This is an optimization exercise on Yosys and OpenROAD, whose aim is small area, a short achievable clock period and few clock cycles per item, not a production implementation. The RTL was checked by simulation tests, not by an equivalence proof against the original design. The series may have gaps, and a smaller design here may also do less where the tests do not look. No activity file was given, so power comes from the tool's default toggle rates.

==> run_1/port_nets.png <==
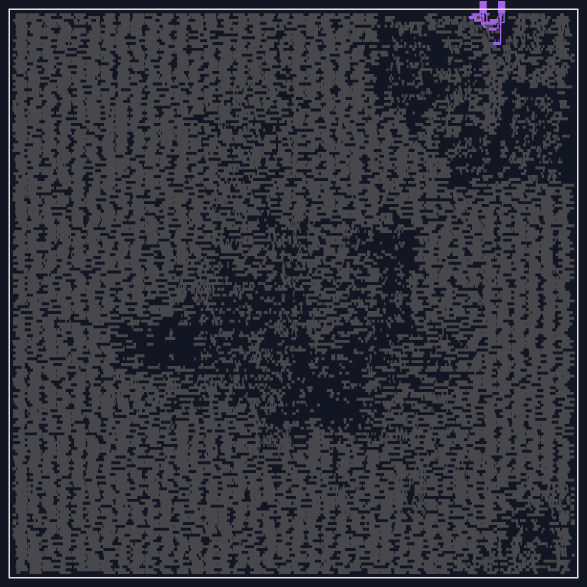
==> run_1/cts_layout.png <==
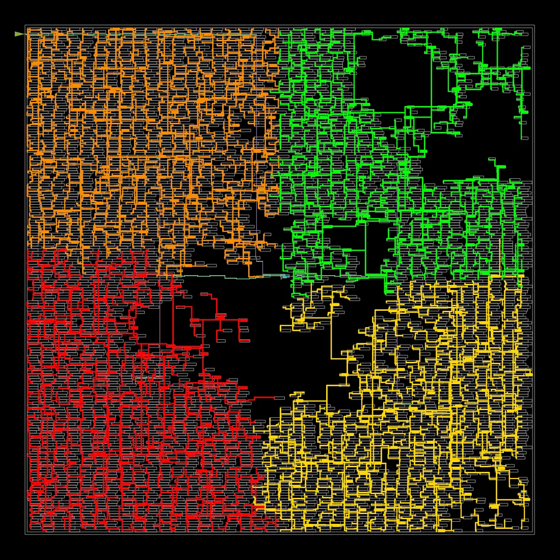
==> run_1/met1.png <==
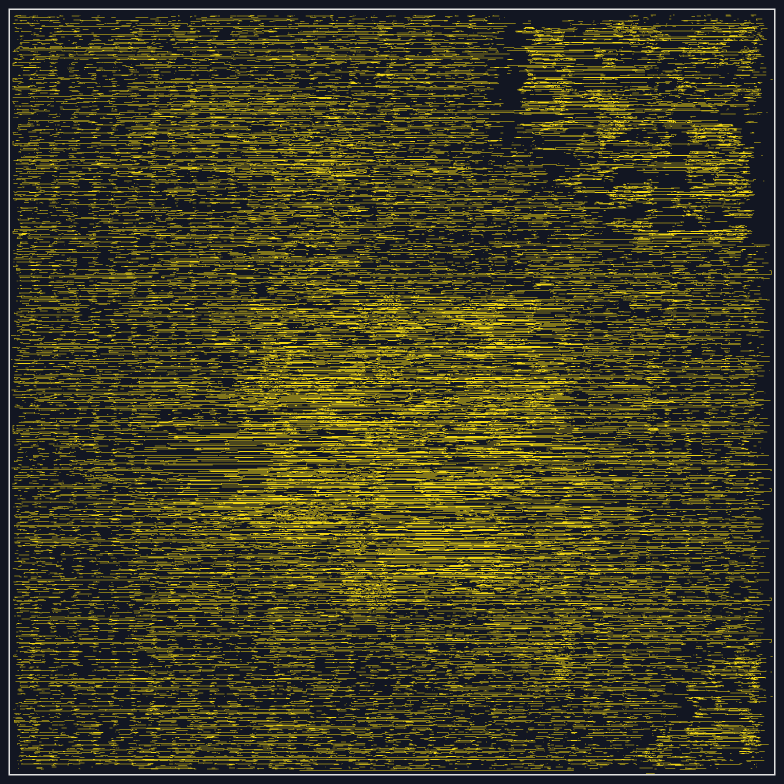
**flow/run.sh**
```bash
#!/bin/bash
# synth_recipe.tcl (not shown) runs the flow's synth.tcl, then flattens the netlist and writes it again
# the make line also repeats each setting of config.mk as NAME=value (left out here)
make -C /OpenROAD-flow-scripts/flow DESIGN_CONFIG=/design/flow/config.mk WORK_HOME=/design/flow/orfs CLKGATE_MAP_FILE= SYNTH_SCRIPT=/design/flow/synth_recipe.tcl finish
```
**flow/config.mk**
```make
export PLATFORM = sky130hd
export DESIGN_NAME = jpeg_ycbcr
export DESIGN_NICKNAME = jpeg_ycbcr
export VERILOG_FILES = /design/flow/design.v
export SDC_FILE = /design/flow/constraint.sdc
export NUM_CORES = 4
export LEC_CHECK = 0
export ABC_CLOCK_PERIOD_IN_PS = 3000
export CAP_MARGIN = 20
export CORE_MARGIN = 2
export CORE_UTILIZATION = 60
export CTS_BUF_LIST = sky130_fd_sc_hd__clkbuf_16
export CTS_CLUSTER_DIAMETER = 60
export CTS_CLUSTER_SIZE = 25
export SETUP_SLACK_MARGIN = 5
export SLEW_MARGIN = 20
export SYNTH_MEMORY_MAX_BITS = 16384
```
**flow/constraint.sdc**
```tcl
create_clock -name core_clock -period 10.0 [get_ports {clk}]
set_input_delay 2.0000 -clock core_clock [delete_from_list [all_inputs] [get_ports {clk}]]
set_output_delay 2.0000 -clock core_clock [all_outputs]
set_load 0.01 [all_outputs]
```
**flow/design.v**
```verilog
`timescale 1ps / 1ps
module jpeg_ycbcr_mem(
    clk,
    WriteEnable,
    WriteColor,
    WriteCount,
    WritePhase3,
    WritePhase4,
    Data0In,
    Data1In,
    ReadActive,
    ReadCount,
    ReadPhase3,
    ReadPhase4,
    DataOutY,
    DataOutCb,
    DataOutCr
);
    input           clk;
    input           WriteEnable;
    input [2:0]     WriteColor;
    input [1:0]     WriteCount;
    input [1:0]     WritePhase3;
    input [1:0]     WritePhase4;
    input [8:0]     Data0In;
    input [8:0]     Data1In;
    input           ReadActive;
    input [7:0]     ReadCount;       
    input [1:0]     ReadPhase3;
    input [1:0]     ReadPhase4;
    output [8:0]    DataOutY;
    output [8:0]    DataOutCb;
    output [8:0]    DataOutCr;
    wire WrY00 = WriteEnable & (WriteColor == 3'd0) & (WriteCount == 2'd0);
    wire RdY00 = ReadActive & (ReadCount[7:3] == 5'd0);
    wire WrY01 = WriteEnable & (WriteColor == 3'd0) & (WriteCount == 2'd1);
    wire RdY01 = ReadActive & (ReadCount[7:3] == 5'd2);
    wire WrY02 = WriteEnable & (WriteColor == 3'd0) & (WriteCount == 2'd2);
    wire RdY02 = ReadActive & (ReadCount[7:3] == 5'd4);
    wire WrY03 = WriteEnable & (WriteColor == 3'd0) & (WriteCount == 2'd3);
    wire RdY03 = ReadActive & (ReadCount[7:3] == 5'd6);
    wire WrY04 = WriteEnable & (WriteColor == 3'd0) & (WriteCount == 2'd3);
    wire RdY04 = ReadActive & (ReadCount[7:3] == 5'd8);
    wire WrY05 = WriteEnable & (WriteColor == 3'd0) & (WriteCount == 2'd2);
    wire RdY05 = ReadActive & (ReadCount[7:3] == 5'd10);
    wire WrY06 = WriteEnable & (WriteColor == 3'd0) & (WriteCount == 2'd1);
    wire RdY06 = ReadActive & (ReadCount[7:3] == 5'd12);
    wire WrY07 = WriteEnable & (WriteColor == 3'd0) & (WriteCount == 2'd0);
    wire RdY07 = ReadActive & (ReadCount[7:3] == 5'd14);
    wire WrY10 = WriteEnable & (WriteColor == 3'd1) & (WriteCount == 2'd0);
    wire RdY10 = ReadActive & (ReadCount[7:3] == 5'd1);
    wire WrY11 = WriteEnable & (WriteColor == 3'd1) & (WriteCount == 2'd1);
    wire RdY11 = ReadActive & (ReadCount[7:3] == 5'd3);
    wire WrY12 = WriteEnable & (WriteColor == 3'd1) & (WriteCount == 2'd2);
    wire RdY12 = ReadActive & (ReadCount[7:3] == 5'd5);
    wire WrY13 = WriteEnable & (WriteColor == 3'd1) & (WriteCount == 2'd3);
    wire RdY13 = ReadActive & (ReadCount[7:3] == 5'd7);
    wire WrY14 = WriteEnable & (WriteColor == 3'd1) & (WriteCount == 2'd3);
    wire RdY14 = ReadActive & (ReadCount[7:3] == 5'd9);
    wire WrY15 = WriteEnable & (WriteColor == 3'd1) & (WriteCount == 2'd2);
    wire RdY15 = ReadActive & (ReadCount[7:3] == 5'd11);
    wire WrY16 = WriteEnable & (WriteColor == 3'd1) & (WriteCount == 2'd1);
    wire RdY16 = ReadActive & (ReadCount[7:3] == 5'd13);
    wire WrY17 = WriteEnable & (WriteColor == 3'd1) & (WriteCount == 2'd0);
    wire RdY17 = ReadActive & (ReadCount[7:3] == 5'd15);
    wire WrY20 = WriteEnable & (WriteColor == 3'd2) & (WriteCount == 2'd0);
    wire RdY20 = ReadActive & (ReadCount[7:3] == 5'd16);
    wire WrY21 = WriteEnable & (WriteColor == 3'd2) & (WriteCount == 2'd1);
    wire RdY21 = ReadActive & (ReadCount[7:3] == 5'd18);
    wire WrY22 = WriteEnable & (WriteColor == 3'd2) & (WriteCount == 2'd2);
    wire RdY22 = ReadActive & (ReadCount[7:3] == 5'd20);
    wire WrY23 = WriteEnable & (WriteColor == 3'd2) & (WriteCount == 2'd3);
    wire RdY23 = ReadActive & (ReadCount[7:3] == 5'd22);
    wire WrY24 = WriteEnable & (WriteColor == 3'd2) & (WriteCount == 2'd3);
    wire RdY24 = ReadActive & (ReadCount[7:3] == 5'd24);
    wire WrY25 = WriteEnable & (WriteColor == 3'd2) & (WriteCount == 2'd2);
    wire RdY25 = ReadActive & (ReadCount[7:3] == 5'd26);
    wire WrY26 = WriteEnable & (WriteColor == 3'd2) & (WriteCount == 2'd1);
    wire RdY26 = ReadActive & (ReadCount[7:3] == 5'd28);
    wire WrY27 = WriteEnable & (WriteColor == 3'd2) & (WriteCount == 2'd0);
    wire RdY27 = ReadActive & (ReadCount[7:3] == 5'd30);
    wire WrY30 = WriteEnable & (WriteColor == 3'd3) & (WriteCount == 2'd0);
    wire RdY30 = ReadActive & (ReadCount[7:3] == 5'd17);
    wire WrY31 = WriteEnable & (WriteColor == 3'd3) & (WriteCount == 2'd1);
    wire RdY31 = ReadActive & (ReadCount[7:3] == 5'd19);
    wire WrY32 = WriteEnable & (WriteColor == 3'd3) & (WriteCount == 2'd2);
    wire RdY32 = ReadActive & (ReadCount[7:3] == 5'd21);
    wire WrY33 = WriteEnable & (WriteColor == 3'd3) & (WriteCount == 2'd3);
    wire RdY33 = ReadActive & (ReadCount[7:3] == 5'd23);
    wire WrY34 = WriteEnable & (WriteColor == 3'd3) & (WriteCount == 2'd3);
    wire RdY34 = ReadActive & (ReadCount[7:3] == 5'd25);
    wire WrY35 = WriteEnable & (WriteColor == 3'd3) & (WriteCount == 2'd2);
    wire RdY35 = ReadActive & (ReadCount[7:3] == 5'd27);
    wire WrY36 = WriteEnable & (WriteColor == 3'd3) & (WriteCount == 2'd1);
    wire RdY36 = ReadActive & (ReadCount[7:3] == 5'd29);
    wire WrY37 = WriteEnable & (WriteColor == 3'd3) & (WriteCount == 2'd0);
    wire RdY37 = ReadActive & (ReadCount[7:3] == 5'd31);
    wire WrCb0 = WriteEnable & (WriteColor == 3'd4) & (WriteCount == 2'd0);
    wire RdCb0 = ReadActive & (ReadCount[7:5] == 3'd0);
    wire WrCb1 = WriteEnable & (WriteColor == 3'd4) & (WriteCount == 2'd1);
    wire RdCb1 = ReadActive & (ReadCount[7:5] == 3'd1);
    wire WrCb2 = WriteEnable & (WriteColor == 3'd4) & (WriteCount == 2'd2);
    wire RdCb2 = ReadActive & (ReadCount[7:5] == 3'd2);
    wire WrCb3 = WriteEnable & (WriteColor == 3'd4) & (WriteCount == 2'd3);
    wire RdCb3 = ReadActive & (ReadCount[7:5] == 3'd3);
    wire WrCb4 = WriteEnable & (WriteColor == 3'd4) & (WriteCount == 2'd3);
    wire RdCb4 = ReadActive & (ReadCount[7:5] == 3'd4);
    wire WrCb5 = WriteEnable & (WriteColor == 3'd4) & (WriteCount == 2'd2);
    wire RdCb5 = ReadActive & (ReadCount[7:5] == 3'd5);
    wire WrCb6 = WriteEnable & (WriteColor == 3'd4) & (WriteCount == 2'd1);
    wire RdCb6 = ReadActive & (ReadCount[7:5] == 3'd6);
    wire WrCb7 = WriteEnable & (WriteColor == 3'd4) & (WriteCount == 2'd0);
    wire RdCb7 = ReadActive & (ReadCount[7:5] == 3'd7);
    wire WrCr0 = WriteEnable & (WriteColor == 3'd5) & (WriteCount == 2'd0);
    wire RdCr0 = ReadActive & (ReadCount[7:5] == 3'd0);
    wire WrCr1 = WriteEnable & (WriteColor == 3'd5) & (WriteCount == 2'd1);
    wire RdCr1 = ReadActive & (ReadCount[7:5] == 3'd1);
    wire WrCr2 = WriteEnable & (WriteColor == 3'd5) & (WriteCount == 2'd2);
    wire RdCr2 = ReadActive & (ReadCount[7:5] == 3'd2);
    wire WrCr3 = WriteEnable & (WriteColor == 3'd5) & (WriteCount == 2'd3);
    wire RdCr3 = ReadActive & (ReadCount[7:5] == 3'd3);
    wire WrCr4 = WriteEnable & (WriteColor == 3'd5) & (WriteCount == 2'd3);
    wire RdCr4 = ReadActive & (ReadCount[7:5] == 3'd4);
    wire WrCr5 = WriteEnable & (WriteColor == 3'd5) & (WriteCount == 2'd2);
    wire RdCr5 = ReadActive & (ReadCount[7:5] == 3'd5);
    wire WrCr6 = WriteEnable & (WriteColor == 3'd5) & (WriteCount == 2'd1);
    wire RdCr6 = ReadActive & (ReadCount[7:5] == 3'd6);
    wire WrCr7 = WriteEnable & (WriteColor == 3'd5) & (WriteCount == 2'd0);
    wire RdCr7 = ReadActive & (ReadCount[7:5] == 3'd7);
    reg  [71:0] Slot_0_0;
    wire        Slot_0_0_Wr = ((WritePhase4 == 2'd0) & WrY00) | ((WritePhase4 == 2'd1) & WrCb2) | ((WritePhase4 == 2'd2) & WrY33);
    wire        Slot_0_0_RdY = ((ReadPhase4 == 2'd0) & RdY00) | ((ReadPhase4 == 2'd2) & RdY33);
    wire        Slot_0_0_RdCb = ((ReadPhase4 == 2'd1) & RdCb2);
    always @(posedge clk) begin
        if(Slot_0_0_Wr | Slot_0_0_RdY | ((Slot_0_0_RdCb) & ReadCount[0])) Slot_0_0 <= {Slot_0_0[62:0], (Slot_0_0_RdCb) ? Slot_0_0[71:63] : Data0In};
    end
    reg  [71:0] Slot_0_1;
    wire        Slot_0_1_Wr = ((WritePhase4 == 2'd1) & WrY00) | ((WritePhase4 == 2'd2) & WrCb2) | ((WritePhase4 == 2'd3) & WrY33);
    wire        Slot_0_1_RdY = ((ReadPhase4 == 2'd1) & RdY00) | ((ReadPhase4 == 2'd3) & RdY33);
    wire        Slot_0_1_RdCb = ((ReadPhase4 == 2'd2) & RdCb2);
    always @(posedge clk) begin
        if(Slot_0_1_Wr | Slot_0_1_RdY | ((Slot_0_1_RdCb) & ReadCount[0])) Slot_0_1 <= {Slot_0_1[62:0], (Slot_0_1_RdCb) ? Slot_0_1[71:63] : Data0In};
    end
    reg  [71:0] Slot_0_2;
    wire        Slot_0_2_Wr = ((WritePhase4 == 2'd2) & WrY00) | ((WritePhase4 == 2'd3) & WrCb2) | ((WritePhase4 == 2'd0) & WrY33);
    wire        Slot_0_2_RdY = ((ReadPhase4 == 2'd2) & RdY00) | ((ReadPhase4 == 2'd0) & RdY33);
    wire        Slot_0_2_RdCb = ((ReadPhase4 == 2'd3) & RdCb2);
    always @(posedge clk) begin
        if(Slot_0_2_Wr | Slot_0_2_RdY | ((Slot_0_2_RdCb) & ReadCount[0])) Slot_0_2 <= {Slot_0_2[62:0], (Slot_0_2_RdCb) ? Slot_0_2[71:63] : Data0In};
    end
    reg  [71:0] Slot_0_3;
    wire        Slot_0_3_Wr = ((WritePhase4 == 2'd3) & WrY00) | ((WritePhase4 == 2'd0) & WrCb2) | ((WritePhase4 == 2'd1) & WrY33);
    wire        Slot_0_3_RdY = ((ReadPhase4 == 2'd3) & RdY00) | ((ReadPhase4 == 2'd1) & RdY33);
    wire        Slot_0_3_RdCb = ((ReadPhase4 == 2'd0) & RdCb2);
    always @(posedge clk) begin
        if(Slot_0_3_Wr | Slot_0_3_RdY | ((Slot_0_3_RdCb) & ReadCount[0])) Slot_0_3 <= {Slot_0_3[62:0], (Slot_0_3_RdCb) ? Slot_0_3[71:63] : Data0In};
    end
    reg  [71:0] Slot_1_0;
    wire        Slot_1_0_Wr = ((WritePhase3 == 2'd0) & WrY01) | ((WritePhase3 == 2'd1) & WrY22);
    wire        Slot_1_0_RdY = ((ReadPhase3 == 2'd0) & RdY01) | ((ReadPhase3 == 2'd1) & RdY22);
    always @(posedge clk) begin
        if(Slot_1_0_Wr | Slot_1_0_RdY) Slot_1_0 <= {Slot_1_0[62:0], Data0In};
    end
    reg  [71:0] Slot_1_1;
    wire        Slot_1_1_Wr = ((WritePhase3 == 2'd1) & WrY01) | ((WritePhase3 == 2'd2) & WrY22);
    wire        Slot_1_1_RdY = ((ReadPhase3 == 2'd1) & RdY01) | ((ReadPhase3 == 2'd2) & RdY22);
    always @(posedge clk) begin
        if(Slot_1_1_Wr | Slot_1_1_RdY) Slot_1_1 <= {Slot_1_1[62:0], Data0In};
    end
    reg  [71:0] Slot_1_2;
    wire        Slot_1_2_Wr = ((WritePhase3 == 2'd2) & WrY01) | ((WritePhase3 == 2'd0) & WrY22);
    wire        Slot_1_2_RdY = ((ReadPhase3 == 2'd2) & RdY01) | ((ReadPhase3 == 2'd0) & RdY22);
    always @(posedge clk) begin
        if(Slot_1_2_Wr | Slot_1_2_RdY) Slot_1_2 <= {Slot_1_2[62:0], Data0In};
    end
    reg  [71:0] Slot_2_0;
    wire        Slot_2_0_Wr = ((WritePhase3 == 2'd0) & WrY02) | ((WritePhase3 == 2'd1) & WrY32);
    wire        Slot_2_0_RdY = ((ReadPhase3 == 2'd0) & RdY02) | ((ReadPhase3 == 2'd1) & RdY32);
    always @(posedge clk) begin
        if(Slot_2_0_Wr | Slot_2_0_RdY) Slot_2_0 <= {Slot_2_0[62:0], Data0In};
    end
    reg  [71:0] Slot_2_1;
    wire        Slot_2_1_Wr = ((WritePhase3 == 2'd1) & WrY02) | ((WritePhase3 == 2'd2) & WrY32);
    wire        Slot_2_1_RdY = ((ReadPhase3 == 2'd1) & RdY02) | ((ReadPhase3 == 2'd2) & RdY32);
    always @(posedge clk) begin
        if(Slot_2_1_Wr | Slot_2_1_RdY) Slot_2_1 <= {Slot_2_1[62:0], Data0In};
    end
    reg  [71:0] Slot_2_2;
    wire        Slot_2_2_Wr = ((WritePhase3 == 2'd2) & WrY02) | ((WritePhase3 == 2'd0) & WrY32);
    wire        Slot_2_2_RdY = ((ReadPhase3 == 2'd2) & RdY02) | ((ReadPhase3 == 2'd0) & RdY32);
    always @(posedge clk) begin
        if(Slot_2_2_Wr | Slot_2_2_RdY) Slot_2_2 <= {Slot_2_2[62:0], Data0In};
    end
    reg  [71:0] Slot_3_0;
    wire        Slot_3_0_Wr = ((WritePhase3 == 2'd0) & WrY03) | ((WritePhase3 == 2'd1) & WrY23);
    wire        Slot_3_0_RdY = ((ReadPhase3 == 2'd0) & RdY03) | ((ReadPhase3 == 2'd1) & RdY23);
    always @(posedge clk) begin
        if(Slot_3_0_Wr | Slot_3_0_RdY) Slot_3_0 <= {Slot_3_0[62:0], Data0In};
    end
    reg  [71:0] Slot_3_1;
    wire        Slot_3_1_Wr = ((WritePhase3 == 2'd1) & WrY03) | ((WritePhase3 == 2'd2) & WrY23);
    wire        Slot_3_1_RdY = ((ReadPhase3 == 2'd1) & RdY03) | ((ReadPhase3 == 2'd2) & RdY23);
    always @(posedge clk) begin
        if(Slot_3_1_Wr | Slot_3_1_RdY) Slot_3_1 <= {Slot_3_1[62:0], Data0In};
    end
    reg  [71:0] Slot_3_2;
    wire        Slot_3_2_Wr = ((WritePhase3 == 2'd2) & WrY03) | ((WritePhase3 == 2'd0) & WrY23);
    wire        Slot_3_2_RdY = ((ReadPhase3 == 2'd2) & RdY03) | ((ReadPhase3 == 2'd0) & RdY23);
    always @(posedge clk) begin
        if(Slot_3_2_Wr | Slot_3_2_RdY) Slot_3_2 <= {Slot_3_2[62:0], Data0In};
    end
    reg  [71:0] Slot_4_0;
    wire        Slot_4_0_Wr = ((WritePhase3 == 2'd0) & WrY04) | ((WritePhase3 == 2'd1) & WrY36);
    wire        Slot_4_0_RdY = ((ReadPhase3 == 2'd0) & RdY04) | ((ReadPhase3 == 2'd1) & RdY36);
    always @(posedge clk) begin
        if(Slot_4_0_Wr | Slot_4_0_RdY) Slot_4_0 <= {Slot_4_0[62:0], Data1In};
    end
    reg  [71:0] Slot_4_1;
    wire        Slot_4_1_Wr = ((WritePhase3 == 2'd1) & WrY04) | ((WritePhase3 == 2'd2) & WrY36);
    wire        Slot_4_1_RdY = ((ReadPhase3 == 2'd1) & RdY04) | ((ReadPhase3 == 2'd2) & RdY36);
    always @(posedge clk) begin
        if(Slot_4_1_Wr | Slot_4_1_RdY) Slot_4_1 <= {Slot_4_1[62:0], Data1In};
    end
    reg  [71:0] Slot_4_2;
    wire        Slot_4_2_Wr = ((WritePhase3 == 2'd2) & WrY04) | ((WritePhase3 == 2'd0) & WrY36);
    wire        Slot_4_2_RdY = ((ReadPhase3 == 2'd2) & RdY04) | ((ReadPhase3 == 2'd0) & RdY36);
    always @(posedge clk) begin
        if(Slot_4_2_Wr | Slot_4_2_RdY) Slot_4_2 <= {Slot_4_2[62:0], Data1In};
    end
    reg  [71:0] Slot_5_0;
    wire        Slot_5_0_Wr = ((WritePhase3 == 2'd0) & WrY05) | ((WritePhase3 == 2'd1) & WrY34);
    wire        Slot_5_0_RdY = ((ReadPhase3 == 2'd0) & RdY05) | ((ReadPhase3 == 2'd1) & RdY34);
    always @(posedge clk) begin
        if(Slot_5_0_Wr | Slot_5_0_RdY) Slot_5_0 <= {Slot_5_0[62:0], Data1In};
    end
    reg  [71:0] Slot_5_1;
    wire        Slot_5_1_Wr = ((WritePhase3 == 2'd1) & WrY05) | ((WritePhase3 == 2'd2) & WrY34);
    wire        Slot_5_1_RdY = ((ReadPhase3 == 2'd1) & RdY05) | ((ReadPhase3 == 2'd2) & RdY34);
    always @(posedge clk) begin
        if(Slot_5_1_Wr | Slot_5_1_RdY) Slot_5_1 <= {Slot_5_1[62:0], Data1In};
    end
    reg  [71:0] Slot_5_2;
    wire        Slot_5_2_Wr = ((WritePhase3 == 2'd2) & WrY05) | ((WritePhase3 == 2'd0) & WrY34);
    wire        Slot_5_2_RdY = ((ReadPhase3 == 2'd2) & RdY05) | ((ReadPhase3 == 2'd0) & RdY34);
    always @(posedge clk) begin
        if(Slot_5_2_Wr | Slot_5_2_RdY) Slot_5_2 <= {Slot_5_2[62:0], Data1In};
    end
    reg  [71:0] Slot_6_0;
    wire        Slot_6_0_Wr = ((WritePhase3 == 2'd0) & WrY06) | ((WritePhase3 == 2'd1) & WrCb6);
    wire        Slot_6_0_RdY = ((ReadPhase3 == 2'd0) & RdY06);
    wire        Slot_6_0_RdCb = ((ReadPhase3 == 2'd1) & RdCb6);
    always @(posedge clk) begin
        if(Slot_6_0_Wr | Slot_6_0_RdY | ((Slot_6_0_RdCb) & ReadCount[0])) Slot_6_0 <= {Slot_6_0[62:0], (Slot_6_0_RdCb) ? Slot_6_0[71:63] : Data1In};
    end
    reg  [71:0] Slot_6_1;
    wire        Slot_6_1_Wr = ((WritePhase3 == 2'd1) & WrY06) | ((WritePhase3 == 2'd2) & WrCb6);
    wire        Slot_6_1_RdY = ((ReadPhase3 == 2'd1) & RdY06);
    wire        Slot_6_1_RdCb = ((ReadPhase3 == 2'd2) & RdCb6);
    always @(posedge clk) begin
        if(Slot_6_1_Wr | Slot_6_1_RdY | ((Slot_6_1_RdCb) & ReadCount[0])) Slot_6_1 <= {Slot_6_1[62:0], (Slot_6_1_RdCb) ? Slot_6_1[71:63] : Data1In};
    end
    reg  [71:0] Slot_6_2;
    wire        Slot_6_2_Wr = ((WritePhase3 == 2'd2) & WrY06) | ((WritePhase3 == 2'd0) & WrCb6);
    wire        Slot_6_2_RdY = ((ReadPhase3 == 2'd2) & RdY06);
    wire        Slot_6_2_RdCb = ((ReadPhase3 == 2'd0) & RdCb6);
    always @(posedge clk) begin
        if(Slot_6_2_Wr | Slot_6_2_RdY | ((Slot_6_2_RdCb) & ReadCount[0])) Slot_6_2 <= {Slot_6_2[62:0], (Slot_6_2_RdCb) ? Slot_6_2[71:63] : Data1In};
    end
    reg  [71:0] Slot_7_0;
    wire        Slot_7_0_Wr = ((WritePhase3 == 2'd0) & WrY07) | ((WritePhase3 == 2'd1) & WrCr5);
    wire        Slot_7_0_RdY = ((ReadPhase3 == 2'd0) & RdY07);
    wire        Slot_7_0_RdCr = ((ReadPhase3 == 2'd1) & RdCr5);
    always @(posedge clk) begin
        if(Slot_7_0_Wr | Slot_7_0_RdY | ((Slot_7_0_RdCr) & ReadCount[0])) Slot_7_0 <= {Slot_7_0[62:0], (Slot_7_0_RdCr) ? Slot_7_0[71:63] : Data1In};
    end
    reg  [71:0] Slot_7_1;
    wire        Slot_7_1_Wr = ((WritePhase3 == 2'd1) & WrY07) | ((WritePhase3 == 2'd2) & WrCr5);
    wire        Slot_7_1_RdY = ((ReadPhase3 == 2'd1) & RdY07);
    wire        Slot_7_1_RdCr = ((ReadPhase3 == 2'd2) & RdCr5);
    always @(posedge clk) begin
        if(Slot_7_1_Wr | Slot_7_1_RdY | ((Slot_7_1_RdCr) & ReadCount[0])) Slot_7_1 <= {Slot_7_1[62:0], (Slot_7_1_RdCr) ? Slot_7_1[71:63] : Data1In};
    end
    reg  [71:0] Slot_7_2;
    wire        Slot_7_2_Wr = ((WritePhase3 == 2'd2) & WrY07) | ((WritePhase3 == 2'd0) & WrCr5);
    wire        Slot_7_2_RdY = ((ReadPhase3 == 2'd2) & RdY07);
    wire        Slot_7_2_RdCr = ((ReadPhase3 == 2'd0) & RdCr5);
    always @(posedge clk) begin
        if(Slot_7_2_Wr | Slot_7_2_RdY | ((Slot_7_2_RdCr) & ReadCount[0])) Slot_7_2 <= {Slot_7_2[62:0], (Slot_7_2_RdCr) ? Slot_7_2[71:63] : Data1In};
    end
    reg  [71:0] Slot_8_0;
    wire        Slot_8_0_Wr = ((WritePhase3 == 2'd0) & WrY14) | ((WritePhase3 == 2'd1) & WrCb7);
    wire        Slot_8_0_RdY = ((ReadPhase3 == 2'd0) & RdY14);
    wire        Slot_8_0_RdCb = ((ReadPhase3 == 2'd1) & RdCb7);
    always @(posedge clk) begin
        if(Slot_8_0_Wr | Slot_8_0_RdY | ((Slot_8_0_RdCb) & ReadCount[0])) Slot_8_0 <= {Slot_8_0[62:0], (Slot_8_0_RdCb) ? Slot_8_0[71:63] : Data1In};
    end
    reg  [71:0] Slot_8_1;
    wire        Slot_8_1_Wr = ((WritePhase3 == 2'd1) & WrY14) | ((WritePhase3 == 2'd2) & WrCb7);
    wire        Slot_8_1_RdY = ((ReadPhase3 == 2'd1) & RdY14);
    wire        Slot_8_1_RdCb = ((ReadPhase3 == 2'd2) & RdCb7);
    always @(posedge clk) begin
        if(Slot_8_1_Wr | Slot_8_1_RdY | ((Slot_8_1_RdCb) & ReadCount[0])) Slot_8_1 <= {Slot_8_1[62:0], (Slot_8_1_RdCb) ? Slot_8_1[71:63] : Data1In};
    end
    reg  [71:0] Slot_8_2;
    wire        Slot_8_2_Wr = ((WritePhase3 == 2'd2) & WrY14) | ((WritePhase3 == 2'd0) & WrCb7);
    wire        Slot_8_2_RdY = ((ReadPhase3 == 2'd2) & RdY14);
    wire        Slot_8_2_RdCb = ((ReadPhase3 == 2'd0) & RdCb7);
    always @(posedge clk) begin
        if(Slot_8_2_Wr | Slot_8_2_RdY | ((Slot_8_2_RdCb) & ReadCount[0])) Slot_8_2 <= {Slot_8_2[62:0], (Slot_8_2_RdCb) ? Slot_8_2[71:63] : Data1In};
    end
    reg  [71:0] Slot_9_0;
    wire        Slot_9_0_Wr = ((WritePhase3 == 2'd0) & WrY15) | ((WritePhase3 == 2'd1) & WrY37);
    wire        Slot_9_0_RdY = ((ReadPhase3 == 2'd0) & RdY15) | ((ReadPhase3 == 2'd1) & RdY37);
    always @(posedge clk) begin
        if(Slot_9_0_Wr | Slot_9_0_RdY) Slot_9_0 <= {Slot_9_0[62:0], Data1In};
    end
    reg  [71:0] Slot_9_1;
    wire        Slot_9_1_Wr = ((WritePhase3 == 2'd1) & WrY15) | ((WritePhase3 == 2'd2) & WrY37);
    wire        Slot_9_1_RdY = ((ReadPhase3 == 2'd1) & RdY15) | ((ReadPhase3 == 2'd2) & RdY37);
    always @(posedge clk) begin
        if(Slot_9_1_Wr | Slot_9_1_RdY) Slot_9_1 <= {Slot_9_1[62:0], Data1In};
    end
    reg  [71:0] Slot_9_2;
    wire        Slot_9_2_Wr = ((WritePhase3 == 2'd2) & WrY15) | ((WritePhase3 == 2'd0) & WrY37);
    wire        Slot_9_2_RdY = ((ReadPhase3 == 2'd2) & RdY15) | ((ReadPhase3 == 2'd0) & RdY37);
    always @(posedge clk) begin
        if(Slot_9_2_Wr | Slot_9_2_RdY) Slot_9_2 <= {Slot_9_2[62:0], Data1In};
    end
    reg  [71:0] Slot_10_0;
    wire        Slot_10_0_Wr = ((WritePhase4 == 2'd0) & WrY16) | ((WritePhase4 == 2'd1) & WrCr4) | ((WritePhase4 == 2'd2) & WrCr7);
    wire        Slot_10_0_RdY = ((ReadPhase4 == 2'd0) & RdY16);
    wire        Slot_10_0_RdCr = ((ReadPhase4 == 2'd1) & RdCr4) | ((ReadPhase4 == 2'd2) & RdCr7);
    always @(posedge clk) begin
        if(Slot_10_0_Wr | Slot_10_0_RdY | ((Slot_10_0_RdCr) & ReadCount[0])) Slot_10_0 <= {Slot_10_0[62:0], (Slot_10_0_RdCr) ? Slot_10_0[71:63] : Data1In};
    end
    reg  [71:0] Slot_10_1;
    wire        Slot_10_1_Wr = ((WritePhase4 == 2'd1) & WrY16) | ((WritePhase4 == 2'd2) & WrCr4) | ((WritePhase4 == 2'd3) & WrCr7);
    wire        Slot_10_1_RdY = ((ReadPhase4 == 2'd1) & RdY16);
    wire        Slot_10_1_RdCr = ((ReadPhase4 == 2'd2) & RdCr4) | ((ReadPhase4 == 2'd3) & RdCr7);
    always @(posedge clk) begin
        if(Slot_10_1_Wr | Slot_10_1_RdY | ((Slot_10_1_RdCr) & ReadCount[0])) Slot_10_1 <= {Slot_10_1[62:0], (Slot_10_1_RdCr) ? Slot_10_1[71:63] : Data1In};
    end
    reg  [71:0] Slot_10_2;
    wire        Slot_10_2_Wr = ((WritePhase4 == 2'd2) & WrY16) | ((WritePhase4 == 2'd3) & WrCr4) | ((WritePhase4 == 2'd0) & WrCr7);
    wire        Slot_10_2_RdY = ((ReadPhase4 == 2'd2) & RdY16);
    wire        Slot_10_2_RdCr = ((ReadPhase4 == 2'd3) & RdCr4) | ((ReadPhase4 == 2'd0) & RdCr7);
    always @(posedge clk) begin
        if(Slot_10_2_Wr | Slot_10_2_RdY | ((Slot_10_2_RdCr) & ReadCount[0])) Slot_10_2 <= {Slot_10_2[62:0], (Slot_10_2_RdCr) ? Slot_10_2[71:63] : Data1In};
    end
    reg  [71:0] Slot_10_3;
    wire        Slot_10_3_Wr = ((WritePhase4 == 2'd3) & WrY16) | ((WritePhase4 == 2'd0) & WrCr4) | ((WritePhase4 == 2'd1) & WrCr7);
    wire        Slot_10_3_RdY = ((ReadPhase4 == 2'd3) & RdY16);
    wire        Slot_10_3_RdCr = ((ReadPhase4 == 2'd0) & RdCr4) | ((ReadPhase4 == 2'd1) & RdCr7);
    always @(posedge clk) begin
        if(Slot_10_3_Wr | Slot_10_3_RdY | ((Slot_10_3_RdCr) & ReadCount[0])) Slot_10_3 <= {Slot_10_3[62:0], (Slot_10_3_RdCr) ? Slot_10_3[71:63] : Data1In};
    end
    reg  [71:0] Slot_11_0;
    wire        Slot_11_0_Wr = ((WritePhase3 == 2'd0) & WrY17) | ((WritePhase3 == 2'd1) & WrCb5);
    wire        Slot_11_0_RdY = ((ReadPhase3 == 2'd0) & RdY17);
    wire        Slot_11_0_RdCb = ((ReadPhase3 == 2'd1) & RdCb5);
    always @(posedge clk) begin
        if(Slot_11_0_Wr | Slot_11_0_RdY | ((Slot_11_0_RdCb) & ReadCount[0])) Slot_11_0 <= {Slot_11_0[62:0], (Slot_11_0_RdCb) ? Slot_11_0[71:63] : Data1In};
    end
    reg  [71:0] Slot_11_1;
    wire        Slot_11_1_Wr = ((WritePhase3 == 2'd1) & WrY17) | ((WritePhase3 == 2'd2) & WrCb5);
    wire        Slot_11_1_RdY = ((ReadPhase3 == 2'd1) & RdY17);
    wire        Slot_11_1_RdCb = ((ReadPhase3 == 2'd2) & RdCb5);
    always @(posedge clk) begin
        if(Slot_11_1_Wr | Slot_11_1_RdY | ((Slot_11_1_RdCb) & ReadCount[0])) Slot_11_1 <= {Slot_11_1[62:0], (Slot_11_1_RdCb) ? Slot_11_1[71:63] : Data1In};
    end
    reg  [71:0] Slot_11_2;
    wire        Slot_11_2_Wr = ((WritePhase3 == 2'd2) & WrY17) | ((WritePhase3 == 2'd0) & WrCb5);
    wire        Slot_11_2_RdY = ((ReadPhase3 == 2'd2) & RdY17);
    wire        Slot_11_2_RdCb = ((ReadPhase3 == 2'd0) & RdCb5);
    always @(posedge clk) begin
        if(Slot_11_2_Wr | Slot_11_2_RdY | ((Slot_11_2_RdCb) & ReadCount[0])) Slot_11_2 <= {Slot_11_2[62:0], (Slot_11_2_RdCb) ? Slot_11_2[71:63] : Data1In};
    end
    reg  [71:0] Slot_12_0;
    wire        Slot_12_0_Wr = ((WritePhase4[0] == 1'b0) & WrY24);
    wire        Slot_12_0_RdY = ((ReadPhase4[0] == 1'b0) & RdY24);
    always @(posedge clk) begin
        if(Slot_12_0_Wr | Slot_12_0_RdY) Slot_12_0 <= {Slot_12_0[62:0], Data1In};
    end
    reg  [71:0] Slot_12_1;
    wire        Slot_12_1_Wr = ((WritePhase4[0] == 1'b1) & WrY24);
    wire        Slot_12_1_RdY = ((ReadPhase4[0] == 1'b1) & RdY24);
    always @(posedge clk) begin
        if(Slot_12_1_Wr | Slot_12_1_RdY) Slot_12_1 <= {Slot_12_1[62:0], Data1In};
    end
    reg  [71:0] Slot_13_0;
    wire        Slot_13_0_Wr = ((WritePhase4[0] == 1'b0) & WrY25);
    wire        Slot_13_0_RdY = ((ReadPhase4[0] == 1'b0) & RdY25);
    always @(posedge clk) begin
        if(Slot_13_0_Wr | Slot_13_0_RdY) Slot_13_0 <= {Slot_13_0[62:0], Data1In};
    end
    reg  [71:0] Slot_13_1;
    wire        Slot_13_1_Wr = ((WritePhase4[0] == 1'b1) & WrY25);
    wire        Slot_13_1_RdY = ((ReadPhase4[0] == 1'b1) & RdY25);
    always @(posedge clk) begin
        if(Slot_13_1_Wr | Slot_13_1_RdY) Slot_13_1 <= {Slot_13_1[62:0], Data1In};
    end
    reg  [71:0] Slot_14_0;
    wire        Slot_14_0_Wr = ((WritePhase4[0] == 1'b0) & WrY26);
    wire        Slot_14_0_RdY = ((ReadPhase4[0] == 1'b0) & RdY26);
    always @(posedge clk) begin
        if(Slot_14_0_Wr | Slot_14_0_RdY) Slot_14_0 <= {Slot_14_0[62:0], Data1In};
    end
    reg  [71:0] Slot_14_1;
    wire        Slot_14_1_Wr = ((WritePhase4[0] == 1'b1) & WrY26);
    wire        Slot_14_1_RdY = ((ReadPhase4[0] == 1'b1) & RdY26);
    always @(posedge clk) begin
        if(Slot_14_1_Wr | Slot_14_1_RdY) Slot_14_1 <= {Slot_14_1[62:0], Data1In};
    end
    reg  [71:0] Slot_15_0;
    wire        Slot_15_0_Wr = ((WritePhase4[0] == 1'b0) & WrY27);
    wire        Slot_15_0_RdY = ((ReadPhase4[0] == 1'b0) & RdY27);
    always @(posedge clk) begin
        if(Slot_15_0_Wr | Slot_15_0_RdY) Slot_15_0 <= {Slot_15_0[62:0], Data1In};
    end
    reg  [71:0] Slot_15_1;
    wire        Slot_15_1_Wr = ((WritePhase4[0] == 1'b1) & WrY27);
    wire        Slot_15_1_RdY = ((ReadPhase4[0] == 1'b1) & RdY27);
    always @(posedge clk) begin
        if(Slot_15_1_Wr | Slot_15_1_RdY) Slot_15_1 <= {Slot_15_1[62:0], Data1In};
    end
    reg  [71:0] Slot_16_0;
    wire        Slot_16_0_Wr = ((WritePhase4[0] == 1'b0) & WrY35);
    wire        Slot_16_0_RdY = ((ReadPhase4[0] == 1'b0) & RdY35);
    always @(posedge clk) begin
        if(Slot_16_0_Wr | Slot_16_0_RdY) Slot_16_0 <= {Slot_16_0[62:0], Data1In};
    end
    reg  [71:0] Slot_16_1;
    wire        Slot_16_1_Wr = ((WritePhase4[0] == 1'b1) & WrY35);
    wire        Slot_16_1_RdY = ((ReadPhase4[0] == 1'b1) & RdY35);
    always @(posedge clk) begin
        if(Slot_16_1_Wr | Slot_16_1_RdY) Slot_16_1 <= {Slot_16_1[62:0], Data1In};
    end
    reg  [71:0] Slot_17_0;
    wire        Slot_17_0_Wr = ((WritePhase3 == 2'd0) & WrCb4) | ((WritePhase3 == 2'd1) & WrCr6);
    wire        Slot_17_0_RdCb = ((ReadPhase3 == 2'd0) & RdCb4);
    wire        Slot_17_0_RdCr = ((ReadPhase3 == 2'd1) & RdCr6);
    always @(posedge clk) begin
        if(Slot_17_0_Wr | ((Slot_17_0_RdCb | Slot_17_0_RdCr) & ReadCount[0])) Slot_17_0 <= {Slot_17_0[62:0], (Slot_17_0_RdCb | Slot_17_0_RdCr) ? Slot_17_0[71:63] : Data1In};
    end
    reg  [71:0] Slot_17_1;
    wire        Slot_17_1_Wr = ((WritePhase3 == 2'd1) & WrCb4) | ((WritePhase3 == 2'd2) & WrCr6);
    wire        Slot_17_1_RdCb = ((ReadPhase3 == 2'd1) & RdCb4);
    wire        Slot_17_1_RdCr = ((ReadPhase3 == 2'd2) & RdCr6);
    always @(posedge clk) begin
        if(Slot_17_1_Wr | ((Slot_17_1_RdCb | Slot_17_1_RdCr) & ReadCount[0])) Slot_17_1 <= {Slot_17_1[62:0], (Slot_17_1_RdCb | Slot_17_1_RdCr) ? Slot_17_1[71:63] : Data1In};
    end
    reg  [71:0] Slot_17_2;
    wire        Slot_17_2_Wr = ((WritePhase3 == 2'd2) & WrCb4) | ((WritePhase3 == 2'd0) & WrCr6);
    wire        Slot_17_2_RdCb = ((ReadPhase3 == 2'd2) & RdCb4);
    wire        Slot_17_2_RdCr = ((ReadPhase3 == 2'd0) & RdCr6);
    always @(posedge clk) begin
        if(Slot_17_2_Wr | ((Slot_17_2_RdCb | Slot_17_2_RdCr) & ReadCount[0])) Slot_17_2 <= {Slot_17_2[62:0], (Slot_17_2_RdCb | Slot_17_2_RdCr) ? Slot_17_2[71:63] : Data1In};
    end
    reg  [71:0] Slot_18_0;
    wire        Slot_18_0_Wr = (1'b1 & WrY10);
    wire        Slot_18_0_RdY = (1'b1 & RdY10);
    always @(posedge clk) begin
        if(Slot_18_0_Wr | Slot_18_0_RdY) Slot_18_0 <= {Slot_18_0[62:0], Data0In};
    end
    reg  [71:0] Slot_19_0;
    wire        Slot_19_0_Wr = (1'b1 & WrY11);
    wire        Slot_19_0_RdY = (1'b1 & RdY11);
    always @(posedge clk) begin
        if(Slot_19_0_Wr | Slot_19_0_RdY) Slot_19_0 <= {Slot_19_0[62:0], Data0In};
    end
    reg  [71:0] Slot_20_0;
    wire        Slot_20_0_Wr = ((WritePhase3 == 2'd0) & WrY12) | ((WritePhase3 == 2'd1) & WrY31) | ((WritePhase3 == 2'd2) & WrCr0);
    wire        Slot_20_0_RdY = ((ReadPhase3 == 2'd0) & RdY12) | ((ReadPhase3 == 2'd1) & RdY31);
    wire        Slot_20_0_RdCr = ((ReadPhase3 == 2'd2) & RdCr0);
    always @(posedge clk) begin
        if(Slot_20_0_Wr | Slot_20_0_RdY | ((Slot_20_0_RdCr) & ReadCount[0])) Slot_20_0 <= {Slot_20_0[62:0], (Slot_20_0_RdCr) ? Slot_20_0[71:63] : Data0In};
    end
    reg  [71:0] Slot_20_1;
    wire        Slot_20_1_Wr = ((WritePhase3 == 2'd1) & WrY12) | ((WritePhase3 == 2'd2) & WrY31) | ((WritePhase3 == 2'd0) & WrCr0);
    wire        Slot_20_1_RdY = ((ReadPhase3 == 2'd1) & RdY12) | ((ReadPhase3 == 2'd2) & RdY31);
    wire        Slot_20_1_RdCr = ((ReadPhase3 == 2'd0) & RdCr0);
    always @(posedge clk) begin
        if(Slot_20_1_Wr | Slot_20_1_RdY | ((Slot_20_1_RdCr) & ReadCount[0])) Slot_20_1 <= {Slot_20_1[62:0], (Slot_20_1_RdCr) ? Slot_20_1[71:63] : Data0In};
    end
    reg  [71:0] Slot_20_2;
    wire        Slot_20_2_Wr = ((WritePhase3 == 2'd2) & WrY12) | ((WritePhase3 == 2'd0) & WrY31) | ((WritePhase3 == 2'd1) & WrCr0);
    wire        Slot_20_2_RdY = ((ReadPhase3 == 2'd2) & RdY12) | ((ReadPhase3 == 2'd0) & RdY31);
    wire        Slot_20_2_RdCr = ((ReadPhase3 == 2'd1) & RdCr0);
    always @(posedge clk) begin
        if(Slot_20_2_Wr | Slot_20_2_RdY | ((Slot_20_2_RdCr) & ReadCount[0])) Slot_20_2 <= {Slot_20_2[62:0], (Slot_20_2_RdCr) ? Slot_20_2[71:63] : Data0In};
    end
    reg  [71:0] Slot_21_0;
    wire        Slot_21_0_Wr = ((WritePhase4 == 2'd0) & WrY13) | ((WritePhase4 == 2'd1) & WrY30) | ((WritePhase4 == 2'd2) & WrCr3) | ((WritePhase4 == 2'd3) & WrCb0);
    wire        Slot_21_0_RdY = ((ReadPhase4 == 2'd0) & RdY13) | ((ReadPhase4 == 2'd1) & RdY30);
    wire        Slot_21_0_RdCb = ((ReadPhase4 == 2'd3) & RdCb0);
    wire        Slot_21_0_RdCr = ((ReadPhase4 == 2'd2) & RdCr3);
    always @(posedge clk) begin
        if(Slot_21_0_Wr | Slot_21_0_RdY | ((Slot_21_0_RdCb | Slot_21_0_RdCr) & ReadCount[0])) Slot_21_0 <= {Slot_21_0[62:0], (Slot_21_0_RdCb | Slot_21_0_RdCr) ? Slot_21_0[71:63] : Data0In};
    end
    reg  [71:0] Slot_21_1;
    wire        Slot_21_1_Wr = ((WritePhase4 == 2'd1) & WrY13) | ((WritePhase4 == 2'd2) & WrY30) | ((WritePhase4 == 2'd3) & WrCr3) | ((WritePhase4 == 2'd0) & WrCb0);
    wire        Slot_21_1_RdY = ((ReadPhase4 == 2'd1) & RdY13) | ((ReadPhase4 == 2'd2) & RdY30);
    wire        Slot_21_1_RdCb = ((ReadPhase4 == 2'd0) & RdCb0);
    wire        Slot_21_1_RdCr = ((ReadPhase4 == 2'd3) & RdCr3);
    always @(posedge clk) begin
        if(Slot_21_1_Wr | Slot_21_1_RdY | ((Slot_21_1_RdCb | Slot_21_1_RdCr) & ReadCount[0])) Slot_21_1 <= {Slot_21_1[62:0], (Slot_21_1_RdCb | Slot_21_1_RdCr) ? Slot_21_1[71:63] : Data0In};
    end
    reg  [71:0] Slot_21_2;
    wire        Slot_21_2_Wr = ((WritePhase4 == 2'd2) & WrY13) | ((WritePhase4 == 2'd3) & WrY30) | ((WritePhase4 == 2'd0) & WrCr3) | ((WritePhase4 == 2'd1) & WrCb0);
    wire        Slot_21_2_RdY = ((ReadPhase4 == 2'd2) & RdY13) | ((ReadPhase4 == 2'd3) & RdY30);
    wire        Slot_21_2_RdCb = ((ReadPhase4 == 2'd1) & RdCb0);
    wire        Slot_21_2_RdCr = ((ReadPhase4 == 2'd0) & RdCr3);
    always @(posedge clk) begin
        if(Slot_21_2_Wr | Slot_21_2_RdY | ((Slot_21_2_RdCb | Slot_21_2_RdCr) & ReadCount[0])) Slot_21_2 <= {Slot_21_2[62:0], (Slot_21_2_RdCb | Slot_21_2_RdCr) ? Slot_21_2[71:63] : Data0In};
    end
    reg  [71:0] Slot_21_3;
    wire        Slot_21_3_Wr = ((WritePhase4 == 2'd3) & WrY13) | ((WritePhase4 == 2'd0) & WrY30) | ((WritePhase4 == 2'd1) & WrCr3) | ((WritePhase4 == 2'd2) & WrCb0);
    wire        Slot_21_3_RdY = ((ReadPhase4 == 2'd3) & RdY13) | ((ReadPhase4 == 2'd0) & RdY30);
    wire        Slot_21_3_RdCb = ((ReadPhase4 == 2'd2) & RdCb0);
    wire        Slot_21_3_RdCr = ((ReadPhase4 == 2'd1) & RdCr3);
    always @(posedge clk) begin
        if(Slot_21_3_Wr | Slot_21_3_RdY | ((Slot_21_3_RdCb | Slot_21_3_RdCr) & ReadCount[0])) Slot_21_3 <= {Slot_21_3[62:0], (Slot_21_3_RdCb | Slot_21_3_RdCr) ? Slot_21_3[71:63] : Data0In};
    end
    reg  [71:0] Slot_22_0;
    wire        Slot_22_0_Wr = ((WritePhase4[0] == 1'b0) & WrY20) | ((WritePhase4[0] == 1'b1) & WrCr1);
    wire        Slot_22_0_RdY = ((ReadPhase4[0] == 1'b0) & RdY20);
    wire        Slot_22_0_RdCr = ((ReadPhase4[0] == 1'b1) & RdCr1);
    always @(posedge clk) begin
        if(Slot_22_0_Wr | Slot_22_0_RdY | ((Slot_22_0_RdCr) & ReadCount[0])) Slot_22_0 <= {Slot_22_0[62:0], (Slot_22_0_RdCr) ? Slot_22_0[71:63] : Data0In};
    end
    reg  [71:0] Slot_22_1;
    wire        Slot_22_1_Wr = ((WritePhase4[0] == 1'b1) & WrY20) | ((WritePhase4[0] == 1'b0) & WrCr1);
    wire        Slot_22_1_RdY = ((ReadPhase4[0] == 1'b1) & RdY20);
    wire        Slot_22_1_RdCr = ((ReadPhase4[0] == 1'b0) & RdCr1);
    always @(posedge clk) begin
        if(Slot_22_1_Wr | Slot_22_1_RdY | ((Slot_22_1_RdCr) & ReadCount[0])) Slot_22_1 <= {Slot_22_1[62:0], (Slot_22_1_RdCr) ? Slot_22_1[71:63] : Data0In};
    end
    reg  [71:0] Slot_23_0;
    wire        Slot_23_0_Wr = ((WritePhase4 == 2'd0) & WrY21) | ((WritePhase4 == 2'd1) & WrCr2) | ((WritePhase4 == 2'd2) & WrCb3) | ((WritePhase4 == 2'd3) & WrCb1);
    wire        Slot_23_0_RdY = ((ReadPhase4 == 2'd0) & RdY21);
    wire        Slot_23_0_RdCb = ((ReadPhase4 == 2'd2) & RdCb3) | ((ReadPhase4 == 2'd3) & RdCb1);
    wire        Slot_23_0_RdCr = ((ReadPhase4 == 2'd1) & RdCr2);
    always @(posedge clk) begin
        if(Slot_23_0_Wr | Slot_23_0_RdY | ((Slot_23_0_RdCb | Slot_23_0_RdCr) & ReadCount[0])) Slot_23_0 <= {Slot_23_0[62:0], (Slot_23_0_RdCb | Slot_23_0_RdCr) ? Slot_23_0[71:63] : Data0In};
    end
    reg  [71:0] Slot_23_1;
    wire        Slot_23_1_Wr = ((WritePhase4 == 2'd1) & WrY21) | ((WritePhase4 == 2'd2) & WrCr2) | ((WritePhase4 == 2'd3) & WrCb3) | ((WritePhase4 == 2'd0) & WrCb1);
    wire        Slot_23_1_RdY = ((ReadPhase4 == 2'd1) & RdY21);
    wire        Slot_23_1_RdCb = ((ReadPhase4 == 2'd3) & RdCb3) | ((ReadPhase4 == 2'd0) & RdCb1);
    wire        Slot_23_1_RdCr = ((ReadPhase4 == 2'd2) & RdCr2);
    always @(posedge clk) begin
        if(Slot_23_1_Wr | Slot_23_1_RdY | ((Slot_23_1_RdCb | Slot_23_1_RdCr) & ReadCount[0])) Slot_23_1 <= {Slot_23_1[62:0], (Slot_23_1_RdCb | Slot_23_1_RdCr) ? Slot_23_1[71:63] : Data0In};
    end
    reg  [71:0] Slot_23_2;
    wire        Slot_23_2_Wr = ((WritePhase4 == 2'd2) & WrY21) | ((WritePhase4 == 2'd3) & WrCr2) | ((WritePhase4 == 2'd0) & WrCb3) | ((WritePhase4 == 2'd1) & WrCb1);
    wire        Slot_23_2_RdY = ((ReadPhase4 == 2'd2) & RdY21);
    wire        Slot_23_2_RdCb = ((ReadPhase4 == 2'd0) & RdCb3) | ((ReadPhase4 == 2'd1) & RdCb1);
    wire        Slot_23_2_RdCr = ((ReadPhase4 == 2'd3) & RdCr2);
    always @(posedge clk) begin
        if(Slot_23_2_Wr | Slot_23_2_RdY | ((Slot_23_2_RdCb | Slot_23_2_RdCr) & ReadCount[0])) Slot_23_2 <= {Slot_23_2[62:0], (Slot_23_2_RdCb | Slot_23_2_RdCr) ? Slot_23_2[71:63] : Data0In};
    end
    reg  [71:0] Slot_23_3;
    wire        Slot_23_3_Wr = ((WritePhase4 == 2'd3) & WrY21) | ((WritePhase4 == 2'd0) & WrCr2) | ((WritePhase4 == 2'd1) & WrCb3) | ((WritePhase4 == 2'd2) & WrCb1);
    wire        Slot_23_3_RdY = ((ReadPhase4 == 2'd3) & RdY21);
    wire        Slot_23_3_RdCb = ((ReadPhase4 == 2'd1) & RdCb3) | ((ReadPhase4 == 2'd2) & RdCb1);
    wire        Slot_23_3_RdCr = ((ReadPhase4 == 2'd0) & RdCr2);
    always @(posedge clk) begin
        if(Slot_23_3_Wr | Slot_23_3_RdY | ((Slot_23_3_RdCb | Slot_23_3_RdCr) & ReadCount[0])) Slot_23_3 <= {Slot_23_3[62:0], (Slot_23_3_RdCb | Slot_23_3_RdCr) ? Slot_23_3[71:63] : Data0In};
    end
    assign DataOutY  = ({9{Slot_0_0_RdY}} & Slot_0_0[71:63])
                     | ({9{Slot_0_1_RdY}} & Slot_0_1[71:63])
                     | ({9{Slot_0_2_RdY}} & Slot_0_2[71:63])
                     | ({9{Slot_0_3_RdY}} & Slot_0_3[71:63])
                     | ({9{Slot_1_0_RdY}} & Slot_1_0[71:63])
                     | ({9{Slot_1_1_RdY}} & Slot_1_1[71:63])
                     | ({9{Slot_1_2_RdY}} & Slot_1_2[71:63])
                     | ({9{Slot_2_0_RdY}} & Slot_2_0[71:63])
                     | ({9{Slot_2_1_RdY}} & Slot_2_1[71:63])
                     | ({9{Slot_2_2_RdY}} & Slot_2_2[71:63])
                     | ({9{Slot_3_0_RdY}} & Slot_3_0[71:63])
                     | ({9{Slot_3_1_RdY}} & Slot_3_1[71:63])
                     | ({9{Slot_3_2_RdY}} & Slot_3_2[71:63])
                     | ({9{Slot_4_0_RdY}} & Slot_4_0[71:63])
                     | ({9{Slot_4_1_RdY}} & Slot_4_1[71:63])
                     | ({9{Slot_4_2_RdY}} & Slot_4_2[71:63])
                     | ({9{Slot_5_0_RdY}} & Slot_5_0[71:63])
                     | ({9{Slot_5_1_RdY}} & Slot_5_1[71:63])
                     | ({9{Slot_5_2_RdY}} & Slot_5_2[71:63])
                     | ({9{Slot_6_0_RdY}} & Slot_6_0[71:63])
                     | ({9{Slot_6_1_RdY}} & Slot_6_1[71:63])
                     | ({9{Slot_6_2_RdY}} & Slot_6_2[71:63])
                     | ({9{Slot_7_0_RdY}} & Slot_7_0[71:63])
                     | ({9{Slot_7_1_RdY}} & Slot_7_1[71:63])
                     | ({9{Slot_7_2_RdY}} & Slot_7_2[71:63])
                     | ({9{Slot_8_0_RdY}} & Slot_8_0[71:63])
                     | ({9{Slot_8_1_RdY}} & Slot_8_1[71:63])
                     | ({9{Slot_8_2_RdY}} & Slot_8_2[71:63])
                     | ({9{Slot_9_0_RdY}} & Slot_9_0[71:63])
                     | ({9{Slot_9_1_RdY}} & Slot_9_1[71:63])
                     | ({9{Slot_9_2_RdY}} & Slot_9_2[71:63])
                     | ({9{Slot_10_0_RdY}} & Slot_10_0[71:63])
                     | ({9{Slot_10_1_RdY}} & Slot_10_1[71:63])
                     | ({9{Slot_10_2_RdY}} & Slot_10_2[71:63])
                     | ({9{Slot_10_3_RdY}} & Slot_10_3[71:63])
                     | ({9{Slot_11_0_RdY}} & Slot_11_0[71:63])
                     | ({9{Slot_11_1_RdY}} & Slot_11_1[71:63])
                     | ({9{Slot_11_2_RdY}} & Slot_11_2[71:63])
                     | ({9{Slot_12_0_RdY}} & Slot_12_0[71:63])
                     | ({9{Slot_12_1_RdY}} & Slot_12_1[71:63])
                     | ({9{Slot_13_0_RdY}} & Slot_13_0[71:63])
                     | ({9{Slot_13_1_RdY}} & Slot_13_1[71:63])
                     | ({9{Slot_14_0_RdY}} & Slot_14_0[71:63])
                     | ({9{Slot_14_1_RdY}} & Slot_14_1[71:63])
                     | ({9{Slot_15_0_RdY}} & Slot_15_0[71:63])
                     | ({9{Slot_15_1_RdY}} & Slot_15_1[71:63])
                     | ({9{Slot_16_0_RdY}} & Slot_16_0[71:63])
                     | ({9{Slot_16_1_RdY}} & Slot_16_1[71:63])
                     | ({9{Slot_18_0_RdY}} & Slot_18_0[71:63])
                     | ({9{Slot_19_0_RdY}} & Slot_19_0[71:63])
                     | ({9{Slot_20_0_RdY}} & Slot_20_0[71:63])
                     | ({9{Slot_20_1_RdY}} & Slot_20_1[71:63])
                     | ({9{Slot_20_2_RdY}} & Slot_20_2[71:63])
                     | ({9{Slot_21_0_RdY}} & Slot_21_0[71:63])
                     | ({9{Slot_21_1_RdY}} & Slot_21_1[71:63])
                     | ({9{Slot_21_2_RdY}} & Slot_21_2[71:63])
                     | ({9{Slot_21_3_RdY}} & Slot_21_3[71:63])
                     | ({9{Slot_22_0_RdY}} & Slot_22_0[71:63])
                     | ({9{Slot_22_1_RdY}} & Slot_22_1[71:63])
                     | ({9{Slot_23_0_RdY}} & Slot_23_0[71:63])
                     | ({9{Slot_23_1_RdY}} & Slot_23_1[71:63])
                     | ({9{Slot_23_2_RdY}} & Slot_23_2[71:63])
                     | ({9{Slot_23_3_RdY}} & Slot_23_3[71:63]);
    assign DataOutCb = ({9{Slot_0_0_RdCb}} & Slot_0_0[71:63])
                     | ({9{Slot_0_1_RdCb}} & Slot_0_1[71:63])
                     | ({9{Slot_0_2_RdCb}} & Slot_0_2[71:63])
                     | ({9{Slot_0_3_RdCb}} & Slot_0_3[71:63])
                     | ({9{Slot_6_0_RdCb}} & Slot_6_0[71:63])
                     | ({9{Slot_6_1_RdCb}} & Slot_6_1[71:63])
                     | ({9{Slot_6_2_RdCb}} & Slot_6_2[71:63])
                     | ({9{Slot_8_0_RdCb}} & Slot_8_0[71:63])
                     | ({9{Slot_8_1_RdCb}} & Slot_8_1[71:63])
                     | ({9{Slot_8_2_RdCb}} & Slot_8_2[71:63])
                     | ({9{Slot_11_0_RdCb}} & Slot_11_0[71:63])
                     | ({9{Slot_11_1_RdCb}} & Slot_11_1[71:63])
                     | ({9{Slot_11_2_RdCb}} & Slot_11_2[71:63])
                     | ({9{Slot_17_0_RdCb}} & Slot_17_0[71:63])
                     | ({9{Slot_17_1_RdCb}} & Slot_17_1[71:63])
                     | ({9{Slot_17_2_RdCb}} & Slot_17_2[71:63])
                     | ({9{Slot_21_0_RdCb}} & Slot_21_0[71:63])
                     | ({9{Slot_21_1_RdCb}} & Slot_21_1[71:63])
                     | ({9{Slot_21_2_RdCb}} & Slot_21_2[71:63])
                     | ({9{Slot_21_3_RdCb}} & Slot_21_3[71:63])
                     | ({9{Slot_23_0_RdCb}} & Slot_23_0[71:63])
                     | ({9{Slot_23_1_RdCb}} & Slot_23_1[71:63])
                     | ({9{Slot_23_2_RdCb}} & Slot_23_2[71:63])
                     | ({9{Slot_23_3_RdCb}} & Slot_23_3[71:63]);
    assign DataOutCr = ({9{Slot_7_0_RdCr}} & Slot_7_0[71:63])
                     | ({9{Slot_7_1_RdCr}} & Slot_7_1[71:63])
                     | ({9{Slot_7_2_RdCr}} & Slot_7_2[71:63])
                     | ({9{Slot_10_0_RdCr}} & Slot_10_0[71:63])
                     | ({9{Slot_10_1_RdCr}} & Slot_10_1[71:63])
                     | ({9{Slot_10_2_RdCr}} & Slot_10_2[71:63])
                     | ({9{Slot_10_3_RdCr}} & Slot_10_3[71:63])
                     | ({9{Slot_17_0_RdCr}} & Slot_17_0[71:63])
                     | ({9{Slot_17_1_RdCr}} & Slot_17_1[71:63])
                     | ({9{Slot_17_2_RdCr}} & Slot_17_2[71:63])
                     | ({9{Slot_20_0_RdCr}} & Slot_20_0[71:63])
                     | ({9{Slot_20_1_RdCr}} & Slot_20_1[71:63])
                     | ({9{Slot_20_2_RdCr}} & Slot_20_2[71:63])
                     | ({9{Slot_21_0_RdCr}} & Slot_21_0[71:63])
                     | ({9{Slot_21_1_RdCr}} & Slot_21_1[71:63])
                     | ({9{Slot_21_2_RdCr}} & Slot_21_2[71:63])
                     | ({9{Slot_21_3_RdCr}} & Slot_21_3[71:63])
                     | ({9{Slot_22_0_RdCr}} & Slot_22_0[71:63])
                     | ({9{Slot_22_1_RdCr}} & Slot_22_1[71:63])
                     | ({9{Slot_23_0_RdCr}} & Slot_23_0[71:63])
                     | ({9{Slot_23_1_RdCr}} & Slot_23_1[71:63])
                     | ({9{Slot_23_2_RdCr}} & Slot_23_2[71:63])
                     | ({9{Slot_23_3_RdCr}} & Slot_23_3[71:63]);
endmodule
`timescale 1ps / 1ps
module jpeg_ycbcr2rgb(
    rst,
    clk,
    Init,
    InEnable,
    InY,
    InCb,
    InCr,
    BlockWidth,
    OutEnable,
    OutPixelX,
    OutPixelY,
    OutR,
    OutG,
    OutB
);
    input           clk;
    input           rst;
    input           Init;
    input           InEnable;
    input [8:0]     InY;
    input [8:0]     InCb;
    input [8:0]     InCr;
    input [11:0]    BlockWidth;
    output          OutEnable;
    output [15:0]   OutPixelX;
    output [15:0]   OutPixelY;
    output [7:0]    OutR;
    output [7:0]    OutG;
    output [7:0]    OutB;
    function [22:0] F_R0;
        input [3:0] x;
        begin
            F_R0[0] = (x == 4'd1) | (x == 4'd3) | (x == 4'd5) | (x == 4'd7) | (x == 4'd9) | (x == 4'd11) | (x == 4'd13) | (x == 4'd15);
            F_R0[1] = (x == 4'd2) | (x == 4'd3) | (x == 4'd6) | (x == 4'd7) | (x == 4'd10) | (x == 4'd11) | (x == 4'd14) | (x == 4'd15);
            F_R0[2] = (x == 4'd1) | (x == 4'd3) | (x == 4'd4) | (x == 4'd6) | (x == 4'd9) | (x == 4'd11) | (x == 4'd12) | (x == 4'd14);
            F_R0[3] = (x == 4'd1) | (x == 4'd2) | (x == 4'd6) | (x == 4'd7) | (x == 4'd8) | (x == 4'd11) | (x == 4'd12) | (x == 4'd13);
            F_R0[4] = (x == 4'd1) | (x == 4'd2) | (x == 4'd3) | (x == 4'd4) | (x == 4'd5) | (x == 4'd11) | (x == 4'd12) | (x == 4'd13) | (x == 4'd14) | (x == 4'd15);
            F_R0[5] = (x == 4'd2) | (x == 4'd4) | (x == 4'd6) | (x == 4'd8) | (x == 4'd10) | (x == 4'd11) | (x == 4'd13) | (x == 4'd15);
            F_R0[6] = (x == 4'd1) | (x == 4'd4) | (x == 4'd5) | (x == 4'd8) | (x == 4'd9) | (x == 4'd11) | (x == 4'd12) | (x == 4'd15);
            F_R0[7] = (x == 4'd1) | (x == 4'd2) | (x == 4'd3) | (x == 4'd8) | (x == 4'd9) | (x == 4'd10) | (x == 4'd15);
            F_R0[8] = (x == 4'd2) | (x == 4'd4) | (x == 4'd6) | (x == 4'd9) | (x == 4'd11) | (x == 4'd13);
            F_R0[9] = (x == 4'd3) | (x == 4'd4) | (x == 4'd7) | (x == 4'd8) | (x == 4'd9) | (x == 4'd12) | (x == 4'd13);
            F_R0[10] = (x == 4'd1) | (x == 4'd3) | (x == 4'd6) | (x == 4'd8) | (x == 4'd11) | (x == 4'd13) | (x == 4'd14);
            F_R0[11] = (x == 4'd1) | (x == 4'd2) | (x == 4'd6) | (x == 4'd7) | (x == 4'd11) | (x == 4'd12);
            F_R0[12] = (x == 4'd2) | (x == 4'd4) | (x == 4'd7) | (x == 4'd9) | (x == 4'd12) | (x == 4'd14);
            F_R0[13] = (x == 4'd1) | (x == 4'd4) | (x == 4'd5) | (x == 4'd7) | (x == 4'd8) | (x == 4'd11) | (x == 4'd14) | (x == 4'd15);
            F_R0[14] = (x == 4'd2) | (x == 4'd5) | (x == 4'd8) | (x == 4'd10) | (x == 4'd11) | (x == 4'd13) | (x == 4'd14);
            F_R0[15] = (x == 4'd3) | (x == 4'd4) | (x == 4'd5) | (x == 4'd9) | (x == 4'd10) | (x == 4'd11) | (x == 4'd15);
            F_R0[16] = (x == 4'd6) | (x == 4'd7) | (x == 4'd8) | (x == 4'd9) | (x == 4'd10) | (x == 4'd11);
            F_R0[17] = (x == 4'd12) | (x == 4'd13) | (x == 4'd14) | (x == 4'd15);
            F_R0[18] = 1'b0;
            F_R0[19] = 1'b0;
            F_R0[20] = 1'b0;
            F_R0[21] = 1'b0;
            F_R0[22] = 1'b0;
        end
    endfunction
    function [22:0] F_R1;
        input [4:0] x;
        begin
            F_R1[0] = 1'b0;
            F_R1[1] = 1'b0;
            F_R1[2] = 1'b0;
            F_R1[3] = 1'b0;
            F_R1[4] = (x == 5'd1) | (x == 5'd3) | (x == 5'd5) | (x == 5'd7) | (x == 5'd9) | (x == 5'd11) | (x == 5'd13) | (x == 5'd15) | (x == 5'd17) | (x == 5'd19) | (x == 5'd21) | (x == 5'd23) | (x == 5'd25) | (x == 5'd27) | (x == 5'd29) | (x == 5'd31);
            F_R1[5] = (x == 5'd2) | (x == 5'd3) | (x == 5'd6) | (x == 5'd7) | (x == 5'd10) | (x == 5'd11) | (x == 5'd14) | (x == 5'd15) | (x == 5'd18) | (x == 5'd19) | (x == 5'd22) | (x == 5'd23) | (x == 5'd26) | (x == 5'd27) | (x == 5'd30) | (x == 5'd31);
            F_R1[6] = (x == 5'd1) | (x == 5'd3) | (x == 5'd4) | (x == 5'd6) | (x == 5'd9) | (x == 5'd11) | (x == 5'd12) | (x == 5'd14) | (x == 5'd17) | (x == 5'd19) | (x == 5'd20) | (x == 5'd22) | (x == 5'd25) | (x == 5'd27) | (x == 5'd28) | (x == 5'd30);
            F_R1[7] = (x == 5'd1) | (x == 5'd2) | (x == 5'd6) | (x == 5'd7) | (x == 5'd8) | (x == 5'd11) | (x == 5'd12) | (x == 5'd13) | (x == 5'd17) | (x == 5'd18) | (x == 5'd22) | (x == 5'd23) | (x == 5'd24) | (x == 5'd27) | (x == 5'd28) | (x == 5'd29);
            F_R1[8] = (x == 5'd1) | (x == 5'd2) | (x == 5'd3) | (x == 5'd4) | (x == 5'd5) | (x == 5'd11) | (x == 5'd12) | (x == 5'd13) | (x == 5'd14) | (x == 5'd15) | (x == 5'd16) | (x == 5'd22) | (x == 5'd23) | (x == 5'd24) | (x == 5'd25) | (x == 5'd26);
            F_R1[9] = (x == 5'd2) | (x == 5'd4) | (x == 5'd6) | (x == 5'd8) | (x == 5'd10) | (x == 5'd11) | (x == 5'd13) | (x == 5'd15) | (x == 5'd16) | (x == 5'd18) | (x == 5'd20) | (x == 5'd23) | (x == 5'd25) | (x == 5'd27) | (x == 5'd29) | (x == 5'd31);
            F_R1[10] = (x == 5'd1) | (x == 5'd4) | (x == 5'd5) | (x == 5'd8) | (x == 5'd9) | (x == 5'd11) | (x == 5'd12) | (x == 5'd15) | (x == 5'd18) | (x == 5'd19) | (x == 5'd22) | (x == 5'd25) | (x == 5'd26) | (x == 5'd29) | (x == 5'd30);
            F_R1[11] = (x == 5'd1) | (x == 5'd2) | (x == 5'd3) | (x == 5'd8) | (x == 5'd9) | (x == 5'd10) | (x == 5'd15) | (x == 5'd18) | (x == 5'd19) | (x == 5'd20) | (x == 5'd21) | (x == 5'd25) | (x == 5'd26) | (x == 5'd27) | (x == 5'd28);
            F_R1[12] = (x == 5'd2) | (x == 5'd4) | (x == 5'd6) | (x == 5'd9) | (x == 5'd11) | (x == 5'd13) | (x == 5'd17) | (x == 5'd18) | (x == 5'd20) | (x == 5'd22) | (x == 5'd24) | (x == 5'd25) | (x == 5'd27) | (x == 5'd29) | (x == 5'd31);
            F_R1[13] = (x == 5'd3) | (x == 5'd4) | (x == 5'd7) | (x == 5'd8) | (x == 5'd9) | (x == 5'd12) | (x == 5'd13) | (x == 5'd16) | (x == 5'd17) | (x == 5'd18) | (x == 5'd21) | (x == 5'd22) | (x == 5'd26) | (x == 5'd27) | (x == 5'd30) | (x == 5'd31);
            F_R1[14] = (x == 5'd1) | (x == 5'd3) | (x == 5'd6) | (x == 5'd8) | (x == 5'd11) | (x == 5'd13) | (x == 5'd14) | (x == 5'd17) | (x == 5'd20) | (x == 5'd22) | (x == 5'd23) | (x == 5'd25) | (x == 5'd27) | (x == 5'd28) | (x == 5'd30);
            F_R1[15] = (x == 5'd1) | (x == 5'd2) | (x == 5'd6) | (x == 5'd7) | (x == 5'd11) | (x == 5'd12) | (x == 5'd17) | (x == 5'd18) | (x == 5'd19) | (x == 5'd22) | (x == 5'd23) | (x == 5'd24) | (x == 5'd27) | (x == 5'd28) | (x == 5'd29);
            F_R1[16] = (x == 5'd2) | (x == 5'd4) | (x == 5'd7) | (x == 5'd9) | (x == 5'd12) | (x == 5'd14) | (x == 5'd16) | (x == 5'd17) | (x == 5'd19) | (x == 5'd21) | (x == 5'd22) | (x == 5'd24) | (x == 5'd26) | (x == 5'd27) | (x == 5'd29) | (x == 5'd31);
            F_R1[17] = (x == 5'd1) | (x == 5'd4) | (x == 5'd5) | (x == 5'd7) | (x == 5'd8) | (x == 5'd11) | (x == 5'd14) | (x == 5'd15) | (x == 5'd16) | (x == 5'd19) | (x == 5'd20) | (x == 5'd22) | (x == 5'd23) | (x == 5'd26) | (x == 5'd29) | (x == 5'd30);
            F_R1[18] = (x == 5'd2) | (x == 5'd5) | (x == 5'd8) | (x == 5'd10) | (x == 5'd11) | (x == 5'd13) | (x == 5'd14) | (x == 5'd17) | (x == 5'd20) | (x == 5'd23) | (x == 5'd25) | (x == 5'd26) | (x == 5'd28) | (x == 5'd29) | (x == 5'd31);
            F_R1[19] = (x == 5'd3) | (x == 5'd4) | (x == 5'd5) | (x == 5'd9) | (x == 5'd10) | (x == 5'd11) | (x == 5'd15) | (x == 5'd18) | (x == 5'd19) | (x == 5'd20) | (x == 5'd24) | (x == 5'd25) | (x == 5'd26) | (x == 5'd30) | (x == 5'd31);
            F_R1[20] = (x == 5'd6) | (x == 5'd7) | (x == 5'd8) | (x == 5'd9) | (x == 5'd10) | (x == 5'd11) | (x == 5'd16) | (x == 5'd17) | (x == 5'd18) | (x == 5'd19) | (x == 5'd20) | (x == 5'd27) | (x == 5'd28) | (x == 5'd29) | (x == 5'd30) | (x == 5'd31);
            F_R1[21] = (x == 5'd12) | (x == 5'd13) | (x == 5'd14) | (x == 5'd15) | (x == 5'd21) | (x == 5'd22) | (x == 5'd23) | (x == 5'd24) | (x == 5'd25) | (x == 5'd26) | (x == 5'd27) | (x == 5'd28) | (x == 5'd29) | (x == 5'd30) | (x == 5'd31);
            F_R1[22] = (x == 5'd16) | (x == 5'd17) | (x == 5'd18) | (x == 5'd19) | (x == 5'd20) | (x == 5'd21) | (x == 5'd22) | (x == 5'd23) | (x == 5'd24) | (x == 5'd25) | (x == 5'd26) | (x == 5'd27) | (x == 5'd28) | (x == 5'd29) | (x == 5'd30) | (x == 5'd31);
        end
    endfunction
    function [20:0] F_B0;
        input [3:0] x;
        begin
            F_B0[0] = (x == 4'd1) | (x == 4'd3) | (x == 4'd5) | (x == 4'd7) | (x == 4'd9) | (x == 4'd11) | (x == 4'd13) | (x == 4'd15);
            F_B0[1] = (x == 4'd2) | (x == 4'd3) | (x == 4'd6) | (x == 4'd7) | (x == 4'd10) | (x == 4'd11) | (x == 4'd14) | (x == 4'd15);
            F_B0[2] = (x == 4'd1) | (x == 4'd3) | (x == 4'd4) | (x == 4'd6) | (x == 4'd9) | (x == 4'd11) | (x == 4'd12) | (x == 4'd14);
            F_B0[3] = (x == 4'd1) | (x == 4'd2) | (x == 4'd6) | (x == 4'd7) | (x == 4'd8) | (x == 4'd11) | (x == 4'd12) | (x == 4'd13);
            F_B0[4] = (x == 4'd2) | (x == 4'd4) | (x == 4'd7) | (x == 4'd9) | (x == 4'd12) | (x == 4'd14);
            F_B0[5] = (x == 4'd1) | (x == 4'd4) | (x == 4'd5) | (x == 4'd7) | (x == 4'd8) | (x == 4'd11) | (x == 4'd14) | (x == 4'd15);
            F_B0[6] = (x == 4'd2) | (x == 4'd5) | (x == 4'd8) | (x == 4'd10) | (x == 4'd11) | (x == 4'd13) | (x == 4'd14);
            F_B0[7] = (x == 4'd3) | (x == 4'd4) | (x == 4'd5) | (x == 4'd9) | (x == 4'd10) | (x == 4'd11) | (x == 4'd15);
            F_B0[8] = (x == 4'd6) | (x == 4'd7) | (x == 4'd8) | (x == 4'd9) | (x == 4'd10) | (x == 4'd11);
            F_B0[9] = (x == 4'd1) | (x == 4'd3) | (x == 4'd5) | (x == 4'd7) | (x == 4'd9) | (x == 4'd11) | (x == 4'd12) | (x == 4'd14);
            F_B0[10] = (x == 4'd1) | (x == 4'd2) | (x == 4'd5) | (x == 4'd6) | (x == 4'd9) | (x == 4'd10) | (x == 4'd14) | (x == 4'd15);
            F_B0[11] = (x == 4'd1) | (x == 4'd2) | (x == 4'd3) | (x == 4'd4) | (x == 4'd9) | (x == 4'd10) | (x == 4'd11) | (x == 4'd12) | (x == 4'd13);
            F_B0[12] = (x == 4'd2) | (x == 4'd4) | (x == 4'd6) | (x == 4'd8) | (x == 4'd9) | (x == 4'd11) | (x == 4'd13) | (x == 4'd15);
            F_B0[13] = (x == 4'd3) | (x == 4'd4) | (x == 4'd7) | (x == 4'd8) | (x == 4'd9) | (x == 4'd12) | (x == 4'd13);
            F_B0[14] = (x == 4'd5) | (x == 4'd6) | (x == 4'd7) | (x == 4'd8) | (x == 4'd9) | (x == 4'd14) | (x == 4'd15);
            F_B0[15] = (x == 4'd10) | (x == 4'd11) | (x == 4'd12) | (x == 4'd13) | (x == 4'd14) | (x == 4'd15);
            F_B0[16] = 1'b0;
            F_B0[17] = 1'b0;
            F_B0[18] = 1'b0;
            F_B0[19] = 1'b0;
            F_B0[20] = 1'b0;
        end
    endfunction
    function [20:0] F_B1;
        input [4:0] x;
        begin
            F_B1[0] = 1'b0;
            F_B1[1] = 1'b0;
            F_B1[2] = 1'b0;
            F_B1[3] = 1'b0;
            F_B1[4] = (x == 5'd1) | (x == 5'd3) | (x == 5'd5) | (x == 5'd7) | (x == 5'd9) | (x == 5'd11) | (x == 5'd13) | (x == 5'd15) | (x == 5'd17) | (x == 5'd19) | (x == 5'd21) | (x == 5'd23) | (x == 5'd25) | (x == 5'd27) | (x == 5'd29) | (x == 5'd31);
            F_B1[5] = (x == 5'd2) | (x == 5'd3) | (x == 5'd6) | (x == 5'd7) | (x == 5'd10) | (x == 5'd11) | (x == 5'd14) | (x == 5'd15) | (x == 5'd18) | (x == 5'd19) | (x == 5'd22) | (x == 5'd23) | (x == 5'd26) | (x == 5'd27) | (x == 5'd30) | (x == 5'd31);
            F_B1[6] = (x == 5'd1) | (x == 5'd3) | (x == 5'd4) | (x == 5'd6) | (x == 5'd9) | (x == 5'd11) | (x == 5'd12) | (x == 5'd14) | (x == 5'd17) | (x == 5'd19) | (x == 5'd20) | (x == 5'd22) | (x == 5'd25) | (x == 5'd27) | (x == 5'd28) | (x == 5'd30);
            F_B1[7] = (x == 5'd1) | (x == 5'd2) | (x == 5'd6) | (x == 5'd7) | (x == 5'd8) | (x == 5'd11) | (x == 5'd12) | (x == 5'd13) | (x == 5'd17) | (x == 5'd18) | (x == 5'd22) | (x == 5'd23) | (x == 5'd24) | (x == 5'd27) | (x == 5'd28) | (x == 5'd29);
            F_B1[8] = (x == 5'd2) | (x == 5'd4) | (x == 5'd7) | (x == 5'd9) | (x == 5'd12) | (x == 5'd14) | (x == 5'd16) | (x == 5'd17) | (x == 5'd19) | (x == 5'd21) | (x == 5'd22) | (x == 5'd24) | (x == 5'd26) | (x == 5'd27) | (x == 5'd29) | (x == 5'd31);
            F_B1[9] = (x == 5'd1) | (x == 5'd4) | (x == 5'd5) | (x == 5'd7) | (x == 5'd8) | (x == 5'd11) | (x == 5'd14) | (x == 5'd15) | (x == 5'd16) | (x == 5'd19) | (x == 5'd20) | (x == 5'd22) | (x == 5'd23) | (x == 5'd26) | (x == 5'd29) | (x == 5'd30);
            F_B1[10] = (x == 5'd2) | (x == 5'd5) | (x == 5'd8) | (x == 5'd10) | (x == 5'd11) | (x == 5'd13) | (x == 5'd14) | (x == 5'd17) | (x == 5'd20) | (x == 5'd23) | (x == 5'd25) | (x == 5'd26) | (x == 5'd28) | (x == 5'd29) | (x == 5'd31);
            F_B1[11] = (x == 5'd3) | (x == 5'd4) | (x == 5'd5) | (x == 5'd9) | (x == 5'd10) | (x == 5'd11) | (x == 5'd15) | (x == 5'd18) | (x == 5'd19) | (x == 5'd20) | (x == 5'd24) | (x == 5'd25) | (x == 5'd26) | (x == 5'd30) | (x == 5'd31);
            F_B1[12] = (x == 5'd6) | (x == 5'd7) | (x == 5'd8) | (x == 5'd9) | (x == 5'd10) | (x == 5'd11) | (x == 5'd16) | (x == 5'd17) | (x == 5'd18) | (x == 5'd19) | (x == 5'd20) | (x == 5'd27) | (x == 5'd28) | (x == 5'd29) | (x == 5'd30) | (x == 5'd31);
            F_B1[13] = (x == 5'd1) | (x == 5'd3) | (x == 5'd5) | (x == 5'd7) | (x == 5'd9) | (x == 5'd11) | (x == 5'd12) | (x == 5'd14) | (x == 5'd17) | (x == 5'd19) | (x == 5'd22) | (x == 5'd24) | (x == 5'd26) | (x == 5'd28) | (x == 5'd30);
            F_B1[14] = (x == 5'd1) | (x == 5'd2) | (x == 5'd5) | (x == 5'd6) | (x == 5'd9) | (x == 5'd10) | (x == 5'd14) | (x == 5'd15) | (x == 5'd16) | (x == 5'd19) | (x == 5'd20) | (x == 5'd21) | (x == 5'd24) | (x == 5'd25) | (x == 5'd28) | (x == 5'd29);
            F_B1[15] = (x == 5'd1) | (x == 5'd2) | (x == 5'd3) | (x == 5'd4) | (x == 5'd9) | (x == 5'd10) | (x == 5'd11) | (x == 5'd12) | (x == 5'd13) | (x == 5'd16) | (x == 5'd17) | (x == 5'd18) | (x == 5'd24) | (x == 5'd25) | (x == 5'd26) | (x == 5'd27);
            F_B1[16] = (x == 5'd2) | (x == 5'd4) | (x == 5'd6) | (x == 5'd8) | (x == 5'd9) | (x == 5'd11) | (x == 5'd13) | (x == 5'd15) | (x == 5'd16) | (x == 5'd18) | (x == 5'd20) | (x == 5'd22) | (x == 5'd25) | (x == 5'd27) | (x == 5'd29) | (x == 5'd31);
            F_B1[17] = (x == 5'd3) | (x == 5'd4) | (x == 5'd7) | (x == 5'd8) | (x == 5'd9) | (x == 5'd12) | (x == 5'd13) | (x == 5'd17) | (x == 5'd18) | (x == 5'd21) | (x == 5'd22) | (x == 5'd26) | (x == 5'd27) | (x == 5'd30) | (x == 5'd31);
            F_B1[18] = (x == 5'd5) | (x == 5'd6) | (x == 5'd7) | (x == 5'd8) | (x == 5'd9) | (x == 5'd14) | (x == 5'd15) | (x == 5'd19) | (x == 5'd20) | (x == 5'd21) | (x == 5'd22) | (x == 5'd28) | (x == 5'd29) | (x == 5'd30) | (x == 5'd31);
            F_B1[19] = (x == 5'd10) | (x == 5'd11) | (x == 5'd12) | (x == 5'd13) | (x == 5'd14) | (x == 5'd15) | (x == 5'd23) | (x == 5'd24) | (x == 5'd25) | (x == 5'd26) | (x == 5'd27) | (x == 5'd28) | (x == 5'd29) | (x == 5'd30) | (x == 5'd31);
            F_B1[20] = (x == 5'd16) | (x == 5'd17) | (x == 5'd18) | (x == 5'd19) | (x == 5'd20) | (x == 5'd21) | (x == 5'd22) | (x == 5'd23) | (x == 5'd24) | (x == 5'd25) | (x == 5'd26) | (x == 5'd27) | (x == 5'd28) | (x == 5'd29) | (x == 5'd30) | (x == 5'd31);
        end
    endfunction
    function [27:0] F_GB0;
        input [3:0] x;
        begin
            F_GB0[0] = 1'b0;
            F_GB0[1] = (x == 4'd1) | (x == 4'd3) | (x == 4'd5) | (x == 4'd7) | (x == 4'd9) | (x == 4'd11) | (x == 4'd13) | (x == 4'd15);
            F_GB0[2] = (x == 4'd2) | (x == 4'd3) | (x == 4'd6) | (x == 4'd7) | (x == 4'd10) | (x == 4'd11) | (x == 4'd14) | (x == 4'd15);
            F_GB0[3] = (x == 4'd1) | (x == 4'd3) | (x == 4'd4) | (x == 4'd6) | (x == 4'd9) | (x == 4'd11) | (x == 4'd12) | (x == 4'd14);
            F_GB0[4] = (x == 4'd1) | (x == 4'd2) | (x == 4'd6) | (x == 4'd7) | (x == 4'd8) | (x == 4'd11) | (x == 4'd12) | (x == 4'd13);
            F_GB0[5] = (x == 4'd2) | (x == 4'd4) | (x == 4'd7) | (x == 4'd9) | (x == 4'd12) | (x == 4'd14);
            F_GB0[6] = (x == 4'd3) | (x == 4'd4) | (x == 4'd8) | (x == 4'd9) | (x == 4'd13) | (x == 4'd14);
            F_GB0[7] = (x == 4'd1) | (x == 4'd3) | (x == 4'd6) | (x == 4'd8) | (x == 4'd11) | (x == 4'd13);
            F_GB0[8] = (x == 4'd1) | (x == 4'd2) | (x == 4'd6) | (x == 4'd7) | (x == 4'd11) | (x == 4'd12);
            F_GB0[9] = (x == 4'd1) | (x == 4'd2) | (x == 4'd3) | (x == 4'd4) | (x == 4'd5) | (x == 4'd11) | (x == 4'd12) | (x == 4'd13) | (x == 4'd14) | (x == 4'd15);
            F_GB0[10] = (x == 4'd1) | (x == 4'd2) | (x == 4'd3) | (x == 4'd4) | (x == 4'd5) | (x == 4'd6) | (x == 4'd7) | (x == 4'd8) | (x == 4'd9) | (x == 4'd10);
            F_GB0[11] = (x == 4'd1) | (x == 4'd2) | (x == 4'd3) | (x == 4'd4) | (x == 4'd5) | (x == 4'd6) | (x == 4'd7) | (x == 4'd8) | (x == 4'd9) | (x == 4'd10) | (x == 4'd11) | (x == 4'd12) | (x == 4'd13) | (x == 4'd14) | (x == 4'd15);
            F_GB0[12] = (x == 4'd1) | (x == 4'd2) | (x == 4'd3) | (x == 4'd4) | (x == 4'd5) | (x == 4'd6) | (x == 4'd7) | (x == 4'd8) | (x == 4'd9) | (x == 4'd10) | (x == 4'd11) | (x == 4'd12) | (x == 4'd13) | (x == 4'd14) | (x == 4'd15);
            F_GB0[13] = (x == 4'd2) | (x == 4'd4) | (x == 4'd6) | (x == 4'd8) | (x == 4'd10) | (x == 4'd12) | (x == 4'd14);
            F_GB0[14] = (x == 4'd3) | (x == 4'd4) | (x == 4'd7) | (x == 4'd8) | (x == 4'd11) | (x == 4'd12) | (x == 4'd15);
            F_GB0[15] = (x == 4'd1) | (x == 4'd3) | (x == 4'd6) | (x == 4'd8) | (x == 4'd9) | (x == 4'd11) | (x == 4'd14);
            F_GB0[16] = (x == 4'd2) | (x == 4'd3) | (x == 4'd5) | (x == 4'd6) | (x == 4'd9) | (x == 4'd12) | (x == 4'd15);
            F_GB0[17] = (x == 4'd1) | (x == 4'd3) | (x == 4'd4) | (x == 4'd6) | (x == 4'd7) | (x == 4'd9) | (x == 4'd10) | (x == 4'd12) | (x == 4'd13) | (x == 4'd15);
            F_GB0[18] = (x == 4'd1) | (x == 4'd2) | (x == 4'd6) | (x == 4'd7) | (x == 4'd8) | (x == 4'd12) | (x == 4'd13) | (x == 4'd14);
            F_GB0[19] = (x == 4'd1) | (x == 4'd2) | (x == 4'd3) | (x == 4'd4) | (x == 4'd5) | (x == 4'd12) | (x == 4'd13) | (x == 4'd14) | (x == 4'd15);
            F_GB0[20] = (x == 4'd1) | (x == 4'd2) | (x == 4'd3) | (x == 4'd4) | (x == 4'd5) | (x == 4'd6) | (x == 4'd7) | (x == 4'd8) | (x == 4'd9) | (x == 4'd10) | (x == 4'd11);
            F_GB0[21] = (x == 4'd1) | (x == 4'd2) | (x == 4'd3) | (x == 4'd4) | (x == 4'd5) | (x == 4'd6) | (x == 4'd7) | (x == 4'd8) | (x == 4'd9) | (x == 4'd10) | (x == 4'd11) | (x == 4'd12) | (x == 4'd13) | (x == 4'd14) | (x == 4'd15);
            F_GB0[22] = (x == 4'd1) | (x == 4'd2) | (x == 4'd3) | (x == 4'd4) | (x == 4'd5) | (x == 4'd6) | (x == 4'd7) | (x == 4'd8) | (x == 4'd9) | (x == 4'd10) | (x == 4'd11) | (x == 4'd12) | (x == 4'd13) | (x == 4'd14) | (x == 4'd15);
            F_GB0[23] = (x == 4'd1) | (x == 4'd2) | (x == 4'd3) | (x == 4'd4) | (x == 4'd5) | (x == 4'd6) | (x == 4'd7) | (x == 4'd8) | (x == 4'd9) | (x == 4'd10) | (x == 4'd11) | (x == 4'd12) | (x == 4'd13) | (x == 4'd14) | (x == 4'd15);
            F_GB0[24] = (x == 4'd1) | (x == 4'd2) | (x == 4'd3) | (x == 4'd4) | (x == 4'd5) | (x == 4'd6) | (x == 4'd7) | (x == 4'd8) | (x == 4'd9) | (x == 4'd10) | (x == 4'd11) | (x == 4'd12) | (x == 4'd13) | (x == 4'd14) | (x == 4'd15);
            F_GB0[25] = (x == 4'd1) | (x == 4'd2) | (x == 4'd3) | (x == 4'd4) | (x == 4'd5) | (x == 4'd6) | (x == 4'd7) | (x == 4'd8) | (x == 4'd9) | (x == 4'd10) | (x == 4'd11) | (x == 4'd12) | (x == 4'd13) | (x == 4'd14) | (x == 4'd15);
            F_GB0[26] = (x == 4'd1) | (x == 4'd2) | (x == 4'd3) | (x == 4'd4) | (x == 4'd5) | (x == 4'd6) | (x == 4'd7) | (x == 4'd8) | (x == 4'd9) | (x == 4'd10) | (x == 4'd11) | (x == 4'd12) | (x == 4'd13) | (x == 4'd14) | (x == 4'd15);
            F_GB0[27] = (x == 4'd1) | (x == 4'd2) | (x == 4'd3) | (x == 4'd4) | (x == 4'd5) | (x == 4'd6) | (x == 4'd7) | (x == 4'd8) | (x == 4'd9) | (x == 4'd10) | (x == 4'd11) | (x == 4'd12) | (x == 4'd13) | (x == 4'd14) | (x == 4'd15);
        end
    endfunction
    function [27:0] F_GB1;
        input [4:0] x;
        begin
            F_GB1[0] = 1'b0;
            F_GB1[1] = 1'b0;
            F_GB1[2] = 1'b0;
            F_GB1[3] = 1'b0;
            F_GB1[4] = 1'b0;
            F_GB1[5] = (x == 5'd1) | (x == 5'd3) | (x == 5'd5) | (x == 5'd7) | (x == 5'd9) | (x == 5'd11) | (x == 5'd13) | (x == 5'd15) | (x == 5'd17) | (x == 5'd19) | (x == 5'd21) | (x == 5'd23) | (x == 5'd25) | (x == 5'd27) | (x == 5'd29) | (x == 5'd31);
            F_GB1[6] = (x == 5'd2) | (x == 5'd3) | (x == 5'd6) | (x == 5'd7) | (x == 5'd10) | (x == 5'd11) | (x == 5'd14) | (x == 5'd15) | (x == 5'd18) | (x == 5'd19) | (x == 5'd22) | (x == 5'd23) | (x == 5'd26) | (x == 5'd27) | (x == 5'd30) | (x == 5'd31);
            F_GB1[7] = (x == 5'd1) | (x == 5'd3) | (x == 5'd4) | (x == 5'd6) | (x == 5'd9) | (x == 5'd11) | (x == 5'd12) | (x == 5'd14) | (x == 5'd17) | (x == 5'd19) | (x == 5'd20) | (x == 5'd22) | (x == 5'd25) | (x == 5'd27) | (x == 5'd28) | (x == 5'd30);
            F_GB1[8] = (x == 5'd1) | (x == 5'd2) | (x == 5'd6) | (x == 5'd7) | (x == 5'd8) | (x == 5'd11) | (x == 5'd12) | (x == 5'd13) | (x == 5'd17) | (x == 5'd18) | (x == 5'd22) | (x == 5'd23) | (x == 5'd24) | (x == 5'd27) | (x == 5'd28) | (x == 5'd29);
            F_GB1[9] = (x == 5'd2) | (x == 5'd4) | (x == 5'd7) | (x == 5'd9) | (x == 5'd12) | (x == 5'd14) | (x == 5'd16) | (x == 5'd17) | (x == 5'd19) | (x == 5'd21) | (x == 5'd22) | (x == 5'd24) | (x == 5'd26) | (x == 5'd27) | (x == 5'd29) | (x == 5'd31);
            F_GB1[10] = (x == 5'd3) | (x == 5'd4) | (x == 5'd8) | (x == 5'd9) | (x == 5'd13) | (x == 5'd14) | (x == 5'd16) | (x == 5'd17) | (x == 5'd20) | (x == 5'd21) | (x == 5'd22) | (x == 5'd25) | (x == 5'd26) | (x == 5'd27) | (x == 5'd30) | (x == 5'd31);
            F_GB1[11] = (x == 5'd1) | (x == 5'd3) | (x == 5'd6) | (x == 5'd8) | (x == 5'd11) | (x == 5'd13) | (x == 5'd17) | (x == 5'd18) | (x == 5'd20) | (x == 5'd22) | (x == 5'd23) | (x == 5'd25) | (x == 5'd27) | (x == 5'd28) | (x == 5'd30);
            F_GB1[12] = (x == 5'd1) | (x == 5'd2) | (x == 5'd6) | (x == 5'd7) | (x == 5'd11) | (x == 5'd12) | (x == 5'd17) | (x == 5'd18) | (x == 5'd19) | (x == 5'd22) | (x == 5'd23) | (x == 5'd24) | (x == 5'd27) | (x == 5'd28) | (x == 5'd29);
            F_GB1[13] = (x == 5'd1) | (x == 5'd2) | (x == 5'd3) | (x == 5'd4) | (x == 5'd5) | (x == 5'd11) | (x == 5'd12) | (x == 5'd13) | (x == 5'd14) | (x == 5'd15) | (x == 5'd16) | (x == 5'd22) | (x == 5'd23) | (x == 5'd24) | (x == 5'd25) | (x == 5'd26);
            F_GB1[14] = (x == 5'd1) | (x == 5'd2) | (x == 5'd3) | (x == 5'd4) | (x == 5'd5) | (x == 5'd6) | (x == 5'd7) | (x == 5'd8) | (x == 5'd9) | (x == 5'd10) | (x == 5'd16) | (x == 5'd17) | (x == 5'd18) | (x == 5'd19) | (x == 5'd20) | (x == 5'd21);
            F_GB1[15] = (x == 5'd1) | (x == 5'd2) | (x == 5'd3) | (x == 5'd4) | (x == 5'd5) | (x == 5'd6) | (x == 5'd7) | (x == 5'd8) | (x == 5'd9) | (x == 5'd10) | (x == 5'd11) | (x == 5'd12) | (x == 5'd13) | (x == 5'd14) | (x == 5'd15);
            F_GB1[16] = (x == 5'd1) | (x == 5'd2) | (x == 5'd3) | (x == 5'd4) | (x == 5'd5) | (x == 5'd6) | (x == 5'd7) | (x == 5'd8) | (x == 5'd9) | (x == 5'd10) | (x == 5'd11) | (x == 5'd12) | (x == 5'd13) | (x == 5'd14) | (x == 5'd15);
            F_GB1[17] = (x == 5'd2) | (x == 5'd4) | (x == 5'd6) | (x == 5'd8) | (x == 5'd10) | (x == 5'd12) | (x == 5'd14) | (x == 5'd17) | (x == 5'd19) | (x == 5'd21) | (x == 5'd23) | (x == 5'd25) | (x == 5'd27) | (x == 5'd29) | (x == 5'd31);
            F_GB1[18] = (x == 5'd3) | (x == 5'd4) | (x == 5'd7) | (x == 5'd8) | (x == 5'd11) | (x == 5'd12) | (x == 5'd15) | (x == 5'd18) | (x == 5'd19) | (x == 5'd22) | (x == 5'd23) | (x == 5'd26) | (x == 5'd27) | (x == 5'd30) | (x == 5'd31);
            F_GB1[19] = (x == 5'd1) | (x == 5'd3) | (x == 5'd6) | (x == 5'd8) | (x == 5'd9) | (x == 5'd11) | (x == 5'd14) | (x == 5'd17) | (x == 5'd19) | (x == 5'd20) | (x == 5'd22) | (x == 5'd25) | (x == 5'd27) | (x == 5'd28) | (x == 5'd30);
            F_GB1[20] = (x == 5'd2) | (x == 5'd3) | (x == 5'd5) | (x == 5'd6) | (x == 5'd9) | (x == 5'd12) | (x == 5'd15) | (x == 5'd18) | (x == 5'd19) | (x == 5'd21) | (x == 5'd22) | (x == 5'd24) | (x == 5'd25) | (x == 5'd28) | (x == 5'd31);
            F_GB1[21] = (x == 5'd1) | (x == 5'd3) | (x == 5'd4) | (x == 5'd6) | (x == 5'd7) | (x == 5'd9) | (x == 5'd10) | (x == 5'd12) | (x == 5'd13) | (x == 5'd15) | (x == 5'd16) | (x == 5'd18) | (x == 5'd21) | (x == 5'd24) | (x == 5'd27) | (x == 5'd30);
            F_GB1[22] = (x == 5'd1) | (x == 5'd2) | (x == 5'd6) | (x == 5'd7) | (x == 5'd8) | (x == 5'd12) | (x == 5'd13) | (x == 5'd14) | (x == 5'd16) | (x == 5'd17) | (x == 5'd21) | (x == 5'd22) | (x == 5'd23) | (x == 5'd27) | (x == 5'd28) | (x == 5'd29);
            F_GB1[23] = (x == 5'd1) | (x == 5'd2) | (x == 5'd3) | (x == 5'd4) | (x == 5'd5) | (x == 5'd12) | (x == 5'd13) | (x == 5'd14) | (x == 5'd15) | (x == 5'd21) | (x == 5'd22) | (x == 5'd23) | (x == 5'd24) | (x == 5'd25) | (x == 5'd26);
            F_GB1[24] = (x == 5'd1) | (x == 5'd2) | (x == 5'd3) | (x == 5'd4) | (x == 5'd5) | (x == 5'd6) | (x == 5'd7) | (x == 5'd8) | (x == 5'd9) | (x == 5'd10) | (x == 5'd11) | (x == 5'd16) | (x == 5'd17) | (x == 5'd18) | (x == 5'd19) | (x == 5'd20);
            F_GB1[25] = (x == 5'd1) | (x == 5'd2) | (x == 5'd3) | (x == 5'd4) | (x == 5'd5) | (x == 5'd6) | (x == 5'd7) | (x == 5'd8) | (x == 5'd9) | (x == 5'd10) | (x == 5'd11) | (x == 5'd12) | (x == 5'd13) | (x == 5'd14) | (x == 5'd15);
            F_GB1[26] = (x == 5'd1) | (x == 5'd2) | (x == 5'd3) | (x == 5'd4) | (x == 5'd5) | (x == 5'd6) | (x == 5'd7) | (x == 5'd8) | (x == 5'd9) | (x == 5'd10) | (x == 5'd11) | (x == 5'd12) | (x == 5'd13) | (x == 5'd14) | (x == 5'd15);
            F_GB1[27] = (x == 5'd1) | (x == 5'd2) | (x == 5'd3) | (x == 5'd4) | (x == 5'd5) | (x == 5'd6) | (x == 5'd7) | (x == 5'd8) | (x == 5'd9) | (x == 5'd10) | (x == 5'd11) | (x == 5'd12) | (x == 5'd13) | (x == 5'd14) | (x == 5'd15);
        end
    endfunction
    function [27:0] F_GR0;
        input [3:0] x;
        begin
            F_GR0[0] = (x == 4'd1) | (x == 4'd3) | (x == 4'd5) | (x == 4'd7) | (x == 4'd9) | (x == 4'd11) | (x == 4'd13) | (x == 4'd15);
            F_GR0[1] = (x == 4'd2) | (x == 4'd3) | (x == 4'd6) | (x == 4'd7) | (x == 4'd10) | (x == 4'd11) | (x == 4'd14) | (x == 4'd15);
            F_GR0[2] = (x == 4'd4) | (x == 4'd5) | (x == 4'd6) | (x == 4'd7) | (x == 4'd12) | (x == 4'd13) | (x == 4'd14) | (x == 4'd15);
            F_GR0[3] = (x == 4'd1) | (x == 4'd3) | (x == 4'd5) | (x == 4'd7) | (x == 4'd8) | (x == 4'd10) | (x == 4'd12) | (x == 4'd14);
            F_GR0[4] = (x == 4'd1) | (x == 4'd2) | (x == 4'd5) | (x == 4'd6) | (x == 4'd10) | (x == 4'd11) | (x == 4'd14) | (x == 4'd15);
            F_GR0[5] = (x == 4'd1) | (x == 4'd2) | (x == 4'd3) | (x == 4'd4) | (x == 4'd10) | (x == 4'd11) | (x == 4'd12) | (x == 4'd13);
            F_GR0[6] = (x == 4'd2) | (x == 4'd4) | (x == 4'd6) | (x == 4'd8) | (x == 4'd11) | (x == 4'd13) | (x == 4'd15);
            F_GR0[7] = (x == 4'd1) | (x == 4'd4) | (x == 4'd5) | (x == 4'd8) | (x == 4'd9) | (x == 4'd11) | (x == 4'd12) | (x == 4'd15);
            F_GR0[8] = (x == 4'd2) | (x == 4'd5) | (x == 4'd7) | (x == 4'd8) | (x == 4'd10) | (x == 4'd11) | (x == 4'd13);
            F_GR0[9] = (x == 4'd3) | (x == 4'd4) | (x == 4'd5) | (x == 4'd9) | (x == 4'd10) | (x == 4'd11) | (x == 4'd14) | (x == 4'd15);
            F_GR0[10] = (x == 4'd1) | (x == 4'd3) | (x == 4'd5) | (x == 4'd6) | (x == 4'd8) | (x == 4'd10) | (x == 4'd13) | (x == 4'd15);
            F_GR0[11] = (x == 4'd2) | (x == 4'd3) | (x == 4'd6) | (x == 4'd9) | (x == 4'd10) | (x == 4'd12) | (x == 4'd13);
            F_GR0[12] = (x == 4'd4) | (x == 4'd5) | (x == 4'd6) | (x == 4'd11) | (x == 4'd12) | (x == 4'd13);
            F_GR0[13] = (x == 4'd1) | (x == 4'd3) | (x == 4'd5) | (x == 4'd8) | (x == 4'd10) | (x == 4'd12) | (x == 4'd15);
            F_GR0[14] = (x == 4'd2) | (x == 4'd3) | (x == 4'd6) | (x == 4'd9) | (x == 4'd10) | (x == 4'd13);
            F_GR0[15] = (x == 4'd4) | (x == 4'd5) | (x == 4'd6) | (x == 4'd11) | (x == 4'd12) | (x == 4'd13);
            F_GR0[16] = (x == 4'd1) | (x == 4'd3) | (x == 4'd5) | (x == 4'd8) | (x == 4'd10) | (x == 4'd12) | (x == 4'd15);
            F_GR0[17] = (x == 4'd2) | (x == 4'd3) | (x == 4'd6) | (x == 4'd9) | (x == 4'd10) | (x == 4'd13);
            F_GR0[18] = (x == 4'd1) | (x == 4'd3) | (x == 4'd4) | (x == 4'd6) | (x == 4'd7) | (x == 4'd9) | (x == 4'd12) | (x == 4'd15);
            F_GR0[19] = (x == 4'd1) | (x == 4'd2) | (x == 4'd6) | (x == 4'd7) | (x == 4'd8) | (x == 4'd12) | (x == 4'd13) | (x == 4'd14);
            F_GR0[20] = (x == 4'd1) | (x == 4'd2) | (x == 4'd3) | (x == 4'd4) | (x == 4'd5) | (x == 4'd12) | (x == 4'd13) | (x == 4'd14) | (x == 4'd15);
            F_GR0[21] = (x == 4'd1) | (x == 4'd2) | (x == 4'd3) | (x == 4'd4) | (x == 4'd5) | (x == 4'd6) | (x == 4'd7) | (x == 4'd8) | (x == 4'd9) | (x == 4'd10) | (x == 4'd11);
            F_GR0[22] = (x == 4'd1) | (x == 4'd2) | (x == 4'd3) | (x == 4'd4) | (x == 4'd5) | (x == 4'd6) | (x == 4'd7) | (x == 4'd8) | (x == 4'd9) | (x == 4'd10) | (x == 4'd11) | (x == 4'd12) | (x == 4'd13) | (x == 4'd14) | (x == 4'd15);
            F_GR0[23] = (x == 4'd1) | (x == 4'd2) | (x == 4'd3) | (x == 4'd4) | (x == 4'd5) | (x == 4'd6) | (x == 4'd7) | (x == 4'd8) | (x == 4'd9) | (x == 4'd10) | (x == 4'd11) | (x == 4'd12) | (x == 4'd13) | (x == 4'd14) | (x == 4'd15);
            F_GR0[24] = (x == 4'd1) | (x == 4'd2) | (x == 4'd3) | (x == 4'd4) | (x == 4'd5) | (x == 4'd6) | (x == 4'd7) | (x == 4'd8) | (x == 4'd9) | (x == 4'd10) | (x == 4'd11) | (x == 4'd12) | (x == 4'd13) | (x == 4'd14) | (x == 4'd15);
            F_GR0[25] = (x == 4'd1) | (x == 4'd2) | (x == 4'd3) | (x == 4'd4) | (x == 4'd5) | (x == 4'd6) | (x == 4'd7) | (x == 4'd8) | (x == 4'd9) | (x == 4'd10) | (x == 4'd11) | (x == 4'd12) | (x == 4'd13) | (x == 4'd14) | (x == 4'd15);
            F_GR0[26] = (x == 4'd1) | (x == 4'd2) | (x == 4'd3) | (x == 4'd4) | (x == 4'd5) | (x == 4'd6) | (x == 4'd7) | (x == 4'd8) | (x == 4'd9) | (x == 4'd10) | (x == 4'd11) | (x == 4'd12) | (x == 4'd13) | (x == 4'd14) | (x == 4'd15);
            F_GR0[27] = (x == 4'd1) | (x == 4'd2) | (x == 4'd3) | (x == 4'd4) | (x == 4'd5) | (x == 4'd6) | (x == 4'd7) | (x == 4'd8) | (x == 4'd9) | (x == 4'd10) | (x == 4'd11) | (x == 4'd12) | (x == 4'd13) | (x == 4'd14) | (x == 4'd15);
        end
    endfunction
    function [27:0] F_GR1;
        input [4:0] x;
        begin
            F_GR1[0] = 1'b0;
            F_GR1[1] = 1'b0;
            F_GR1[2] = 1'b0;
            F_GR1[3] = 1'b0;
            F_GR1[4] = (x == 5'd1) | (x == 5'd3) | (x == 5'd5) | (x == 5'd7) | (x == 5'd9) | (x == 5'd11) | (x == 5'd13) | (x == 5'd15) | (x == 5'd17) | (x == 5'd19) | (x == 5'd21) | (x == 5'd23) | (x == 5'd25) | (x == 5'd27) | (x == 5'd29) | (x == 5'd31);
            F_GR1[5] = (x == 5'd2) | (x == 5'd3) | (x == 5'd6) | (x == 5'd7) | (x == 5'd10) | (x == 5'd11) | (x == 5'd14) | (x == 5'd15) | (x == 5'd18) | (x == 5'd19) | (x == 5'd22) | (x == 5'd23) | (x == 5'd26) | (x == 5'd27) | (x == 5'd30) | (x == 5'd31);
            F_GR1[6] = (x == 5'd4) | (x == 5'd5) | (x == 5'd6) | (x == 5'd7) | (x == 5'd12) | (x == 5'd13) | (x == 5'd14) | (x == 5'd15) | (x == 5'd20) | (x == 5'd21) | (x == 5'd22) | (x == 5'd23) | (x == 5'd28) | (x == 5'd29) | (x == 5'd30) | (x == 5'd31);
            F_GR1[7] = (x == 5'd1) | (x == 5'd3) | (x == 5'd5) | (x == 5'd7) | (x == 5'd8) | (x == 5'd10) | (x == 5'd12) | (x == 5'd14) | (x == 5'd17) | (x == 5'd19) | (x == 5'd21) | (x == 5'd23) | (x == 5'd24) | (x == 5'd26) | (x == 5'd28) | (x == 5'd30);
            F_GR1[8] = (x == 5'd1) | (x == 5'd2) | (x == 5'd5) | (x == 5'd6) | (x == 5'd10) | (x == 5'd11) | (x == 5'd14) | (x == 5'd15) | (x == 5'd16) | (x == 5'd19) | (x == 5'd20) | (x == 5'd23) | (x == 5'd24) | (x == 5'd25) | (x == 5'd28) | (x == 5'd29);
            F_GR1[9] = (x == 5'd1) | (x == 5'd2) | (x == 5'd3) | (x == 5'd4) | (x == 5'd10) | (x == 5'd11) | (x == 5'd12) | (x == 5'd13) | (x == 5'd16) | (x == 5'd17) | (x == 5'd18) | (x == 5'd23) | (x == 5'd24) | (x == 5'd25) | (x == 5'd26) | (x == 5'd27);
            F_GR1[10] = (x == 5'd2) | (x == 5'd4) | (x == 5'd6) | (x == 5'd8) | (x == 5'd11) | (x == 5'd13) | (x == 5'd15) | (x == 5'd16) | (x == 5'd18) | (x == 5'd20) | (x == 5'd22) | (x == 5'd23) | (x == 5'd25) | (x == 5'd27) | (x == 5'd29) | (x == 5'd31);
            F_GR1[11] = (x == 5'd1) | (x == 5'd4) | (x == 5'd5) | (x == 5'd8) | (x == 5'd9) | (x == 5'd11) | (x == 5'd12) | (x == 5'd15) | (x == 5'd18) | (x == 5'd19) | (x == 5'd22) | (x == 5'd25) | (x == 5'd26) | (x == 5'd29) | (x == 5'd30);
            F_GR1[12] = (x == 5'd2) | (x == 5'd5) | (x == 5'd7) | (x == 5'd8) | (x == 5'd10) | (x == 5'd11) | (x == 5'd13) | (x == 5'd17) | (x == 5'd18) | (x == 5'd20) | (x == 5'd23) | (x == 5'd26) | (x == 5'd28) | (x == 5'd29) | (x == 5'd31);
            F_GR1[13] = (x == 5'd3) | (x == 5'd4) | (x == 5'd5) | (x == 5'd9) | (x == 5'd10) | (x == 5'd11) | (x == 5'd14) | (x == 5'd15) | (x == 5'd19) | (x == 5'd20) | (x == 5'd24) | (x == 5'd25) | (x == 5'd26) | (x == 5'd30) | (x == 5'd31);
            F_GR1[14] = (x == 5'd1) | (x == 5'd3) | (x == 5'd5) | (x == 5'd6) | (x == 5'd8) | (x == 5'd10) | (x == 5'd13) | (x == 5'd15) | (x == 5'd16) | (x == 5'd18) | (x == 5'd20) | (x == 5'd21) | (x == 5'd23) | (x == 5'd25) | (x == 5'd28) | (x == 5'd30);
            F_GR1[15] = (x == 5'd2) | (x == 5'd3) | (x == 5'd6) | (x == 5'd9) | (x == 5'd10) | (x == 5'd12) | (x == 5'd13) | (x == 5'd17) | (x == 5'd18) | (x == 5'd21) | (x == 5'd24) | (x == 5'd25) | (x == 5'd27) | (x == 5'd28) | (x == 5'd31);
            F_GR1[16] = (x == 5'd4) | (x == 5'd5) | (x == 5'd6) | (x == 5'd11) | (x == 5'd12) | (x == 5'd13) | (x == 5'd16) | (x == 5'd17) | (x == 5'd18) | (x == 5'd22) | (x == 5'd23) | (x == 5'd24) | (x == 5'd25) | (x == 5'd29) | (x == 5'd30) | (x == 5'd31);
            F_GR1[17] = (x == 5'd1) | (x == 5'd3) | (x == 5'd5) | (x == 5'd8) | (x == 5'd10) | (x == 5'd12) | (x == 5'd15) | (x == 5'd16) | (x == 5'd18) | (x == 5'd19) | (x == 5'd21) | (x == 5'd23) | (x == 5'd25) | (x == 5'd26) | (x == 5'd28) | (x == 5'd30);
            F_GR1[18] = (x == 5'd2) | (x == 5'd3) | (x == 5'd6) | (x == 5'd9) | (x == 5'd10) | (x == 5'd13) | (x == 5'd17) | (x == 5'd18) | (x == 5'd20) | (x == 5'd21) | (x == 5'd24) | (x == 5'd25) | (x == 5'd27) | (x == 5'd28) | (x == 5'd31);
            F_GR1[19] = (x == 5'd4) | (x == 5'd5) | (x == 5'd6) | (x == 5'd11) | (x == 5'd12) | (x == 5'd13) | (x == 5'd16) | (x == 5'd17) | (x == 5'd18) | (x == 5'd22) | (x == 5'd23) | (x == 5'd24) | (x == 5'd25) | (x == 5'd29) | (x == 5'd30) | (x == 5'd31);
            F_GR1[20] = (x == 5'd1) | (x == 5'd3) | (x == 5'd5) | (x == 5'd8) | (x == 5'd10) | (x == 5'd12) | (x == 5'd15) | (x == 5'd16) | (x == 5'd18) | (x == 5'd19) | (x == 5'd21) | (x == 5'd23) | (x == 5'd25) | (x == 5'd26) | (x == 5'd28) | (x == 5'd30);
            F_GR1[21] = (x == 5'd2) | (x == 5'd3) | (x == 5'd6) | (x == 5'd9) | (x == 5'd10) | (x == 5'd13) | (x == 5'd17) | (x == 5'd18) | (x == 5'd20) | (x == 5'd21) | (x == 5'd24) | (x == 5'd25) | (x == 5'd27) | (x == 5'd28) | (x == 5'd31);
            F_GR1[22] = (x == 5'd1) | (x == 5'd3) | (x == 5'd4) | (x == 5'd6) | (x == 5'd7) | (x == 5'd9) | (x == 5'd12) | (x == 5'd15) | (x == 5'd16) | (x == 5'd18) | (x == 5'd19) | (x == 5'd21) | (x == 5'd22) | (x == 5'd24) | (x == 5'd27) | (x == 5'd30);
            F_GR1[23] = (x == 5'd1) | (x == 5'd2) | (x == 5'd6) | (x == 5'd7) | (x == 5'd8) | (x == 5'd12) | (x == 5'd13) | (x == 5'd14) | (x == 5'd16) | (x == 5'd17) | (x == 5'd21) | (x == 5'd22) | (x == 5'd23) | (x == 5'd27) | (x == 5'd28) | (x == 5'd29);
            F_GR1[24] = (x == 5'd1) | (x == 5'd2) | (x == 5'd3) | (x == 5'd4) | (x == 5'd5) | (x == 5'd12) | (x == 5'd13) | (x == 5'd14) | (x == 5'd15) | (x == 5'd21) | (x == 5'd22) | (x == 5'd23) | (x == 5'd24) | (x == 5'd25) | (x == 5'd26);
            F_GR1[25] = (x == 5'd1) | (x == 5'd2) | (x == 5'd3) | (x == 5'd4) | (x == 5'd5) | (x == 5'd6) | (x == 5'd7) | (x == 5'd8) | (x == 5'd9) | (x == 5'd10) | (x == 5'd11) | (x == 5'd16) | (x == 5'd17) | (x == 5'd18) | (x == 5'd19) | (x == 5'd20);
            F_GR1[26] = (x == 5'd1) | (x == 5'd2) | (x == 5'd3) | (x == 5'd4) | (x == 5'd5) | (x == 5'd6) | (x == 5'd7) | (x == 5'd8) | (x == 5'd9) | (x == 5'd10) | (x == 5'd11) | (x == 5'd12) | (x == 5'd13) | (x == 5'd14) | (x == 5'd15);
            F_GR1[27] = (x == 5'd1) | (x == 5'd2) | (x == 5'd3) | (x == 5'd4) | (x == 5'd5) | (x == 5'd6) | (x == 5'd7) | (x == 5'd8) | (x == 5'd9) | (x == 5'd10) | (x == 5'd11) | (x == 5'd12) | (x == 5'd13) | (x == 5'd14) | (x == 5'd15);
        end
    endfunction
    function [10:0] F_Add11;
        input [10:0] a;
        input [10:0] b;
        reg   [10:0] p, g, pp, gg;
        integer d;
        begin
            p  = a ^ b;
            g  = a & b;
            pp = p;
            gg = g;
            for(d = 1; d < 11; d = d * 2) begin
                gg = gg | (pp & (gg << d));
                pp = pp & (pp << d);
            end
            F_Add11 = p ^ {gg[9:0], 1'b0};
        end
    endfunction
    function [20:0] F_Add21;
        input [20:0] a;
        input [20:0] b;
        reg   [20:0] p, g, pp, gg;
        integer d;
        begin
            p  = a ^ b;
            g  = a & b;
            pp = p;
            gg = g;
            for(d = 1; d < 21; d = d * 2) begin
                gg = gg | (pp & (gg << d));
                pp = pp & (pp << d);
            end
            F_Add21 = p ^ {gg[19:0], 1'b0};
        end
    endfunction
    function [22:0] F_Add23;
        input [22:0] a;
        input [22:0] b;
        reg   [22:0] p, g, pp, gg;
        integer d;
        begin
            p  = a ^ b;
            g  = a & b;
            pp = p;
            gg = g;
            for(d = 1; d < 23; d = d * 2) begin
                gg = gg | (pp & (gg << d));
                pp = pp & (pp << d);
            end
            F_Add23 = p ^ {gg[21:0], 1'b0};
        end
    endfunction
    function [27:0] F_Add28;
        input [27:0] a;
        input [27:0] b;
        reg   [27:0] p, g, pp, gg;
        integer d;
        begin
            p  = a ^ b;
            g  = a & b;
            pp = p;
            gg = g;
            for(d = 1; d < 28; d = d * 2) begin
                gg = gg | (pp & (gg << d));
                pp = pp & (pp << d);
            end
            F_Add28 = p ^ {gg[26:0], 1'b0};
        end
    endfunction
    function [12:0] F_Inc13;
        input [12:0] x;
        reg   [12:0] a;
        integer d;
        begin
            a = x;
            for(d = 1; d < 13; d = d * 2)
                a = a & ((a << d) | ((13'd1 << d) - 13'd1));
            F_Inc13 = x ^ {a[11:0], 1'b1};
        end
    endfunction
    reg             Phase1Enable;
    reg             Phase2Enable;
    reg             Phase3Enable;
    reg             Phase4Enable;
    always @(posedge clk or negedge rst) begin
        if(!rst) begin
            Phase1Enable <= 1'b0;
            Phase2Enable <= 1'b0;
            Phase3Enable <= 1'b0;
            Phase4Enable <= 1'b0;
        end else begin
            Phase1Enable <= InEnable;
            Phase2Enable <= Phase1Enable;
            Phase3Enable <= Phase2Enable;
            Phase4Enable <= Phase3Enable;
        end
    end
    reg [8:0]       Phase1Y;
    reg [8:0]       Phase1Cb;
    reg [8:0]       Phase1Cr;
    always @(posedge clk) begin
        Phase1Y  <= InY;
        Phase1Cb <= InCb;
        Phase1Cr <= InCr;
    end
    wire [22:0]     SumR  = F_Add23(F_R0(Phase1Cr[3:0]), F_R1(Phase1Cr[8:4]));
    wire [20:0]     SumB  = F_Add21(F_B0(Phase1Cb[3:0]), F_B1(Phase1Cb[8:4]));
    wire [27:0]     G0    = F_GB0(Phase1Cb[3:0]);
    wire [27:0]     G1    = F_GB1(Phase1Cb[8:4]);
    wire [27:0]     G2    = F_GR0(Phase1Cr[3:0]);
    wire [27:0]     G3    = F_GR1(Phase1Cr[8:4]);
    wire [27:0]     GS0   = G0 ^ G1 ^ G2;
    wire [27:0]     GC0   = {(G0[26:0] & G1[26:0]) | (G0[26:0] & G2[26:0]) | (G1[26:0] & G2[26:0]), 1'b0};
    wire [27:0]     GS1   = GS0 ^ GC0 ^ G3;
    wire [27:0]     GC1   = {(GS0[26:0] & GC0[26:0]) | (GS0[26:0] & G3[26:0]) | (GC0[26:0] & G3[26:0]), 1'b0};
    wire [2:0]      Y128  = {Phase1Y[8], Phase1Y[8:7]} + 3'd1;
    reg [9:0]       Phase2Y;
    reg [9:0]       Phase2R;
    reg [9:0]       Phase2B;
    reg [27:0]      Phase2GS;
    reg [27:0]      Phase2GC;
    always @(posedge clk) begin
        Phase2Y  <= {Y128, Phase1Y[6:0]};
        Phase2R  <= SumR[22:13];
        Phase2B  <= SumB[20:11];
        Phase2GS <= GS1;
        Phase2GC <= GC1;
    end
    wire [27:0]     SumG  = F_Add28(Phase2GS, Phase2GC);
    reg [9:0]       Phase3Y;
    reg [9:0]       Phase3R;
    reg [9:0]       Phase3G;
    reg [9:0]       Phase3B;
    always @(posedge clk) begin
        Phase3Y <= Phase2Y;
        Phase3R <= Phase2R;
        Phase3G <= SumG[27:18];
        Phase3B <= Phase2B;
    end
    wire [10:0]     OutSumR = F_Add11({Phase3Y[9], Phase3Y}, {Phase3R[9], Phase3R});
    wire [10:0]     OutSumG = F_Add11({Phase3Y[9], Phase3Y}, {Phase3G[9], Phase3G});
    wire [10:0]     OutSumB = F_Add11({Phase3Y[9], Phase3Y}, {Phase3B[9], Phase3B});
    function [7:0] F_Clip;
        input [10:0] v;
        begin
            F_Clip = v[10] ? 8'h00 : v[8] ? 8'hFF : v[7:0];
        end
    endfunction
    reg [7:0]   RegR;
    reg [7:0]   RegG;
    reg [7:0]   RegB;
    always @(posedge clk) begin
        RegR <= F_Clip(OutSumR);
        RegG <= F_Clip(OutSumG);
        RegB <= F_Clip(OutSumB);
    end
    reg             First;
    reg [11:0]      BlockX;
    reg [11:0]      BlockY;
    reg [3:0]       PixelX;
    reg [3:0]       PixelY;
    wire [12:0]     BlockXInc = F_Inc13({1'b0, BlockX});
    wire [12:0]     BlockYInc = F_Inc13({1'b0, BlockY});
    always @(posedge clk or negedge rst) begin
        if(!rst) begin
            First  <= 1'b1;
            BlockX <= 12'h000;
            BlockY <= 12'h000;
            PixelX <= 4'h0;
            PixelY <= 4'h0;
        end else begin
            if(Init) begin
                First  <= 1'b1;
            end else if(Phase3Enable) begin
                First  <= 1'b0;
                if(First) begin
                    BlockX <= 12'h000;
                    BlockY <= 12'h000;
                    PixelX <= 4'h0;
                    PixelY <= 4'h0;
                end else begin
                    PixelX <= PixelX + 4'h1;
                    if(PixelX == 4'hF) begin
                        PixelY <= PixelY + 4'h1;
                        if(PixelY == 4'hF) begin
                            if({1'b0, BlockWidth} == BlockXInc) begin
                                BlockX <= 12'h000;
                                BlockY <= BlockYInc[11:0];
                            end else begin
                                BlockX <= BlockXInc[11:0];
                            end
                        end
                    end
                end
            end
        end
    end
    assign OutEnable = Phase4Enable;
    assign OutPixelX = {BlockX, PixelX};
    assign OutPixelY = {BlockY, PixelY};
    assign OutR      = RegR;
    assign OutG      = RegG;
    assign OutB      = RegB;
endmodule
`timescale 1ps / 1ps
module jpeg_ycbcr(
    rst,
    clk,
    ProcessInit,
    DataInEnable,
    DataInPage,
    DataInCount,
    Data0In,
    Data1In,
    DataInBlockWidth,
    OutEnable,
    OutPixelX,
    OutPixelY,
    OutR,
    OutG,
    OutB
    );
    input           rst;
    input           clk;
    input           ProcessInit;
    input           DataInEnable;
    input [2:0]     DataInPage;
    input [1:0]     DataInCount;
    input [8:0]     Data0In;
    input [8:0]     Data1In;
    input [11:0]    DataInBlockWidth;
    output          OutEnable;
    output [15:0]   OutPixelX;
    output [15:0]   OutPixelY;
    output [7:0]    OutR;
    output [7:0]    OutG;
    output [7:0]    OutB;
    reg             InInit;
    reg             InEnable;
    reg [2:0]       InPage;
    reg [1:0]       InCount;
    reg [8:0]       InData0;
    reg [8:0]       InData1;
    reg [11:0]      InWidth;
    always @(posedge clk or negedge rst) begin
        if(!rst) begin
            InInit   <= 1'b0;
            InEnable <= 1'b0;
        end else begin
            InInit   <= ProcessInit;
            InEnable <= DataInEnable;
        end
    end
    always @(posedge clk) begin
        InPage  <= DataInPage;
        InCount <= DataInCount;
        InData0 <= Data0In;
        InData1 <= Data1In;
        InWidth <= DataInBlockWidth;
    end
    reg [2:0]       DataInColor;
    reg [1:0]       WritePhase3;
    reg [1:0]       WritePhase4;
    wire            BlockLast = InEnable & (InPage == 3'b111) & (InCount == 2'b11);
    wire            McuLast   = BlockLast & (DataInColor == 3'b101);
    always @(posedge clk or negedge rst) begin
        if(!rst) begin
            DataInColor <= 3'b000;
            WritePhase3 <= 2'd0;
            WritePhase4 <= 2'd0;
        end else begin
            if(InInit) begin
                DataInColor <= 3'b000;
                WritePhase3 <= 2'd0;
                WritePhase4 <= 2'd0;
            end else if(BlockLast) begin
                if(DataInColor == 3'b101) begin
                    DataInColor <= 3'b000;
                    WritePhase3 <= (WritePhase3 == 2'd2) ? 2'd0 : WritePhase3 + 2'd1;
                    WritePhase4 <= WritePhase4 + 2'd1;
                end else begin
                    DataInColor <= DataInColor + 3'b001;
                end
            end
        end
    end
    reg [1:0]       ReadAvail;
    reg [1:0]       ReadPhase3;
    reg [1:0]       ReadPhase4;
    reg [7:0]       ReadCount;       
    wire            ReadActive = (ReadAvail != 2'd0);
    wire [7:0]      ReadCountInc;
    function [7:0] F_Inc8;
        input [7:0] x;
        reg   [7:0] a;
        integer d;
        begin
            a = x;
            for(d = 1; d < 8; d = d * 2)
                a = a & ((a << d) | ((8'd1 << d) - 8'd1));
            F_Inc8 = x ^ {a[6:0], 1'b1};
        end
    endfunction
    assign ReadCountInc = F_Inc8(ReadCount);
    wire            ReadLast   = ReadActive & (ReadCount == 8'hFF);
    always @(posedge clk or negedge rst) begin
        if(!rst) begin
            ReadAvail  <= 2'd0;
            ReadPhase3 <= 2'd0;
            ReadPhase4 <= 2'd0;
            ReadCount  <= 8'h00;
        end else begin
            if(InInit) begin
                ReadAvail  <= 2'd0;
                ReadPhase3 <= 2'd0;
                ReadPhase4 <= 2'd0;
                ReadCount  <= 8'h00;
            end else begin
                ReadAvail <= ReadAvail + {1'b0, McuLast} - {1'b0, ReadLast};
                if(ReadActive) ReadCount <= ReadCountInc;
                if(ReadLast) begin
                    ReadPhase3 <= (ReadPhase3 == 2'd2) ? 2'd0 : ReadPhase3 + 2'd1;
                    ReadPhase4 <= ReadPhase4 + 2'd1;
                end
            end
        end
    end
    wire [8:0]      DataY;
    wire [8:0]      DataCb;
    wire [8:0]      DataCr;
    jpeg_ycbcr_mem u_jpeg_ycbcr_mem(
        .clk            ( clk               ),
        .WriteEnable    ( InEnable          ),
        .WriteColor     ( DataInColor       ),
        .WriteCount     ( InCount           ),
        .WritePhase3    ( WritePhase3       ),
        .WritePhase4    ( WritePhase4       ),
        .Data0In        ( InData0           ),
        .Data1In        ( InData1           ),
        .ReadActive     ( ReadActive        ),
        .ReadCount      ( ReadCount         ),
        .ReadPhase3     ( ReadPhase3        ),
        .ReadPhase4     ( ReadPhase4        ),
        .DataOutY       ( DataY             ),
        .DataOutCb      ( DataCb            ),
        .DataOutCr      ( DataCr            )
    );
    jpeg_ycbcr2rgb u_jpeg_ycbcr2rgb(
        .rst        ( rst               ),
        .clk        ( clk               ),
        .Init       ( InInit            ),
        .InEnable   ( ReadActive        ),
        .InY        ( DataY             ),
        .InCb       ( DataCb            ),
        .InCr       ( DataCr            ),
        .BlockWidth ( InWidth           ),
        .OutEnable  ( OutEnable         ),
        .OutPixelX  ( OutPixelX         ),
        .OutPixelY  ( OutPixelY         ),
        .OutR       ( OutR              ),
        .OutG       ( OutG              ),
        .OutB       ( OutB              )
    );
endmodule
```
==> impl_metrics.ini, run 1 <==
[drt]
ant_nets = 0
via_per_inst = 6.16
vias = 77118
drtPass1Iterations = 9
drt-total-wl_um = 416000
post_drt_wl_per_cell_um = 33.3
drtIter0Drc = 12039

[setup_path]
startpoint_type = register
worst-r2r-setup-slack_ns = 5.39
reg2reg_from = ReadCount[6]$_DFFE_PN0P_
critPathCapture = u_jpeg_ycbcr2rgb.Phase1Y[3]$_DFF_P_
startpoint = ReadCount[6]$_DFFE_PN0P_
cp_data_required_time_ns = 10.77
crit_chain = nand2b_1 -> nor2_1 -> a22oi_1 -> nor3_2 -> buf_4 -> a22o_1 -> a221oi_1 -> nand3_1 -> nor3_1 -> nand4_1
cp_slowest_cell = nor3_1
worstSetupPathType = register to register
cp.arrival_ns = 5.38
cpPeakStageDelay_ns = 0.92
worstSetupEndpointType = register

[grt]
track_usage_pct = 29.0
grt_pass1_wl_um = 566000
grt_pass1_vias = 71407
grt_max_degree = 73

[layout]
seq_area_um2 = 148000
n_fill_cell = 18113
multiInputGateArea_um2 = 19200
syn_to_final_growth_pct = 9.85
stdcell_count = 12518
mostFrequentLayoutCells = 4752 x edfxtp_1, 845 x nand2_1, 291 x clkbuf_16

[timing]
min_period_ns = 4.61
whs_ns = 0.329
hold_viol = 0
finClkSkew_ns = 0.0586
drv_slew = 0

[flow_run]
drv_cap = 0

[pwr]
clock_power_w = 0.0130
p_sw_share_pct = 20.0
internal-power_w = 0.0288
power_frac_clock_pct = 36.0
p_comb_w = 0.000233
p_seq_w = 0.0228
power-top-group = registers

[synthesis]
ys_seq_area_share_pct = 88.2
yosys_warnings = 3
syn_area_per_cell_um2 = 20.4
synth_edf_count = 4752
yosysUniqueCellTypes = 103
async_reset_ff_share_pct = 1.20
syn-num-nets = 8434
ys_seq_elements = 5017
yosys-top-cells-area = edfxtp_1 85%, dfxtp_1 2.4%, nand2_1 1.9%
synth-main-ff-cell = edfxtp_1
synth_top_area_cell = edfxtp_1

[hold_path]
hp-start = u_jpeg_ycbcr2rgb.Phase2R[2]$_DFF_P_
hp-class = register to register

[clock_tree]
clk_path_buf_depth = 4
holdBufCountCts = 0
post_cts_buffers = 0
clk_pin_slew_ns = 0.09
clk_latency_ns = 0.94

[floorplanning]
rows = 194
dieArea_um2 = 285000
start_util_pct = 60.2
fp.dieH_um = 533
core_um2 = 279000

[place]
place_hpwl_um = 284000
gp_congestion = 1.09
place_ws_ns = 5.47

[status]
status = timing/DRC/antenna clean
Testbench counts for the RTL of run 1, summed over its fixed seeds: cycles 99,872, mcus 384.
About port_nets.png:
color	port	direction	end cells	buffers	wire
purple	OutB	output	8	8	141 µm
I/O Buffers: 95
IO Pins: 96

About cts_layout.png:
Seq cells: 5017
CTS Root Cell: clkbuf_16
H-tree depth: 5
Num CTS Buffers: 288
clock sinks: 5017

About met1.png:
wire length on this layer	173 mm
nets with wire on the layer	8575
longest straight run	191 µm
main direction	horizontal

## run 1: logic make-up after synthesis
group                    after synthesis  synth area share (%)
adder cells (fa/ha/maj)              147                  1.30
multiplexers                         134                 0.876
flip-flops                          5017                  88.2
buffers and inverters                311                 0.790
AO/OA/AOI/OAI                        931                  4.01
AND/OR/NAND/NOR                     1612                  4.32
XOR/XNOR                              97                 0.505
## run 1: through the flow
step           power [W]  instance area (µm²)
2_1_floorplan     0.0233               168000
3_3_place_gp      0.0235               175000
3_5_place_dp      0.0235               175000
4_1_cts           0.0363               184000
5_1_grt           0.0370               185000
6_report          0.0360               185000
## run 1: worst min-delay path by stage
stage,slack [ns],cells past startpoint,end
after floorplan,0.31,0,u_jpeg_ycbcr2rgb.Phase2Y[0]$_DFF_P_
after global placement,0.31,0,u_jpeg_ycbcr2rgb.Phase3Y[7]$_DFF_P_
after detailed placement,0.31,0,u_jpeg_ycbcr2rgb.Phase3Y[0]$_DFF_P_
after CTS,0.33,0,u_jpeg_ycbcr2rgb.Phase3R[2]$_DFF_P_
after global routing,0.33,0,u_jpeg_ycbcr2rgb.Phase3B[8]$_DFF_P_
final,0.33,0,u_jpeg_ycbcr2rgb.Phase3R[2]$_DFF_P_
## run 1: area by class of cell
type / count / share of cell area [%]
diodes: 20 / 0.0271
clock buffers: 291 / 3.94
clock inverters: 189 / 1.29
inverters: 76 / 0.154
multi-input cells: 2921 / 10.4
flip-flops and latches: 5017 / 80.3
well taps: 3724 / 2.52
repair buffers: 280 / 1.36
## run 1: cells in the mapped netlist, drive strengths merged (28+ instances only)
master and n:
nand3 103, edfxtp 4752, o21ai 162, nand4 98, nand2b 38, a221oi 114, xor2 29, a222oi 40
a22o 83, mux2i 28, dfrtp 59, nor2b 48, buf 85, nand2 853, a22oi 154, clkbuf 150
a21oi 150, nor3 81, inv 74, dfxtp 205, xnor2 68, fa 47, nor2 272, mux2 106
o21a 38, ha 99
## run 1: critical path: cells and delay by family (launching register included)
kind	cells	cell delay, ns
AOI/OAI and AO/OA	3	1.15
buffers and inverters	1	0.24
DFF	1	0.76
and+or+nand+nor	6	2.26
## run 1: routing by layer
metal	track usage, %	vias to the layer above	wire length (µm)
met3	6.28	957	41400
met4	14.4	20	24700
met5	0	-	120
li1	-	32807	-
met2	40.7	4114	177000
met1	43.7	39220	173000
==> run 2: too many edits to list; what changed since run 1 <==
flow/design.v: 1314 -> 1312 lines; modules unchanged: 0
  jpeg_ycbcr_mem: edited, 679 -> 675 lines
  jpeg_ycbcr2rgb: edited, 473 -> 473 lines
  jpeg_ycbcr: edited, 159 -> 161 lines
==> module jpeg_ycbcr as of run 2 <==
module jpeg_ycbcr(
    rst,
    clk,
    ProcessInit,
    DataInEnable,
    DataInPage,
    DataInCount,
    Data0In,
    Data1In,
    DataInBlockWidth,
    OutEnable,
    OutPixelX,
    OutPixelY,
    OutR,
    OutG,
    OutB
    );
    input           rst;
    input           clk;
    input           ProcessInit;
    input           DataInEnable;
    input [2:0]     DataInPage;
    input [1:0]     DataInCount;
    input [8:0]     Data0In;
    input [8:0]     Data1In;
    input [11:0]    DataInBlockWidth;
    output          OutEnable;
    output [15:0]   OutPixelX;
    output [15:0]   OutPixelY;
    output [7:0]    OutR;
    output [7:0]    OutG;
    output [7:0]    OutB;
    reg [2:0]       DataInColor;
    reg [2:0]       WritePhase3;
    reg [3:0]       WritePhase4;
    wire            BlockLast = DataInEnable & (DataInPage == 3'b111) & (DataInCount == 2'b11);
    always @(posedge clk or negedge rst) begin
        if(!rst) begin
            DataInColor <= 3'b000;
            WritePhase3 <= 3'b001;
            WritePhase4 <= 4'b0001;
        end else begin
            if(ProcessInit) begin
                DataInColor <= 3'b000;
                WritePhase3 <= 3'b001;
                WritePhase4 <= 4'b0001;
            end else if(BlockLast) begin
                if(DataInColor == 3'b101) begin
                    DataInColor <= 3'b000;
                    WritePhase3 <= {WritePhase3[1:0], WritePhase3[2]};
                    WritePhase4 <= {WritePhase4[2:0], WritePhase4[3]};
                end else begin
                    DataInColor <= DataInColor + 3'b001;
                end
            end
        end
    end
    reg             InInit;
    reg             McuLast;
    reg [23:0]      InStrobe;
    reg [2:0]       InPhase3;
    reg [3:0]       InPhase4;
    reg [8:0]       InData0;
    reg [8:0]       InData1;
    reg [11:0]      InWidth;
    integer         i;
    always @(posedge clk or negedge rst) begin
        if(!rst) begin
            InInit   <= 1'b0;
            McuLast  <= 1'b0;
            InStrobe <= 24'h000000;
        end else begin
            InInit   <= ProcessInit;
            McuLast  <= BlockLast & (DataInColor == 3'b101);
            for(i = 0; i < 24; i = i + 1)
                InStrobe[i] <= DataInEnable & (DataInColor == i / 4) & (DataInCount == i % 4);
        end
    end
    always @(posedge clk) begin
        InPhase3 <= WritePhase3;
        InPhase4 <= WritePhase4;
        InData0  <= Data0In;
        InData1  <= Data1In;
        InWidth  <= DataInBlockWidth;
    end
    reg [1:0]       ReadAvail;
    reg [2:0]       ReadPhase3;
    reg [3:0]       ReadPhase4;
    reg [7:0]       ReadCount;       
    wire            ReadActive = (ReadAvail != 2'd0);
    wire [7:0]      ReadCountInc;
    function [7:0] F_Inc8;
        input [7:0] x;
        reg   [7:0] a;
        integer d;
        begin
            a = x;
            for(d = 1; d < 8; d = d * 2)
                a = a & ((a << d) | ((8'd1 << d) - 8'd1));
            F_Inc8 = x ^ {a[6:0], 1'b1};
        end
    endfunction
    assign ReadCountInc = F_Inc8(ReadCount);
    wire            ReadLast   = ReadActive & (ReadCount == 8'hFF);
    always @(posedge clk or negedge rst) begin
        if(!rst) begin
            ReadAvail  <= 2'd0;
            ReadPhase3 <= 3'b001;
            ReadPhase4 <= 4'b0001;
            ReadCount  <= 8'h00;
        end else begin
            if(InInit) begin
                ReadAvail  <= 2'd0;
                ReadPhase3 <= 3'b001;
                ReadPhase4 <= 4'b0001;
                ReadCount  <= 8'h00;
            end else begin
                ReadAvail <= ReadAvail + {1'b0, McuLast} - {1'b0, ReadLast};
                if(ReadActive) ReadCount <= ReadCountInc;
                if(ReadLast) begin
                    ReadPhase3 <= {ReadPhase3[1:0], ReadPhase3[2]};
                    ReadPhase4 <= {ReadPhase4[2:0], ReadPhase4[3]};
                end
            end
        end
    end
    wire [8:0]      DataY;
    wire [8:0]      DataCb;
    wire [8:0]      DataCr;
    jpeg_ycbcr_mem u_jpeg_ycbcr_mem(
        .clk            ( clk               ),
        .WriteStrobe    ( InStrobe          ),
        .WritePhase3    ( InPhase3          ),
        .WritePhase4    ( InPhase4          ),
        .Data0In        ( InData0           ),
        .Data1In        ( InData1           ),
        .ReadActive     ( ReadActive        ),
        .ReadCount      ( ReadCount         ),
        .ReadPhase3     ( ReadPhase3        ),
        .ReadPhase4     ( ReadPhase4        ),
        .DataOutY       ( DataY             ),
        .DataOutCb      ( DataCb            ),
        .DataOutCr      ( DataCr            )
    );
    jpeg_ycbcr2rgb u_jpeg_ycbcr2rgb(
        .rst        ( rst               ),
        .clk        ( clk               ),
        .Init       ( InInit            ),
        .InEnable   ( ReadActive        ),
        .InY        ( DataY             ),
        .InCb       ( DataCb            ),
        .InCr       ( DataCr            ),
        .BlockWidth ( InWidth           ),
        .OutEnable  ( OutEnable         ),
        .OutPixelX  ( OutPixelX         ),
        .OutPixelY  ( OutPixelY         ),
        .OutR       ( OutR              ),
        .OutG       ( OutG              ),
        .OutB       ( OutB              )
    );
endmodule
==> flow/flow/run.sh (new file) <==
#!/bin/bash
# Layout flow: the standard layout (standard.sh, all steps from the
# standard synthesis to the routed layout), with one change: the timing
# repair steps aim at a setup slack of 6.4 ns instead of the 5 ns that
# flow/config.mk's SETUP_SLACK_MARGIN may ask for, so that repair_timing
# works on the paths longer than about 3.6 ns.  The clock, its period, the
# constraints and every other setting are the standard flow's.
set -euo pipefail
MARGIN=6.4
grep -q "SETUP_SLACK_MARGIN=5" standard.sh
sed "s/SETUP_SLACK_MARGIN=5/SETUP_SLACK_MARGIN=${MARGIN}/" standard.sh > standard_margin.sh
grep -q "SETUP_SLACK_MARGIN=${MARGIN}" standard_margin.sh
bash standard_margin.sh > make_standard.log 2>&1
test -s out/final.def
==> flow/standard.sh (new file) <==
#!/bin/bash
# synth_recipe.tcl (not shown) runs the flow's synth.tcl, then flattens the netlist and writes it again
# the make line also repeats each setting of config.mk as NAME=value (left out here)
make -C /OpenROAD-flow-scripts/flow DESIGN_CONFIG=/design/flow/config.mk WORK_HOME=/design/flow/orfs CLKGATE_MAP_FILE= SYNTH_SCRIPT=/design/flow/synth_recipe.tcl "${@:-finish}"
--- a/flow/config.mk
+++ b/flow/config.mk
@@ -6,5 +6,4 @@
 export NUM_CORES = 4
 export LEC_CHECK = 0
-export ABC_CLOCK_PERIOD_IN_PS = 3000
 export CAP_MARGIN = 20
 export CORE_MARGIN = 2
removed: flow/run.sh
==> run_2/wire_density.png <==
27 x 27 tiles, from white (low) to dark blue (high), scaled to the fullest tile. Values are wire area over tile area, all layers added.
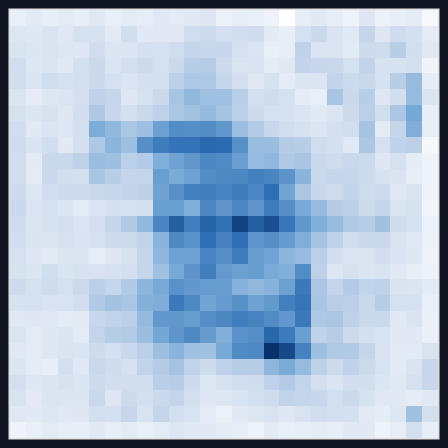
nearly empty tiles	0.10%
mean over tiles	0.25
tiles over half the peak	16%
fullest tile	0.88
densest ninth of the die	middle
DR vias: 77.4k
drt total wl: 414000 µm
GRT Util Overall: 28.8%

==> run_2/met1.png <==
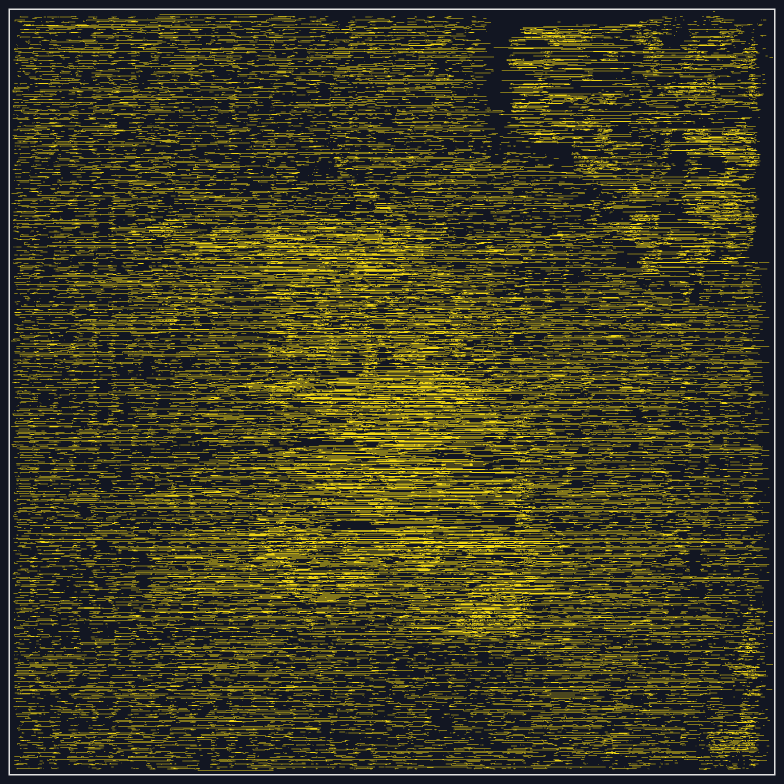
nets with wire on the layer	8508
share of all routed wire	41%
main direction	horizontal
met1 usage in global routing: 42.5%

==> run_2/port_nets.png <==
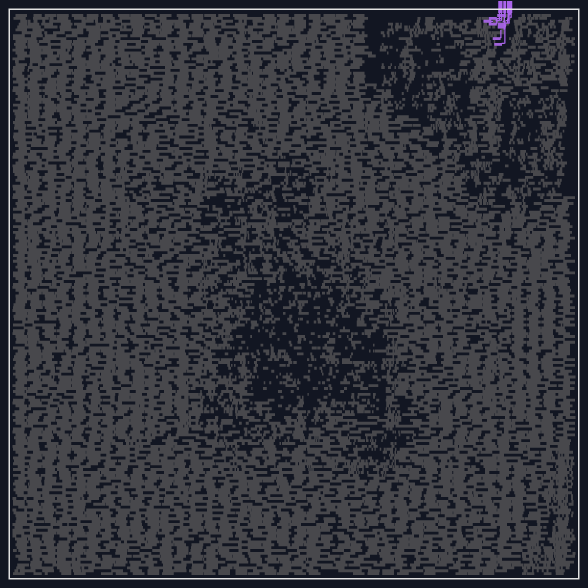
color	port	direction	end cells	buffers	wire
purple	OutB	output	8	8	144 µm

==> run 2 against run 1 <==
Still clean on timing, DRC and antenna. Die area is 0.29% higher. Critical path depth is 2 lower. First-iteration DRC count is 0.12% higher. Synthesized cell count is 2.5% lower. Via count is 0.36% higher. Global-route usage is 0.21 points lower. Sequential share of layout area is 0.42 points lower. Critical endpoint is now u_jpeg_ycbcr2rgb.Phase1Y[8]$_DFF_P_.
==> impl_metrics.ini, run 2 <==
[clock_tree]
cts_max_level = 5
cts_root_buf = clkbuf_16
clk_path_buf_depth = 4
clk_pin_slew_ns = 0.10

[grt]
grt_max_degree = 73
grtUsageMet2_pct = 40.4
top_usage_layer = met1
grt_pass1_wl_um = 563000
met3_usage_pct = 7.12
grt_pass1_vias = 71444

[setup_path]
cp_data_required_time_ns = 10.80
reg2reg_from = ReadCount[4]$_DFFE_PN0P_
worst-r2r-setup-slack_ns = 6.26
cp.arrival_ns = 4.54
worstSetupEndpointType = register
crit_chain = nand2_1 -> buf_4 -> nor3_2 -> buf_4 -> a22o_1 -> a221oi_1 -> nand4_1 -> or4_1
startpoint_type = register
cp_slowest_cell = a221oi_1
cpPeakStageDelay_ns = 0.78
worstSetupPathType = register to register

[floorplanning]
rows = 194
core_um2 = 279000
dieArea_um2 = 285000
io_pins = 96

[pwr]
power_frac_clock_pct = 35.5
internal-power_w = 0.0288
clock_power_w = 0.0128
p_comb_w = 0.000244
p_sw_share_pct = 19.8
p_seq_w = 0.0229
power-top-group = registers

[drt]
m1WireLength_um = 168000
via_per_inst = 6.22
post_drt_wl_per_cell_um = 33.3
drtPass1Iterations = 12
drtIter0Drc = 12053
top_layer = met5
wl_met2_um = 177000

[synthesis]
ys_seq_elements = 5049
yosysUniqueCellTypes = 96
syn_area_per_cell_um2 = 21.0
async_reset_ff_share_pct = 1.15
synth-main-ff-cell = edfxtp_1
synth_edf_count = 4784
yosys-top-cells-area = edfxtp_1 85%, dfxtp_1 2.5%, nand2_1 1.3%
yosys_warnings = 3

[layout]
buffers = 389
inverters = 67
flops_and_latches = 5049
top_area_cell_class = registers
syn_to_final_growth_pct = 10.9
stdcell_count = 12434
num_antenna_cells = 21
nMultiInputCombCells = 2708
n_fill_cell = 17919
multi_input_area_share_pct = 10.5
seq_area_um2 = 149000
seq_share_pct = 79.9

[place]
place_ws_ns = 5.00
gp_congestion = 1.04

[timing]
finClkSkew_ns = 0.0374
min_period_ns = 3.74
drv_slew = 0

[status]
status = timing/DRC/antenna clean
Testbench counts for the RTL of run 2, summed over its fixed seeds: cycles 99,872, mcus 384.
-- run 2: cell types whose count changed in the layout (fill, tap and decap cells not counted), sizes merged, moves of 37 or more --
cell,previous run,this run
nand2,853,604
buf,186,314
a22oi,154,219
mux2,106,169
clkdlybuf4s50,94,36
a221oi,114,77
-- run 2: worst max-delay path, delay by kind of cell (launching register included) --
kind | cells | cell delay [ns]
compound gates | 2 | 1.08
buf+inv | 2 | 0.59
flops | 1 | 0.41
simple gates | 4 | 1.53
-- run 2: worst min-delay path by stage --
stage                                        start                             endpoint  slack, ns  cells after the start
2_1_floorplan  u_jpeg_ycbcr2rgb.Phase1Y[0]$_DFF_P_  u_jpeg_ycbcr2rgb.Phase2Y[0]$_DFF_P_       0.31                      0
3_3_place_gp   u_jpeg_ycbcr2rgb.Phase2Y[8]$_DFF_P_  u_jpeg_ycbcr2rgb.Phase3Y[8]$_DFF_P_       0.31                      0
3_5_place_dp   u_jpeg_ycbcr2rgb.Phase2B[3]$_DFF_P_  u_jpeg_ycbcr2rgb.Phase3B[3]$_DFF_P_       0.31                      0
4_1_cts        u_jpeg_ycbcr2rgb.Phase2R[3]$_DFF_P_  u_jpeg_ycbcr2rgb.Phase3R[3]$_DFF_P_       0.33                      0
5_1_grt        u_jpeg_ycbcr2rgb.Phase2B[6]$_DFF_P_  u_jpeg_ycbcr2rgb.Phase3B[6]$_DFF_P_       0.34                      0
6_report       u_jpeg_ycbcr2rgb.Phase2R[3]$_DFF_P_  u_jpeg_ycbcr2rgb.Phase3R[3]$_DFF_P_       0.33                      0
-- run 2: timing repair --
action,in CTS,in global routing
endpoints found under the setup margin,2593,1479
pin swaps,18,32
buffers inserted,59,63
gates cloned,15,6
endpoints found under the hold margin,0,0
gates resized for setup,291,102
-- run 2: through the flow --
step	power [W]	hold WS [ns]	utilization, %
finish	0.0360	0.328	66.9
global placement	0.0237	0.312	62.7
CTS	0.0362	0.329	66.5
floorplan	0.0235	0.310	-
global route	0.0369	0.336	66.9
detailed placement	0.0237	0.312	62.7
-- run 2: kinds of logic after synthesis --
kind of cell    synth area share [%]
simple gates                    3.58
buf+inv                        0.718
xor+xnor                       0.581
fa+ha+maj                       1.24
compound gates                  4.15
mux                             1.22
flops                           88.5

[separate check: timing with driven ports]
The flow's constraints put no driver on any port. The routed layouts listed below were extracted and timed again, unchanged, in two steps.
Step 1: set_driving_cell puts a clkbuf_16 on clk and a buf_2 on each other input, an assumption about the parent block.
Step 2, shift: input delay + t, output delay - t, t = (earliest + latest rising clock arrival at the registers) / 2. This alone moves slack from input paths to output paths.
a / b / c = ideal ports / drivers / drivers and shift; a / b = the first two.
run	t (ns)	setup slack, ns	hold WS [ns]	worst register clock-pin slew, ns	cell pins on the clock port's net
run 1	1.038	5.390 / 5.390 / 5.390	0.329 / 0.329 / 0.329	0.10 / 0.10	1
run 2	1.022	6.263 / 6.263 / 5.688	0.328 / 0.328 / 0.328	0.10 / 0.10	1
After both steps every run listed still meets setup and hold. The setup slack of run 2, which loses most, moves by 0.000 ns with the drivers and by -0.575 ns with both steps.
